From an optimization exercise on the open Yosys and OpenROAD flow, aimed at small area; shortcuts taken in it are not production practice. At most, simulation tests tie the RTL to the original design; equivalence was not proved. Some runs may be left out. An edit can pass the tests and still lose a function that they never use. The RTL of runs 15 to 18 was laid out without a check of its function.

--- flow/constraint.sdc ---
create_clock -name core_clock -period 12.0 [get_ports {CLK}]
set_input_delay 2.4000 -clock core_clock [delete_from_list [all_inputs] [get_ports {CLK}]]
set_output_delay 2.4000 -clock core_clock [all_outputs]
set_load 0.01 [all_outputs]
--- flow/design.v ---
`default_nettype none
`timescale 1ns / 1ps
module rf_nor2(
    input wire A,
    input wire B,
    output wire Y
    );
assign Y = ~(A | B);
endmodule
module rf_a21oi(
    input wire A1,
    input wire A2,
    input wire B1,
    output wire Y
    );
assign Y = ~((A1 & A2) | B1);
endmodule
module rf_rcell(
    input wire S1, D1,
    input wire S2, D2,
    input wire S3, D3,
    output wire Y
    );
assign Y = ~((S1 & D1) | (S2 & D2) | (S3 & D3));
endmodule
module rf_rcomb(
    input wire [10:0] G,
    output wire Y
    );
assign Y = ~&G;
endmodule
module rf_rbit(
    input wire [31:1] S,
    input wire [31:1] D,
    output wire Y
    );
wire [10:0] g;
genvar k;
generate
	for (k = 0; k < 10; k = k + 1) begin : grp
		rf_rcell c(.S1(S[3*k+1]), .D1(D[3*k+1]), .S2(S[3*k+2]), .D2(D[3*k+2]),
		           .S3(S[3*k+3]), .D3(D[3*k+3]), .Y(g[k]));
	end
endgenerate
assign g[10] = ~(S[31] & D[31]);
rf_rcomb m(.G(g), .Y(Y));
endmodule
`default_nettype none
`timescale 1ns / 1ps
module ALU(
    input wire [31:0] A,
    input wire [31:0] B,
    input wire [2:0] ALU_OP,
	input wire RST,
    output wire [31:0] F,
    output wire ZF,
    output wire OF
    );
wire is_add = (ALU_OP == 3'd4);
wire is_sub = (ALU_OP == 3'd5);
wire is_slt = (ALU_OP == 3'd6);
wire is_sll = (ALU_OP == 3'd7);
wire inv = is_sub | is_slt;                          
wire kg = ~RST & ~ALU_OP[2] & (ALU_OP[1:0] != 2'd2);  
wire kx = ~RST & (~ALU_OP[2] ? (ALU_OP[1:0] != 2'd0) : (is_add | is_sub));
wire kn = ~RST & (ALU_OP == 3'd3);
wire kc = ~RST & (is_add | is_sub);
wire kgn = ~kg;
wire kxn = ~kx;
wire knn = ~kn;
wire kcn = ~kc;
wire big = |A[31:6];
wire sh_ok = ~RST & is_sll & ~big;                    
wire enn = ~(sh_ok & ~A[5]);                          
wire [4:0] s = A[4:0];
wire [4:0] sn = ~A[4:0];
wire [32:0] c;       
wire [32:0] cn;      
wire [31:0] y, x, xn, gn, m, mn, t, tn, fpn, fa;
assign c[0] = inv;
alu_xor2   u_y0(.A(A[0]), .B(B[0]), .X(y[0]));
alu_xor2   u_x0(.A(y[0]), .B(inv), .X(x[0]));
alu_mux2i  u_c0(.S(x[0]), .A1(c[0]), .A0(A[0]), .Y(cn[1]));
alu_a32oi  u_m0(.A1(kg), .A2(A[0]), .A3(B[0]), .B1(kx), .B2(x[0]), .Y(mn[0]));
alu_nand2  u_k0(.A(kc), .B(c[0]), .Y(tn[0]));
alu_nand2  u_t0(.A(knn), .B(tn[0]), .Y(t[0]));
alu_xor2   u_f0(.A(mn[0]), .B(t[0]), .X(fpn[0]));
alu_xor2   u_y1(.A(A[1]), .B(B[1]), .X(y[1]));
alu_xnor2  u_x1(.A(y[1]), .B(inv), .Y(xn[1]));
alu_nand2  u_g1(.A(A[1]), .B(xn[1]), .Y(gn[1]));
alu_o21ai  u_c1(.A1(xn[1]), .A2(cn[1]), .B1(gn[1]), .Y(c[2]));
alu_o22ai  u_m1(.A1(kgn), .A2(gn[1]), .B1(kxn), .B2(xn[1]), .Y(m[1]));
alu_o21ai  u_t1(.A1(kcn), .A2(cn[1]), .B1(knn), .Y(t[1]));
alu_xnor2  u_f1(.A(m[1]), .B(t[1]), .Y(fpn[1]));
alu_xor2   u_y2(.A(A[2]), .B(B[2]), .X(y[2]));
alu_xor2   u_x2(.A(y[2]), .B(inv), .X(x[2]));
alu_mux2i  u_c2(.S(x[2]), .A1(c[2]), .A0(A[2]), .Y(cn[3]));
alu_a32oi  u_m2(.A1(kg), .A2(A[2]), .A3(B[2]), .B1(kx), .B2(x[2]), .Y(mn[2]));
alu_nand2  u_k2(.A(kc), .B(c[2]), .Y(tn[2]));
alu_nand2  u_t2(.A(knn), .B(tn[2]), .Y(t[2]));
alu_xor2   u_f2(.A(mn[2]), .B(t[2]), .X(fpn[2]));
alu_xor2   u_y3(.A(A[3]), .B(B[3]), .X(y[3]));
alu_xnor2  u_x3(.A(y[3]), .B(inv), .Y(xn[3]));
alu_nand2  u_g3(.A(A[3]), .B(xn[3]), .Y(gn[3]));
alu_o21ai  u_c3(.A1(xn[3]), .A2(cn[3]), .B1(gn[3]), .Y(c[4]));
alu_o22ai  u_m3(.A1(kgn), .A2(gn[3]), .B1(kxn), .B2(xn[3]), .Y(m[3]));
alu_o21ai  u_t3(.A1(kcn), .A2(cn[3]), .B1(knn), .Y(t[3]));
alu_xnor2  u_f3(.A(m[3]), .B(t[3]), .Y(fpn[3]));
alu_xor2   u_y4(.A(A[4]), .B(B[4]), .X(y[4]));
alu_xor2   u_x4(.A(y[4]), .B(inv), .X(x[4]));
alu_mux2i  u_c4(.S(x[4]), .A1(c[4]), .A0(A[4]), .Y(cn[5]));
alu_a32oi  u_m4(.A1(kg), .A2(A[4]), .A3(B[4]), .B1(kx), .B2(x[4]), .Y(mn[4]));
alu_nand2  u_k4(.A(kc), .B(c[4]), .Y(tn[4]));
alu_nand2  u_t4(.A(knn), .B(tn[4]), .Y(t[4]));
alu_xor2   u_f4(.A(mn[4]), .B(t[4]), .X(fpn[4]));
alu_xor2   u_y5(.A(A[5]), .B(B[5]), .X(y[5]));
alu_xnor2  u_x5(.A(y[5]), .B(inv), .Y(xn[5]));
alu_nand2  u_g5(.A(A[5]), .B(xn[5]), .Y(gn[5]));
alu_o21ai  u_c5(.A1(xn[5]), .A2(cn[5]), .B1(gn[5]), .Y(c[6]));
alu_o22ai  u_m5(.A1(kgn), .A2(gn[5]), .B1(kxn), .B2(xn[5]), .Y(m[5]));
alu_o21ai  u_t5(.A1(kcn), .A2(cn[5]), .B1(knn), .Y(t[5]));
alu_xnor2  u_f5(.A(m[5]), .B(t[5]), .Y(fpn[5]));
alu_xor2   u_y6(.A(A[6]), .B(B[6]), .X(y[6]));
alu_xor2   u_x6(.A(y[6]), .B(inv), .X(x[6]));
alu_mux2i  u_c6(.S(x[6]), .A1(c[6]), .A0(A[6]), .Y(cn[7]));
alu_a32oi  u_m6(.A1(kg), .A2(A[6]), .A3(B[6]), .B1(kx), .B2(x[6]), .Y(mn[6]));
alu_nand2  u_k6(.A(kc), .B(c[6]), .Y(tn[6]));
alu_nand2  u_t6(.A(knn), .B(tn[6]), .Y(t[6]));
alu_xor2   u_f6(.A(mn[6]), .B(t[6]), .X(fpn[6]));
alu_xor2   u_y7(.A(A[7]), .B(B[7]), .X(y[7]));
alu_xnor2  u_x7(.A(y[7]), .B(inv), .Y(xn[7]));
alu_nand2  u_g7(.A(A[7]), .B(xn[7]), .Y(gn[7]));
alu_o21ai  u_c7(.A1(xn[7]), .A2(cn[7]), .B1(gn[7]), .Y(c[8]));
alu_o22ai  u_m7(.A1(kgn), .A2(gn[7]), .B1(kxn), .B2(xn[7]), .Y(m[7]));
alu_o21ai  u_t7(.A1(kcn), .A2(cn[7]), .B1(knn), .Y(t[7]));
alu_xnor2  u_f7(.A(m[7]), .B(t[7]), .Y(fpn[7]));
alu_xor2   u_y8(.A(A[8]), .B(B[8]), .X(y[8]));
alu_xor2   u_x8(.A(y[8]), .B(inv), .X(x[8]));
alu_mux2i  u_c8(.S(x[8]), .A1(c[8]), .A0(A[8]), .Y(cn[9]));
alu_a32oi  u_m8(.A1(kg), .A2(A[8]), .A3(B[8]), .B1(kx), .B2(x[8]), .Y(mn[8]));
alu_nand2  u_k8(.A(kc), .B(c[8]), .Y(tn[8]));
alu_nand2  u_t8(.A(knn), .B(tn[8]), .Y(t[8]));
alu_xor2   u_f8(.A(mn[8]), .B(t[8]), .X(fpn[8]));
alu_xor2   u_y9(.A(A[9]), .B(B[9]), .X(y[9]));
alu_xnor2  u_x9(.A(y[9]), .B(inv), .Y(xn[9]));
alu_nand2  u_g9(.A(A[9]), .B(xn[9]), .Y(gn[9]));
alu_o21ai  u_c9(.A1(xn[9]), .A2(cn[9]), .B1(gn[9]), .Y(c[10]));
alu_o22ai  u_m9(.A1(kgn), .A2(gn[9]), .B1(kxn), .B2(xn[9]), .Y(m[9]));
alu_o21ai  u_t9(.A1(kcn), .A2(cn[9]), .B1(knn), .Y(t[9]));
alu_xnor2  u_f9(.A(m[9]), .B(t[9]), .Y(fpn[9]));
alu_xor2   u_y10(.A(A[10]), .B(B[10]), .X(y[10]));
alu_xor2   u_x10(.A(y[10]), .B(inv), .X(x[10]));
alu_mux2i  u_c10(.S(x[10]), .A1(c[10]), .A0(A[10]), .Y(cn[11]));
alu_a32oi  u_m10(.A1(kg), .A2(A[10]), .A3(B[10]), .B1(kx), .B2(x[10]), .Y(mn[10]));
alu_nand2  u_k10(.A(kc), .B(c[10]), .Y(tn[10]));
alu_nand2  u_t10(.A(knn), .B(tn[10]), .Y(t[10]));
alu_xor2   u_f10(.A(mn[10]), .B(t[10]), .X(fpn[10]));
alu_xor2   u_y11(.A(A[11]), .B(B[11]), .X(y[11]));
alu_xnor2  u_x11(.A(y[11]), .B(inv), .Y(xn[11]));
alu_nand2  u_g11(.A(A[11]), .B(xn[11]), .Y(gn[11]));
alu_o21ai  u_c11(.A1(xn[11]), .A2(cn[11]), .B1(gn[11]), .Y(c[12]));
alu_o22ai  u_m11(.A1(kgn), .A2(gn[11]), .B1(kxn), .B2(xn[11]), .Y(m[11]));
alu_o21ai  u_t11(.A1(kcn), .A2(cn[11]), .B1(knn), .Y(t[11]));
alu_xnor2  u_f11(.A(m[11]), .B(t[11]), .Y(fpn[11]));
alu_xor2   u_y12(.A(A[12]), .B(B[12]), .X(y[12]));
alu_xor2   u_x12(.A(y[12]), .B(inv), .X(x[12]));
alu_mux2i  u_c12(.S(x[12]), .A1(c[12]), .A0(A[12]), .Y(cn[13]));
alu_a32oi  u_m12(.A1(kg), .A2(A[12]), .A3(B[12]), .B1(kx), .B2(x[12]), .Y(mn[12]));
alu_nand2  u_k12(.A(kc), .B(c[12]), .Y(tn[12]));
alu_nand2  u_t12(.A(knn), .B(tn[12]), .Y(t[12]));
alu_xor2   u_f12(.A(mn[12]), .B(t[12]), .X(fpn[12]));
alu_xor2   u_y13(.A(A[13]), .B(B[13]), .X(y[13]));
alu_xnor2  u_x13(.A(y[13]), .B(inv), .Y(xn[13]));
alu_nand2  u_g13(.A(A[13]), .B(xn[13]), .Y(gn[13]));
alu_o21ai  u_c13(.A1(xn[13]), .A2(cn[13]), .B1(gn[13]), .Y(c[14]));
alu_o22ai  u_m13(.A1(kgn), .A2(gn[13]), .B1(kxn), .B2(xn[13]), .Y(m[13]));
alu_o21ai  u_t13(.A1(kcn), .A2(cn[13]), .B1(knn), .Y(t[13]));
alu_xnor2  u_f13(.A(m[13]), .B(t[13]), .Y(fpn[13]));
alu_xor2   u_y14(.A(A[14]), .B(B[14]), .X(y[14]));
alu_xor2   u_x14(.A(y[14]), .B(inv), .X(x[14]));
alu_mux2i  u_c14(.S(x[14]), .A1(c[14]), .A0(A[14]), .Y(cn[15]));
alu_a32oi  u_m14(.A1(kg), .A2(A[14]), .A3(B[14]), .B1(kx), .B2(x[14]), .Y(mn[14]));
alu_nand2  u_k14(.A(kc), .B(c[14]), .Y(tn[14]));
alu_nand2  u_t14(.A(knn), .B(tn[14]), .Y(t[14]));
alu_xor2   u_f14(.A(mn[14]), .B(t[14]), .X(fpn[14]));
alu_xor2   u_y15(.A(A[15]), .B(B[15]), .X(y[15]));
alu_xnor2  u_x15(.A(y[15]), .B(inv), .Y(xn[15]));
alu_nand2  u_g15(.A(A[15]), .B(xn[15]), .Y(gn[15]));
alu_o22ai  u_m15(.A1(kgn), .A2(gn[15]), .B1(kxn), .B2(xn[15]), .Y(m[15]));
alu_o21ai  u_t15(.A1(kcn), .A2(cn[15]), .B1(knn), .Y(t[15]));
alu_xnor2  u_f15(.A(m[15]), .B(t[15]), .Y(fpn[15]));
alu_xor2   u_y16(.A(A[16]), .B(B[16]), .X(y[16]));
alu_xor2   u_x16(.A(y[16]), .B(inv), .X(x[16]));
alu_mux2i  u_c16(.S(x[16]), .A1(c[16]), .A0(A[16]), .Y(cn[17]));
alu_a32oi  u_m16(.A1(kg), .A2(A[16]), .A3(B[16]), .B1(kx), .B2(x[16]), .Y(mn[16]));
alu_nand2  u_k16(.A(kc), .B(c[16]), .Y(tn[16]));
alu_nand2  u_t16(.A(knn), .B(tn[16]), .Y(t[16]));
alu_xor2   u_f16(.A(mn[16]), .B(t[16]), .X(fpn[16]));
alu_xor2   u_y17(.A(A[17]), .B(B[17]), .X(y[17]));
alu_xnor2  u_x17(.A(y[17]), .B(inv), .Y(xn[17]));
alu_nand2  u_g17(.A(A[17]), .B(xn[17]), .Y(gn[17]));
alu_o21ai  u_c17(.A1(xn[17]), .A2(cn[17]), .B1(gn[17]), .Y(c[18]));
alu_o22ai  u_m17(.A1(kgn), .A2(gn[17]), .B1(kxn), .B2(xn[17]), .Y(m[17]));
alu_o21ai  u_t17(.A1(kcn), .A2(cn[17]), .B1(knn), .Y(t[17]));
alu_xnor2  u_f17(.A(m[17]), .B(t[17]), .Y(fpn[17]));
alu_xor2   u_y18(.A(A[18]), .B(B[18]), .X(y[18]));
alu_xor2   u_x18(.A(y[18]), .B(inv), .X(x[18]));
alu_mux2i  u_c18(.S(x[18]), .A1(c[18]), .A0(A[18]), .Y(cn[19]));
alu_a32oi  u_m18(.A1(kg), .A2(A[18]), .A3(B[18]), .B1(kx), .B2(x[18]), .Y(mn[18]));
alu_nand2  u_k18(.A(kc), .B(c[18]), .Y(tn[18]));
alu_nand2  u_t18(.A(knn), .B(tn[18]), .Y(t[18]));
alu_xor2   u_f18(.A(mn[18]), .B(t[18]), .X(fpn[18]));
alu_xor2   u_y19(.A(A[19]), .B(B[19]), .X(y[19]));
alu_xnor2  u_x19(.A(y[19]), .B(inv), .Y(xn[19]));
alu_nand2  u_g19(.A(A[19]), .B(xn[19]), .Y(gn[19]));
alu_o21ai  u_c19(.A1(xn[19]), .A2(cn[19]), .B1(gn[19]), .Y(c[20]));
alu_o22ai  u_m19(.A1(kgn), .A2(gn[19]), .B1(kxn), .B2(xn[19]), .Y(m[19]));
alu_o21ai  u_t19(.A1(kcn), .A2(cn[19]), .B1(knn), .Y(t[19]));
alu_xnor2  u_f19(.A(m[19]), .B(t[19]), .Y(fpn[19]));
alu_xor2   u_y20(.A(A[20]), .B(B[20]), .X(y[20]));
alu_xor2   u_x20(.A(y[20]), .B(inv), .X(x[20]));
alu_mux2i  u_c20(.S(x[20]), .A1(c[20]), .A0(A[20]), .Y(cn[21]));
alu_a32oi  u_m20(.A1(kg), .A2(A[20]), .A3(B[20]), .B1(kx), .B2(x[20]), .Y(mn[20]));
alu_nand2  u_k20(.A(kc), .B(c[20]), .Y(tn[20]));
alu_nand2  u_t20(.A(knn), .B(tn[20]), .Y(t[20]));
alu_xor2   u_f20(.A(mn[20]), .B(t[20]), .X(fpn[20]));
alu_xor2   u_y21(.A(A[21]), .B(B[21]), .X(y[21]));
alu_xnor2  u_x21(.A(y[21]), .B(inv), .Y(xn[21]));
alu_nand2  u_g21(.A(A[21]), .B(xn[21]), .Y(gn[21]));
alu_o21ai  u_c21(.A1(xn[21]), .A2(cn[21]), .B1(gn[21]), .Y(c[22]));
alu_o22ai  u_m21(.A1(kgn), .A2(gn[21]), .B1(kxn), .B2(xn[21]), .Y(m[21]));
alu_o21ai  u_t21(.A1(kcn), .A2(cn[21]), .B1(knn), .Y(t[21]));
alu_xnor2  u_f21(.A(m[21]), .B(t[21]), .Y(fpn[21]));
alu_xor2   u_y22(.A(A[22]), .B(B[22]), .X(y[22]));
alu_xor2   u_x22(.A(y[22]), .B(inv), .X(x[22]));
alu_mux2i  u_c22(.S(x[22]), .A1(c[22]), .A0(A[22]), .Y(cn[23]));
alu_a32oi  u_m22(.A1(kg), .A2(A[22]), .A3(B[22]), .B1(kx), .B2(x[22]), .Y(mn[22]));
alu_nand2  u_k22(.A(kc), .B(c[22]), .Y(tn[22]));
alu_nand2  u_t22(.A(knn), .B(tn[22]), .Y(t[22]));
alu_xor2   u_f22(.A(mn[22]), .B(t[22]), .X(fpn[22]));
alu_xor2   u_y23(.A(A[23]), .B(B[23]), .X(y[23]));
alu_xnor2  u_x23(.A(y[23]), .B(inv), .Y(xn[23]));
alu_nand2  u_g23(.A(A[23]), .B(xn[23]), .Y(gn[23]));
alu_o22ai  u_m23(.A1(kgn), .A2(gn[23]), .B1(kxn), .B2(xn[23]), .Y(m[23]));
alu_o21ai  u_t23(.A1(kcn), .A2(cn[23]), .B1(knn), .Y(t[23]));
alu_xnor2  u_f23(.A(m[23]), .B(t[23]), .Y(fpn[23]));
alu_xor2   u_y24(.A(A[24]), .B(B[24]), .X(y[24]));
alu_xor2   u_x24(.A(y[24]), .B(inv), .X(x[24]));
alu_mux2i  u_c24(.S(x[24]), .A1(c[24]), .A0(A[24]), .Y(cn[25]));
alu_a32oi  u_m24(.A1(kg), .A2(A[24]), .A3(B[24]), .B1(kx), .B2(x[24]), .Y(mn[24]));
alu_nand2  u_k24(.A(kc), .B(c[24]), .Y(tn[24]));
alu_nand2  u_t24(.A(knn), .B(tn[24]), .Y(t[24]));
alu_xor2   u_f24(.A(mn[24]), .B(t[24]), .X(fpn[24]));
alu_xor2   u_y25(.A(A[25]), .B(B[25]), .X(y[25]));
alu_xnor2  u_x25(.A(y[25]), .B(inv), .Y(xn[25]));
alu_nand2  u_g25(.A(A[25]), .B(xn[25]), .Y(gn[25]));
alu_o21ai  u_c25(.A1(xn[25]), .A2(cn[25]), .B1(gn[25]), .Y(c[26]));
alu_o22ai  u_m25(.A1(kgn), .A2(gn[25]), .B1(kxn), .B2(xn[25]), .Y(m[25]));
alu_o21ai  u_t25(.A1(kcn), .A2(cn[25]), .B1(knn), .Y(t[25]));
alu_xnor2  u_f25(.A(m[25]), .B(t[25]), .Y(fpn[25]));
alu_xor2   u_y26(.A(A[26]), .B(B[26]), .X(y[26]));
alu_xor2   u_x26(.A(y[26]), .B(inv), .X(x[26]));
alu_mux2i  u_c26(.S(x[26]), .A1(c[26]), .A0(A[26]), .Y(cn[27]));
alu_a32oi  u_m26(.A1(kg), .A2(A[26]), .A3(B[26]), .B1(kx), .B2(x[26]), .Y(mn[26]));
alu_nand2  u_k26(.A(kc), .B(c[26]), .Y(tn[26]));
alu_nand2  u_t26(.A(knn), .B(tn[26]), .Y(t[26]));
alu_xor2   u_f26(.A(mn[26]), .B(t[26]), .X(fpn[26]));
alu_xor2   u_y27(.A(A[27]), .B(B[27]), .X(y[27]));
alu_xnor2  u_x27(.A(y[27]), .B(inv), .Y(xn[27]));
alu_nand2  u_g27(.A(A[27]), .B(xn[27]), .Y(gn[27]));
alu_o21ai  u_c27(.A1(xn[27]), .A2(cn[27]), .B1(gn[27]), .Y(c[28]));
alu_o22ai  u_m27(.A1(kgn), .A2(gn[27]), .B1(kxn), .B2(xn[27]), .Y(m[27]));
alu_o21ai  u_t27(.A1(kcn), .A2(cn[27]), .B1(knn), .Y(t[27]));
alu_xnor2  u_f27(.A(m[27]), .B(t[27]), .Y(fpn[27]));
alu_xor2   u_y28(.A(A[28]), .B(B[28]), .X(y[28]));
alu_xor2   u_x28(.A(y[28]), .B(inv), .X(x[28]));
alu_mux2i  u_c28(.S(x[28]), .A1(c[28]), .A0(A[28]), .Y(cn[29]));
alu_a32oi  u_m28(.A1(kg), .A2(A[28]), .A3(B[28]), .B1(kx), .B2(x[28]), .Y(mn[28]));
alu_nand2  u_k28(.A(kc), .B(c[28]), .Y(tn[28]));
alu_nand2  u_t28(.A(knn), .B(tn[28]), .Y(t[28]));
alu_xor2   u_f28(.A(mn[28]), .B(t[28]), .X(fpn[28]));
alu_xor2   u_y29(.A(A[29]), .B(B[29]), .X(y[29]));
alu_xnor2  u_x29(.A(y[29]), .B(inv), .Y(xn[29]));
alu_nand2  u_g29(.A(A[29]), .B(xn[29]), .Y(gn[29]));
alu_o21ai  u_c29(.A1(xn[29]), .A2(cn[29]), .B1(gn[29]), .Y(c[30]));
alu_o22ai  u_m29(.A1(kgn), .A2(gn[29]), .B1(kxn), .B2(xn[29]), .Y(m[29]));
alu_o21ai  u_t29(.A1(kcn), .A2(cn[29]), .B1(knn), .Y(t[29]));
alu_xnor2  u_f29(.A(m[29]), .B(t[29]), .Y(fpn[29]));
alu_xor2   u_y30(.A(A[30]), .B(B[30]), .X(y[30]));
alu_xor2   u_x30(.A(y[30]), .B(inv), .X(x[30]));
alu_mux2i  u_c30(.S(x[30]), .A1(c[30]), .A0(A[30]), .Y(cn[31]));
alu_a32oi  u_m30(.A1(kg), .A2(A[30]), .A3(B[30]), .B1(kx), .B2(x[30]), .Y(mn[30]));
alu_nand2  u_k30(.A(kc), .B(c[30]), .Y(tn[30]));
alu_nand2  u_t30(.A(knn), .B(tn[30]), .Y(t[30]));
alu_xor2   u_f30(.A(mn[30]), .B(t[30]), .X(fpn[30]));
alu_xor2   u_y31(.A(A[31]), .B(B[31]), .X(y[31]));
alu_xnor2  u_x31(.A(y[31]), .B(inv), .Y(xn[31]));
alu_nand2  u_g31(.A(A[31]), .B(xn[31]), .Y(gn[31]));
alu_o21ai  u_c31(.A1(xn[31]), .A2(cn[31]), .B1(gn[31]), .Y(c[32]));
alu_o22ai  u_m31(.A1(kgn), .A2(gn[31]), .B1(kxn), .B2(xn[31]), .Y(m[31]));
alu_o21ai  u_t31(.A1(kcn), .A2(cn[31]), .B1(knn), .Y(t[31]));
alu_xnor2  u_f31(.A(m[31]), .B(t[31]), .Y(fpn[31]));
wire [16:9] gc1;    
alu_nand2b u_gb1_8(.A_N(x[8]), .B(A[8]), .Y(gc1[9]));
alu_o21ai  u_gb1_9(.A1(xn[9]), .A2(gc1[9]), .B1(gn[9]), .Y(gc1[10]));
alu_mux2i  u_gb1_10(.S(x[10]), .A1(gc1[10]), .A0(A[10]), .Y(gc1[11]));
alu_o21ai  u_gb1_11(.A1(xn[11]), .A2(gc1[11]), .B1(gn[11]), .Y(gc1[12]));
alu_mux2i  u_gb1_12(.S(x[12]), .A1(gc1[12]), .A0(A[12]), .Y(gc1[13]));
alu_o21ai  u_gb1_13(.A1(xn[13]), .A2(gc1[13]), .B1(gn[13]), .Y(gc1[14]));
alu_mux2i  u_gb1_14(.S(x[14]), .A1(gc1[14]), .A0(A[14]), .Y(gc1[15]));
alu_o21ai  u_gb1_15(.A1(xn[15]), .A2(gc1[15]), .B1(gn[15]), .Y(gc1[16]));
wire pe1, po1, p1;
alu_nand4  u_pe1(.A(x[8]), .B(x[10]), .C(x[12]), .D(x[14]), .Y(pe1));
alu_or4    u_po1(.A(xn[9]), .B(xn[11]), .C(xn[13]), .D(xn[15]), .X(po1));
alu_nor2   u_p1(.A(pe1), .B(po1), .Y(p1));
alu_a21o   u_la1(.A1(p1), .A2(c[8]), .B1(gc1[16]), .X(c[16]));
wire [24:17] gc2;    
alu_nand2b u_gb2_16(.A_N(x[16]), .B(A[16]), .Y(gc2[17]));
alu_o21ai  u_gb2_17(.A1(xn[17]), .A2(gc2[17]), .B1(gn[17]), .Y(gc2[18]));
alu_mux2i  u_gb2_18(.S(x[18]), .A1(gc2[18]), .A0(A[18]), .Y(gc2[19]));
alu_o21ai  u_gb2_19(.A1(xn[19]), .A2(gc2[19]), .B1(gn[19]), .Y(gc2[20]));
alu_mux2i  u_gb2_20(.S(x[20]), .A1(gc2[20]), .A0(A[20]), .Y(gc2[21]));
alu_o21ai  u_gb2_21(.A1(xn[21]), .A2(gc2[21]), .B1(gn[21]), .Y(gc2[22]));
alu_mux2i  u_gb2_22(.S(x[22]), .A1(gc2[22]), .A0(A[22]), .Y(gc2[23]));
alu_o21ai  u_gb2_23(.A1(xn[23]), .A2(gc2[23]), .B1(gn[23]), .Y(gc2[24]));
wire pe2, po2, p2;
alu_nand4  u_pe2(.A(x[16]), .B(x[18]), .C(x[20]), .D(x[22]), .Y(pe2));
alu_or4    u_po2(.A(xn[17]), .B(xn[19]), .C(xn[21]), .D(xn[23]), .X(po2));
alu_nor2   u_p2(.A(pe2), .B(po2), .Y(p2));
alu_a21o   u_la2(.A1(p2), .A2(c[16]), .B1(gc2[24]), .X(c[24]));
wire [32:0] v1;
alu_nand2  u_s0_0(.A(sn[0]), .B(B[0]), .Y(v1[0]));
alu_o22ai  u_s0_1(.A1(s[0]), .A2(B[1]), .B1(sn[0]), .B2(B[0]), .Y(v1[1]));
alu_o22ai  u_s0_2(.A1(s[0]), .A2(B[2]), .B1(sn[0]), .B2(B[1]), .Y(v1[2]));
alu_o22ai  u_s0_3(.A1(s[0]), .A2(B[3]), .B1(sn[0]), .B2(B[2]), .Y(v1[3]));
alu_o22ai  u_s0_4(.A1(s[0]), .A2(B[4]), .B1(sn[0]), .B2(B[3]), .Y(v1[4]));
alu_o22ai  u_s0_5(.A1(s[0]), .A2(B[5]), .B1(sn[0]), .B2(B[4]), .Y(v1[5]));
alu_o22ai  u_s0_6(.A1(s[0]), .A2(B[6]), .B1(sn[0]), .B2(B[5]), .Y(v1[6]));
alu_o22ai  u_s0_7(.A1(s[0]), .A2(B[7]), .B1(sn[0]), .B2(B[6]), .Y(v1[7]));
alu_o22ai  u_s0_8(.A1(s[0]), .A2(B[8]), .B1(sn[0]), .B2(B[7]), .Y(v1[8]));
alu_o22ai  u_s0_9(.A1(s[0]), .A2(B[9]), .B1(sn[0]), .B2(B[8]), .Y(v1[9]));
alu_o22ai  u_s0_10(.A1(s[0]), .A2(B[10]), .B1(sn[0]), .B2(B[9]), .Y(v1[10]));
alu_o22ai  u_s0_11(.A1(s[0]), .A2(B[11]), .B1(sn[0]), .B2(B[10]), .Y(v1[11]));
alu_o22ai  u_s0_12(.A1(s[0]), .A2(B[12]), .B1(sn[0]), .B2(B[11]), .Y(v1[12]));
alu_o22ai  u_s0_13(.A1(s[0]), .A2(B[13]), .B1(sn[0]), .B2(B[12]), .Y(v1[13]));
alu_o22ai  u_s0_14(.A1(s[0]), .A2(B[14]), .B1(sn[0]), .B2(B[13]), .Y(v1[14]));
alu_o22ai  u_s0_15(.A1(s[0]), .A2(B[15]), .B1(sn[0]), .B2(B[14]), .Y(v1[15]));
alu_o22ai  u_s0_16(.A1(s[0]), .A2(B[16]), .B1(sn[0]), .B2(B[15]), .Y(v1[16]));
alu_o22ai  u_s0_17(.A1(s[0]), .A2(B[17]), .B1(sn[0]), .B2(B[16]), .Y(v1[17]));
alu_o22ai  u_s0_18(.A1(s[0]), .A2(B[18]), .B1(sn[0]), .B2(B[17]), .Y(v1[18]));
alu_o22ai  u_s0_19(.A1(s[0]), .A2(B[19]), .B1(sn[0]), .B2(B[18]), .Y(v1[19]));
alu_o22ai  u_s0_20(.A1(s[0]), .A2(B[20]), .B1(sn[0]), .B2(B[19]), .Y(v1[20]));
alu_o22ai  u_s0_21(.A1(s[0]), .A2(B[21]), .B1(sn[0]), .B2(B[20]), .Y(v1[21]));
alu_o22ai  u_s0_22(.A1(s[0]), .A2(B[22]), .B1(sn[0]), .B2(B[21]), .Y(v1[22]));
alu_o22ai  u_s0_23(.A1(s[0]), .A2(B[23]), .B1(sn[0]), .B2(B[22]), .Y(v1[23]));
alu_o22ai  u_s0_24(.A1(s[0]), .A2(B[24]), .B1(sn[0]), .B2(B[23]), .Y(v1[24]));
alu_o22ai  u_s0_25(.A1(s[0]), .A2(B[25]), .B1(sn[0]), .B2(B[24]), .Y(v1[25]));
alu_o22ai  u_s0_26(.A1(s[0]), .A2(B[26]), .B1(sn[0]), .B2(B[25]), .Y(v1[26]));
alu_o22ai  u_s0_27(.A1(s[0]), .A2(B[27]), .B1(sn[0]), .B2(B[26]), .Y(v1[27]));
alu_o22ai  u_s0_28(.A1(s[0]), .A2(B[28]), .B1(sn[0]), .B2(B[27]), .Y(v1[28]));
alu_o22ai  u_s0_29(.A1(s[0]), .A2(B[29]), .B1(sn[0]), .B2(B[28]), .Y(v1[29]));
alu_o22ai  u_s0_30(.A1(s[0]), .A2(B[30]), .B1(sn[0]), .B2(B[29]), .Y(v1[30]));
alu_o22ai  u_s0_31(.A1(s[0]), .A2(B[31]), .B1(sn[0]), .B2(B[30]), .Y(v1[31]));
alu_nand2  u_s0_32(.A(s[0]), .B(B[31]), .Y(v1[32]));
wire [32:0] v2;
alu_nor2   u_s1_0(.A(s[1]), .B(v1[0]), .Y(v2[0]));
alu_nor2   u_s1_1(.A(s[1]), .B(v1[1]), .Y(v2[1]));
alu_o22ai  u_s1_2(.A1(s[1]), .A2(v1[2]), .B1(sn[1]), .B2(v1[0]), .Y(v2[2]));
alu_o22ai  u_s1_3(.A1(s[1]), .A2(v1[3]), .B1(sn[1]), .B2(v1[1]), .Y(v2[3]));
alu_o22ai  u_s1_4(.A1(s[1]), .A2(v1[4]), .B1(sn[1]), .B2(v1[2]), .Y(v2[4]));
alu_o22ai  u_s1_5(.A1(s[1]), .A2(v1[5]), .B1(sn[1]), .B2(v1[3]), .Y(v2[5]));
alu_o22ai  u_s1_6(.A1(s[1]), .A2(v1[6]), .B1(sn[1]), .B2(v1[4]), .Y(v2[6]));
alu_o22ai  u_s1_7(.A1(s[1]), .A2(v1[7]), .B1(sn[1]), .B2(v1[5]), .Y(v2[7]));
alu_o22ai  u_s1_8(.A1(s[1]), .A2(v1[8]), .B1(sn[1]), .B2(v1[6]), .Y(v2[8]));
alu_o22ai  u_s1_9(.A1(s[1]), .A2(v1[9]), .B1(sn[1]), .B2(v1[7]), .Y(v2[9]));
alu_o22ai  u_s1_10(.A1(s[1]), .A2(v1[10]), .B1(sn[1]), .B2(v1[8]), .Y(v2[10]));
alu_o22ai  u_s1_11(.A1(s[1]), .A2(v1[11]), .B1(sn[1]), .B2(v1[9]), .Y(v2[11]));
alu_o22ai  u_s1_12(.A1(s[1]), .A2(v1[12]), .B1(sn[1]), .B2(v1[10]), .Y(v2[12]));
alu_o22ai  u_s1_13(.A1(s[1]), .A2(v1[13]), .B1(sn[1]), .B2(v1[11]), .Y(v2[13]));
alu_o22ai  u_s1_14(.A1(s[1]), .A2(v1[14]), .B1(sn[1]), .B2(v1[12]), .Y(v2[14]));
alu_o22ai  u_s1_15(.A1(s[1]), .A2(v1[15]), .B1(sn[1]), .B2(v1[13]), .Y(v2[15]));
alu_o22ai  u_s1_16(.A1(s[1]), .A2(v1[16]), .B1(sn[1]), .B2(v1[14]), .Y(v2[16]));
alu_o22ai  u_s1_17(.A1(s[1]), .A2(v1[17]), .B1(sn[1]), .B2(v1[15]), .Y(v2[17]));
alu_o22ai  u_s1_18(.A1(s[1]), .A2(v1[18]), .B1(sn[1]), .B2(v1[16]), .Y(v2[18]));
alu_o22ai  u_s1_19(.A1(s[1]), .A2(v1[19]), .B1(sn[1]), .B2(v1[17]), .Y(v2[19]));
alu_o22ai  u_s1_20(.A1(s[1]), .A2(v1[20]), .B1(sn[1]), .B2(v1[18]), .Y(v2[20]));
alu_o22ai  u_s1_21(.A1(s[1]), .A2(v1[21]), .B1(sn[1]), .B2(v1[19]), .Y(v2[21]));
alu_o22ai  u_s1_22(.A1(s[1]), .A2(v1[22]), .B1(sn[1]), .B2(v1[20]), .Y(v2[22]));
alu_o22ai  u_s1_23(.A1(s[1]), .A2(v1[23]), .B1(sn[1]), .B2(v1[21]), .Y(v2[23]));
alu_o22ai  u_s1_24(.A1(s[1]), .A2(v1[24]), .B1(sn[1]), .B2(v1[22]), .Y(v2[24]));
alu_o22ai  u_s1_25(.A1(s[1]), .A2(v1[25]), .B1(sn[1]), .B2(v1[23]), .Y(v2[25]));
alu_o22ai  u_s1_26(.A1(s[1]), .A2(v1[26]), .B1(sn[1]), .B2(v1[24]), .Y(v2[26]));
alu_o22ai  u_s1_27(.A1(s[1]), .A2(v1[27]), .B1(sn[1]), .B2(v1[25]), .Y(v2[27]));
alu_o22ai  u_s1_28(.A1(s[1]), .A2(v1[28]), .B1(sn[1]), .B2(v1[26]), .Y(v2[28]));
alu_o22ai  u_s1_29(.A1(s[1]), .A2(v1[29]), .B1(sn[1]), .B2(v1[27]), .Y(v2[29]));
alu_o22ai  u_s1_30(.A1(s[1]), .A2(v1[30]), .B1(sn[1]), .B2(v1[28]), .Y(v2[30]));
alu_o22ai  u_s1_31(.A1(s[1]), .A2(v1[31]), .B1(sn[1]), .B2(v1[29]), .Y(v2[31]));
alu_o22ai  u_s1_32(.A1(s[1]), .A2(v1[32]), .B1(sn[1]), .B2(v1[30]), .Y(v2[32]));
wire [32:0] v3;
alu_nand2  u_s2_0(.A(sn[2]), .B(v2[0]), .Y(v3[0]));
alu_nand2  u_s2_1(.A(sn[2]), .B(v2[1]), .Y(v3[1]));
alu_nand2  u_s2_2(.A(sn[2]), .B(v2[2]), .Y(v3[2]));
alu_nand2  u_s2_3(.A(sn[2]), .B(v2[3]), .Y(v3[3]));
alu_o22ai  u_s2_4(.A1(s[2]), .A2(v2[4]), .B1(sn[2]), .B2(v2[0]), .Y(v3[4]));
alu_o22ai  u_s2_5(.A1(s[2]), .A2(v2[5]), .B1(sn[2]), .B2(v2[1]), .Y(v3[5]));
alu_o22ai  u_s2_6(.A1(s[2]), .A2(v2[6]), .B1(sn[2]), .B2(v2[2]), .Y(v3[6]));
alu_o22ai  u_s2_7(.A1(s[2]), .A2(v2[7]), .B1(sn[2]), .B2(v2[3]), .Y(v3[7]));
alu_o22ai  u_s2_8(.A1(s[2]), .A2(v2[8]), .B1(sn[2]), .B2(v2[4]), .Y(v3[8]));
alu_o22ai  u_s2_9(.A1(s[2]), .A2(v2[9]), .B1(sn[2]), .B2(v2[5]), .Y(v3[9]));
alu_o22ai  u_s2_10(.A1(s[2]), .A2(v2[10]), .B1(sn[2]), .B2(v2[6]), .Y(v3[10]));
alu_o22ai  u_s2_11(.A1(s[2]), .A2(v2[11]), .B1(sn[2]), .B2(v2[7]), .Y(v3[11]));
alu_o22ai  u_s2_12(.A1(s[2]), .A2(v2[12]), .B1(sn[2]), .B2(v2[8]), .Y(v3[12]));
alu_o22ai  u_s2_13(.A1(s[2]), .A2(v2[13]), .B1(sn[2]), .B2(v2[9]), .Y(v3[13]));
alu_o22ai  u_s2_14(.A1(s[2]), .A2(v2[14]), .B1(sn[2]), .B2(v2[10]), .Y(v3[14]));
alu_o22ai  u_s2_15(.A1(s[2]), .A2(v2[15]), .B1(sn[2]), .B2(v2[11]), .Y(v3[15]));
alu_o22ai  u_s2_16(.A1(s[2]), .A2(v2[16]), .B1(sn[2]), .B2(v2[12]), .Y(v3[16]));
alu_o22ai  u_s2_17(.A1(s[2]), .A2(v2[17]), .B1(sn[2]), .B2(v2[13]), .Y(v3[17]));
alu_o22ai  u_s2_18(.A1(s[2]), .A2(v2[18]), .B1(sn[2]), .B2(v2[14]), .Y(v3[18]));
alu_o22ai  u_s2_19(.A1(s[2]), .A2(v2[19]), .B1(sn[2]), .B2(v2[15]), .Y(v3[19]));
alu_o22ai  u_s2_20(.A1(s[2]), .A2(v2[20]), .B1(sn[2]), .B2(v2[16]), .Y(v3[20]));
alu_o22ai  u_s2_21(.A1(s[2]), .A2(v2[21]), .B1(sn[2]), .B2(v2[17]), .Y(v3[21]));
alu_o22ai  u_s2_22(.A1(s[2]), .A2(v2[22]), .B1(sn[2]), .B2(v2[18]), .Y(v3[22]));
alu_o22ai  u_s2_23(.A1(s[2]), .A2(v2[23]), .B1(sn[2]), .B2(v2[19]), .Y(v3[23]));
alu_o22ai  u_s2_24(.A1(s[2]), .A2(v2[24]), .B1(sn[2]), .B2(v2[20]), .Y(v3[24]));
alu_o22ai  u_s2_25(.A1(s[2]), .A2(v2[25]), .B1(sn[2]), .B2(v2[21]), .Y(v3[25]));
alu_o22ai  u_s2_26(.A1(s[2]), .A2(v2[26]), .B1(sn[2]), .B2(v2[22]), .Y(v3[26]));
alu_o22ai  u_s2_27(.A1(s[2]), .A2(v2[27]), .B1(sn[2]), .B2(v2[23]), .Y(v3[27]));
alu_o22ai  u_s2_28(.A1(s[2]), .A2(v2[28]), .B1(sn[2]), .B2(v2[24]), .Y(v3[28]));
alu_o22ai  u_s2_29(.A1(s[2]), .A2(v2[29]), .B1(sn[2]), .B2(v2[25]), .Y(v3[29]));
alu_o22ai  u_s2_30(.A1(s[2]), .A2(v2[30]), .B1(sn[2]), .B2(v2[26]), .Y(v3[30]));
alu_o22ai  u_s2_31(.A1(s[2]), .A2(v2[31]), .B1(sn[2]), .B2(v2[27]), .Y(v3[31]));
alu_o22ai  u_s2_32(.A1(s[2]), .A2(v2[32]), .B1(sn[2]), .B2(v2[28]), .Y(v3[32]));
wire [32:0] v4;
alu_nor2   u_s3_0(.A(s[3]), .B(v3[0]), .Y(v4[0]));
alu_nor2   u_s3_1(.A(s[3]), .B(v3[1]), .Y(v4[1]));
alu_nor2   u_s3_2(.A(s[3]), .B(v3[2]), .Y(v4[2]));
alu_nor2   u_s3_3(.A(s[3]), .B(v3[3]), .Y(v4[3]));
alu_nor2   u_s3_4(.A(s[3]), .B(v3[4]), .Y(v4[4]));
alu_nor2   u_s3_5(.A(s[3]), .B(v3[5]), .Y(v4[5]));
alu_nor2   u_s3_6(.A(s[3]), .B(v3[6]), .Y(v4[6]));
alu_nor2   u_s3_7(.A(s[3]), .B(v3[7]), .Y(v4[7]));
alu_o22ai  u_s3_8(.A1(s[3]), .A2(v3[8]), .B1(sn[3]), .B2(v3[0]), .Y(v4[8]));
alu_o22ai  u_s3_9(.A1(s[3]), .A2(v3[9]), .B1(sn[3]), .B2(v3[1]), .Y(v4[9]));
alu_o22ai  u_s3_10(.A1(s[3]), .A2(v3[10]), .B1(sn[3]), .B2(v3[2]), .Y(v4[10]));
alu_o22ai  u_s3_11(.A1(s[3]), .A2(v3[11]), .B1(sn[3]), .B2(v3[3]), .Y(v4[11]));
alu_o22ai  u_s3_12(.A1(s[3]), .A2(v3[12]), .B1(sn[3]), .B2(v3[4]), .Y(v4[12]));
alu_o22ai  u_s3_13(.A1(s[3]), .A2(v3[13]), .B1(sn[3]), .B2(v3[5]), .Y(v4[13]));
alu_o22ai  u_s3_14(.A1(s[3]), .A2(v3[14]), .B1(sn[3]), .B2(v3[6]), .Y(v4[14]));
alu_o22ai  u_s3_15(.A1(s[3]), .A2(v3[15]), .B1(sn[3]), .B2(v3[7]), .Y(v4[15]));
alu_o22ai  u_s3_16(.A1(s[3]), .A2(v3[16]), .B1(sn[3]), .B2(v3[8]), .Y(v4[16]));
alu_o22ai  u_s3_17(.A1(s[3]), .A2(v3[17]), .B1(sn[3]), .B2(v3[9]), .Y(v4[17]));
alu_o22ai  u_s3_18(.A1(s[3]), .A2(v3[18]), .B1(sn[3]), .B2(v3[10]), .Y(v4[18]));
alu_o22ai  u_s3_19(.A1(s[3]), .A2(v3[19]), .B1(sn[3]), .B2(v3[11]), .Y(v4[19]));
alu_o22ai  u_s3_20(.A1(s[3]), .A2(v3[20]), .B1(sn[3]), .B2(v3[12]), .Y(v4[20]));
alu_o22ai  u_s3_21(.A1(s[3]), .A2(v3[21]), .B1(sn[3]), .B2(v3[13]), .Y(v4[21]));
alu_o22ai  u_s3_22(.A1(s[3]), .A2(v3[22]), .B1(sn[3]), .B2(v3[14]), .Y(v4[22]));
alu_o22ai  u_s3_23(.A1(s[3]), .A2(v3[23]), .B1(sn[3]), .B2(v3[15]), .Y(v4[23]));
alu_o22ai  u_s3_24(.A1(s[3]), .A2(v3[24]), .B1(sn[3]), .B2(v3[16]), .Y(v4[24]));
alu_o22ai  u_s3_25(.A1(s[3]), .A2(v3[25]), .B1(sn[3]), .B2(v3[17]), .Y(v4[25]));
alu_o22ai  u_s3_26(.A1(s[3]), .A2(v3[26]), .B1(sn[3]), .B2(v3[18]), .Y(v4[26]));
alu_o22ai  u_s3_27(.A1(s[3]), .A2(v3[27]), .B1(sn[3]), .B2(v3[19]), .Y(v4[27]));
alu_o22ai  u_s3_28(.A1(s[3]), .A2(v3[28]), .B1(sn[3]), .B2(v3[20]), .Y(v4[28]));
alu_o22ai  u_s3_29(.A1(s[3]), .A2(v3[29]), .B1(sn[3]), .B2(v3[21]), .Y(v4[29]));
alu_o22ai  u_s3_30(.A1(s[3]), .A2(v3[30]), .B1(sn[3]), .B2(v3[22]), .Y(v4[30]));
alu_o22ai  u_s3_31(.A1(s[3]), .A2(v3[31]), .B1(sn[3]), .B2(v3[23]), .Y(v4[31]));
alu_o22ai  u_s3_32(.A1(s[3]), .A2(v3[32]), .B1(sn[3]), .B2(v3[24]), .Y(v4[32]));
wire [32:0] v5;
alu_nand2  u_s4_0(.A(sn[4]), .B(v4[0]), .Y(v5[0]));
alu_nand2  u_s4_1(.A(sn[4]), .B(v4[1]), .Y(v5[1]));
alu_nand2  u_s4_2(.A(sn[4]), .B(v4[2]), .Y(v5[2]));
alu_nand2  u_s4_3(.A(sn[4]), .B(v4[3]), .Y(v5[3]));
alu_nand2  u_s4_4(.A(sn[4]), .B(v4[4]), .Y(v5[4]));
alu_nand2  u_s4_5(.A(sn[4]), .B(v4[5]), .Y(v5[5]));
alu_nand2  u_s4_6(.A(sn[4]), .B(v4[6]), .Y(v5[6]));
alu_nand2  u_s4_7(.A(sn[4]), .B(v4[7]), .Y(v5[7]));
alu_nand2  u_s4_8(.A(sn[4]), .B(v4[8]), .Y(v5[8]));
alu_nand2  u_s4_9(.A(sn[4]), .B(v4[9]), .Y(v5[9]));
alu_nand2  u_s4_10(.A(sn[4]), .B(v4[10]), .Y(v5[10]));
alu_nand2  u_s4_11(.A(sn[4]), .B(v4[11]), .Y(v5[11]));
alu_nand2  u_s4_12(.A(sn[4]), .B(v4[12]), .Y(v5[12]));
alu_nand2  u_s4_13(.A(sn[4]), .B(v4[13]), .Y(v5[13]));
alu_nand2  u_s4_14(.A(sn[4]), .B(v4[14]), .Y(v5[14]));
alu_nand2  u_s4_15(.A(sn[4]), .B(v4[15]), .Y(v5[15]));
alu_o22ai  u_s4_16(.A1(s[4]), .A2(v4[16]), .B1(sn[4]), .B2(v4[0]), .Y(v5[16]));
alu_o22ai  u_s4_17(.A1(s[4]), .A2(v4[17]), .B1(sn[4]), .B2(v4[1]), .Y(v5[17]));
alu_o22ai  u_s4_18(.A1(s[4]), .A2(v4[18]), .B1(sn[4]), .B2(v4[2]), .Y(v5[18]));
alu_o22ai  u_s4_19(.A1(s[4]), .A2(v4[19]), .B1(sn[4]), .B2(v4[3]), .Y(v5[19]));
alu_o22ai  u_s4_20(.A1(s[4]), .A2(v4[20]), .B1(sn[4]), .B2(v4[4]), .Y(v5[20]));
alu_o22ai  u_s4_21(.A1(s[4]), .A2(v4[21]), .B1(sn[4]), .B2(v4[5]), .Y(v5[21]));
alu_o22ai  u_s4_22(.A1(s[4]), .A2(v4[22]), .B1(sn[4]), .B2(v4[6]), .Y(v5[22]));
alu_o22ai  u_s4_23(.A1(s[4]), .A2(v4[23]), .B1(sn[4]), .B2(v4[7]), .Y(v5[23]));
alu_o22ai  u_s4_24(.A1(s[4]), .A2(v4[24]), .B1(sn[4]), .B2(v4[8]), .Y(v5[24]));
alu_o22ai  u_s4_25(.A1(s[4]), .A2(v4[25]), .B1(sn[4]), .B2(v4[9]), .Y(v5[25]));
alu_o22ai  u_s4_26(.A1(s[4]), .A2(v4[26]), .B1(sn[4]), .B2(v4[10]), .Y(v5[26]));
alu_o22ai  u_s4_27(.A1(s[4]), .A2(v4[27]), .B1(sn[4]), .B2(v4[11]), .Y(v5[27]));
alu_o22ai  u_s4_28(.A1(s[4]), .A2(v4[28]), .B1(sn[4]), .B2(v4[12]), .Y(v5[28]));
alu_o22ai  u_s4_29(.A1(s[4]), .A2(v4[29]), .B1(sn[4]), .B2(v4[13]), .Y(v5[29]));
alu_o22ai  u_s4_30(.A1(s[4]), .A2(v4[30]), .B1(sn[4]), .B2(v4[14]), .Y(v5[30]));
alu_o22ai  u_s4_31(.A1(s[4]), .A2(v4[31]), .B1(sn[4]), .B2(v4[15]), .Y(v5[31]));
alu_o22ai  u_s4_32(.A1(s[4]), .A2(v4[32]), .B1(sn[4]), .B2(v4[16]), .Y(v5[32]));
wire [32:0] shn = {v5[32], v5[31], v5[30], v5[29], v5[28], v5[27], v5[26], v5[25], v5[24], v5[23], v5[22], v5[21], v5[20], v5[19], v5[18], v5[17], v5[16], v5[15], v5[14], v5[13], v5[12], v5[11], v5[10], v5[9], v5[8], v5[7], v5[6], v5[5], v5[4], v5[3], v5[2], v5[1], v5[0]};
genvar i;
generate
	for (i = 1; i < 32; i = i + 1) begin : fo
		alu_o21ai u_o(.A1(enn), .A2(shn[i]), .B1(fpn[i]), .Y(fa[i]));
	end
endgenerate
wire slt_bit = ~RST & is_slt & ~c[32];
assign fa[0] = ~fpn[0] | (~enn & ~shn[0]) | slt_bit;
assign F = fa;
wire a_is_32 = A[5] & (A[4:0] == 5'd0);
assign OF = (~RST & is_add & c[32]) | (~RST & is_sub & ~c[32]) |
            (sh_ok & (A[5] ? (a_is_32 & B[0]) : ~shn[32]));
assign ZF = ~RST & (fa == 32'd0);
endmodule
module alu_xor2(input wire A, input wire B, output wire X);
assign X = A ^ B;
endmodule
module alu_xnor2(input wire A, input wire B, output wire Y);
assign Y = ~(A ^ B);
endmodule
module alu_nand2(input wire A, input wire B, output wire Y);
assign Y = ~(A & B);
endmodule
module alu_nor2(input wire A, input wire B, output wire Y);
assign Y = ~(A | B);
endmodule
module alu_mux2i(input wire S, input wire A0, input wire A1, output wire Y);
assign Y = ~(S ? A1 : A0);
endmodule
module alu_o21ai(input wire A1, input wire A2, input wire B1, output wire Y);
assign Y = ~((A1 | A2) & B1);
endmodule
module alu_o22ai(input wire A1, input wire A2, input wire B1, input wire B2, output wire Y);
assign Y = ~((A1 | A2) & (B1 | B2));
endmodule
module alu_nand2b(input wire A_N, input wire B, output wire Y);
assign Y = ~(~A_N & B);
endmodule
module alu_nand4(input wire A, input wire B, input wire C, input wire D, output wire Y);
assign Y = ~(A & B & C & D);
endmodule
module alu_or4(input wire A, input wire B, input wire C, input wire D, output wire X);
assign X = A | B | C | D;
endmodule
module alu_or2(input wire A, input wire B, output wire X);
assign X = A | B;
endmodule
module alu_a21o(input wire A1, input wire A2, input wire B1, output wire X);
assign X = (A1 & A2) | B1;
endmodule
module alu_a32oi(input wire A1, input wire A2, input wire A3, input wire B1, input wire B2, output wire Y);
assign Y = ~((A1 & A2 & A3) | (B1 & B2));
endmodule
`default_nettype none
`timescale 1ns / 1ps
module opt(
    input wire [5:0] OP,
    input wire [5:0] func,
    output reg WE,
    output reg [2:0] ALU_OP
    );
always @* begin
	ALU_OP = 3'b000;
	if (!OP) begin
		WE = 1;
		case (func)
			6'b100000: ALU_OP = 3'b100;
			6'b100010: ALU_OP = 3'b101;
			6'b100100: ALU_OP = 3'b000;
			6'b100101: ALU_OP = 3'b001;
			6'b100110: ALU_OP = 3'b010;
			6'b100111: ALU_OP = 3'b011;
			6'b101011: ALU_OP = 3'b110;
			6'b000100: ALU_OP = 3'b111;
		endcase
	end else begin
		WE = 0;
	end
end
endmodule
`default_nettype none
`timescale 1ns / 1ps
module CPU(
    input wire CLK,
    input wire RST,
	output wire [31:0]ALU_OUT,
	output wire ALU_OF,
	output wire ALU_ZF,
	output wire [31:0] dbg_inst,
	output wire [31:0] dbg_a,
    output wire [31:0] dbg_b,
	output wire [2:0] dbg_op,
	output wire reg_write_enable,
	output wire [31:0]alu_output,
	output wire [5:0] inst_addr,
	input wire [31:0] inst_data
    );
reg [5:0] pc;
always @(posedge CLK or posedge RST)
	if (RST) pc <= 6'd0;
	else pc <= pc + 6'd1;
reg [31:0] inst_code;
always @(posedge CLK or posedge RST)
	if (RST) inst_code <= 32'd0;
	else inst_code <= inst_data;
assign inst_addr = pc;
assign dbg_inst = inst_code;
wire [5:0] op = inst_code[31:26];
wire [4:0] rs = inst_code[25:21];
wire [4:0] rt = inst_code[20:16];
wire [4:0] rd = inst_code[15:11];
wire [5:0] func = inst_code[5:0];
wire [2:0] alu_op;
wire we;
opt o(.OP(op), .func(func), .ALU_OP(alu_op), .WE(we));
reg [31:1] valid;
wire [31:1] wsel;
wire [31:1] sel_a;
wire [31:1] sel_b;
wire [31:0] f = ALU_OUT;    
wire [31:0] rdata [1:31];
genvar g, b;
generate
	for (g = 1; g < 32; g = g + 1) begin : row
		reg [31:0] q;
		wire [31:0] d;
		assign wsel[g] = we && (rd == g);
		assign sel_a[g] = valid[g] && (rs == g);
		assign sel_b[g] = valid[g] && (rt == g);
		assign d = ({32{wsel[g]}} & f) | ({32{~wsel[g]}} & q);
		always @(posedge CLK) q <= d;
		assign rdata[g] = q;
		always @(posedge CLK or posedge RST)
			if (RST) valid[g] <= 1'b0;
			else if (wsel[g]) valid[g] <= 1'b1;
	end
	for (b = 0; b < 32; b = b + 1) begin : rbit
		wire [31:1] col;
		for (g = 1; g < 32; g = g + 1) begin : c
			assign col[g] = rdata[g][b];
		end
		rf_rbit pa(.S(sel_a), .D(col), .Y(dbg_a[b]));
		rf_rbit pb(.S(sel_b), .D(col), .Y(dbg_b[b]));
	end
endgenerate
ALU a(
	.ALU_OP(alu_op),
	.A(dbg_a),
	.B(dbg_b),
	.RST(RST),
	.F(ALU_OUT),
	.ZF(ALU_ZF),
	.OF(ALU_OF)
);
assign alu_output = ALU_OUT;
assign dbg_op = alu_op;
assign reg_write_enable = we;
endmodule
--- flow/run.sh ---
#!/bin/bash
# synth_recipe.tcl (not shown) runs the flow's synth.tcl, then flattens the netlist and writes it again
# the make line also repeats each setting of config.mk as NAME=value (left out here)
make -C /OpenROAD-flow-scripts/flow DESIGN_CONFIG=/design/flow/config.mk WORK_HOME=/design/flow/orfs CLKGATE_MAP_FILE= SYNTH_SCRIPT=/design/flow/synth_recipe.tcl finish
--- flow/config.mk ---
export PLATFORM = sky130hd
export DESIGN_NAME = CPU
export DESIGN_NICKNAME = CPU
export VERILOG_FILES = /design/flow/design.v
export SDC_FILE = /design/flow/constraint.sdc
export NUM_CORES = 4
export LEC_CHECK = 0
export CAP_MARGIN = 20
export CELL_PAD_IN_SITES_DETAIL_PLACEMENT = 1
export CELL_PAD_IN_SITES_GLOBAL_PLACEMENT = 2
export CORE_MARGIN = 2
export CORE_UTILIZATION = 40
export GPL_ROUTABILITY_DRIVEN = 1
export PLACE_DENSITY = 0.55
export SETUP_SLACK_MARGIN = 0
export SLEW_MARGIN = 20
export SYNTH_HIERARCHICAL = 1
**Run 1: routing congestion**

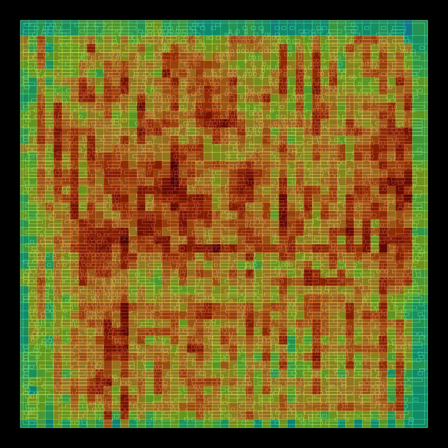
Final Util: 0.482
most used routing layer in global routing: met2
met3 Usage GRT: 0.0728
Total GRT Usage: 0.352

**Run 1: gate-type map**

Bar = 100 um.
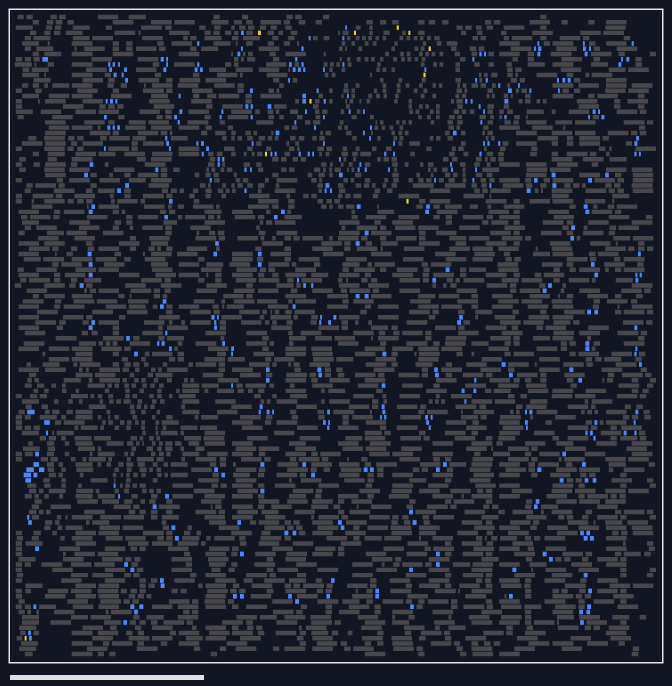
colour	family	cells
blue	nand cells	360
yellow	inv cells	10
Non-Filler Instances: 4,756
most common cell after layout, fill and taps aside: edfxtp_1
multi-input gate share of total cell area: 0.245

**Run 1: met2 routing**

Bar = 100 um.
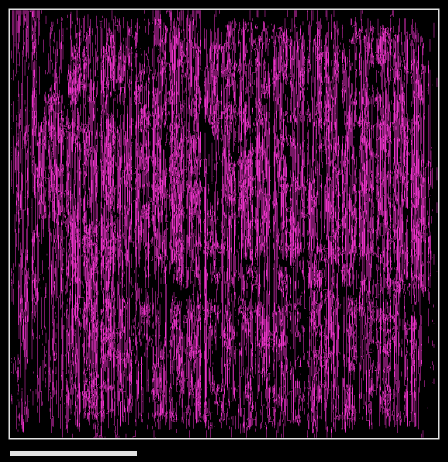
longest straight run	183 um
share of all routed wire	45%
wire length on this layer	91.4 mm
main direction	vertical
Vias: 35,300
final wirelength: 204,000 um
routing usage on met2: 0.540

**Run 1: routed metal, one colour a layer**

Only two layers are drawn.
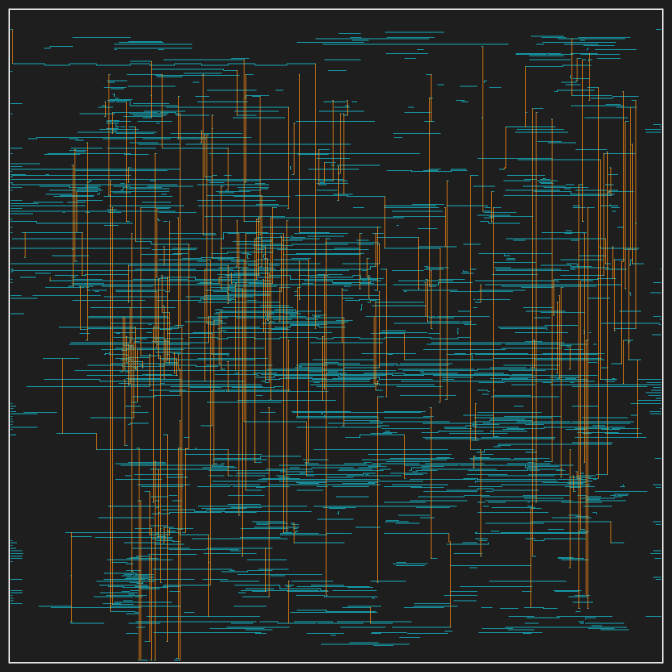
colour	layer	wire length
cyan	metal 3	23.9 mm
orange	metal 4	12,000 um
Avg WL per Cell: 43.0 um

==> flow_summary.json, run 1 <==
{
  "status": "complete, no violations",
  "cts_hold_buf": 0,
  "cp.arrival_ns": 8.89,
  "grt_pass1_vias": 35000,
  "grt_pass1_wl_um": 278000,
  "ys_warn_count": 8,
  "synth_common_cells": "992 x edfxtp_1, 640 x a222oi_1, 149 x o22ai_1, 140 x nand2_1, 135 x nand4_1",
  "hold_depth": 1,
  "hold_violations": 0,
  "endpoint": "ALU_ZF",
  "syn2layout_area_growth_pct": 19.8,
  "io_pins": 206,
  "clockBufferDepth": 3,
  "postRouteAntennaNets": 0,
  "cts_made_buffers": 114,
  "synth_most_common_cell": "edfxtp_1",
  "drt-initial-drc-count": 8039,
  "antenna_found_initial": 10,
  "cp_common_cell": "o21ai_1",
  "synth_area_sq_mm": 0.0443,
  "hp-start": "pc[5]$_DFF_PP0_",
  "synth-edff-count": 992,
  "dp_cells": 4535,
  "cap_viol_max_count": 0,
  "worst_pin_slew_ns": 1.06,
  "grt_max_degree": 64,
  "netlist_instances": 2747,
  "fin_crit_sh": 0.941,
  "critical_path_cell_count": 33,
  "slowest_stage": "and3_2",
  "fin_ws_ns": 0.713,
  "regArea_sq_mm": 0.0315,
  "synthFlopType": "edfxtp_1",
  "postCtsSetupRepairBufs": 0,
  "placed_area_sq_mm": 0.0494,
  "yosys.area_share.simple": 0.0779,
  "rsz0062_at_grt": "false",
  "gp_congestion": 0.927,
  "port_buffers": 205,
  "ctsResizeCount": 0,
  "syn_area_per_cell_sq_um": 16.1,
  "fin_crit_ns": 11.29,
  "async_flop_share": 0.0650,
  "die_area_sq_mm": 0.113,
  "yosysTopAreaCell": "edfxtp_1"
}
[run 1: layout make-up]
| class | instances | area share |
|---|---|---|
| Sequential cell | 1061 | 0.593 |
| Antenna cell | 8 | 0.000377 |
| Clock inverter | 63 | 0.00912 |
| Tap cell | 1488 | 0.0351 |
| Inverter | 10 | 0.000730 |
| Timing Repair Buffer | 336 | 0.0572 |
| Clock buffer | 150 | 0.0596 |
| Multi-Input combinational cell | 1640 | 0.245 |
[run 1: layer usage]
layer	share of wire	GRT usage	vias to the layer above
met1	0.38	0.468	18300
met5	0.00045	0.00511	-
met2	0.45	0.540	2685
met3	0.12	0.0728	491
li1	-	-	13800
met4	0.059	0.194	5
[run 1: modules after synthesis (local to each module, per instance), excerpt]
module      cells inside  copies in the design
alu_nand4              1                     2
rf_rcomb               4                    64
alu_or4                1                     2
alu_xor2               1                    64
alu_a32oi              1                    16
rf_rcell               1                   640
opt                   20                     1
alu_nand2b             1                     2
alu_mux2i              1                    22
alu_a21o               1                     2
## Run 2: what changed since run 1
==> flow/flow/run.sh (new file) <==
#!/bin/bash
# Own layout flow: the standard ORFS flow (standard synthesis unchanged),
# with plain buf_1 cells as the port buffers, no dummy loads in the clock
# tree, and power recovery (downsizing of cells with slack) after global
# routing. Each tool's output goes to a log of its own here.
set -euo pipefail
export BUFFER_PORTS_ARGS="-buffer_cell sky130_fd_sc_hd__buf_1"
export CTS_ARGS="-sink_clustering_enable -repair_clock_nets -dont_use_dummy_load"
export RECOVER_POWER=100
bash standard.sh synth > synth.log 2>&1
bash standard.sh \
  "BUFFER_PORTS_ARGS=$BUFFER_PORTS_ARGS" \
  "CTS_ARGS=$CTS_ARGS" \
  "RECOVER_POWER=$RECOVER_POWER" \
  finish > layout.log 2>&1
==> flow/standard.sh (new file) <==
#!/bin/bash
# synth_recipe.tcl (not shown) runs the flow's synth.tcl, then flattens the netlist and writes it again
# the make line also repeats each setting of config.mk as NAME=value (left out here)
make -C /OpenROAD-flow-scripts/flow DESIGN_CONFIG=/design/flow/config.mk WORK_HOME=/design/flow/orfs CLKGATE_MAP_FILE= SYNTH_SCRIPT=/design/flow/synth_recipe.tcl "${@:-finish}"
removed: flow/run.sh
==> run 2 against run 1 <==
Now fails the layout checks on capacitance limit, slew limit. Clock skew rose by 0.0085 ns. Sequential share of layout area rose by 2.7 points. Global-route usage barely moved. Die area did not move. Final cell count fell by 1.8%. Count of clock-buffer cells in the layout fell by 34. Via count fell by 1.3%. Critical path depth fell by 2. Area after synthesis did not move. Largest cell class unchanged.
==> flow_summary.json, run 2 <==
{
  "die_area_sq_mm": 0.113,
  "syn_area_per_cell_sq_um": 16.1,
  "io_pins": 206,
  "fin_ws_ns": 0.402,
  "synth_common_cells": "992 x edfxtp_1, 640 x a222oi_1, 149 x o22ai_1, 140 x nand2_1, 135 x nand4_1",
  "cp_common_cell": "mux2i_1",
  "fin_cells": 4671,
  "gp_congestion": 0.948,
  "rsz0062_at_grt": "false",
  "synthFlopType": "edfxtp_1",
  "worst_pin_slew_ns": 4.02,
  "utilization": 0.461,
  "drt-initial-drc-count": 7408,
  "placed_area_sq_mm": 0.0482,
  "slew_viol_final": 1842,
  "grt_max_degree": 65,
  "cts_made_buffers": 116,
  "grt_pass1_wl_um": 277000,
  "fin_crit_sh": 0.967,
  "check-failures": "capacitance limit, slew limit",
  "cts_hold_buf": 0,
  "grt_pass1_vias": 34700,
  "grtUsageTotal": 0.352,
  "synth_area_sq_mm": 0.0443,
  "ys_warn_count": 8,
  "hold_violations": 0,
  "slowest_stage": "and3_1",
  "synth_most_common_cell": "edfxtp_1",
  "cap_viol_max_count": 54,
  "postRouteAntennaNets": 0,
  "status": "finished with violations",
  "via_count": 34800,
  "fin_crit_ns": 11.60,
  "yosysTopAreaCell": "edfxtp_1"
}
run 2: cell counts after synthesis:
No cell type changed its count.
run 2: area by class of cell:
| cell class | count | area, sq um | area share |
|---|---|---|---|
| antenna | 9 | 22.5 | 0.000444 |
| clock buffer | 116 | 2900 | 0.0572 |
| inverter | 10 | 38.8 | 0.000764 |
| multi-input combinational | 1640 | 12800 | 0.253 |
| sequential | 1061 | 31500 | 0.621 |
| tap | 1488 | 1860 | 0.0367 |
| timing repair buffer | 347 | 1610 | 0.0317 |
run 2: per-layer routing:
layer | GRT usage | part of all wire | vias to the layer above | wire (um)
li1 | - | - | 13700 | -
met1 | 0.465 | 0.38 | 18200 | 77700
met2 | 0.542 | 0.45 | 2480 | 91600
met3 | 0.0765 | 0.11 | 451 | 23100
met4 | 0.191 | 0.059 | 6 | 12000
met5 | 0 | 0.00017 | - | 34
**Run 2: I/O pins on the die edge**

Bar = 100 um. Pins as bars across the die edge, other pins in grey.
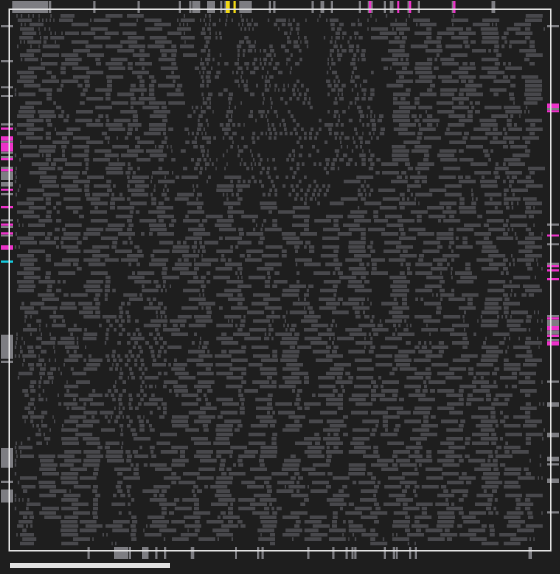
colour	port	pins	direction	edge
cyan	ALU_ZF	1	output	left
magenta	dbg_a	32	output	15 left, 13 right, 4 top
yellow	dbg_op	3	output	top
all pins by edge	73 top, 63 left, 36 right, 34 bottom
die height: 337 um
Port Buffers: 205
die width: 337 um

**Run 2: routing congestion**

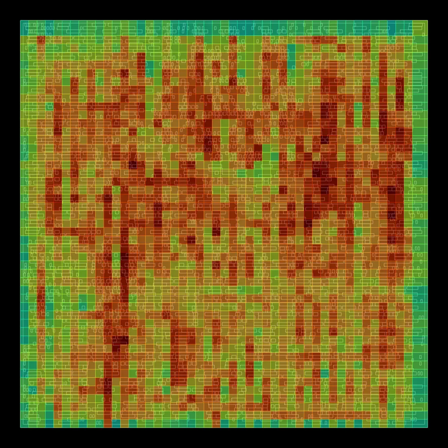
Avg WL per Cell: 43.8 um
routing usage on met2: 0.542

## Run 3: what changed since run 2
==> flow/flow/run.sh (replaced) <==
#!/bin/bash
# Own layout flow: the standard ORFS flow (standard synthesis unchanged),
# with plain buf_1 cells as the port buffers and a clock tree of smaller
# clock buffers without dummy loads. Each tool's output goes to a log of its
# own here.
set -euo pipefail
export BUFFER_PORTS_ARGS="-buffer_cell sky130_fd_sc_hd__buf_1"
export CTS_ARGS="-sink_clustering_enable -repair_clock_nets -dont_use_dummy_load -buf_list {sky130_fd_sc_hd__clkbuf_16} -sink_clustering_size 20 -sink_clustering_max_diameter 100"
bash standard.sh synth > synth.log 2>&1
bash standard.sh \
  "BUFFER_PORTS_ARGS=$BUFFER_PORTS_ARGS" \
  "CTS_ARGS=$CTS_ARGS" \
  finish > layout.log 2>&1
==> run 3 against run 2 <==
The run now finishes clean. Area after synthesis is the same. Core utilization down 0.92 points.
==> flow_summary.json, run 3 <==
{
  "placed_area_sq_mm": 0.0482,
  "synthFlopType": "edfxtp_1",
  "clockBufferCount": 61,
  "synth_area_sq_mm": 0.0443,
  "largest_class": "flip-flops and latches",
  "status": "complete, no violations",
  "post_drt_wl_per_cell_um": 43.8,
  "regArea_sq_mm": 0.0315,
  "grt_pass1_wl_um": 275000,
  "ys_warn_count": 8,
  "port_buffers": 205,
  "rsz0062_at_grt": "false",
  "top_layer": "met5",
  "io_pins": 206,
  "die_y_um": 337,
  "via_count": 34500,
  "drt-initial-drc-count": 7648,
  "netlist_instances": 2747,
  "grtUsageMet1": 0.463,
  "seq_cell_count": 1061,
  "cap_viol_max_count": 0,
  "nWellTaps": 1488,
  "clockBufferDepth": 3
}
==> run 3: worst paths after layout <==
kind                                               from                     end  cells after the start
worst max-delay path            inst_code[16]$_DFF_PP0_                  ALU_ZF                     33
worst min-delay path                    pc[5]$_DFF_PP0_         pc[5]$_DFF_PP0_                      1
worst max register to register  inst_code[16]$_DFF_PP0_                register                     29
worst min register to register          pc[5]$_DFF_PP0_         pc[5]$_DFF_PP0_                      1
max in group asynchronous                           RST         pc[5]$_DFF_PP0_                      3
min in group asynchronous                           RST  inst_code[1]$_DFF_PP0_                      2
==> run 3: worst max-delay path: cells and delay by family, from the launching register on <==
kind	cells	cell delay [ns]
and+or+nand+nor	8	2.91
muxes	8	1.69
DFF	1	0.46
buffers and inverters	1	0.27
xor gates and xnor gates	3	0.77
AOI/OAI and AO/OA	13	2.16
==> run 3: through the flow <==
step | util | std cells
after floorplan | - | 2747
after global routing | 0.451 | 4610
after global placement | 0.438 | 4545
after CTS | 0.451 | 4607
final | 0.452 | 4615
after detailed placement | 0.438 | 4546
**Run 3: I/O pins on the die edge**

Bar = 100 um. Pins as bars across the die edge, other pins in grey.
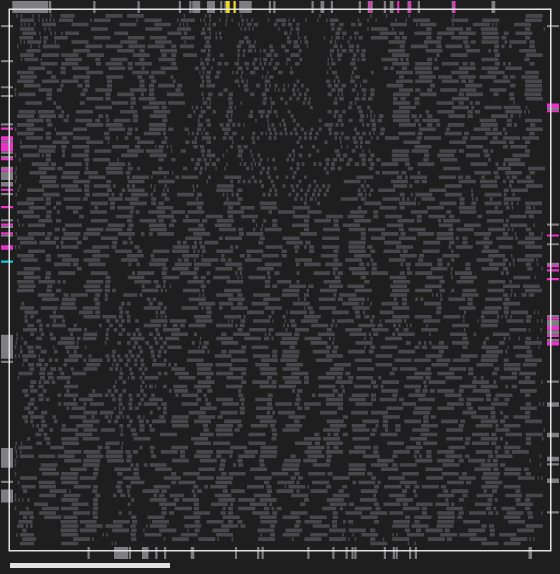
colour	port	pins	direction	edge
cyan	ALU_ZF	1	output	left
yellow	dbg_op	3	output	top
magenta	dbg_a	32	output	15 left, 13 right, 4 top
all pins by edge	73 top, 63 left, 36 right, 34 bottom

**Run 3: routed metal, one colour a layer**

Only two layers are drawn.
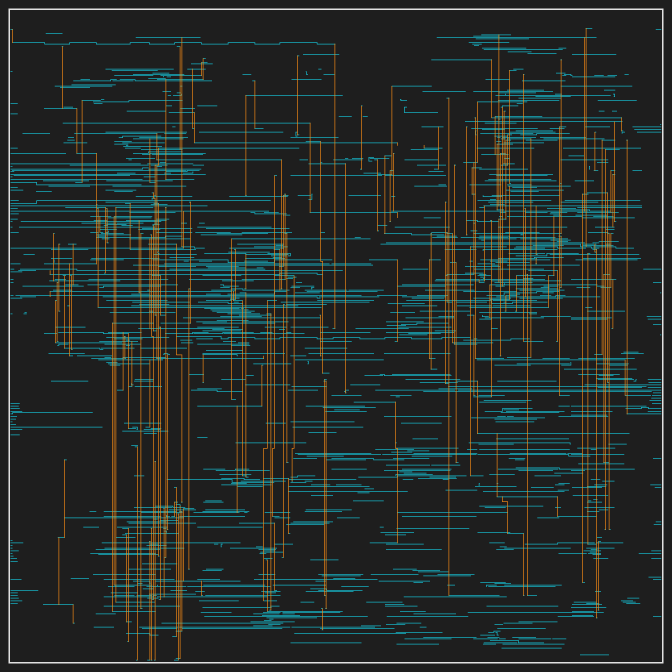
colour	layer	wire length
cyan	metal 3	22.0 mm
orange	metal 4	11,600 um
final wirelength: 202,000 um
Total GRT Usage: 0.348

## Run 4: what changed since run 3
--- a/flow/flow/run.sh
+++ b/flow/flow/run.sh
@@ -6,5 +6,5 @@
 set -euo pipefail
 export BUFFER_PORTS_ARGS="-buffer_cell sky130_fd_sc_hd__buf_1"
-export CTS_ARGS="-sink_clustering_enable -repair_clock_nets -dont_use_dummy_load -buf_list {sky130_fd_sc_hd__clkbuf_16} -sink_clustering_size 20 -sink_clustering_max_diameter 100"
+export CTS_ARGS="-sink_clustering_enable -repair_clock_nets -dont_use_dummy_load -buf_list {sky130_fd_sc_hd__clkbuf_16} -sink_clustering_size 24 -sink_clustering_max_diameter 140"
 bash standard.sh synth > synth.log 2>&1
 bash standard.sh \
==> run 4 against run 3 <==
Via count fell by 0.29%. Count of clock-buffer cells in the layout fell by 11. Critical path depth did not move. Register-to-register slack barely moved. Wire length barely moved. Clock skew rose by 0.0059 ns. Still clean. Design area fell by 0.58%. Sequential share of layout area rose by 0.37 points. Maximum frequency rose by 0.18%. Largest cell class unchanged.
==> flow_summary.json, run 4 <==
{
  "rsz0062_at_grt": "false",
  "num-multi-input-gates": 1640,
  "postCtsSetupRepairBufs": 0,
  "clockBufferDepth": 3,
  "grt_max_degree": 65,
  "ctsResizeCount": 0,
  "cp.arrival_ns": 8.99,
  "drt-initial-drc-count": 7651,
  "met2_length_um": 91100,
  "status": "complete, no violations",
  "cts_hold_buf": 0,
  "async_flop_share": 0.0650,
  "yosys.area_share.simple": 0.0779,
  "die_area_sq_mm": 0.113,
  "die_w_um": 337,
  "grt_busiest_layer": "met2",
  "syn_area_per_cell_sq_um": 16.1,
  "clockBufferCount": 50,
  "multi_input_area_sq_mm": 0.0130,
  "top_layer": "met5",
  "largest_class": "flip-flops and latches",
  "endpoint": "ALU_ZF",
  "critical_path_cell_count": 33
}
-- run 4: cell counts after synthesis --
No cell type changed its count.
-- run 4: worst min path at each step --
stage,startpoint,to,cells past startpoint
3_5_place_dp,valid[10]$_DFFE_PP0P_,valid[10]$_DFFE_PP0P_,1
4_1_cts,pc[5]$_DFF_PP0_,pc[5]$_DFF_PP0_,1
2_1_floorplan,valid[10]$_DFFE_PP0P_,valid[10]$_DFFE_PP0P_,1
5_1_grt,pc[5]$_DFF_PP0_,pc[5]$_DFF_PP0_,1
3_3_place_gp,pc[5]$_DFF_PP0_,pc[5]$_DFF_PP0_,1
6_report,valid[10]$_DFFE_PP0P_,valid[10]$_DFFE_PP0P_,1
**Run 4: routed metal, one colour a layer**

Only two layers are drawn.
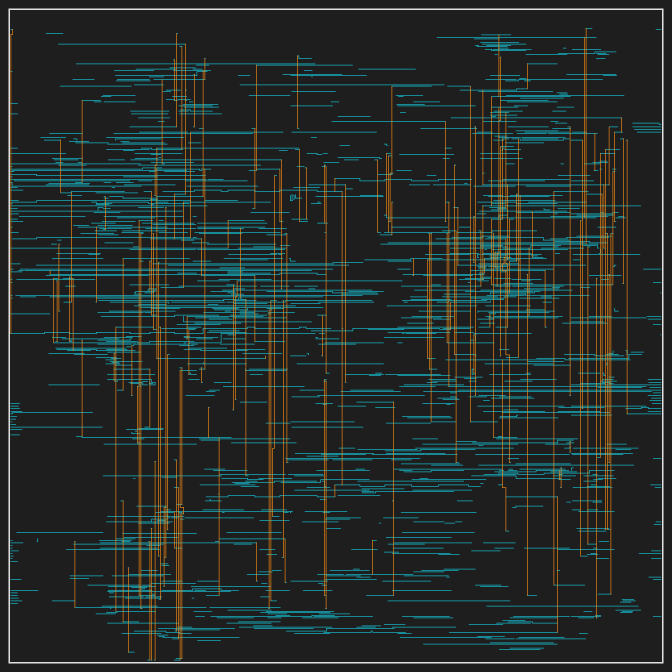
colour	layer	wire length
cyan	metal 3	22.7 mm
orange	metal 4	11,100 um
Vias: 34,400
Total GRT Usage: 0.348
Avg WL per Cell: 44.0 um
final wirelength: 202,000 um

**Run 4: I/O pins on the die edge**

Bar = 100 um. Pins as bars across the die edge, other pins in grey.
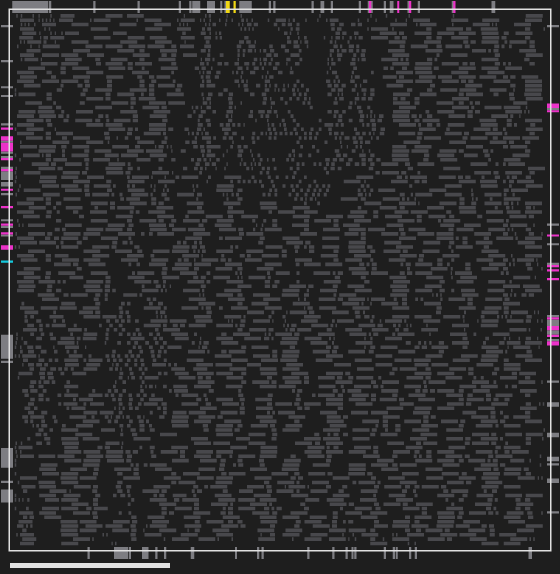
colour	port	pins	direction	edge
yellow	dbg_op	3	output	top
magenta	dbg_a	32	output	15 left, 13 right, 4 top
cyan	ALU_ZF	1	output	left

## Run 5: what changed since run 4
--- a/flow/flow/run.sh
+++ b/flow/flow/run.sh
@@ -6,5 +6,5 @@
 set -euo pipefail
 export BUFFER_PORTS_ARGS="-buffer_cell sky130_fd_sc_hd__buf_1"
-export CTS_ARGS="-sink_clustering_enable -repair_clock_nets -dont_use_dummy_load -buf_list {sky130_fd_sc_hd__clkbuf_16} -sink_clustering_size 24 -sink_clustering_max_diameter 140"
+export CTS_ARGS="-sink_clustering_enable -repair_clock_nets -dont_use_dummy_load -buf_list {sky130_fd_sc_hd__clkbuf_4 sky130_fd_sc_hd__clkbuf_8}"
 bash standard.sh synth > synth.log 2>&1
 bash standard.sh \
==> run 5 against run 4 <==
First-iteration DRC count fell by 1.3%. Die area unchanged. Non-clock buffer count is the same. Sequential share of layout area shrank 1.6 points. Count of clock-buffer cells in the layout up 131. Worst hold slack worse by 0.011 ns. Largest cell class unchanged. Highest routed layer unchanged. Global-route usage rose by 0.66 points. Critical path depth stayed put. Clock skew up 0.041 ns. Maximum frequency decreased by 0.39%. Critical endpoint unchanged.
==> flow_summary.json, run 5 <==
{
  "slew_viol_final": 0,
  "yosysTopAreaCell": "edfxtp_1",
  "endpoint": "ALU_ZF",
  "reg2reg_depth": 29,
  "cp.arrival_ns": 9.03,
  "die_y_um": 337,
  "syn2layout_area_growth_pct": 14.5,
  "critPathLaunch": "inst_code[16]$_DFF_PP0_",
  "via_count": 35300,
  "worst_pin_slew_ns": 1.10,
  "multi_input_area_sq_mm": 0.0130,
  "synth_area_sq_mm": 0.0443,
  "slowest_stage": "and3_2",
  "ctsResizeCount": 0,
  "wl_met3_um": 23200,
  "clockBufferDepth": 3,
  "post_drt_wl_per_cell_um": 43.3,
  "netlist_instances": 2747,
  "synth-edff-count": 992,
  "status": "complete, no violations",
  "fin_crit_ns": 11.43,
  "io_pins": 206,
  "wirelength_um": 205000
}
## run 5: cell counts after synthesis
No cell type changed its count.
## run 5: stage by stage
stage | worst slack [ns] | hold WS (ns)
floorplan | 0.223 | 0.439
global placement | 1.67 | 0.466
detailed placement | 1.59 | 0.461
CTS | 0.688 | 0.474
global route | 0.0721 | 0.497
finish | 0.567 | 0.474
## run 5: cell families (layout without fill, tap and decap cells)
logic type | count (synthesis) | count (layout) | synth area share
AND/OR/NAND/NOR | 627 | 627 | 0.0779
buffers and inverters | 46 | 538 | 0.00666
XOR/XNOR | 101 | 101 | 0.0200
adder cells (fa/ha/maj) | 1 | 1 | 0.000282
other | 0 | 9 | 0
multiplexers | 22 | 22 | 0.00497
AO/OA/AOI/OAI | 889 | 889 | 0.179
flip-flops | 1061 | 1061 | 0.711
## run 5: final cells by class
class,count,area share
well taps,1488,0.0367
inverters,10,0.000764
repair buffers,347,0.0361
flip-flops and latches,1061,0.621
multi-input cells,1640,0.256
diodes,9,0.000444
clock buffers,181,0.0491
**Run 5: gate-type map**

Bar = 100 um.
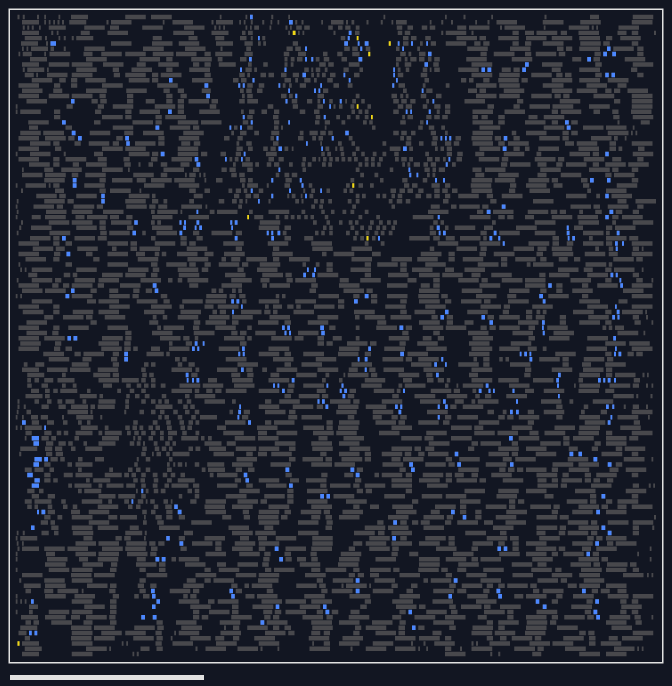
colour	family	cells	where
blue	nand cells	360	widely spread
yellow	inv cells	10	top centre
Non-Filler Instances: 4,736
multi-input gate share of total cell area: 0.256

**Run 5: the clock tree on the layout**

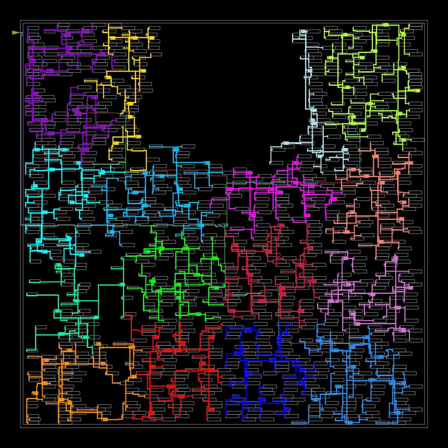
num sequential: 1,061
TritonCTS Sinks: 1,061

## Run 6: what changed since run 5
--- a/flow/flow/run.sh
+++ b/flow/flow/run.sh
@@ -6,5 +6,5 @@
 set -euo pipefail
 export BUFFER_PORTS_ARGS="-buffer_cell sky130_fd_sc_hd__buf_1"
-export CTS_ARGS="-sink_clustering_enable -repair_clock_nets -dont_use_dummy_load -buf_list {sky130_fd_sc_hd__clkbuf_4 sky130_fd_sc_hd__clkbuf_8}"
+export CTS_ARGS="-sink_clustering_enable -repair_clock_nets -dont_use_dummy_load -buf_list {sky130_fd_sc_hd__clkbuf_16} -sink_clustering_size 24 -sink_clustering_max_diameter 120"
 bash standard.sh synth > synth.log 2>&1
 bash standard.sh \
==> run 6 against run 5 <==
Still clean on timing, DRC and antenna. Core utilization shrank 1.1 points. Critical path depth unchanged. Sequential share of layout area increased by 1.6 points. Global-route usage fell by 0.65 points.
==> flow_summary.json, run 6 <==
{
  "netlist_instances": 2747,
  "status": "complete, no violations",
  "rr_startpoint": "inst_code[16]$_DFF_PP0_",
  "rsz0062_at_grt": "false",
  "clockBufferDepth": 3,
  "worst_pin_slew_ns": 1.09,
  "fin_crit_sh": 0.950,
  "utilization": 0.449,
  "multi_input_area_sq_mm": 0.0130,
  "syn2layout_area_growth_pct": 11.7,
  "postCtsSetupRepairBufs": 0,
  "slew_viol_final": 0,
  "synth-edff-count": 992,
  "drt-initial-drc-count": 7651,
  "pre_cts_ws_ns": 1.59,
  "use_met3": 0.0735,
  "synth_most_common_cell": "edfxtp_1",
  "synth_compound_area_frac": 0.179,
  "synth-adder-area-share": 0.000282,
  "synth_common_cells": "992 x edfxtp_1, 640 x a222oi_1, 149 x o22ai_1, 140 x nand2_1, 135 x nand4_1",
  "placed_area_sq_mm": 0.0482,
  "ctsResizeCount": 0,
  "cap_viol_max_count": 0,
  "die_area_sq_mm": 0.113,
  "antenna_found_initial": 11,
  "cp.arrival_ns": 9.00,
  "die_w_um": 337,
  "post_drt_wl_per_cell_um": 43.9,
  "muxShareOfSynthArea": 0.00497,
  "io_pins": 206
}
==> run 6: cell counts after synthesis <==
Identical to the previous run, type by type.
==> run 6: metal layers <==
layer | wire length, um | part of all wire
met4 | 11400 | 0.056
met2 | 90800 | 0.45
met1 | 77500 | 0.38
met5 | 64 | 0.00032
met3 | 22200 | 0.11
==> run 6: area by class of cell <==
cell class / instances / area share
sequential: 1061 / 0.637
multi-input combinational: 1640 / 0.262
tap: 1488 / 0.0376
timing repair buffer: 347 / 0.0370
clock buffer: 50 / 0.0253
inverter: 10 / 0.000784
antenna: 3 / 0.000152
==> run 6: kinds of logic (layout without fill, tap and decap cells) <==
family / Yosys count / in the layout
adder cells (fa/ha/maj): 1 / 1
flip-flops: 1061 / 1061
multiplexers: 22 / 22
XOR/XNOR: 101 / 101
other: 0 / 3
buffers and inverters: 46 / 407
AO/OA/AOI/OAI: 889 / 889
AND/OR/NAND/NOR: 627 / 627
==> run 6: worst max-delay path, delay by kind of cell, from the launching register on <==
family	cells	cell delay, ns
AOI/OAI and AO/OA	13	2.16
xor gates and xnor gates	3	0.77
buffers and inverters	1	0.27
DFF	1	0.47
muxes	8	1.67
and+or+nand+nor	8	2.94
**Run 6: gate-type map**

Bar = 100 um.
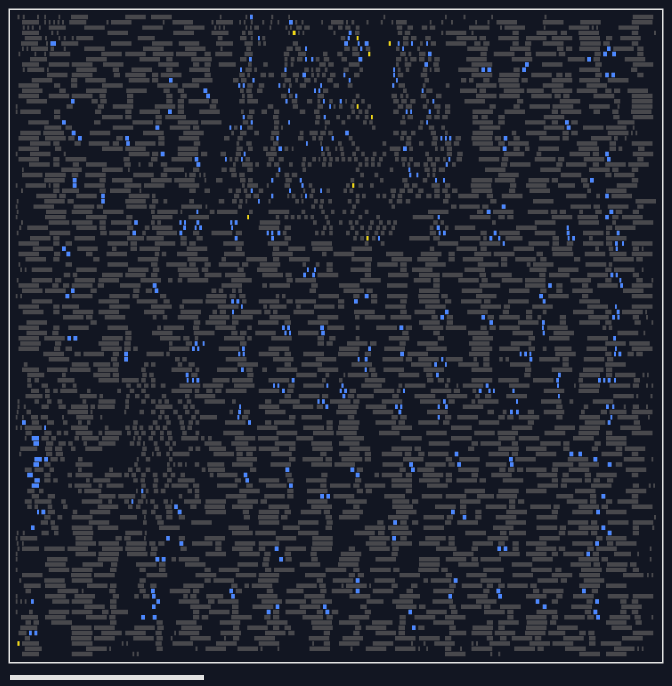
colour	family	cells	where
yellow	inv cells	10	top centre
blue	nand cells	360	widely spread
Non-Filler Instances: 4,599
multi-input gate share of total cell area: 0.262

**Run 6: the clock tree on the layout**

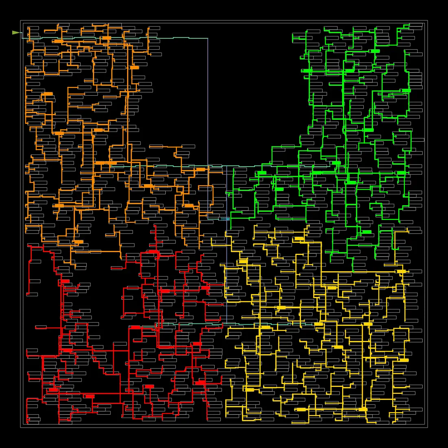
H-tree level count: 2
number of CTS-inserted buffers: 50

## Run 7: what changed since run 6
--- a/flow/config.mk
+++ b/flow/config.mk
@@ -10,7 +10,7 @@
 export CELL_PAD_IN_SITES_GLOBAL_PLACEMENT = 2
 export CORE_MARGIN = 2
-export CORE_UTILIZATION = 40
+export CORE_UTILIZATION = 48
 export GPL_ROUTABILITY_DRIVEN = 1
-export PLACE_DENSITY = 0.55
+export PLACE_DENSITY = 0.62
 export SETUP_SLACK_MARGIN = 0
 export SLEW_MARGIN = 20
==> run 7 against run 6 <==
First-iteration DRC count increased by 22%. Worst hold slack worse by 0.0077 ns. Die area is 16% lower.
==> flow_summary.json, run 7 <==
{
  "synth_top_family_by_area": "compound AO/OA/AOI/OAI gates",
  "clockBufferDepth": 3,
  "gp_congestion": 0.941,
  "die_y_um": 308,
  "via_count": 35100,
  "grtUsageTotal": 0.394,
  "wl_met3_um": 26200,
  "slew_viol_final": 0,
  "synth_common_cells": "992 x edfxtp_1, 640 x a222oi_1, 149 x o22ai_1, 140 x nand2_1, 135 x nand4_1",
  "grt_max_degree": 65,
  "status": "complete, no violations",
  "hold_depth": 1,
  "die_area_sq_mm": 0.0948,
  "postCtsSetupRepairBufs": 0,
  "rsz0062_at_grt": "false",
  "ctsResizeCount": 0,
  "placed_area_sq_mm": 0.0479,
  "cts-htree-levels": 2,
  "wirelength_um": 191000,
  "yosysTopAreaCell": "edfxtp_1",
  "regArea_sq_mm": 0.0315
}
[run 7: metal layers]
layer / GRT usage / vias up
met5: 0 / -
met4: 0.218 / 10
met3: 0.0948 / 514
met2: 0.582 / 3118
met1: 0.538 / 17900
li1: - / 13600
[run 7: cell type report]
| type | instances | share of cell area |
|---|---|---|
| diodes | 7 | 0.000357 |
| clock buffers | 50 | 0.0255 |
| inverters | 10 | 0.000789 |
| multi-input cells | 1640 | 0.263 |
| flip-flops and latches | 1061 | 0.641 |
| well taps | 1186 | 0.0302 |
| repair buffers | 354 | 0.0385 |
[run 7: path summary, 6_finish.rpt]
kind | endpoint | slack, ns
setup / recovery | ALU_ZF | 0.44
hold / removal | pc[5]$_DFF_PP0_ | 0.47
setup reg to reg | register | 3.75
hold reg to reg | pc[5]$_DFF_PP0_ | 0.47
max in group asynchronous | valid[5]$_DFFE_PP0P_ | 8.97
min in group asynchronous | inst_code[5]$_DFF_PP0_ | 1.81
**Run 7: the clock tree on the layout**

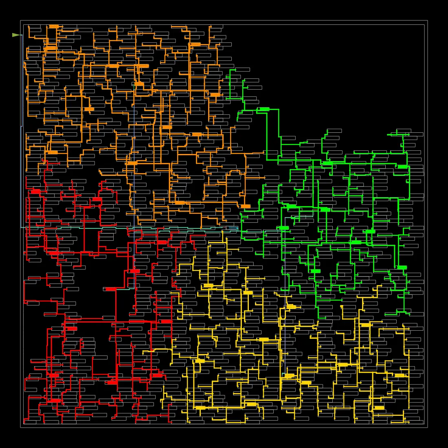
clk root buf: clkbuf_16

**Run 7: routing congestion**

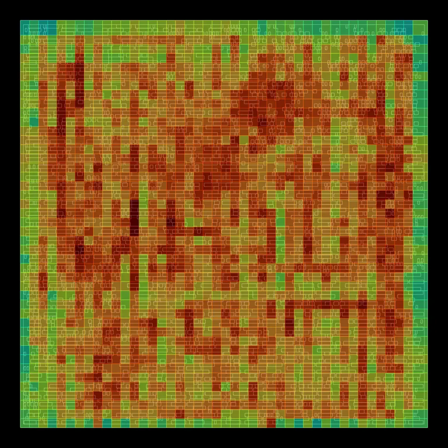
Final Util: 0.537
routing usage on met2: 0.582
met3 Usage GRT: 0.0948

## Run 8: what changed since run 7
--- a/flow/flow/run.sh
+++ b/flow/flow/run.sh
@@ -6,5 +6,5 @@
 set -euo pipefail
 export BUFFER_PORTS_ARGS="-buffer_cell sky130_fd_sc_hd__buf_1"
-export CTS_ARGS="-sink_clustering_enable -repair_clock_nets -dont_use_dummy_load -buf_list {sky130_fd_sc_hd__clkbuf_16} -sink_clustering_size 24 -sink_clustering_max_diameter 120"
+export CTS_ARGS="-sink_clustering_enable -repair_clock_nets -dont_use_dummy_load -buf_list {sky130_fd_sc_hd__clkbuf_16} -sink_clustering_size 27 -sink_clustering_max_diameter 130"
 bash standard.sh synth > synth.log 2>&1
 bash standard.sh \
--- a/flow/config.mk
+++ b/flow/config.mk
@@ -10,7 +10,7 @@
 export CELL_PAD_IN_SITES_GLOBAL_PLACEMENT = 2
 export CORE_MARGIN = 2
-export CORE_UTILIZATION = 48
+export CORE_UTILIZATION = 40
 export GPL_ROUTABILITY_DRIVEN = 1
-export PLACE_DENSITY = 0.62
+export PLACE_DENSITY = 0.55
 export SETUP_SLACK_MARGIN = 0
 export SLEW_MARGIN = 20
==> run 8 against run 7 <==
Core utilization fell by 8.9 points. Largest cell class unchanged. Critical path type unchanged. Highest routed layer unchanged. Critical endpoint unchanged. Via count fell by 2.3%. Sequential share of layout area fell by 0.31 points. Still clean.
==> flow_summary.json, run 8 <==
{
  "status": "complete, no violations",
  "antenna_found_initial": 10,
  "critical_path_cell_count": 33,
  "largest_class": "flip-flops and latches",
  "synth_top_family_by_area": "compound AO/OA/AOI/OAI gates",
  "hp-start": "pc[5]$_DFF_PP0_",
  "yosysTopAreaCell": "edfxtp_1",
  "min_to": "pc[5]$_DFF_PP0_",
  "cts_made_buffers": 45,
  "grt_pass1_wl_um": 274000,
  "io_pins": 206,
  "grtUsageTotal": 0.347,
  "met2_length_um": 92100,
  "grt_max_degree": 65,
  "die_area_sq_mm": 0.113,
  "clockBufferDepth": 3,
  "slowest_stage": "and3_2",
  "cts-htree-levels": 2,
  "rr_startpoint": "inst_code[16]$_DFF_PP0_",
  "area_share_nonclk_buffers": 0.0371,
  "cp.buffers_inverters": 1,
  "inv_count": 10,
  "reg2reg_depth": 29,
  "nWellTaps": 1488,
  "slew_viol_final": 0,
  "grtUsageMet1": 0.461,
  "syn2layout_area_growth_pct": 11.4,
  "seq_cell_count": 1061,
  "clockBufferCount": 45,
  "synth-edff-count": 992,
  "async_flop_share": 0.0650,
  "cts_hold_buf": 0,
  "nNonClkBuffers": 347,
  "cap_viol_max_count": 0,
  "use_met2": 0.547,
  "grt_busiest_layer": "met2",
  "drt-met1-wl_um": 77100,
  "syn_area_per_cell_sq_um": 16.1,
  "port_buffers": 205,
  "via_count": 34300,
  "wl_met3_um": 22100,
  "synth_most_common_cell": "edfxtp_1",
  "postCtsSetupRepairBufs": 0,
  "clk_share": 0.0228,
  "endpoint": "ALU_ZF",
  "multi_input_area_sq_mm": 0.0130,
  "cts_sinks": 1061,
  "muxShareOfSynthArea": 0.00497,
  "synth_compound_area_frac": 0.179,
  "grt_pass1_vias": 33800,
  "synth_area_sq_mm": 0.0443,
  "fin_crit_sh": 0.951,
  "num-multi-input-gates": 1640,
  "seq_area_frac": 0.638,
  "final_common_cell": "edfxtp_1",
  "hold_depth": 1
}
## run 8: cell types whose count changed in the layout (fill, tap and decap cells not counted)
| cell | delta |
|---|---|
| and3_1 | -22 |
| and3_2 | +22 |
| buf_1 | +1 |
| buf_2 | +1 |
| buf_4 | -9 |
| clkbuf_16 | -5 |
| clkinv_1 | -1 |
| diode_2 | +2 |
| inv_1 | +1 |
| o21ai_2 | -2 |
| o21ai_4 | +2 |
## run 8: through the flow
step / hold slack (ns) / area, sq um / util / cells
floorplan: 0.439 / 44300 / - / 2747
global placement: 0.466 / 48200 / 0.438 / 4545
detailed placement: 0.461 / 48200 / 0.438 / 4546
CTS: 0.482 / 49400 / 0.448 / 4591
global route: 0.503 / 49400 / 0.448 / 4594
finish: 0.480 / 49400 / 0.448 / 4600
**Run 8: I/O pins on the die edge**

Bar = 100 um. Pins as bars across the die edge, other pins in grey.
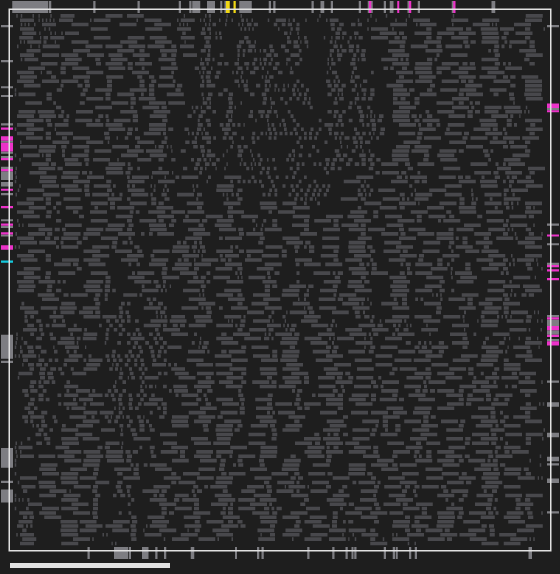
colour	port	pins	direction	edge
yellow	dbg_op	3	output	top
magenta	dbg_a	32	output	15 left, 13 right, 4 top
cyan	ALU_ZF	1	output	left
all pins by edge	73 top, 63 left, 36 right, 34 bottom

**Run 8: gate-type map**

Bar = 100 um.
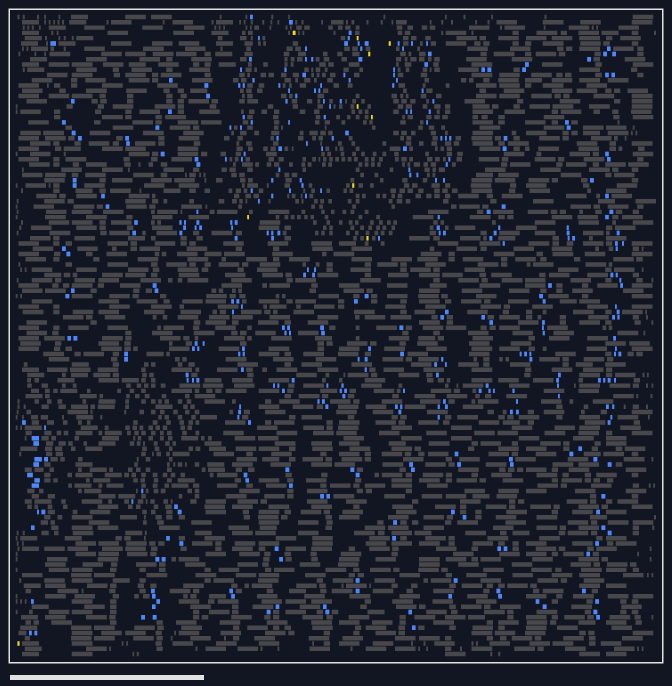
colour	family	cells	where
yellow	inv cells	10	top centre
blue	nand cells	360	widely spread
Non-Filler Instances: 4,600
multi-input gate share of total cell area: 0.263

## Run 9: what changed since run 8
--- a/flow/design.v
+++ b/flow/design.v
@@ -1,18 +1,12 @@
 `default_nettype none
 `timescale 1ns / 1ps
-module rf_nor2(
-    input wire A,
-    input wire B,
-    output wire Y
-    );
-assign Y = ~(A | B);
-endmodule
-module rf_a21oi(
-    input wire A1,
-    input wire A2,
-    input wire B1,
-    output wire Y
+module rf_wcell(
+    input wire WE,
+    input wire WEN,
+    input wire Q,
+    input wire W,
+    output wire D
     );
-assign Y = ~((A1 & A2) | B1);
+assign D = (WE | Q) & (WEN | W);
 endmodule
 module rf_rcell(
@@ -629,5 +623,8 @@
 		assign sel_a[g] = valid[g] && (rs == g);
 		assign sel_b[g] = valid[g] && (rt == g);
-		assign d = ({32{wsel[g]}} & f) | ({32{~wsel[g]}} & q);
+		wire wseln = ~wsel[g];
+		for (b = 0; b < 32; b = b + 1) begin : wb
+			rf_wcell w(.WE(wsel[g]), .WEN(wseln), .Q(q[b]), .W(f[b]), .D(d[b]));
+		end
 		always @(posedge CLK) q <= d;
 		assign rdata[g] = q;
==> run 9 against run 8 <==
Worst hold slack got worse by 0.0073 ns. Synthesized cell count rose by 37%. Final cell count increased by 20%. Die area is 2.5% lower. Count of clock-buffer cells in the layout stayed put. Global-route usage grew 7.6 points. Largest cell class is now multi-input combinational cells.
==> flow_summary.json, run 9 <==
{
  "top_layer": "met5",
  "die_area_sq_mm": 0.111,
  "hold_ws_ns": 0.473,
  "ys_warn_count": 8,
  "fin_ws_ns": 0.421,
  "endpoint": "ALU_ZF",
  "hold_depth": 1,
  "cts_made_buffers": 45,
  "r2r-end": "row[16].q[0]$_DFF_P_",
  "slowest_stage": "a222oi_1",
  "dp_cells": 5486,
  "antenna_found_initial": 23,
  "slew_viol_final": 0,
  "cap_viol_max_count": 0,
  "utilization": 0.451,
  "syn_area_per_cell_sq_um": 11.5,
  "worst_pin_slew_ns": 1.33,
  "critPathTopFamily": "compound AO/OA/AOI/OAI gates",
  "cts_sinks": 1061,
  "drt-met1-wl_um": 98600,
  "placed_area_sq_mm": 0.0471,
  "hold_violations": 0,
  "grt_busiest_layer": "met2",
  "use_met3": 0.119,
  "synth_common_cells": "992 x dfxtp_1, 992 x o22a_1, 640 x a222oi_1, 169 x nand2_1, 149 x o22ai_1",
  "status": "complete, no violations",
  "met2_length_um": 102000,
  "grtUsageMet1": 0.582,
  "cts-htree-levels": 2,
  "io_pins": 206,
  "fin_crit_ns": 11.58,
  "postCtsSetupRepairBufs": 0,
  "yosysTopAreaCell": "dfxtp_1",
  "reg2reg_depth": 29,
  "rr_startpoint": "inst_code[18]$_DFF_PP0_",
  "ctsResizeCount": 0,
  "grtUsageTotal": 0.423,
  "syn2layout_area_growth_pct": 11.7,
  "synth-edff-count": 0,
  "fin_crit_sh": 0.965,
  "pre_cts_ws_ns": 1.51,
  "postRouteAntennaNets": 0,
  "root_buffer": "clkbuf_16",
  "drt-initial-drc-count": 10400,
  "async_flop_share": 0.0650,
  "hp-start": "pc[5]$_DFF_PP0_",
  "die_y_um": 333,
  "synth_area_sq_mm": 0.0432,
  "port_buffers": 205,
  "die_w_um": 333,
  "grt_pass1_wl_um": 339000,
  "wl_met3_um": 32400,
  "clockBufferDepth": 3
}
[run 9: logic make-up after synthesis]
logic type	after synthesis	share of synthesized area
buffers and inverters	76	0.00947
XOR/XNOR	101	0.0205
adder cells (fa/ha/maj)	1	0.000290
flip-flops	1061	0.500
AND/OR/NAND/NOR	624	0.0804
multiplexers	22	0.00510
AO/OA/AOI/OAI	1881	0.385
[run 9: area by class of cell]
class,count,area (sq um),area share
flip-flops and latches,1061,21600,0.447
well taps,1403,1760,0.0364
clock buffers,45,1130,0.0233
inverters,41,155,0.00321
repair buffers,354,1920,0.0397
multi-input cells,2629,21700,0.450
diodes,7,17.5,0.000363
[run 9: worst reg2reg max path: cells and delay by family (launching register included)]
family,cells,cell delay [ns]
mux,7,0.89
buf+inv,1,0.31
xor+xnor,2,0.52
simple gates,5,2.09
flops,1,0.44
compound gates,14,3.91
**Run 9: met2 routing**

Bar = 100 um.
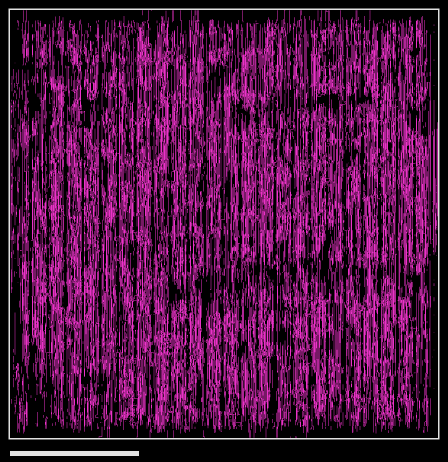
main direction	vertical
nets with wire on the layer	3,952
routing usage on met2: 0.616
Vias: 44,600
final wirelength: 247,000 um

**Run 9: gate-type map**

Bar = 100 um.
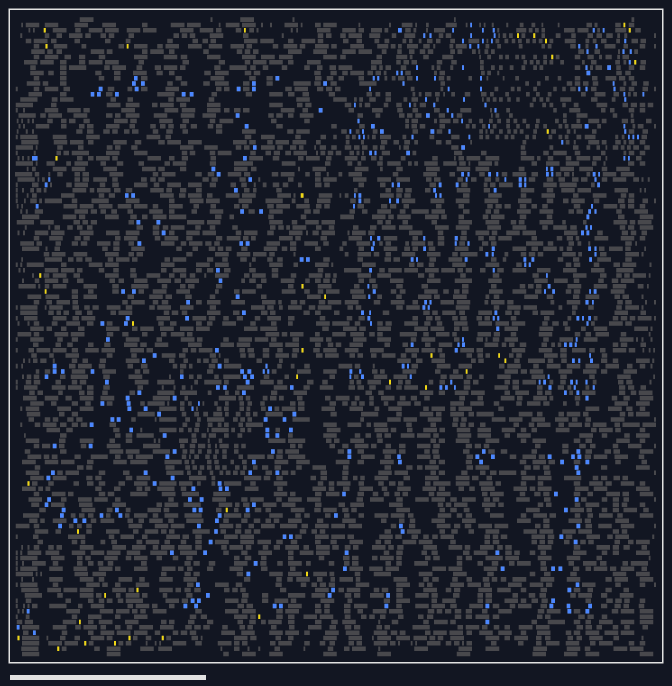
colour	family	cells	where
blue	nand cells	409	widely spread
yellow	inv cells	41	widely spread
Non-Filler Instances: 5,540
multi-input gate share of total cell area: 0.450

## Run 10: what changed since run 9
--- a/flow/config.mk
+++ b/flow/config.mk
@@ -12,4 +12,5 @@
 export CORE_UTILIZATION = 40
 export GPL_ROUTABILITY_DRIVEN = 1
+export GPL_TIMING_DRIVEN = 0
 export PLACE_DENSITY = 0.55
 export SETUP_SLACK_MARGIN = 0
==> run 10 against run 9 <==
Worst hold slack got worse by 0.0030 ns. Non-clock buffer count rose by 46. Sequential share of layout area fell by 2.6 points. Wire length fell by 6.4%. Critical endpoint unchanged.
==> flow_summary.json, run 10 <==
{
  "status": "complete, no violations",
  "dp_cells": 5531,
  "diodes": 0,
  "die_w_um": 333,
  "ctsResizeCount": 8,
  "regArea_sq_mm": 0.0216,
  "inv_count": 41,
  "grt_busiest_layer": "met2",
  "fin_cells": 5579,
  "async_flop_share": 0.0650,
  "die_area_sq_mm": 0.111,
  "multi_input_area_share": 0.428,
  "hp-start": "pc[5]$_DFF_PP0_",
  "synthFlopType": "dfxtp_1",
  "use_met3": 0.0910,
  "seq_cell_count": 1061,
  "hold_ws_ns": 0.470,
  "synth_area_sq_mm": 0.0432,
  "largest_class": "multi-input combinational cells",
  "r2r_slack_ns": 3.61,
  "postCtsSetupRepairBufs": 0,
  "antenna_found_initial": 4,
  "synthXorXnorAreaFrac": 0.0205,
  "reg2reg_depth": 29,
  "cp.buffers_inverters": 1,
  "postRouteAntennaNets": 0,
  "area_share_nonclk_buffers": 0.0915,
  "cts_made_buffers": 45,
  "fin_crit_ns": 11.75
}
[run 10: cell counts after synthesis]
No cell type changed its count.
[run 10: Yosys stat by module, one instance, submodules excluded, a selection]
| module | cells inside | cell area [sq um] | flip-flops and latches | times used |
|---|---|---|---|---|
| ALU | 48 | 317 | 0 | 1 |
| alu_xor2 | 1 | 8.76 | 0 | 64 |
| alu_o22ai | 1 | 6.26 | 0 | 149 |
| alu_nand4 | 1 | 6.26 | 0 | 2 |
| alu_nand2b | 1 | 6.26 | 0 | 2 |
| alu_nand2 | 1 | 3.75 | 0 | 70 |
| rf_rbit | 1 | 3.75 | 0 | 64 |
| CPU | 1304 | 23100 | 1061 | 1 |
| alu_xnor2 | 1 | 8.76 | 0 | 32 |
| alu_a21o | 1 | 7.51 | 0 | 2 |
| opt | 20 | 133 | 0 | 1 |
| alu_o21ai | 1 | 5.00 | 0 | 69 |
| rf_rcell | 1 | 10.0 | 0 | 640 |
| alu_or4 | 1 | 7.51 | 0 | 2 |
| alu_nor2 | 1 | 3.75 | 0 | 12 |
| rf_rcomb | 4 | 23.8 | 0 | 64 |
**Run 10: routed metal, one colour a layer**

Only two layers are drawn.
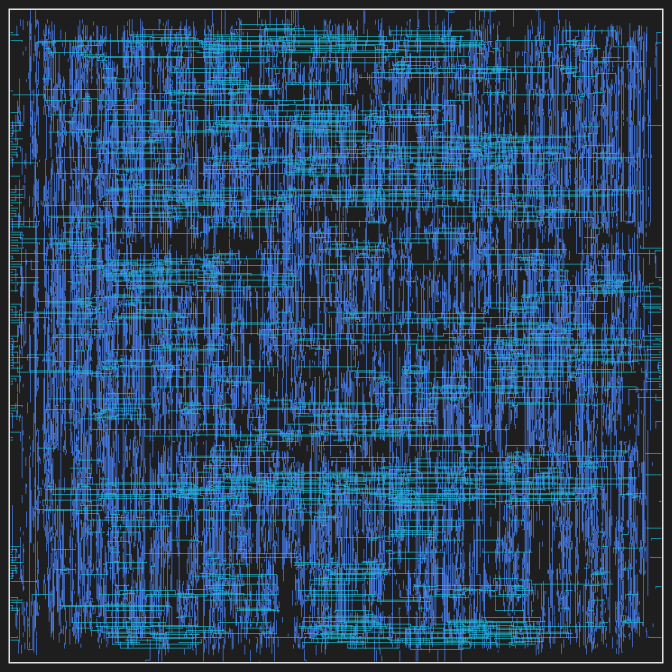
colour	layer	wire length
cyan	metal 3	26.9 mm
blue	metal 2	98.9 mm
Vias: 44,500
final wirelength: 231,000 um
Total GRT Usage: 0.396
Avg WL per Cell: 41.4 um

**Run 10: met2 routing**

Bar = 100 um.
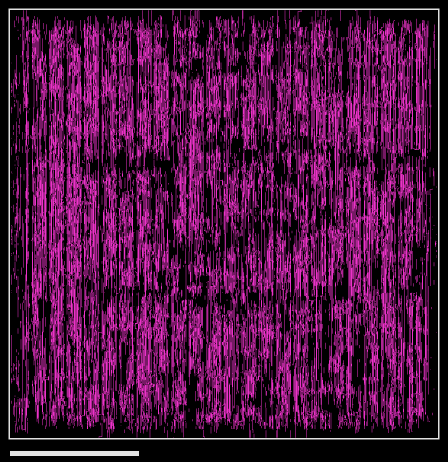
longest straight run	207 um
nets with wire on the layer	4,011
main direction	vertical
share of all routed wire	43%
wire length on this layer	98.9 mm
routing usage on met2: 0.594

## Run 11: what changed since run 10
--- a/flow/flow/run.sh
+++ b/flow/flow/run.sh
@@ -6,5 +6,5 @@
 set -euo pipefail
 export BUFFER_PORTS_ARGS="-buffer_cell sky130_fd_sc_hd__buf_1"
-export CTS_ARGS="-sink_clustering_enable -repair_clock_nets -dont_use_dummy_load -buf_list {sky130_fd_sc_hd__clkbuf_16} -sink_clustering_size 27 -sink_clustering_max_diameter 130"
+export CTS_ARGS="-sink_clustering_enable -repair_clock_nets -dont_use_dummy_load -buf_list {sky130_fd_sc_hd__clkbuf_8} -sink_clustering_size 16 -sink_clustering_max_diameter 90"
 bash standard.sh synth > synth.log 2>&1
 bash standard.sh \
--- a/flow/config.mk
+++ b/flow/config.mk
@@ -12,5 +12,4 @@
 export CORE_UTILIZATION = 40
 export GPL_ROUTABILITY_DRIVEN = 1
-export GPL_TIMING_DRIVEN = 0
 export PLACE_DENSITY = 0.55
 export SETUP_SLACK_MARGIN = 0
==> run 11 against run 10 <==
Worst setup slack better by 0.21 ns. Still clean on timing, DRC and antenna. Non-clock buffer count decreased by 46. Count of clock-buffer cells in the layout grew 32. Maximum frequency up 1.8%.
==> flow_summary.json, run 11 <==
{
  "seq_cell_count": 1061,
  "clockBufferCount": 77,
  "status": "complete, no violations",
  "async_flop_share": 0.0650,
  "syn2layout_area_growth_pct": 11.8,
  "cp.buffers_inverters": 2,
  "inv_count": 41,
  "ys_warn_count": 8,
  "wl_met3_um": 32900,
  "hold_violations": 0,
  "met2_length_um": 103000,
  "postCtsSetupRepairBufs": 0,
  "regArea_sq_mm": 0.0216,
  "yosysTopAreaCell": "dfxtp_1",
  "num-multi-input-gates": 2629,
  "synth-adder-area-share": 0.000290,
  "synthXorXnorAreaFrac": 0.0205,
  "multi_input_area_share": 0.451,
  "root_buffer": "clkbuf_8",
  "cts_hold_buf": 0,
  "grtUsageTotal": 0.425,
  "reg2reg_depth": 31,
  "hold_ws_ns": 0.470,
  "netlist_instances": 3766,
  "use_met3": 0.130,
  "hp-start": "pc[5]$_DFF_PP0_",
  "cp.arrival_ns": 9.15,
  "multi_input_area_sq_mm": 0.0218,
  "die_area_sq_mm": 0.111
}
-- run 11: cell counts after synthesis --
Identical to the previous run, type by type.
-- run 11: how the worst max path moves through the flow --
stage                            startpoint             to  slack, ns  depth (start not counted)
floorplan            inst_code[2]$_DFF_PP0_  alu_output[0]       0.07                         27
global placement    inst_code[18]$_DFF_PP0_         ALU_ZF       1.61                         33
detailed placement  inst_code[21]$_DFF_PP0_         ALU_ZF       1.51                         33
CTS                 inst_code[16]$_DFF_PP0_         ALU_ZF       0.61                         33
global route        inst_code[21]$_DFF_PP0_         ALU_ZF       0.06                         34
finish              inst_code[21]$_DFF_PP0_         ALU_ZF       0.45                         34
-- run 11: logic make-up (layout without fill, tap and decap cells) --
family / after synthesis / in the layout
AOI/OAI and AO/OA: 1881 / 1881
DFF: 1061 / 1061
buffers and inverters: 76 / 472
xor gates and xnor gates: 101 / 101
and+or+nand+nor: 624 / 624
other: 0 / 14
muxes: 22 / 22
adders and majority gates: 1 / 1
**Run 11: met2 routing**

Bar = 100 um.
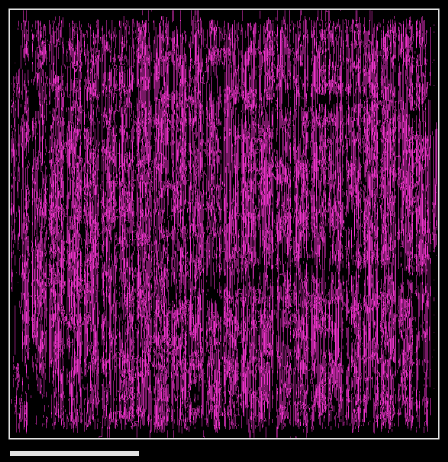
nets with wire on the layer	3,977
wire length on this layer	103 mm
Vias: 44,500
final wirelength: 248,000 um
routing usage on met2: 0.621

**Run 11: I/O pins on the die edge**

Bar = 100 um. Pins as bars across the die edge, other pins in grey.
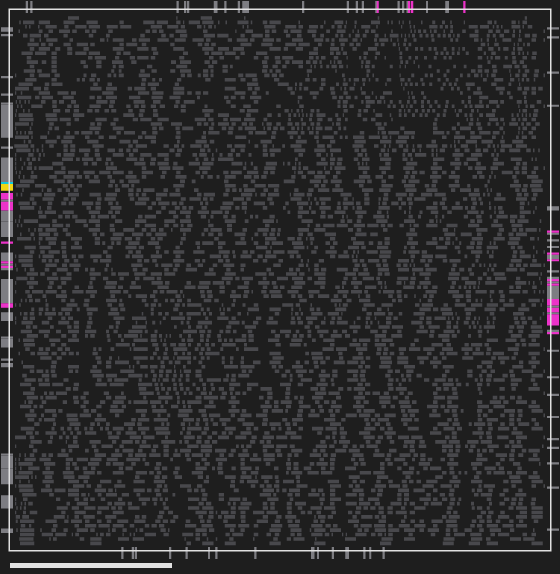
colour	port	pins	direction	edge
cyan	ALU_ZF	1	output	left
yellow	dbg_op	3	output	left
magenta	dbg_a	32	output	16 right, 12 left, 4 top
all pins by edge	113 left, 48 right, 28 top, 17 bottom
die height: 333 um
die width: 333 um

## Run 12: what changed since run 11
--- a/flow/flow/run.sh
+++ b/flow/flow/run.sh
@@ -6,5 +6,5 @@
 set -euo pipefail
 export BUFFER_PORTS_ARGS="-buffer_cell sky130_fd_sc_hd__buf_1"
-export CTS_ARGS="-sink_clustering_enable -repair_clock_nets -dont_use_dummy_load -buf_list {sky130_fd_sc_hd__clkbuf_8} -sink_clustering_size 16 -sink_clustering_max_diameter 90"
+export CTS_ARGS="-sink_clustering_enable -repair_clock_nets -dont_use_dummy_load -buf_list {sky130_fd_sc_hd__clkbuf_16} -sink_clustering_size 24 -sink_clustering_max_diameter 120"
 bash standard.sh synth > synth.log 2>&1
 bash standard.sh \
==> run 12 against run 11 <==
Critical path depth down 2. Worst setup slack worse by 0.080 ns. Register-to-register slack worse by 0.11 ns. Synthesized cell count unchanged. Sequential share of layout area down 0.092 points. Global-route usage down 0.13 points. Maximum frequency down 0.68%. Critical endpoint unchanged. Highest routed layer unchanged.
==> flow_summary.json, run 12 <==
{
  "cts_hold_buf": 0,
  "rsz0062_at_grt": "false",
  "muxShareOfSynthArea": 0.00510,
  "clockBufferDepth": 3,
  "ys_warn_count": 8,
  "hold_ws_ns": 0.472,
  "min_to": "pc[5]$_DFF_PP0_",
  "hold_violations": 0,
  "finalInstanceArea_sq_mm": 0.0484,
  "slew_viol_final": 0,
  "synth_top_family_by_area": "compound AO/OA/AOI/OAI gates",
  "grt_max_degree": 70,
  "via_count": 44500,
  "postCtsSetupRepairBufs": 0,
  "slowest_stage": "or3_1",
  "synthXorXnorAreaFrac": 0.0205,
  "cp_common_cell": "o21ai_1",
  "cap_viol_max_count": 0,
  "port_buffers": 205,
  "synthFlopType": "dfxtp_1",
  "synth-edff-count": 0,
  "root_buffer": "clkbuf_16",
  "synth_area_sq_mm": 0.0432,
  "grt_pass1_vias": 42000,
  "critical_path_cell_count": 32,
  "syn_area_per_cell_sq_um": 11.5,
  "grtUsageTotal": 0.424,
  "die_y_um": 333,
  "regArea_sq_mm": 0.0216,
  "r2r-end": "row[18].q[0]$_DFF_P_",
  "die_area_sq_mm": 0.111,
  "hold_depth": 1,
  "yosys.area_share.simple": 0.0804,
  "utilization": 0.452,
  "cts_made_buffers": 50,
  "dp_cells": 5486,
  "rr_startpoint": "inst_code[16]$_DFF_PP0_",
  "grt_pass1_wl_um": 339000,
  "postRouteAntennaNets": 0,
  "r2r_slack_ns": 3.69,
  "status": "complete, no violations",
  "antenna_found_initial": 18,
  "ctsResizeCount": 0,
  "syn2layout_area_growth_pct": 12.0,
  "io_pins": 206,
  "fin_ws_ns": 0.374
}
run 12: layout make-up:
cell class,instances,area share
Multi-Input combinational cell,2629,0.449
Sequential cell,1061,0.446
Timing Repair Buffer,354,0.0396
Tap cell,1403,0.0363
Clock buffer,50,0.0259
Inverter,41,0.00321
Antenna cell,2,0.000103
run 12: layer usage:
| metal | track usage | share of wire | vias up |
|---|---|---|---|
| met4 | 0.178 | 0.053 | 16 |
| met3 | 0.125 | 0.14 | 487 |
| met2 | 0.619 | 0.41 | 3471 |
| met5 | 0 | 0.00040 | - |
| li1 | - | - | 17600 |
| met1 | 0.581 | 0.40 | 22900 |
run 12: how the worst max path moves through the flow:
stage,from,endpoint
6_report,inst_code[16]$_DFF_PP0_,ALU_ZF
5_1_grt,inst_code[21]$_DFF_PP0_,ALU_ZF
4_1_cts,inst_code[21]$_DFF_PP0_,ALU_ZF
3_5_place_dp,inst_code[21]$_DFF_PP0_,ALU_ZF
3_3_place_gp,inst_code[18]$_DFF_PP0_,ALU_ZF
2_1_floorplan,inst_code[2]$_DFF_PP0_,alu_output[0]
**Run 12: I/O pins on the die edge**

Bar = 100 um. Pins as bars across the die edge, other pins in grey.
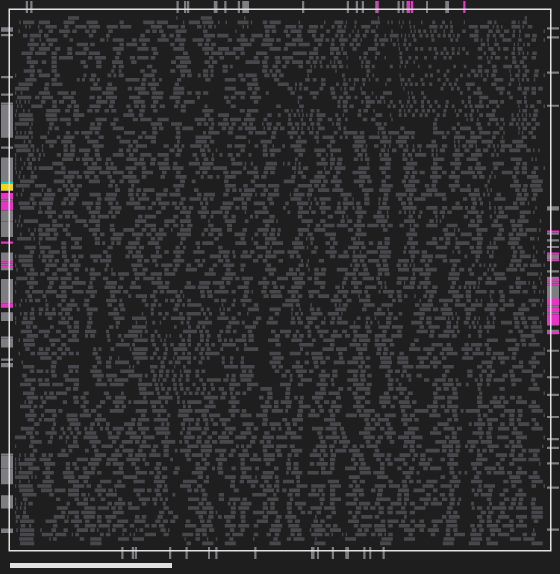
colour	port	pins	direction	edge
magenta	dbg_a	32	output	16 right, 12 left, 4 top
yellow	dbg_op	3	output	left
cyan	ALU_ZF	1	output	left
all pins by edge	113 left, 48 right, 28 top, 17 bottom

**Run 12: gate-type map**

Bar = 100 um.
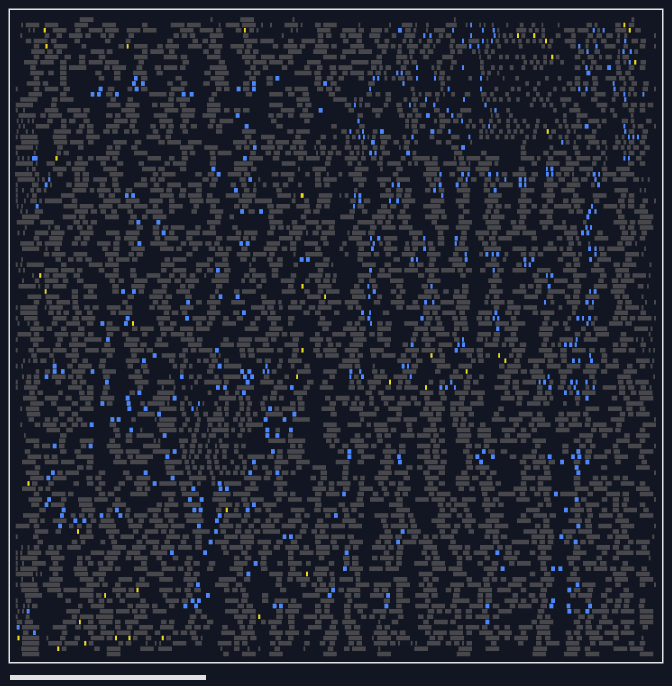
colour	family	cells	where
yellow	inv cells	41	widely spread
blue	nand cells	409	widely spread
multi-input gate share of total cell area: 0.449

## Run 13: what changed since run 12
--- a/flow/config.mk
+++ b/flow/config.mk
@@ -12,5 +12,5 @@
 export CORE_UTILIZATION = 40
 export GPL_ROUTABILITY_DRIVEN = 1
-export PLACE_DENSITY = 0.55
+export PLACE_DENSITY = 0.7
 export SETUP_SLACK_MARGIN = 0
 export SLEW_MARGIN = 20
==> run 13 against run 12 <==
Sequential share of layout area shrank 0.21 points. Count of clock-buffer cells in the layout is the same. Critical path type unchanged. Worst setup slack gained 0.095 ns.
==> flow_summary.json, run 13 <==
{
  "status": "complete, no violations",
  "synth_area_sq_mm": 0.0432,
  "yosysTopAreaCell": "dfxtp_1",
  "netlist_instances": 3766,
  "regArea_sq_mm": 0.0216,
  "synth_common_cells": "992 x dfxtp_1, 992 x o22a_1, 640 x a222oi_1, 169 x nand2_1, 149 x o22ai_1",
  "placed_area_sq_mm": 0.0472,
  "critical_path_cell_count": 33,
  "synth-adder-area-share": 0.000290,
  "muxShareOfSynthArea": 0.00510,
  "gp_congestion": 1.00,
  "grt_max_degree": 70,
  "io_pins": 206,
  "slowest_stage": "and3_2",
  "synthXorXnorAreaFrac": 0.0205,
  "finalInstanceArea_sq_mm": 0.0486,
  "fin_ws_ns": 0.469,
  "cts_made_buffers": 50,
  "fin_crit_ns": 11.53,
  "ctsResizeCount": 0,
  "hold_depth": 1,
  "cp.arrival_ns": 9.13,
  "die_area_sq_mm": 0.111,
  "port_buffers": 205,
  "grtUsageTotal": 0.423,
  "hold_violations": 0,
  "pre_cts_ws_ns": 1.29,
  "die_y_um": 333,
  "die_w_um": 333,
  "synth_compound_area_frac": 0.385,
  "antenna_found_initial": 20,
  "cts_hold_buf": 0,
  "postCtsSetupRepairBufs": 0,
  "slew_viol_final": 0,
  "synthFlopType": "dfxtp_1",
  "postRouteAntennaNets": 0,
  "post_drt_wl_per_cell_um": 44.4,
  "critPathTopFamily": "simple AND/OR/NAND/NOR gates",
  "drt-initial-drc-count": 9396,
  "worst_pin_slew_ns": 1.23,
  "async_flop_share": 0.0650,
  "yosys.area_share.simple": 0.0804,
  "cts-htree-levels": 2,
  "reg2reg_depth": 30,
  "utilization": 0.454,
  "hold_ws_ns": 0.486,
  "synth_top_family_by_area": "compound AO/OA/AOI/OAI gates",
  "clockBufferDepth": 3,
  "multi_input_area_sq_mm": 0.0218
}
## run 13: worst paths after layout
path	slack, ns	start	endpoint
min in group asynchronous	2.33	RST	inst_code[28]$_DFF_PP0_
min	0.49	pc[5]$_DFF_PP0_	pc[5]$_DFF_PP0_
max in group asynchronous	8.99	RST	pc[0]$_DFF_PP0_
max reg2reg	3.64	inst_code[24]$_DFF_PP0_	row[3].q[0]$_DFF_P_
min reg2reg	0.49	pc[5]$_DFF_PP0_	pc[5]$_DFF_PP0_
max	0.47	inst_code[24]$_DFF_PP0_	ALU_ZF
## run 13: per-layer routing
layer  wire length, um  vias up  global-route usage
met2            104000     3395               0.629
li1                  -    17700                   -
met5               104        -                   0
met3             32400      669               0.136
met1             94300    23200               0.540
met4             15700       14               0.241
## run 13: area by class of cell
class / instances / area share
multi-input combinational: 2629 / 0.448
sequential: 1061 / 0.444
antenna: 11 / 0.000566
inverter: 41 / 0.00319
clock buffer: 50 / 0.0257
timing repair buffer: 368 / 0.0426
tap: 1403 / 0.0361
**Run 13: gate-type map**

Bar = 100 um.
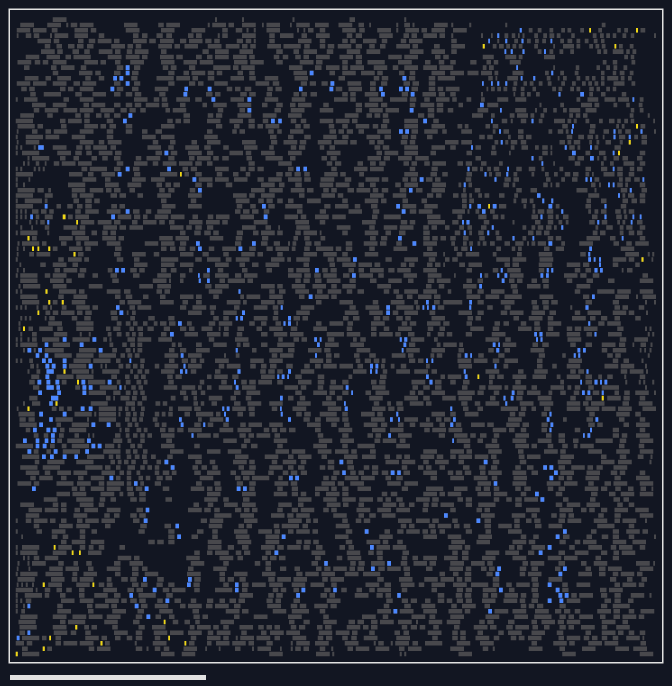
colour	family	cells	where
yellow	inv cells	41	widely spread
blue	nand cells	409	widely spread
multi-input gate share of total cell area: 0.448
Non-Filler Instances: 5,563

**Run 13: met2 routing**

Bar = 100 um.
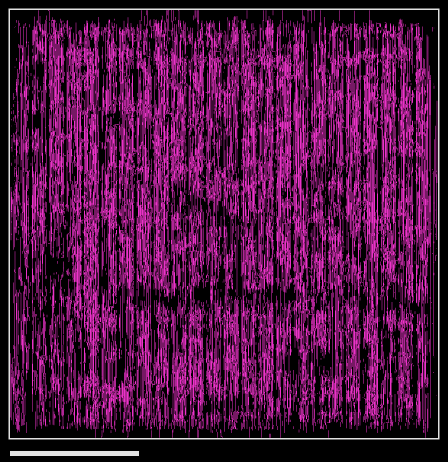
longest straight run	151 um
main direction	vertical
share of all routed wire	42%
final wirelength: 247,000 um
routing usage on met2: 0.629
Vias: 45,000

## Run 14: what changed since run 13
--- a/flow/config.mk
+++ b/flow/config.mk
@@ -10,7 +10,7 @@
 export CELL_PAD_IN_SITES_GLOBAL_PLACEMENT = 2
 export CORE_MARGIN = 2
-export CORE_UTILIZATION = 40
+export CORE_UTILIZATION = 45
 export GPL_ROUTABILITY_DRIVEN = 1
-export PLACE_DENSITY = 0.7
+export PLACE_DENSITY = 0.6
 export SETUP_SLACK_MARGIN = 0
 export SLEW_MARGIN = 20
==> run 14 against run 13 <==
Area after synthesis unchanged. Via count about the same. Critical path depth fell by 2. Final cell count decreased by 2.2%. Clock skew increased by 0.025 ns. Flip-flop and latch count did not move. Critical path type unchanged. Highest routed layer unchanged.
==> flow_summary.json, run 14 <==
{
  "synth_area_sq_mm": 0.0432,
  "syn2layout_area_growth_pct": 11.9,
  "die_w_um": 314,
  "min_to": "pc[0]$_DFF_PP0_",
  "status": "complete, no violations",
  "muxShareOfSynthArea": 0.00510,
  "cts_hold_buf": 0,
  "r2r-end": "row[16].q[0]$_DFF_P_",
  "synth_top_family_by_area": "compound AO/OA/AOI/OAI gates",
  "cp.buffers_inverters": 2,
  "cts-htree-levels": 2,
  "critPathTopFamily": "simple AND/OR/NAND/NOR gates",
  "r2r_slack_ns": 4.05,
  "grt_max_degree": 70,
  "hold_violations": 0,
  "grt_pass1_wl_um": 327000,
  "use_met2": 0.675,
  "fin_crit_ns": 11.13,
  "placed_area_sq_mm": 0.0470,
  "pre_cts_ws_ns": 1.84,
  "slowest_stage": "and3_1",
  "reg2reg_depth": 28,
  "synthFlopType": "dfxtp_1",
  "postRouteAntennaNets": 0,
  "yosys.area_share.simple": 0.0804,
  "finalInstanceArea_sq_mm": 0.0484,
  "drt-met1-wl_um": 85600,
  "die_y_um": 314,
  "synth_compound_area_frac": 0.385,
  "die_area_sq_mm": 0.0985,
  "fin_crit_sh": 0.927,
  "grt_pass1_vias": 43800,
  "cap_viol_max_count": 0,
  "slew_viol_final": 0
}
## run 14: layout make-up
class	count	area, sq um
multi-input combinational	2629	21600
clock buffer	50	1250
fill	10200	46800
tap	1265	1580
antenna	11	27.5
sequential	1061	21600
timing repair buffer	382	2130
inverter	41	155
## run 14: worst reg2reg max path, delay by kind of cell, from the launching register on
family	cells	cell delay (ns)
AOI/OAI and AO/OA	13	2.52
and+or+nand+nor	4	2.03
muxes	7	1.52
buffers and inverters	2	0.95
xor gates and xnor gates	2	0.49
DFF	1	0.42
## run 14: cells by family after synthesis
| group | count (synthesis) |
|---|---|
| xor+xnor | 101 |
| flops | 1061 |
| simple gates | 624 |
| buf+inv | 76 |
| fa+ha+maj | 1 |
| compound gates | 1881 |
| mux | 22 |
## run 14: Yosys stat by module (local to each module, per instance), excerpt
module,flops+latches,times used,cell area (sq um),cells inside
alu_xnor2,0,32,8.76,1
alu_or4,0,2,7.51,1
opt,0,1,133,20
alu_nand4,0,2,6.26,1
alu_a32oi,0,16,8.76,1
alu_xor2,0,64,8.76,1
alu_o22ai,0,149,6.26,1
ALU,0,1,317,48
alu_o21ai,0,69,5.00,1
rf_rcell,0,640,10.0,1
**Run 14: routed metal, one colour a layer**

Only two layers are drawn.
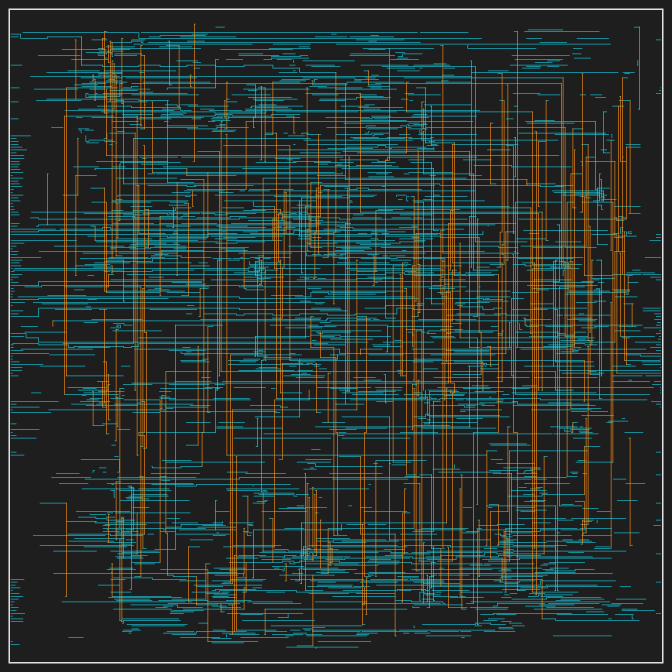
colour	layer	wire length
orange	metal 4	16,100 um
cyan	metal 3	33.2 mm
final wirelength: 234,000 um
Total GRT Usage: 0.453
Avg WL per Cell: 43.0 um
Vias: 45,000

**Run 14: gate-type map**

Bar = 100 um.
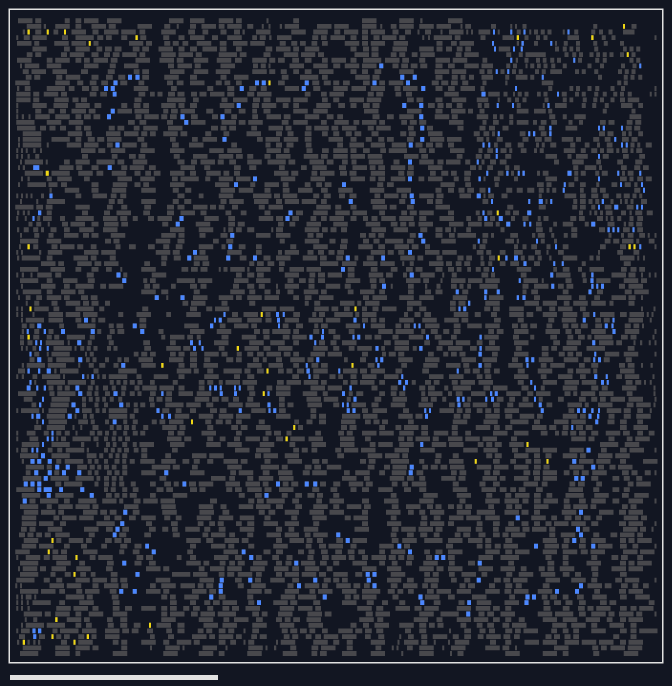
colour	family	cells	where
blue	nand cells	409	widely spread
yellow	inv cells	41	widely spread
multi-input gate share of total cell area: 0.447
Non-Filler Instances: 5,439

## Run 15: what changed since run 14
--- a/flow/design.v
+++ b/flow/design.v
@@ -1,12 +1,18 @@
 `default_nettype none
 `timescale 1ns / 1ps
-module rf_wcell(
-    input wire WE,
-    input wire WEN,
-    input wire Q,
-    input wire W,
-    output wire D
+module rf_nor2(
+    input wire A,
+    input wire B,
+    output wire Y
+    );
+assign Y = ~(A | B);
+endmodule
+module rf_a21oi(
+    input wire A1,
+    input wire A2,
+    input wire B1,
+    output wire Y
     );
-assign D = (WE | Q) & (WEN | W);
+assign Y = ~((A1 & A2) | B1);
 endmodule
 module rf_rcell(
@@ -181,4 +187,5 @@
 alu_xnor2  u_x15(.A(y[15]), .B(inv), .Y(xn[15]));
 alu_nand2  u_g15(.A(A[15]), .B(xn[15]), .Y(gn[15]));
+alu_o21ai  u_c15(.A1(xn[15]), .A2(cn[15]), .B1(gn[15]), .Y(c[16]));
 alu_o22ai  u_m15(.A1(kgn), .A2(gn[15]), .B1(kxn), .B2(xn[15]), .Y(m[15]));
 alu_o21ai  u_t15(.A1(kcn), .A2(cn[15]), .B1(knn), .Y(t[15]));
@@ -236,4 +243,5 @@
 alu_xnor2  u_x23(.A(y[23]), .B(inv), .Y(xn[23]));
 alu_nand2  u_g23(.A(A[23]), .B(xn[23]), .Y(gn[23]));
+alu_o21ai  u_c23(.A1(xn[23]), .A2(cn[23]), .B1(gn[23]), .Y(c[24]));
 alu_o22ai  u_m23(.A1(kgn), .A2(gn[23]), .B1(kxn), .B2(xn[23]), .Y(m[23]));
 alu_o21ai  u_t23(.A1(kcn), .A2(cn[23]), .B1(knn), .Y(t[23]));
@@ -295,32 +303,4 @@
 alu_o21ai  u_t31(.A1(kcn), .A2(cn[31]), .B1(knn), .Y(t[31]));
 alu_xnor2  u_f31(.A(m[31]), .B(t[31]), .Y(fpn[31]));
-wire [16:9] gc1;    
-alu_nand2b u_gb1_8(.A_N(x[8]), .B(A[8]), .Y(gc1[9]));
-alu_o21ai  u_gb1_9(.A1(xn[9]), .A2(gc1[9]), .B1(gn[9]), .Y(gc1[10]));
-alu_mux2i  u_gb1_10(.S(x[10]), .A1(gc1[10]), .A0(A[10]), .Y(gc1[11]));
-alu_o21ai  u_gb1_11(.A1(xn[11]), .A2(gc1[11]), .B1(gn[11]), .Y(gc1[12]));
-alu_mux2i  u_gb1_12(.S(x[12]), .A1(gc1[12]), .A0(A[12]), .Y(gc1[13]));
-alu_o21ai  u_gb1_13(.A1(xn[13]), .A2(gc1[13]), .B1(gn[13]), .Y(gc1[14]));
-alu_mux2i  u_gb1_14(.S(x[14]), .A1(gc1[14]), .A0(A[14]), .Y(gc1[15]));
-alu_o21ai  u_gb1_15(.A1(xn[15]), .A2(gc1[15]), .B1(gn[15]), .Y(gc1[16]));
-wire pe1, po1, p1;
-alu_nand4  u_pe1(.A(x[8]), .B(x[10]), .C(x[12]), .D(x[14]), .Y(pe1));
-alu_or4    u_po1(.A(xn[9]), .B(xn[11]), .C(xn[13]), .D(xn[15]), .X(po1));
-alu_nor2   u_p1(.A(pe1), .B(po1), .Y(p1));
-alu_a21o   u_la1(.A1(p1), .A2(c[8]), .B1(gc1[16]), .X(c[16]));
-wire [24:17] gc2;    
-alu_nand2b u_gb2_16(.A_N(x[16]), .B(A[16]), .Y(gc2[17]));
-alu_o21ai  u_gb2_17(.A1(xn[17]), .A2(gc2[17]), .B1(gn[17]), .Y(gc2[18]));
-alu_mux2i  u_gb2_18(.S(x[18]), .A1(gc2[18]), .A0(A[18]), .Y(gc2[19]));
-alu_o21ai  u_gb2_19(.A1(xn[19]), .A2(gc2[19]), .B1(gn[19]), .Y(gc2[20]));
-alu_mux2i  u_gb2_20(.S(x[20]), .A1(gc2[20]), .A0(A[20]), .Y(gc2[21]));
-alu_o21ai  u_gb2_21(.A1(xn[21]), .A2(gc2[21]), .B1(gn[21]), .Y(gc2[22]));
-alu_mux2i  u_gb2_22(.S(x[22]), .A1(gc2[22]), .A0(A[22]), .Y(gc2[23]));
-alu_o21ai  u_gb2_23(.A1(xn[23]), .A2(gc2[23]), .B1(gn[23]), .Y(gc2[24]));
-wire pe2, po2, p2;
-alu_nand4  u_pe2(.A(x[16]), .B(x[18]), .C(x[20]), .D(x[22]), .Y(pe2));
-alu_or4    u_po2(.A(xn[17]), .B(xn[19]), .C(xn[21]), .D(xn[23]), .X(po2));
-alu_nor2   u_p2(.A(pe2), .B(po2), .Y(p2));
-alu_a21o   u_la2(.A1(p2), .A2(c[16]), .B1(gc2[24]), .X(c[24]));
 wire [32:0] v1;
 alu_nand2  u_s0_0(.A(sn[0]), .B(B[0]), .Y(v1[0]));
@@ -529,19 +509,4 @@
 assign Y = ~((A1 | A2) & (B1 | B2));
 endmodule
-module alu_nand2b(input wire A_N, input wire B, output wire Y);
-assign Y = ~(~A_N & B);
-endmodule
-module alu_nand4(input wire A, input wire B, input wire C, input wire D, output wire Y);
-assign Y = ~(A & B & C & D);
-endmodule
-module alu_or4(input wire A, input wire B, input wire C, input wire D, output wire X);
-assign X = A | B | C | D;
-endmodule
-module alu_or2(input wire A, input wire B, output wire X);
-assign X = A | B;
-endmodule
-module alu_a21o(input wire A1, input wire A2, input wire B1, output wire X);
-assign X = (A1 & A2) | B1;
-endmodule
 module alu_a32oi(input wire A1, input wire A2, input wire A3, input wire B1, input wire B2, output wire Y);
 assign Y = ~((A1 & A2 & A3) | (B1 & B2));
@@ -623,8 +588,5 @@
 		assign sel_a[g] = valid[g] && (rs == g);
 		assign sel_b[g] = valid[g] && (rt == g);
-		wire wseln = ~wsel[g];
-		for (b = 0; b < 32; b = b + 1) begin : wb
-			rf_wcell w(.WE(wsel[g]), .WEN(wseln), .Q(q[b]), .W(f[b]), .D(d[b]));
-		end
+		assign d = ({32{wsel[g]}} & f) | ({32{~wsel[g]}} & q);
 		always @(posedge CLK) q <= d;
 		assign rdata[g] = q;
==> flow/run.sh (new file) <==
#!/bin/bash
# synth_recipe.tcl (not shown) runs the flow's synth.tcl, then flattens the netlist and writes it again
# the make line also repeats each setting of config.mk as NAME=value (left out here)
make -C /OpenROAD-flow-scripts/flow DESIGN_CONFIG=/design/flow/config.mk WORK_HOME=/design/flow/orfs CLKGATE_MAP_FILE= SYNTH_SCRIPT=/design/flow/synth_recipe.tcl finish
--- a/flow/config.mk
+++ b/flow/config.mk
@@ -10,7 +10,7 @@
 export CELL_PAD_IN_SITES_GLOBAL_PLACEMENT = 2
 export CORE_MARGIN = 2
-export CORE_UTILIZATION = 45
+export CORE_UTILIZATION = 55
 export GPL_ROUTABILITY_DRIVEN = 1
-export PLACE_DENSITY = 0.6
+export PLACE_DENSITY = 0.65
 export SETUP_SLACK_MARGIN = 0
 export SLEW_MARGIN = 20
removed: flow/flow/run.sh
removed: flow/standard.sh
==> run 15 against run 14 <==
Synthesized cell count is 28% lower. Area after synthesis is 2.2% higher. The run now fails in 5_1_grt.
==> flow_summary.json, run 15 <==
{
  "status": "did not finish",
  "stop_stage": "5_1_grt",
  "error_line": "[ERROR GRT-0232] Routing congestion too high. Check the congestion heatmap in the GUI.",
  "synth_most_common_cell": "edfxtp_1",
  "port_buffers": 205,
  "ys_ff_latch": 1061,
  "use_met3": 0.766,
  "ys_warn_count": 8,
  "ys_types": 52,
  "synth.top_cells.by_area": "edfxtp_1 67%, a222oi_1 15%, dfrtp_1 3.9%",
  "endpoint_type": "output port",
  "dpl.hpwl_um": 128000,
  "dp_cells": 4266,
  "grtUsageMet1": 0.838,
  "grtUsageTotal": 0.830,
  "netlist_instances": 2725,
  "cts_sinks": 1061,
  "cts_hold_buf": 0,
  "die_w_um": 287,
  "synth_top_area_share": 0.674,
  "synth_area_sq_mm": 0.0442,
  "synthFlopType": "edfxtp_1",
  "die_y_um": 287,
  "rows": 103,
  "clockBufferDepth": 3,
  "gp_congestion": 0.970,
  "antenna_found_initial": 62,
  "grt_max_degree": 70,
  "io_pins": 206,
  "placed_area_sq_mm": 0.0501,
  "async_flop_share": 0.0650,
  "seq_area_frac_synth": 0.714,
  "yosysTopAreaCell": "edfxtp_1",
  "synth-edff-count": 992,
  "crit_endpoint": "ALU_ZF",
  "use_met2": 0.934,
  "start_util": 0.557,
  "syn_area_per_cell_sq_um": 16.2,
  "grt_overflow": 260,
  "grt_busiest_layer": "met2",
  "cts_made_buffers": 105,
  "synth_common_cells": "992 x edfxtp_1, 640 x a222oi_1, 149 x o22ai_1, 140 x nand2_1, 133 x nand4_1",
  "root_buffer": "clkbuf_16",
  "synthesis.nets": 2760,
  "cts-htree-levels": 3
}
[run 15: changes by cell type after synthesis, moves of 4 or more]
| cell | previous run | this run |
|---|---|---|
| o21ai_1 | 69 | 63 |
| dfxtp_1 | 992 | 0 |
| nand4b_1 | 1 | 5 |
| inv_1 | 41 | 10 |
| mux2i_1 | 22 | 16 |
| nor2_1 | 25 | 43 |
| nor2b_4 | 4 | 0 |
| nor3_1 | 3 | 10 |
| edfxtp_1 | 0 | 992 |
| nand2_1 | 169 | 140 |
| or2_1 | 0 | 29 |
| nand2b_1 | 35 | 5 |
| o22a_1 | 992 | 0 |
| nor2b_1 | 6 | 11 |
[run 15: cell families after synthesis]
group	synth area share
DFF	0.714
xor gates and xnor gates	0.0200
adders and majority gates	0.000283
buffers and inverters	0.00669
muxes	0.00363
AOI/OAI and AO/OA	0.179
and+or+nand+nor	0.0771
[run 15: through the flow]
stage	hold slack (ns)	worst slack (ns)
after floorplan	0.439	0.656
after global placement	0.460	-0.373
after detailed placement	0.464	-0.701
after CTS	0.481	-0.196
[run 15: timing repair]
action / 4_1_cts
pin swaps: 75
setup endpoints to repair: 17
resized for setup: 115
setup buffers: 238
## Run 16: what changed since run 15
--- a/flow/config.mk
+++ b/flow/config.mk
@@ -10,7 +10,7 @@
 export CELL_PAD_IN_SITES_GLOBAL_PLACEMENT = 2
 export CORE_MARGIN = 2
-export CORE_UTILIZATION = 55
+export CORE_UTILIZATION = 40
 export GPL_ROUTABILITY_DRIVEN = 1
-export PLACE_DENSITY = 0.65
+export PLACE_DENSITY = 0.55
 export SETUP_SLACK_MARGIN = 0
 export SLEW_MARGIN = 20
==> run 16 against run 15 <==
The layout now fails its checks (setup timing). Synthesized cell count unchanged. Area after synthesis unchanged.
==> flow_summary.json, run 16 <==
{
  "yosysTopAreaCell": "edfxtp_1",
  "io_pins": 206,
  "cap_viol_max_count": 0,
  "wl_met3_um": 25200,
  "cts-htree-levels": 3,
  "cp.arrival_ns": 10.26,
  "finalInstanceArea_sq_mm": 0.0561,
  "grt_max_degree": 65,
  "critPathLaunch": "inst_code[22]$_DFF_PP0_",
  "postRouteAntennaNets": 0,
  "status": "finished with violations",
  "clk_share": 0.0690,
  "syn2layout_area_growth_pct": 27.1,
  "use_met3": 0.0935,
  "synth_most_common_cell": "edfxtp_1",
  "grt_overflow": 0,
  "hold_violations": 0,
  "met2_length_um": 95300,
  "fin_crit_ns": 12.66,
  "fin_crit_sh": 1.05,
  "ys_ff_latch": 1061,
  "slowest_stage": "or3_4",
  "seq_cell_count": 1061,
  "grt_busiest_layer": "met2",
  "fin_ws_ns": -0.656,
  "synth.top_cells.by_area": "edfxtp_1 67%, a222oi_1 15%, dfrtp_1 3.9%",
  "cp_common_cell": "buf_4",
  "check-failures": "setup timing",
  "use_met2": 0.560,
  "hold_ws_ns": 0.477,
  "setup_violations": 7,
  "synth_area_sq_mm": 0.0442,
  "grt_pass1_vias": 36500,
  "die_w_um": 336,
  "drt-initial-drc-count": 8180,
  "rr_startpoint": "inst_code[22]$_DFF_PP0_"
}
## run 16: worst paths after layout
check                      slack [ns]                       to  cells past startpoint
max in group asynchronous        8.18  inst_code[21]$_DFF_PP0_                      3
setup reg to reg                 2.43                 register                     47
hold / removal                   0.48          pc[5]$_DFF_PP0_                      1
min in group asynchronous        2.59   inst_code[1]$_DFF_PP0_                      2
setup / recovery                -0.66                   ALU_ZF                     53
hold reg to reg                  0.48          pc[5]$_DFF_PP0_                      1
## run 16: cells by family after synthesis
| family | share of synthesized area |
|---|---|
| adders and majority gates | 0.000283 |
| muxes | 0.00363 |
| DFF | 0.714 |
| buffers and inverters | 0.00669 |
| AOI/OAI and AO/OA | 0.179 |
| and+or+nand+nor | 0.0771 |
| xor gates and xnor gates | 0.0200 |
## run 16: what timing repair did
item	in CTS	in global routing
endpoints found under the setup margin	14	26
hold endpoints to repair	0	0
hold buffers	0	0
pin swaps	32	67
resized for setup	36	179
buffers inserted	107	46
gates cloned	0	5
## run 16: metrics by stage
stage	utilization	instances
final	0.514	5020
after global routing	0.514	5017
after floorplan	-	2725
after CTS	0.505	4966
after global placement	0.461	4647
after detailed placement	0.461	4647
**Run 16: routed metal, one colour a layer**

Only two layers are drawn.
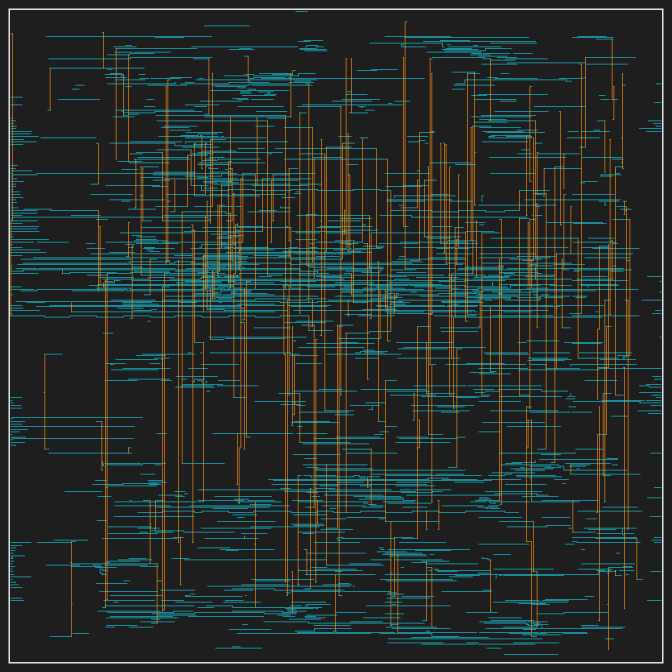
colour	layer	wire length
orange	metal 4	12,600 um
cyan	metal 3	25.2 mm
Avg WL per Cell: 42.2 um
Total GRT Usage: 0.363
final wirelength: 212,000 um

**Run 16: gate-type map**

Bar = 100 um.
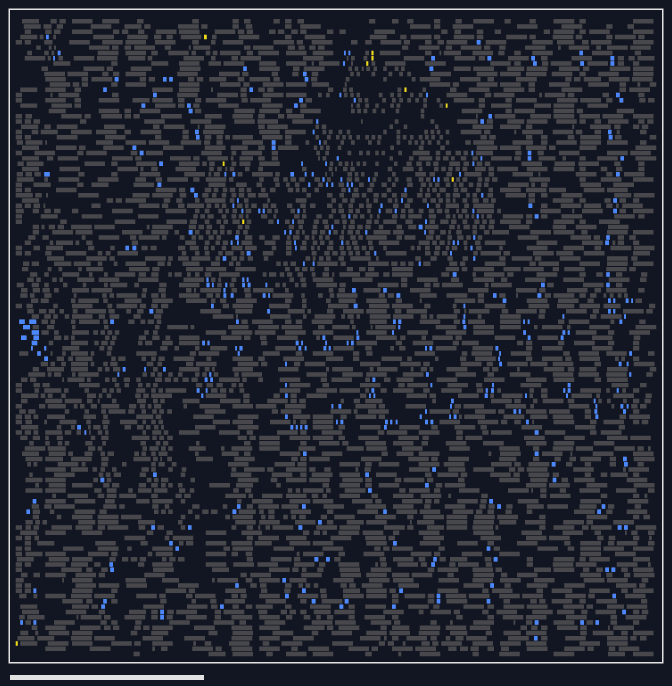
colour	family	cells
blue	nand cells	356
yellow	inv cells	10
Non-Filler Instances: 5,020
multi-input gate share of total cell area: 0.234

==> run 17: a larger rewrite; changed files in full <==
==> flow/design.v <==
`default_nettype none
`timescale 1ns / 1ps
module register(
    input wire [4:0] R_Addr_A,
    input wire [4:0] R_Addr_B,
    input wire [4:0] W_Addr,
    input wire [31:0] W_Data,
    output wire [31:0] R_Data_A,
    output wire [31:0] R_Data_B,
    input wire CLK,
    input wire RST,
    input wire WE
    );
reg [31:0] r [0:31];
assign R_Data_A = r[R_Addr_A];
assign R_Data_B = r[R_Addr_B];
integer i;
always @ (posedge RST or posedge CLK)
begin
	if (RST) begin
		for (i = 0; i < 32; i = i + 1)
			r[i] <= 0;
	end else begin
		if (WE && W_Addr) r[W_Addr] <= W_Data;
	end
end
endmodule
`default_nettype none
`timescale 1ns / 1ps
module ALU(
    input wire [31:0] A,
    input wire [31:0] B,
    input wire [2:0] ALU_OP,
	input wire RST,
    output reg [31:0] F,
    output reg ZF,
    output reg OF
    );
always @* begin
	if (RST) begin
		F = 0;
		ZF = 0;
		OF = 0;
	end else begin
		case (ALU_OP)
			0: begin F = A & B; OF = 0; end
			1: begin F = A | B; OF = 0; end
			2: begin F = A ^ B; OF = 0; end
			3: begin F = ~(A | B); OF = 0; end
			4: begin {OF, F} = A + B; end
			5: begin {OF, F} = A - B; end
			6: begin F = A < B; OF = 0; end
			7: begin {OF, F} = B << A; end
			default: begin F = 0; OF = 0; end
		endcase
		ZF = F == 0 ? 1: 0;
	end
end
endmodule
`default_nettype none
`timescale 1ns / 1ps
module opt(
    input wire [5:0] OP,
    input wire [5:0] func,
    output reg WE,
    output reg [2:0] ALU_OP
    );
always @* begin
	ALU_OP = 3'b000;
	if (!OP) begin
		WE = 1;
		case (func)
			6'b100000: ALU_OP = 3'b100;
			6'b100010: ALU_OP = 3'b101;
			6'b100100: ALU_OP = 3'b000;
			6'b100101: ALU_OP = 3'b001;
			6'b100110: ALU_OP = 3'b010;
			6'b100111: ALU_OP = 3'b011;
			6'b101011: ALU_OP = 3'b110;
			6'b000100: ALU_OP = 3'b111;
		endcase
	end else begin
		WE = 0;
	end
end
endmodule
`default_nettype none
`timescale 1ns / 1ps
module CPU(
    input wire CLK,
    input wire RST,
	output wire [31:0]ALU_OUT,
	output wire ALU_OF,
	output wire ALU_ZF,
	output wire [31:0] dbg_inst,
	output wire [31:0] dbg_a,
    output wire [31:0] dbg_b,
	output wire [2:0] dbg_op,
	output wire reg_write_enable,
	output wire [31:0]alu_output,
	output wire [5:0] inst_addr,
	input wire [31:0] inst_data
    );
reg [31:0] PC;  
always @(posedge CLK or posedge RST)
begin
	if (RST) PC <= 0;
	else begin
		PC <= PC + 4;
	end
end
reg [31:0]inst_code;
always @(posedge CLK or posedge RST)
begin
	if (RST) inst_code <= 0;
	else inst_code <= inst_data;
end
assign dbg_inst = inst_code;
assign inst_addr = PC[7:2];
wire [5:0]op = inst_code[31:26];
wire [4:0]rs = inst_code[25:21];
wire [4:0]rt = inst_code[20:16];
wire [4:0]rd = inst_code[15:11];
wire [5:0]shamt = inst_code[10:6];
wire [5:0]func = inst_code[5:0];
wire [31:0]alu_input_A, alu_input_B;
register r(
	.R_Addr_A(rs),
	.R_Addr_B(rt),
	.W_Addr(rd),
	.R_Data_A(alu_input_A),
	.R_Data_B(alu_input_B),
	.W_Data(alu_output),
	.CLK(CLK),
	.RST(RST),
	.WE(reg_write_enable)
);
wire [2:0]alu_op;
wire alu_of, alu_zf;
opt o(
	.OP(op),
	.func(func),
	.ALU_OP(alu_op),
	.WE(reg_write_enable)
);
ALU a(
	.ALU_OP(alu_op),
	.A(alu_input_A),
	.B(alu_input_B),
	.F(alu_output),
	.OF(alu_of),
	.ZF(alu_zf),
	.RST(RST)
);
assign ALU_OUT = alu_output;
assign ALU_OF = alu_of;
assign ALU_ZF = alu_zf;
assign dbg_a = alu_input_A;
assign dbg_b = alu_input_B;
assign dbg_op = alu_op;
endmodule
==> flow/config.mk <==
export PLATFORM = sky130hd
export DESIGN_NAME = CPU
export DESIGN_NICKNAME = CPU
export VERILOG_FILES = /design/flow/design.v
export SDC_FILE = /design/flow/constraint.sdc
export NUM_CORES = 4
export LEC_CHECK = 0
export CAP_MARGIN = 20
export CELL_PAD_IN_SITES_DETAIL_PLACEMENT = 1
export CELL_PAD_IN_SITES_GLOBAL_PLACEMENT = 2
export CORE_MARGIN = 2
export CORE_UTILIZATION = 30
export GPL_ROUTABILITY_DRIVEN = 1
export PLACE_DENSITY = 0.45
export SETUP_SLACK_MARGIN = 0.5
export SLEW_MARGIN = 20
==> run 17 against run 16 <==
The run now finishes clean. Die area increased by 80%. Core utilization decreased by 16 points. Count of clock-buffer cells in the layout increased by 68. Area after synthesis increased by 36%. Worst setup slack improved by 1.3 ns. Design area increased by 27%.
==> flow_summary.json, run 17 <==
{
  "seq_cell_count": 1062,
  "clk_share": 0.0669,
  "ctsResizeCount": 19,
  "seq_area_frac": 0.372,
  "syn2layout_area_growth_pct": 19.0,
  "clockBufferCount": 204,
  "fin_ws_ns": 0.667,
  "rows": 164,
  "slew_viol_final": 0,
  "antenna_found_initial": 40,
  "synth_area_sq_mm": 0.0601,
  "fillers": 22800,
  "diodes": 15,
  "ys_warn_count": 5,
  "netlist_instances": 7123,
  "use_met3": 0.0959,
  "start_util": 0.301,
  "root_buffer": "clkbuf_16",
  "cts_hold_buf": 0,
  "async_flop_share": 1.00,
  "grt_max_degree": 139,
  "io_pins": 206,
  "cts-htree-levels": 4,
  "ys_ff_latch": 1062,
  "synth-edff-count": 0,
  "postRouteAntennaNets": 0,
  "cts_sinks": 1062,
  "grtUsageTotal": 0.406,
  "area_share_nonclk_buffers": 0.0731,
  "final_common_cell": "nand2_1",
  "die_area_sq_mm": 0.204,
  "fin_crit_sh": 0.944,
  "clockBufferDepth": 3,
  "fin_cells": 9898,
  "worst_pin_slew_ns": 1.34,
  "postCtsSetupRepairBufs": 33,
  "status": "complete, no violations",
  "pre_cts_ws_ns": 1.04,
  "inv_count": 128,
  "synth_common_cells": "1,180 x nand2_1, 1,062 x dfrtp_1, 891 x o21ai_0, 660 x nand3_1, 554 x clkbuf_1",
  "finalInstanceArea_sq_mm": 0.0715,
  "fin_crit_ns": 11.33,
  "grt_overflow": 0,
  "gp_congestion": 0.956,
  "hold_ws_ns": 0.405,
  "synth_most_common_cell": "nand2_1",
  "rsz0062_at_grt": "false"
}
==> run 17: path summary, 6_finish.rpt <==
check	from	to	slack (ns)	cells past startpoint
setup / recovery	inst_code[16]$_DFF_PP0_	ALU_ZF	0.67	24
hold / removal	r.r[0][8]$_DFFE_PP0P_	r.r[0][8]$_DFFE_PP0P_	0.41	0
setup reg to reg	inst_code[16]$_DFF_PP0_	r.r[1][29]$_DFFE_PP0P_	3.76	24
hold reg to reg	r.r[0][8]$_DFFE_PP0P_	r.r[0][8]$_DFFE_PP0P_	0.41	0
max in group asynchronous	RST	r.r[14][14]$_DFFE_PP0P_	5.41	6
min in group asynchronous	RST	inst_code[14]$_DFF_PP0_	2.83	2
==> run 17: metal layers <==
metal	routed length (um)	part of all wire
met5	173	0.00041
met4	31000	0.073
met3	36700	0.086
met2	183000	0.43
met1	176000	0.41
==> run 17: cells by family after synthesis <==
logic type	Yosys count	synth area share
AOI/OAI and AO/OA	1992	0.210
xor gates and xnor gates	19	0.00277
adders and majority gates	100	0.0211
buffers and inverters	877	0.0607
DFF	1062	0.442
muxes	145	0.0269
and+or+nand+nor	2928	0.236
**Run 17: met2 routing**

Bar = 100 um.
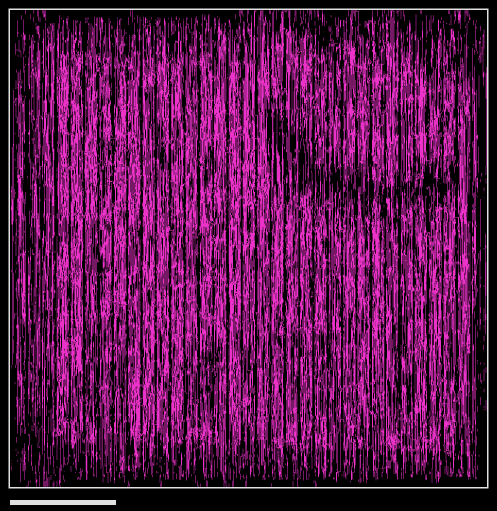
nets with wire on the layer	5,887
main direction	vertical
final wirelength: 426,000 um
Vias: 63,900
routing usage on met2: 0.607

**Run 17: I/O pins on the die edge**

Bar = 100 um. Pins as bars across the die edge, other pins in grey.
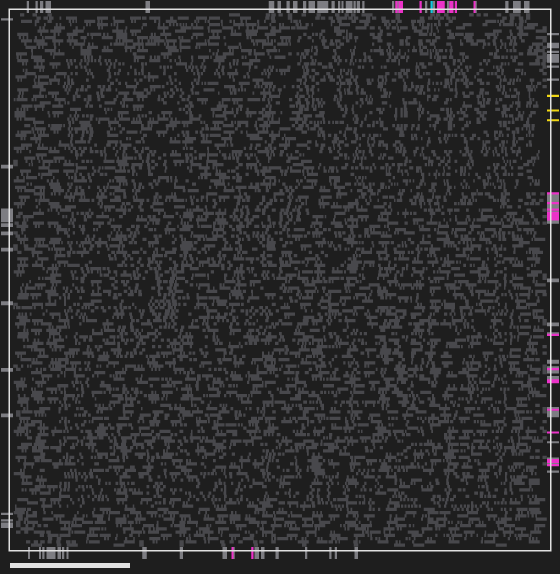
colour	port	pins	direction	edge
magenta	dbg_a	32	output	17 right, 13 top, 2 bottom
yellow	dbg_op	3	output	right
cyan	ALU_ZF	1	output	top
die height: 452 um
die width: 452 um

==> run 18: a larger rewrite; changed files in full <==
==> flow/design.v <==
`default_nettype none
`timescale 1ns / 1ps
module rf_nor2(
    input wire A,
    input wire B,
    output wire Y
    );
assign Y = ~(A | B);
endmodule
module rf_a21oi(
    input wire A1,
    input wire A2,
    input wire B1,
    output wire Y
    );
assign Y = ~((A1 & A2) | B1);
endmodule
module rf_rcell(
    input wire S1, D1,
    input wire S2, D2,
    input wire S3, D3,
    output wire Y
    );
assign Y = ~((S1 & D1) | (S2 & D2) | (S3 & D3));
endmodule
module rf_rcomb(
    input wire [10:0] G,
    output wire Y
    );
assign Y = ~&G;
endmodule
module rf_rbit(
    input wire [31:1] S,
    input wire [31:1] D,
    output wire Y
    );
wire [10:0] g;
genvar k;
generate
	for (k = 0; k < 10; k = k + 1) begin : grp
		rf_rcell c(.S1(S[3*k+1]), .D1(D[3*k+1]), .S2(S[3*k+2]), .D2(D[3*k+2]),
		           .S3(S[3*k+3]), .D3(D[3*k+3]), .Y(g[k]));
	end
endgenerate
assign g[10] = ~(S[31] & D[31]);
rf_rcomb m(.G(g), .Y(Y));
endmodule
`default_nettype none
`timescale 1ns / 1ps
module ALU(
    input wire [31:0] A,
    input wire [31:0] B,
    input wire [2:0] ALU_OP,
	input wire RST,
    output wire [31:0] F,
    output wire [31:0] FR,
    output wire ZF,
    output wire OF
    );
wire sub = ALU_OP[0] | ALU_OP[1];
wire [32:0] sum = {1'b0, A} + {1'b0, B ^ {32{sub}}} + {32'd0, sub};
wire borrow = ~sum[32];
wire big = |A[31:6];
wire [32:0] sh = {1'b0, B} << A[5:0];
reg [31:0] f;
reg of;
always @* begin
	of = 1'b0;
	case (ALU_OP)
		3'd0: f = A & B;
		3'd1: f = A | B;
		3'd2: f = A ^ B;
		3'd3: f = ~(A | B);
		3'd4: begin f = sum[31:0]; of = sum[32]; end
		3'd5: begin f = sum[31:0]; of = borrow; end
		3'd6: f = {31'd0, borrow};
		default: begin f = big ? 32'd0 : sh[31:0]; of = ~big & sh[32]; end
	endcase
end
assign FR = f;
assign F = RST ? 32'd0 : f;
assign OF = ~RST & of;
assign ZF = ~RST & (f == 32'd0);
endmodule
`default_nettype none
`timescale 1ns / 1ps
module opt(
    input wire [5:0] OP,
    input wire [5:0] func,
    output reg WE,
    output reg [2:0] ALU_OP
    );
always @* begin
	ALU_OP = 3'b000;
	if (!OP) begin
		WE = 1;
		case (func)
			6'b100000: ALU_OP = 3'b100;
			6'b100010: ALU_OP = 3'b101;
			6'b100100: ALU_OP = 3'b000;
			6'b100101: ALU_OP = 3'b001;
			6'b100110: ALU_OP = 3'b010;
			6'b100111: ALU_OP = 3'b011;
			6'b101011: ALU_OP = 3'b110;
			6'b000100: ALU_OP = 3'b111;
		endcase
	end else begin
		WE = 0;
	end
end
endmodule
`default_nettype none
`timescale 1ns / 1ps
module CPU(
    input wire CLK,
    input wire RST,
	output wire [31:0]ALU_OUT,
	output wire ALU_OF,
	output wire ALU_ZF,
	output wire [31:0] dbg_inst,
	output wire [31:0] dbg_a,
    output wire [31:0] dbg_b,
	output wire [2:0] dbg_op,
	output wire reg_write_enable,
	output wire [31:0]alu_output,
	output wire [5:0] inst_addr,
	input wire [31:0] inst_data
    );
reg [5:0] pc;
always @(posedge CLK or posedge RST)
	if (RST) pc <= 6'd0;
	else pc <= pc + 6'd1;
reg [31:0] inst_code;
always @(posedge CLK or posedge RST)
	if (RST) inst_code <= 32'd0;
	else inst_code <= inst_data;
assign inst_addr = pc;
assign dbg_inst = inst_code;
wire [5:0] op = inst_code[31:26];
wire [4:0] rs = inst_code[25:21];
wire [4:0] rt = inst_code[20:16];
wire [4:0] rd = inst_code[15:11];
wire [5:0] func = inst_code[5:0];
wire [2:0] alu_op;
wire we;
opt o(.OP(op), .func(func), .ALU_OP(alu_op), .WE(we));
reg [31:1] valid;
wire [31:1] wsel;
wire [31:1] sel_a;
wire [31:1] sel_b;
wire [31:0] f;       
wire [31:0] rdata [1:31];
genvar g, b;
generate
	for (g = 1; g < 32; g = g + 1) begin : row
		reg [31:0] q;
		wire [31:0] d;
		assign wsel[g] = we && (rd == g);
		assign sel_a[g] = valid[g] && (rs == g);
		assign sel_b[g] = valid[g] && (rt == g);
		assign d = ({32{wsel[g]}} & f) | ({32{~wsel[g]}} & q);
		always @(posedge CLK) q <= d;
		assign rdata[g] = q;
		always @(posedge CLK or posedge RST)
			if (RST) valid[g] <= 1'b0;
			else if (wsel[g]) valid[g] <= 1'b1;
	end
	for (b = 0; b < 32; b = b + 1) begin : rbit
		wire [31:1] col;
		for (g = 1; g < 32; g = g + 1) begin : c
			assign col[g] = rdata[g][b];
		end
		rf_rbit pa(.S(sel_a), .D(col), .Y(dbg_a[b]));
		rf_rbit pb(.S(sel_b), .D(col), .Y(dbg_b[b]));
	end
endgenerate
ALU a(
	.ALU_OP(alu_op),
	.A(dbg_a),
	.B(dbg_b),
	.RST(RST),
	.F(ALU_OUT),
	.FR(f),
	.ZF(ALU_ZF),
	.OF(ALU_OF)
);
assign alu_output = ALU_OUT;
assign dbg_op = alu_op;
assign reg_write_enable = we;
endmodule
==> flow/config.mk <==
export PLATFORM = sky130hd
export DESIGN_NAME = CPU
export DESIGN_NICKNAME = CPU
export VERILOG_FILES = /design/flow/design.v
export SDC_FILE = /design/flow/constraint.sdc
export NUM_CORES = 4
export LEC_CHECK = 0
export CAP_MARGIN = 20
export CELL_PAD_IN_SITES_DETAIL_PLACEMENT = 1
export CELL_PAD_IN_SITES_GLOBAL_PLACEMENT = 2
export CORE_MARGIN = 2
export CORE_UTILIZATION = 55
export GPL_ROUTABILITY_DRIVEN = 1
export PLACE_DENSITY = 0.65
export SETUP_SLACK_MARGIN = 0
export SLEW_MARGIN = 20
export SYNTH_HIERARCHICAL = 1
==> run 18 against run 17 <==
Final cell count down 50%. Via count fell by 34%. Wire length down 46%. Count of clock-buffer cells in the layout is 67 lower. Sequential share of layout area grew 19 points. Critical path depth decreased by 8. Area after synthesis fell by 20%. Maximum frequency decreased by 1.9%. Design area shrank 22%. Worst hold slack gained 0.087 ns. Highest routed layer unchanged.
==> flow_summary.json, run 18 <==
{
  "status": "complete, no violations",
  "finalInstanceArea_sq_mm": 0.0560,
  "dp_cells": 4700,
  "clockBufferCount": 137,
  "async_flop_share": 0.0650,
  "pre_cts_ws_ns": 1.55,
  "drt-initial-drc-count": 12200,
  "grt_overflow": 0,
  "synthesis.nets": 3421,
  "fin_ws_ns": 0.453,
  "ys_types": 90,
  "setup_violations": 0,
  "grt_pass1_wl_um": 317000,
  "gp_congestion": 1.01,
  "postRouteAntennaNets": 0,
  "grt_busiest_layer": "met2",
  "fin_crit_ns": 11.55,
  "synth-edff-count": 992,
  "io_pins": 206,
  "slowest_stage": "o21ai_0",
  "clk_share": 0.0608,
  "post_drt_wl_per_cell_um": 46.7,
  "cap_viol_max_count": 0,
  "yosys.area_share.simple": 0.0916,
  "fin_cells": 4906,
  "die_area_sq_mm": 0.0897,
  "area_share_nonclk_buffers": 0.0596,
  "utilization": 0.647,
  "syn2layout_area_growth_pct": 16.7,
  "synth.top_cells.by_area": "edfxtp_1 62%, a222oi_1 13%, dfrtp_1 3.6%",
  "synth_area_sq_mm": 0.0480,
  "synth_compound_area_frac": 0.175,
  "largest_class": "flip-flops and latches",
  "grt_pass1_vias": 41900,
  "start_util": 0.554,
  "nNonClkBuffers": 367,
  "grt_max_degree": 70,
  "rsz0062_at_grt": "false",
  "fin_crit_sh": 0.962,
  "placed_area_sq_mm": 0.0525,
  "ys_ff_latch": 1061,
  "seq_cell_count": 1061,
  "synth_top_family_by_area": "compound AO/OA/AOI/OAI gates",
  "cts_made_buffers": 101,
  "dpl.hpwl_um": 139000,
  "nWellTaps": 1155,
  "hold_ws_ns": 0.492,
  "cp.arrival_ns": 9.15,
  "slew_viol_final": 0,
  "synth_top_area_share": 0.620
}
[run 18: critical path, delay by kind of cell, from the launching register on]
family	cells	cell delay, ns
AO/OA/AOI/OAI	3	2.23
buffers and inverters	2	0.94
flip-flops	1	0.51
AND/OR/NAND/NOR	11	4.73
[run 18: path summary, 6_finish.rpt]
kind                                          from                     end  slack, ns  depth (start not counted)
min in group asynchronous                      RST  inst_code[3]$_DFF_PP0_       2.56                          4
hold reg to reg              valid[10]$_DFFE_PP0P_   valid[10]$_DFFE_PP0P_       0.49                          1
setup reg to reg           inst_code[16]$_DFF_PP0_                register       4.00                         19
hold / removal               valid[10]$_DFFE_PP0P_   valid[10]$_DFFE_PP0P_       0.49                          1
setup / recovery           inst_code[21]$_DFF_PP0_                  ALU_ZF       0.45                         16
max in group asynchronous                      RST         pc[4]$_DFF_PP0_       8.84                          4
[run 18: per-module statistics from Yosys (local to each module, per instance)]
module,flops+latches,copies in the design,area (sq um)
rf_rcomb,0,64,23.8
rf_rcell,0,640,10.0
rf_rbit,0,64,3.75
opt,0,1,133
CPU,1061,1,32900
ALU,0,1,6860
**Run 18: I/O pins on the die edge**

Bar = 100 um. Pins as bars across the die edge, other pins in grey.
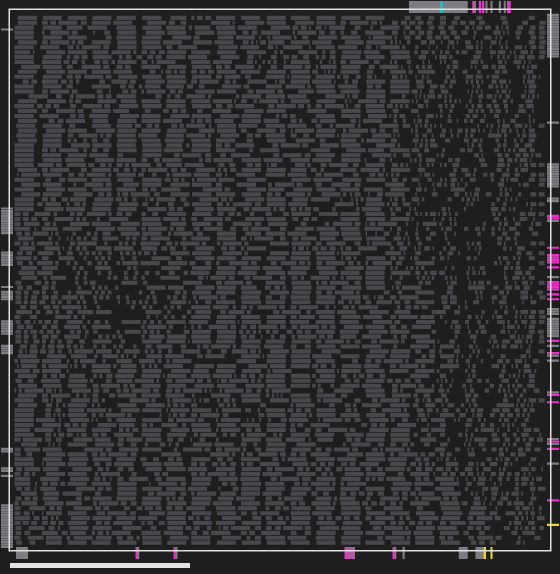
colour	port	pins	direction	edge
yellow	dbg_op	3	output	2 bottom, 1 right
magenta	dbg_a	32	output	21 right, 6 bottom, 5 top
cyan	ALU_ZF	1	output	top
all pins by edge	73 right, 56 left, 45 top, 32 bottom
die width: 299 um
die height: 299 um

**Run 18: met2 routing**

Bar = 100 um.
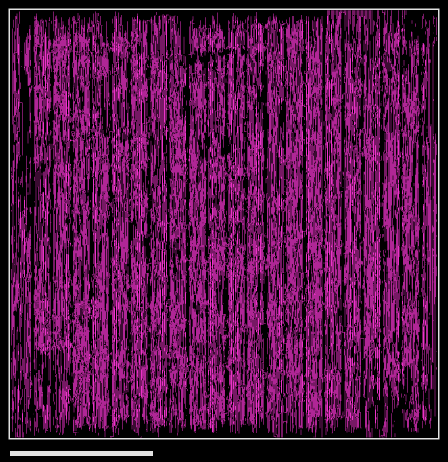
wire length on this layer	98.1 mm
main direction	vertical
longest straight run	224 um
share of all routed wire	43%
nets with wire on the layer	3,558
Vias: 42,000
routing usage on met2: 0.740
final wirelength: 229,000 um


==> notes/layouts.md <==
Pictures saved along the way, in no particular order.

Routing congestion.
panel A
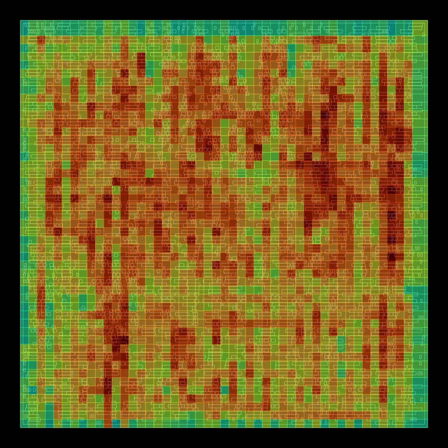
panel B
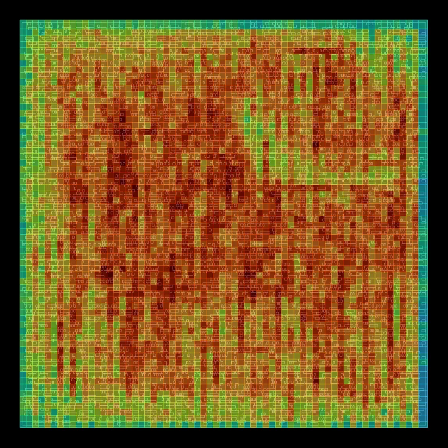
panel C
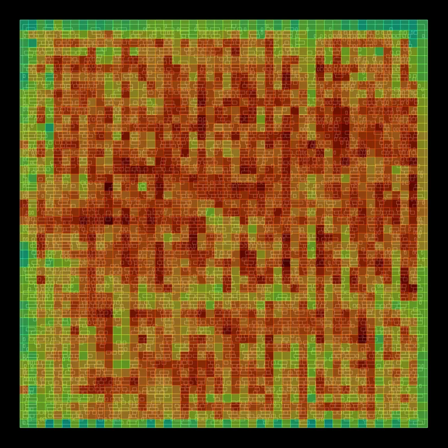
panel D
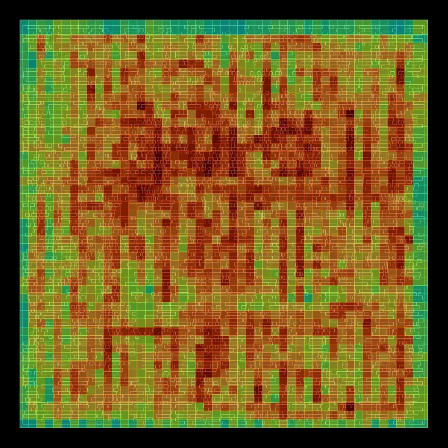
panel E
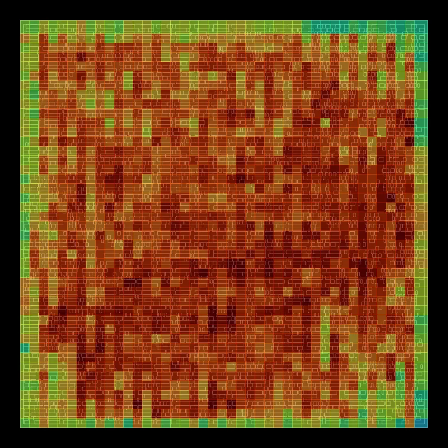
panel F
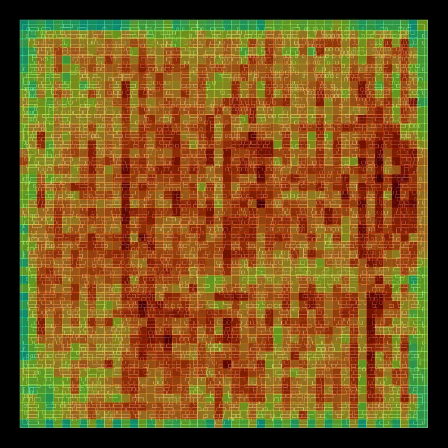
- highest utilization: panel E
- highest track usage: panel E
| from | picture |
|---|---|
| run 16 | panel D |
| run 6 | panel A |
| run 13 | panel C |
| run 11 | panel F |
| run 17 | panel B |
| run 18 | panel E |


==> screenshots <==
Gate-type map.
Bar = 100 um.
Plate I
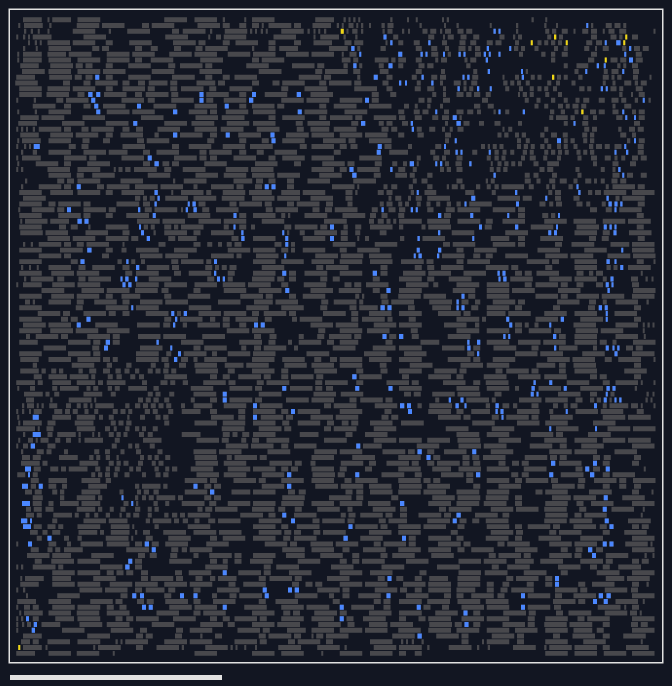
Plate II
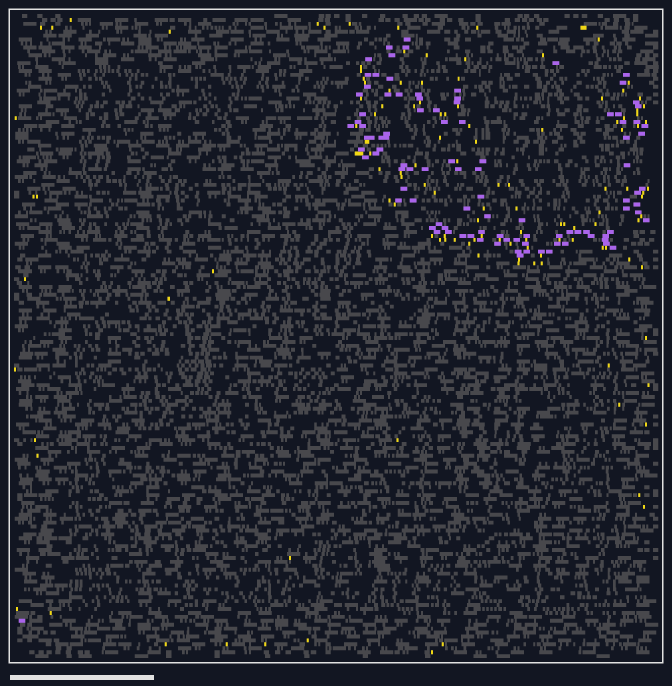
Plate III
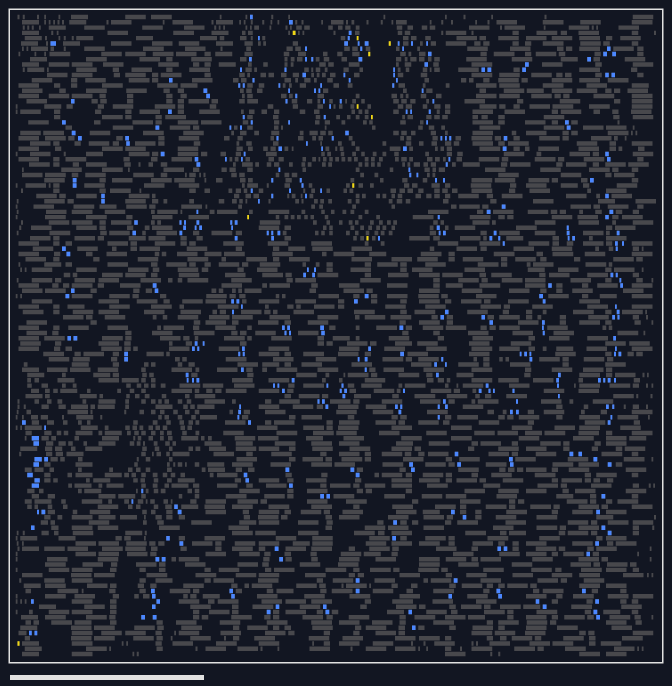
Plate IV
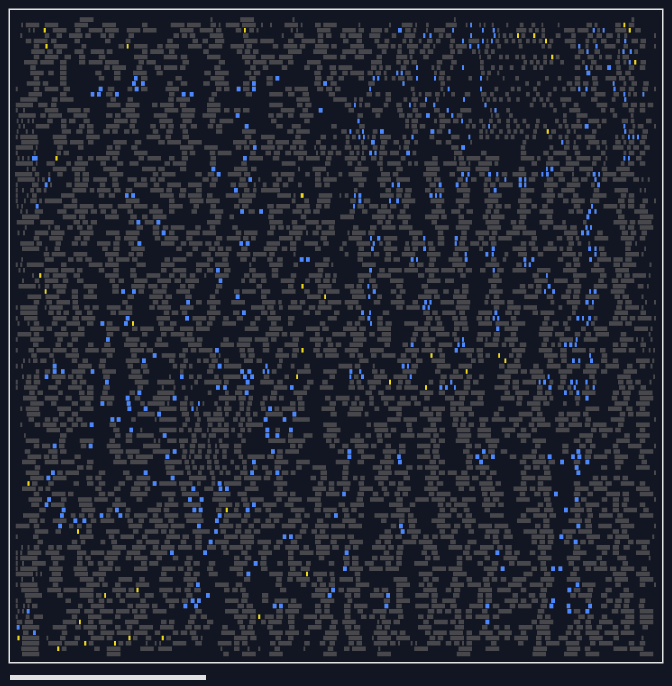
Plate V
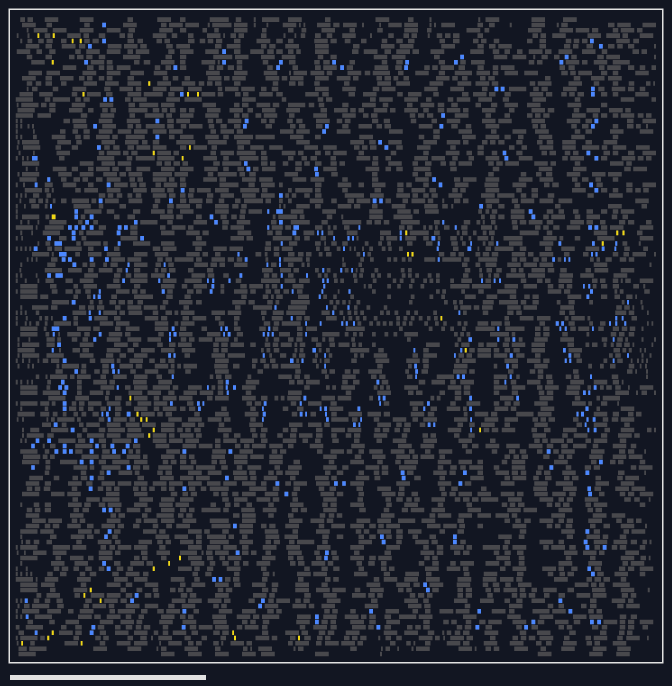
Plate VI
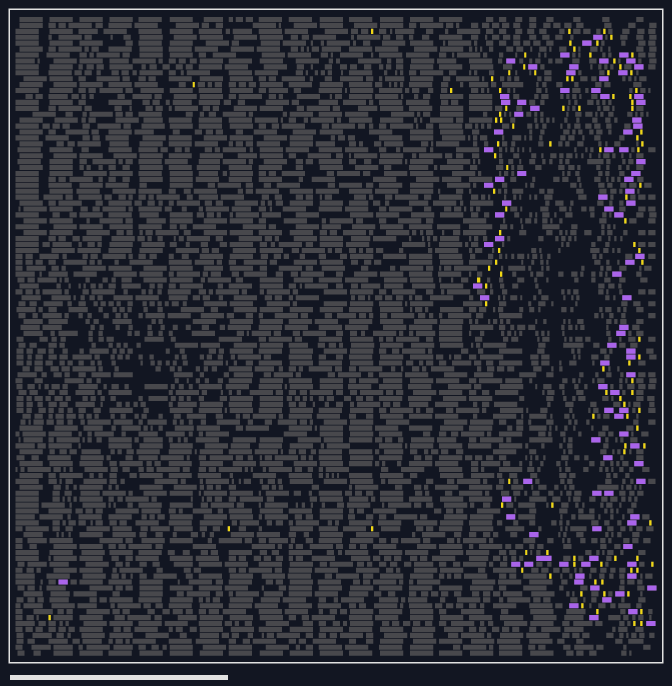
- largest die: Plate II
- most cells: Plate II
Plate IV is run 11.
Plate I is run 7.
Plate II is run 17.
Plate III is run 3.
Plate V is run 10.
Plate VI is run 18.

Key to Plate IV:
colour	family	cells	where
yellow	inv cells	41	widely spread
blue	nand cells	409	widely spread

[afterwards: timing with drivers on the ports]
In the flow no input, the clock included, has a driving cell. The finished layouts below were timed again as built, in two steps. Step 1, drivers: a clkbuf_16 drives CLK and a buf_2 each remaining input, both assumed. Step 2 also shifts input and output timing later by t, the mid clock arrival at the registers, as if the neighbouring blocks saw the same clock. a / b / c = no drivers / after step 1 / after step 2; a / b = the first two.
run | t (ns) | setup slack, ns | worst hold slack (ns) | worst register clock-pin slew, ns
run 1 | 0.782 | 0.713 / 0.636 / 1.418 | 0.484 / 0.484 / 0.484 | 0.07 / 0.07
run 2 | 0.768 | 0.402 / 0.323 / 1.092 | 0.470 / 0.470 / 0.470 | 0.07 / 0.07
run 3 | 0.758 | 0.591 / 0.510 / 1.268 | 0.479 / 0.479 / 0.479 | 0.09 / 0.09
run 4 | 0.748 | 0.611 / 0.538 / 1.287 | 0.484 / 0.484 / 0.484 | 0.10 / 0.10
run 5 | 0.870 | 0.567 / 0.494 / 1.364 | 0.474 / 0.474 / 0.474 | 0.06 / 0.06
run 6 | 0.752 | 0.604 / 0.524 / 1.275 | 0.481 / 0.481 / 0.481 | 0.10 / 0.10
run 7 | 0.738 | 0.444 / 0.370 / 1.108 | 0.473 / 0.473 / 0.473 | 0.11 / 0.11
run 8 | 0.752 | 0.589 / 0.510 / 1.263 | 0.480 / 0.480 / 0.480 | 0.12 / 0.12
run 9 | 0.725 | 0.421 / 0.339 / 1.063 | 0.473 / 0.473 / 0.473 | 0.12 / 0.12
run 10 | 0.754 | 0.247 / 0.169 / 0.923 | 0.470 / 0.470 / 0.470 | 0.12 / 0.12
run 11 | 0.859 | 0.453 / 0.377 / 1.236 | 0.470 / 0.470 / 0.470 | 0.12 / 0.12
run 12 | 0.746 | 0.374 / 0.293 / 1.038 | 0.472 / 0.472 / 0.472 | 0.11 / 0.11
run 13 | 0.750 | 0.469 / 0.390 / 1.140 | 0.486 / 0.486 / 0.486 | 0.11 / 0.11
run 14 | 0.735 | 0.872 / 0.795 / 1.529 | 0.507 / 0.507 / 0.507 | 0.10 / 0.10
run 16 | 0.802 | -0.656 / -0.729 / 0.074 | 0.477 / 0.477 / 0.477 | 0.07 / 0.07
run 17 | 0.903 | 0.667 / 0.567 / 1.470 | 0.405 / 0.405 / 0.405 | 0.07 / 0.07
run 18 | 0.776 | 0.453 / 0.377 / 1.153 | 0.492 / 0.492 / 0.492 | 0.07 / 0.07
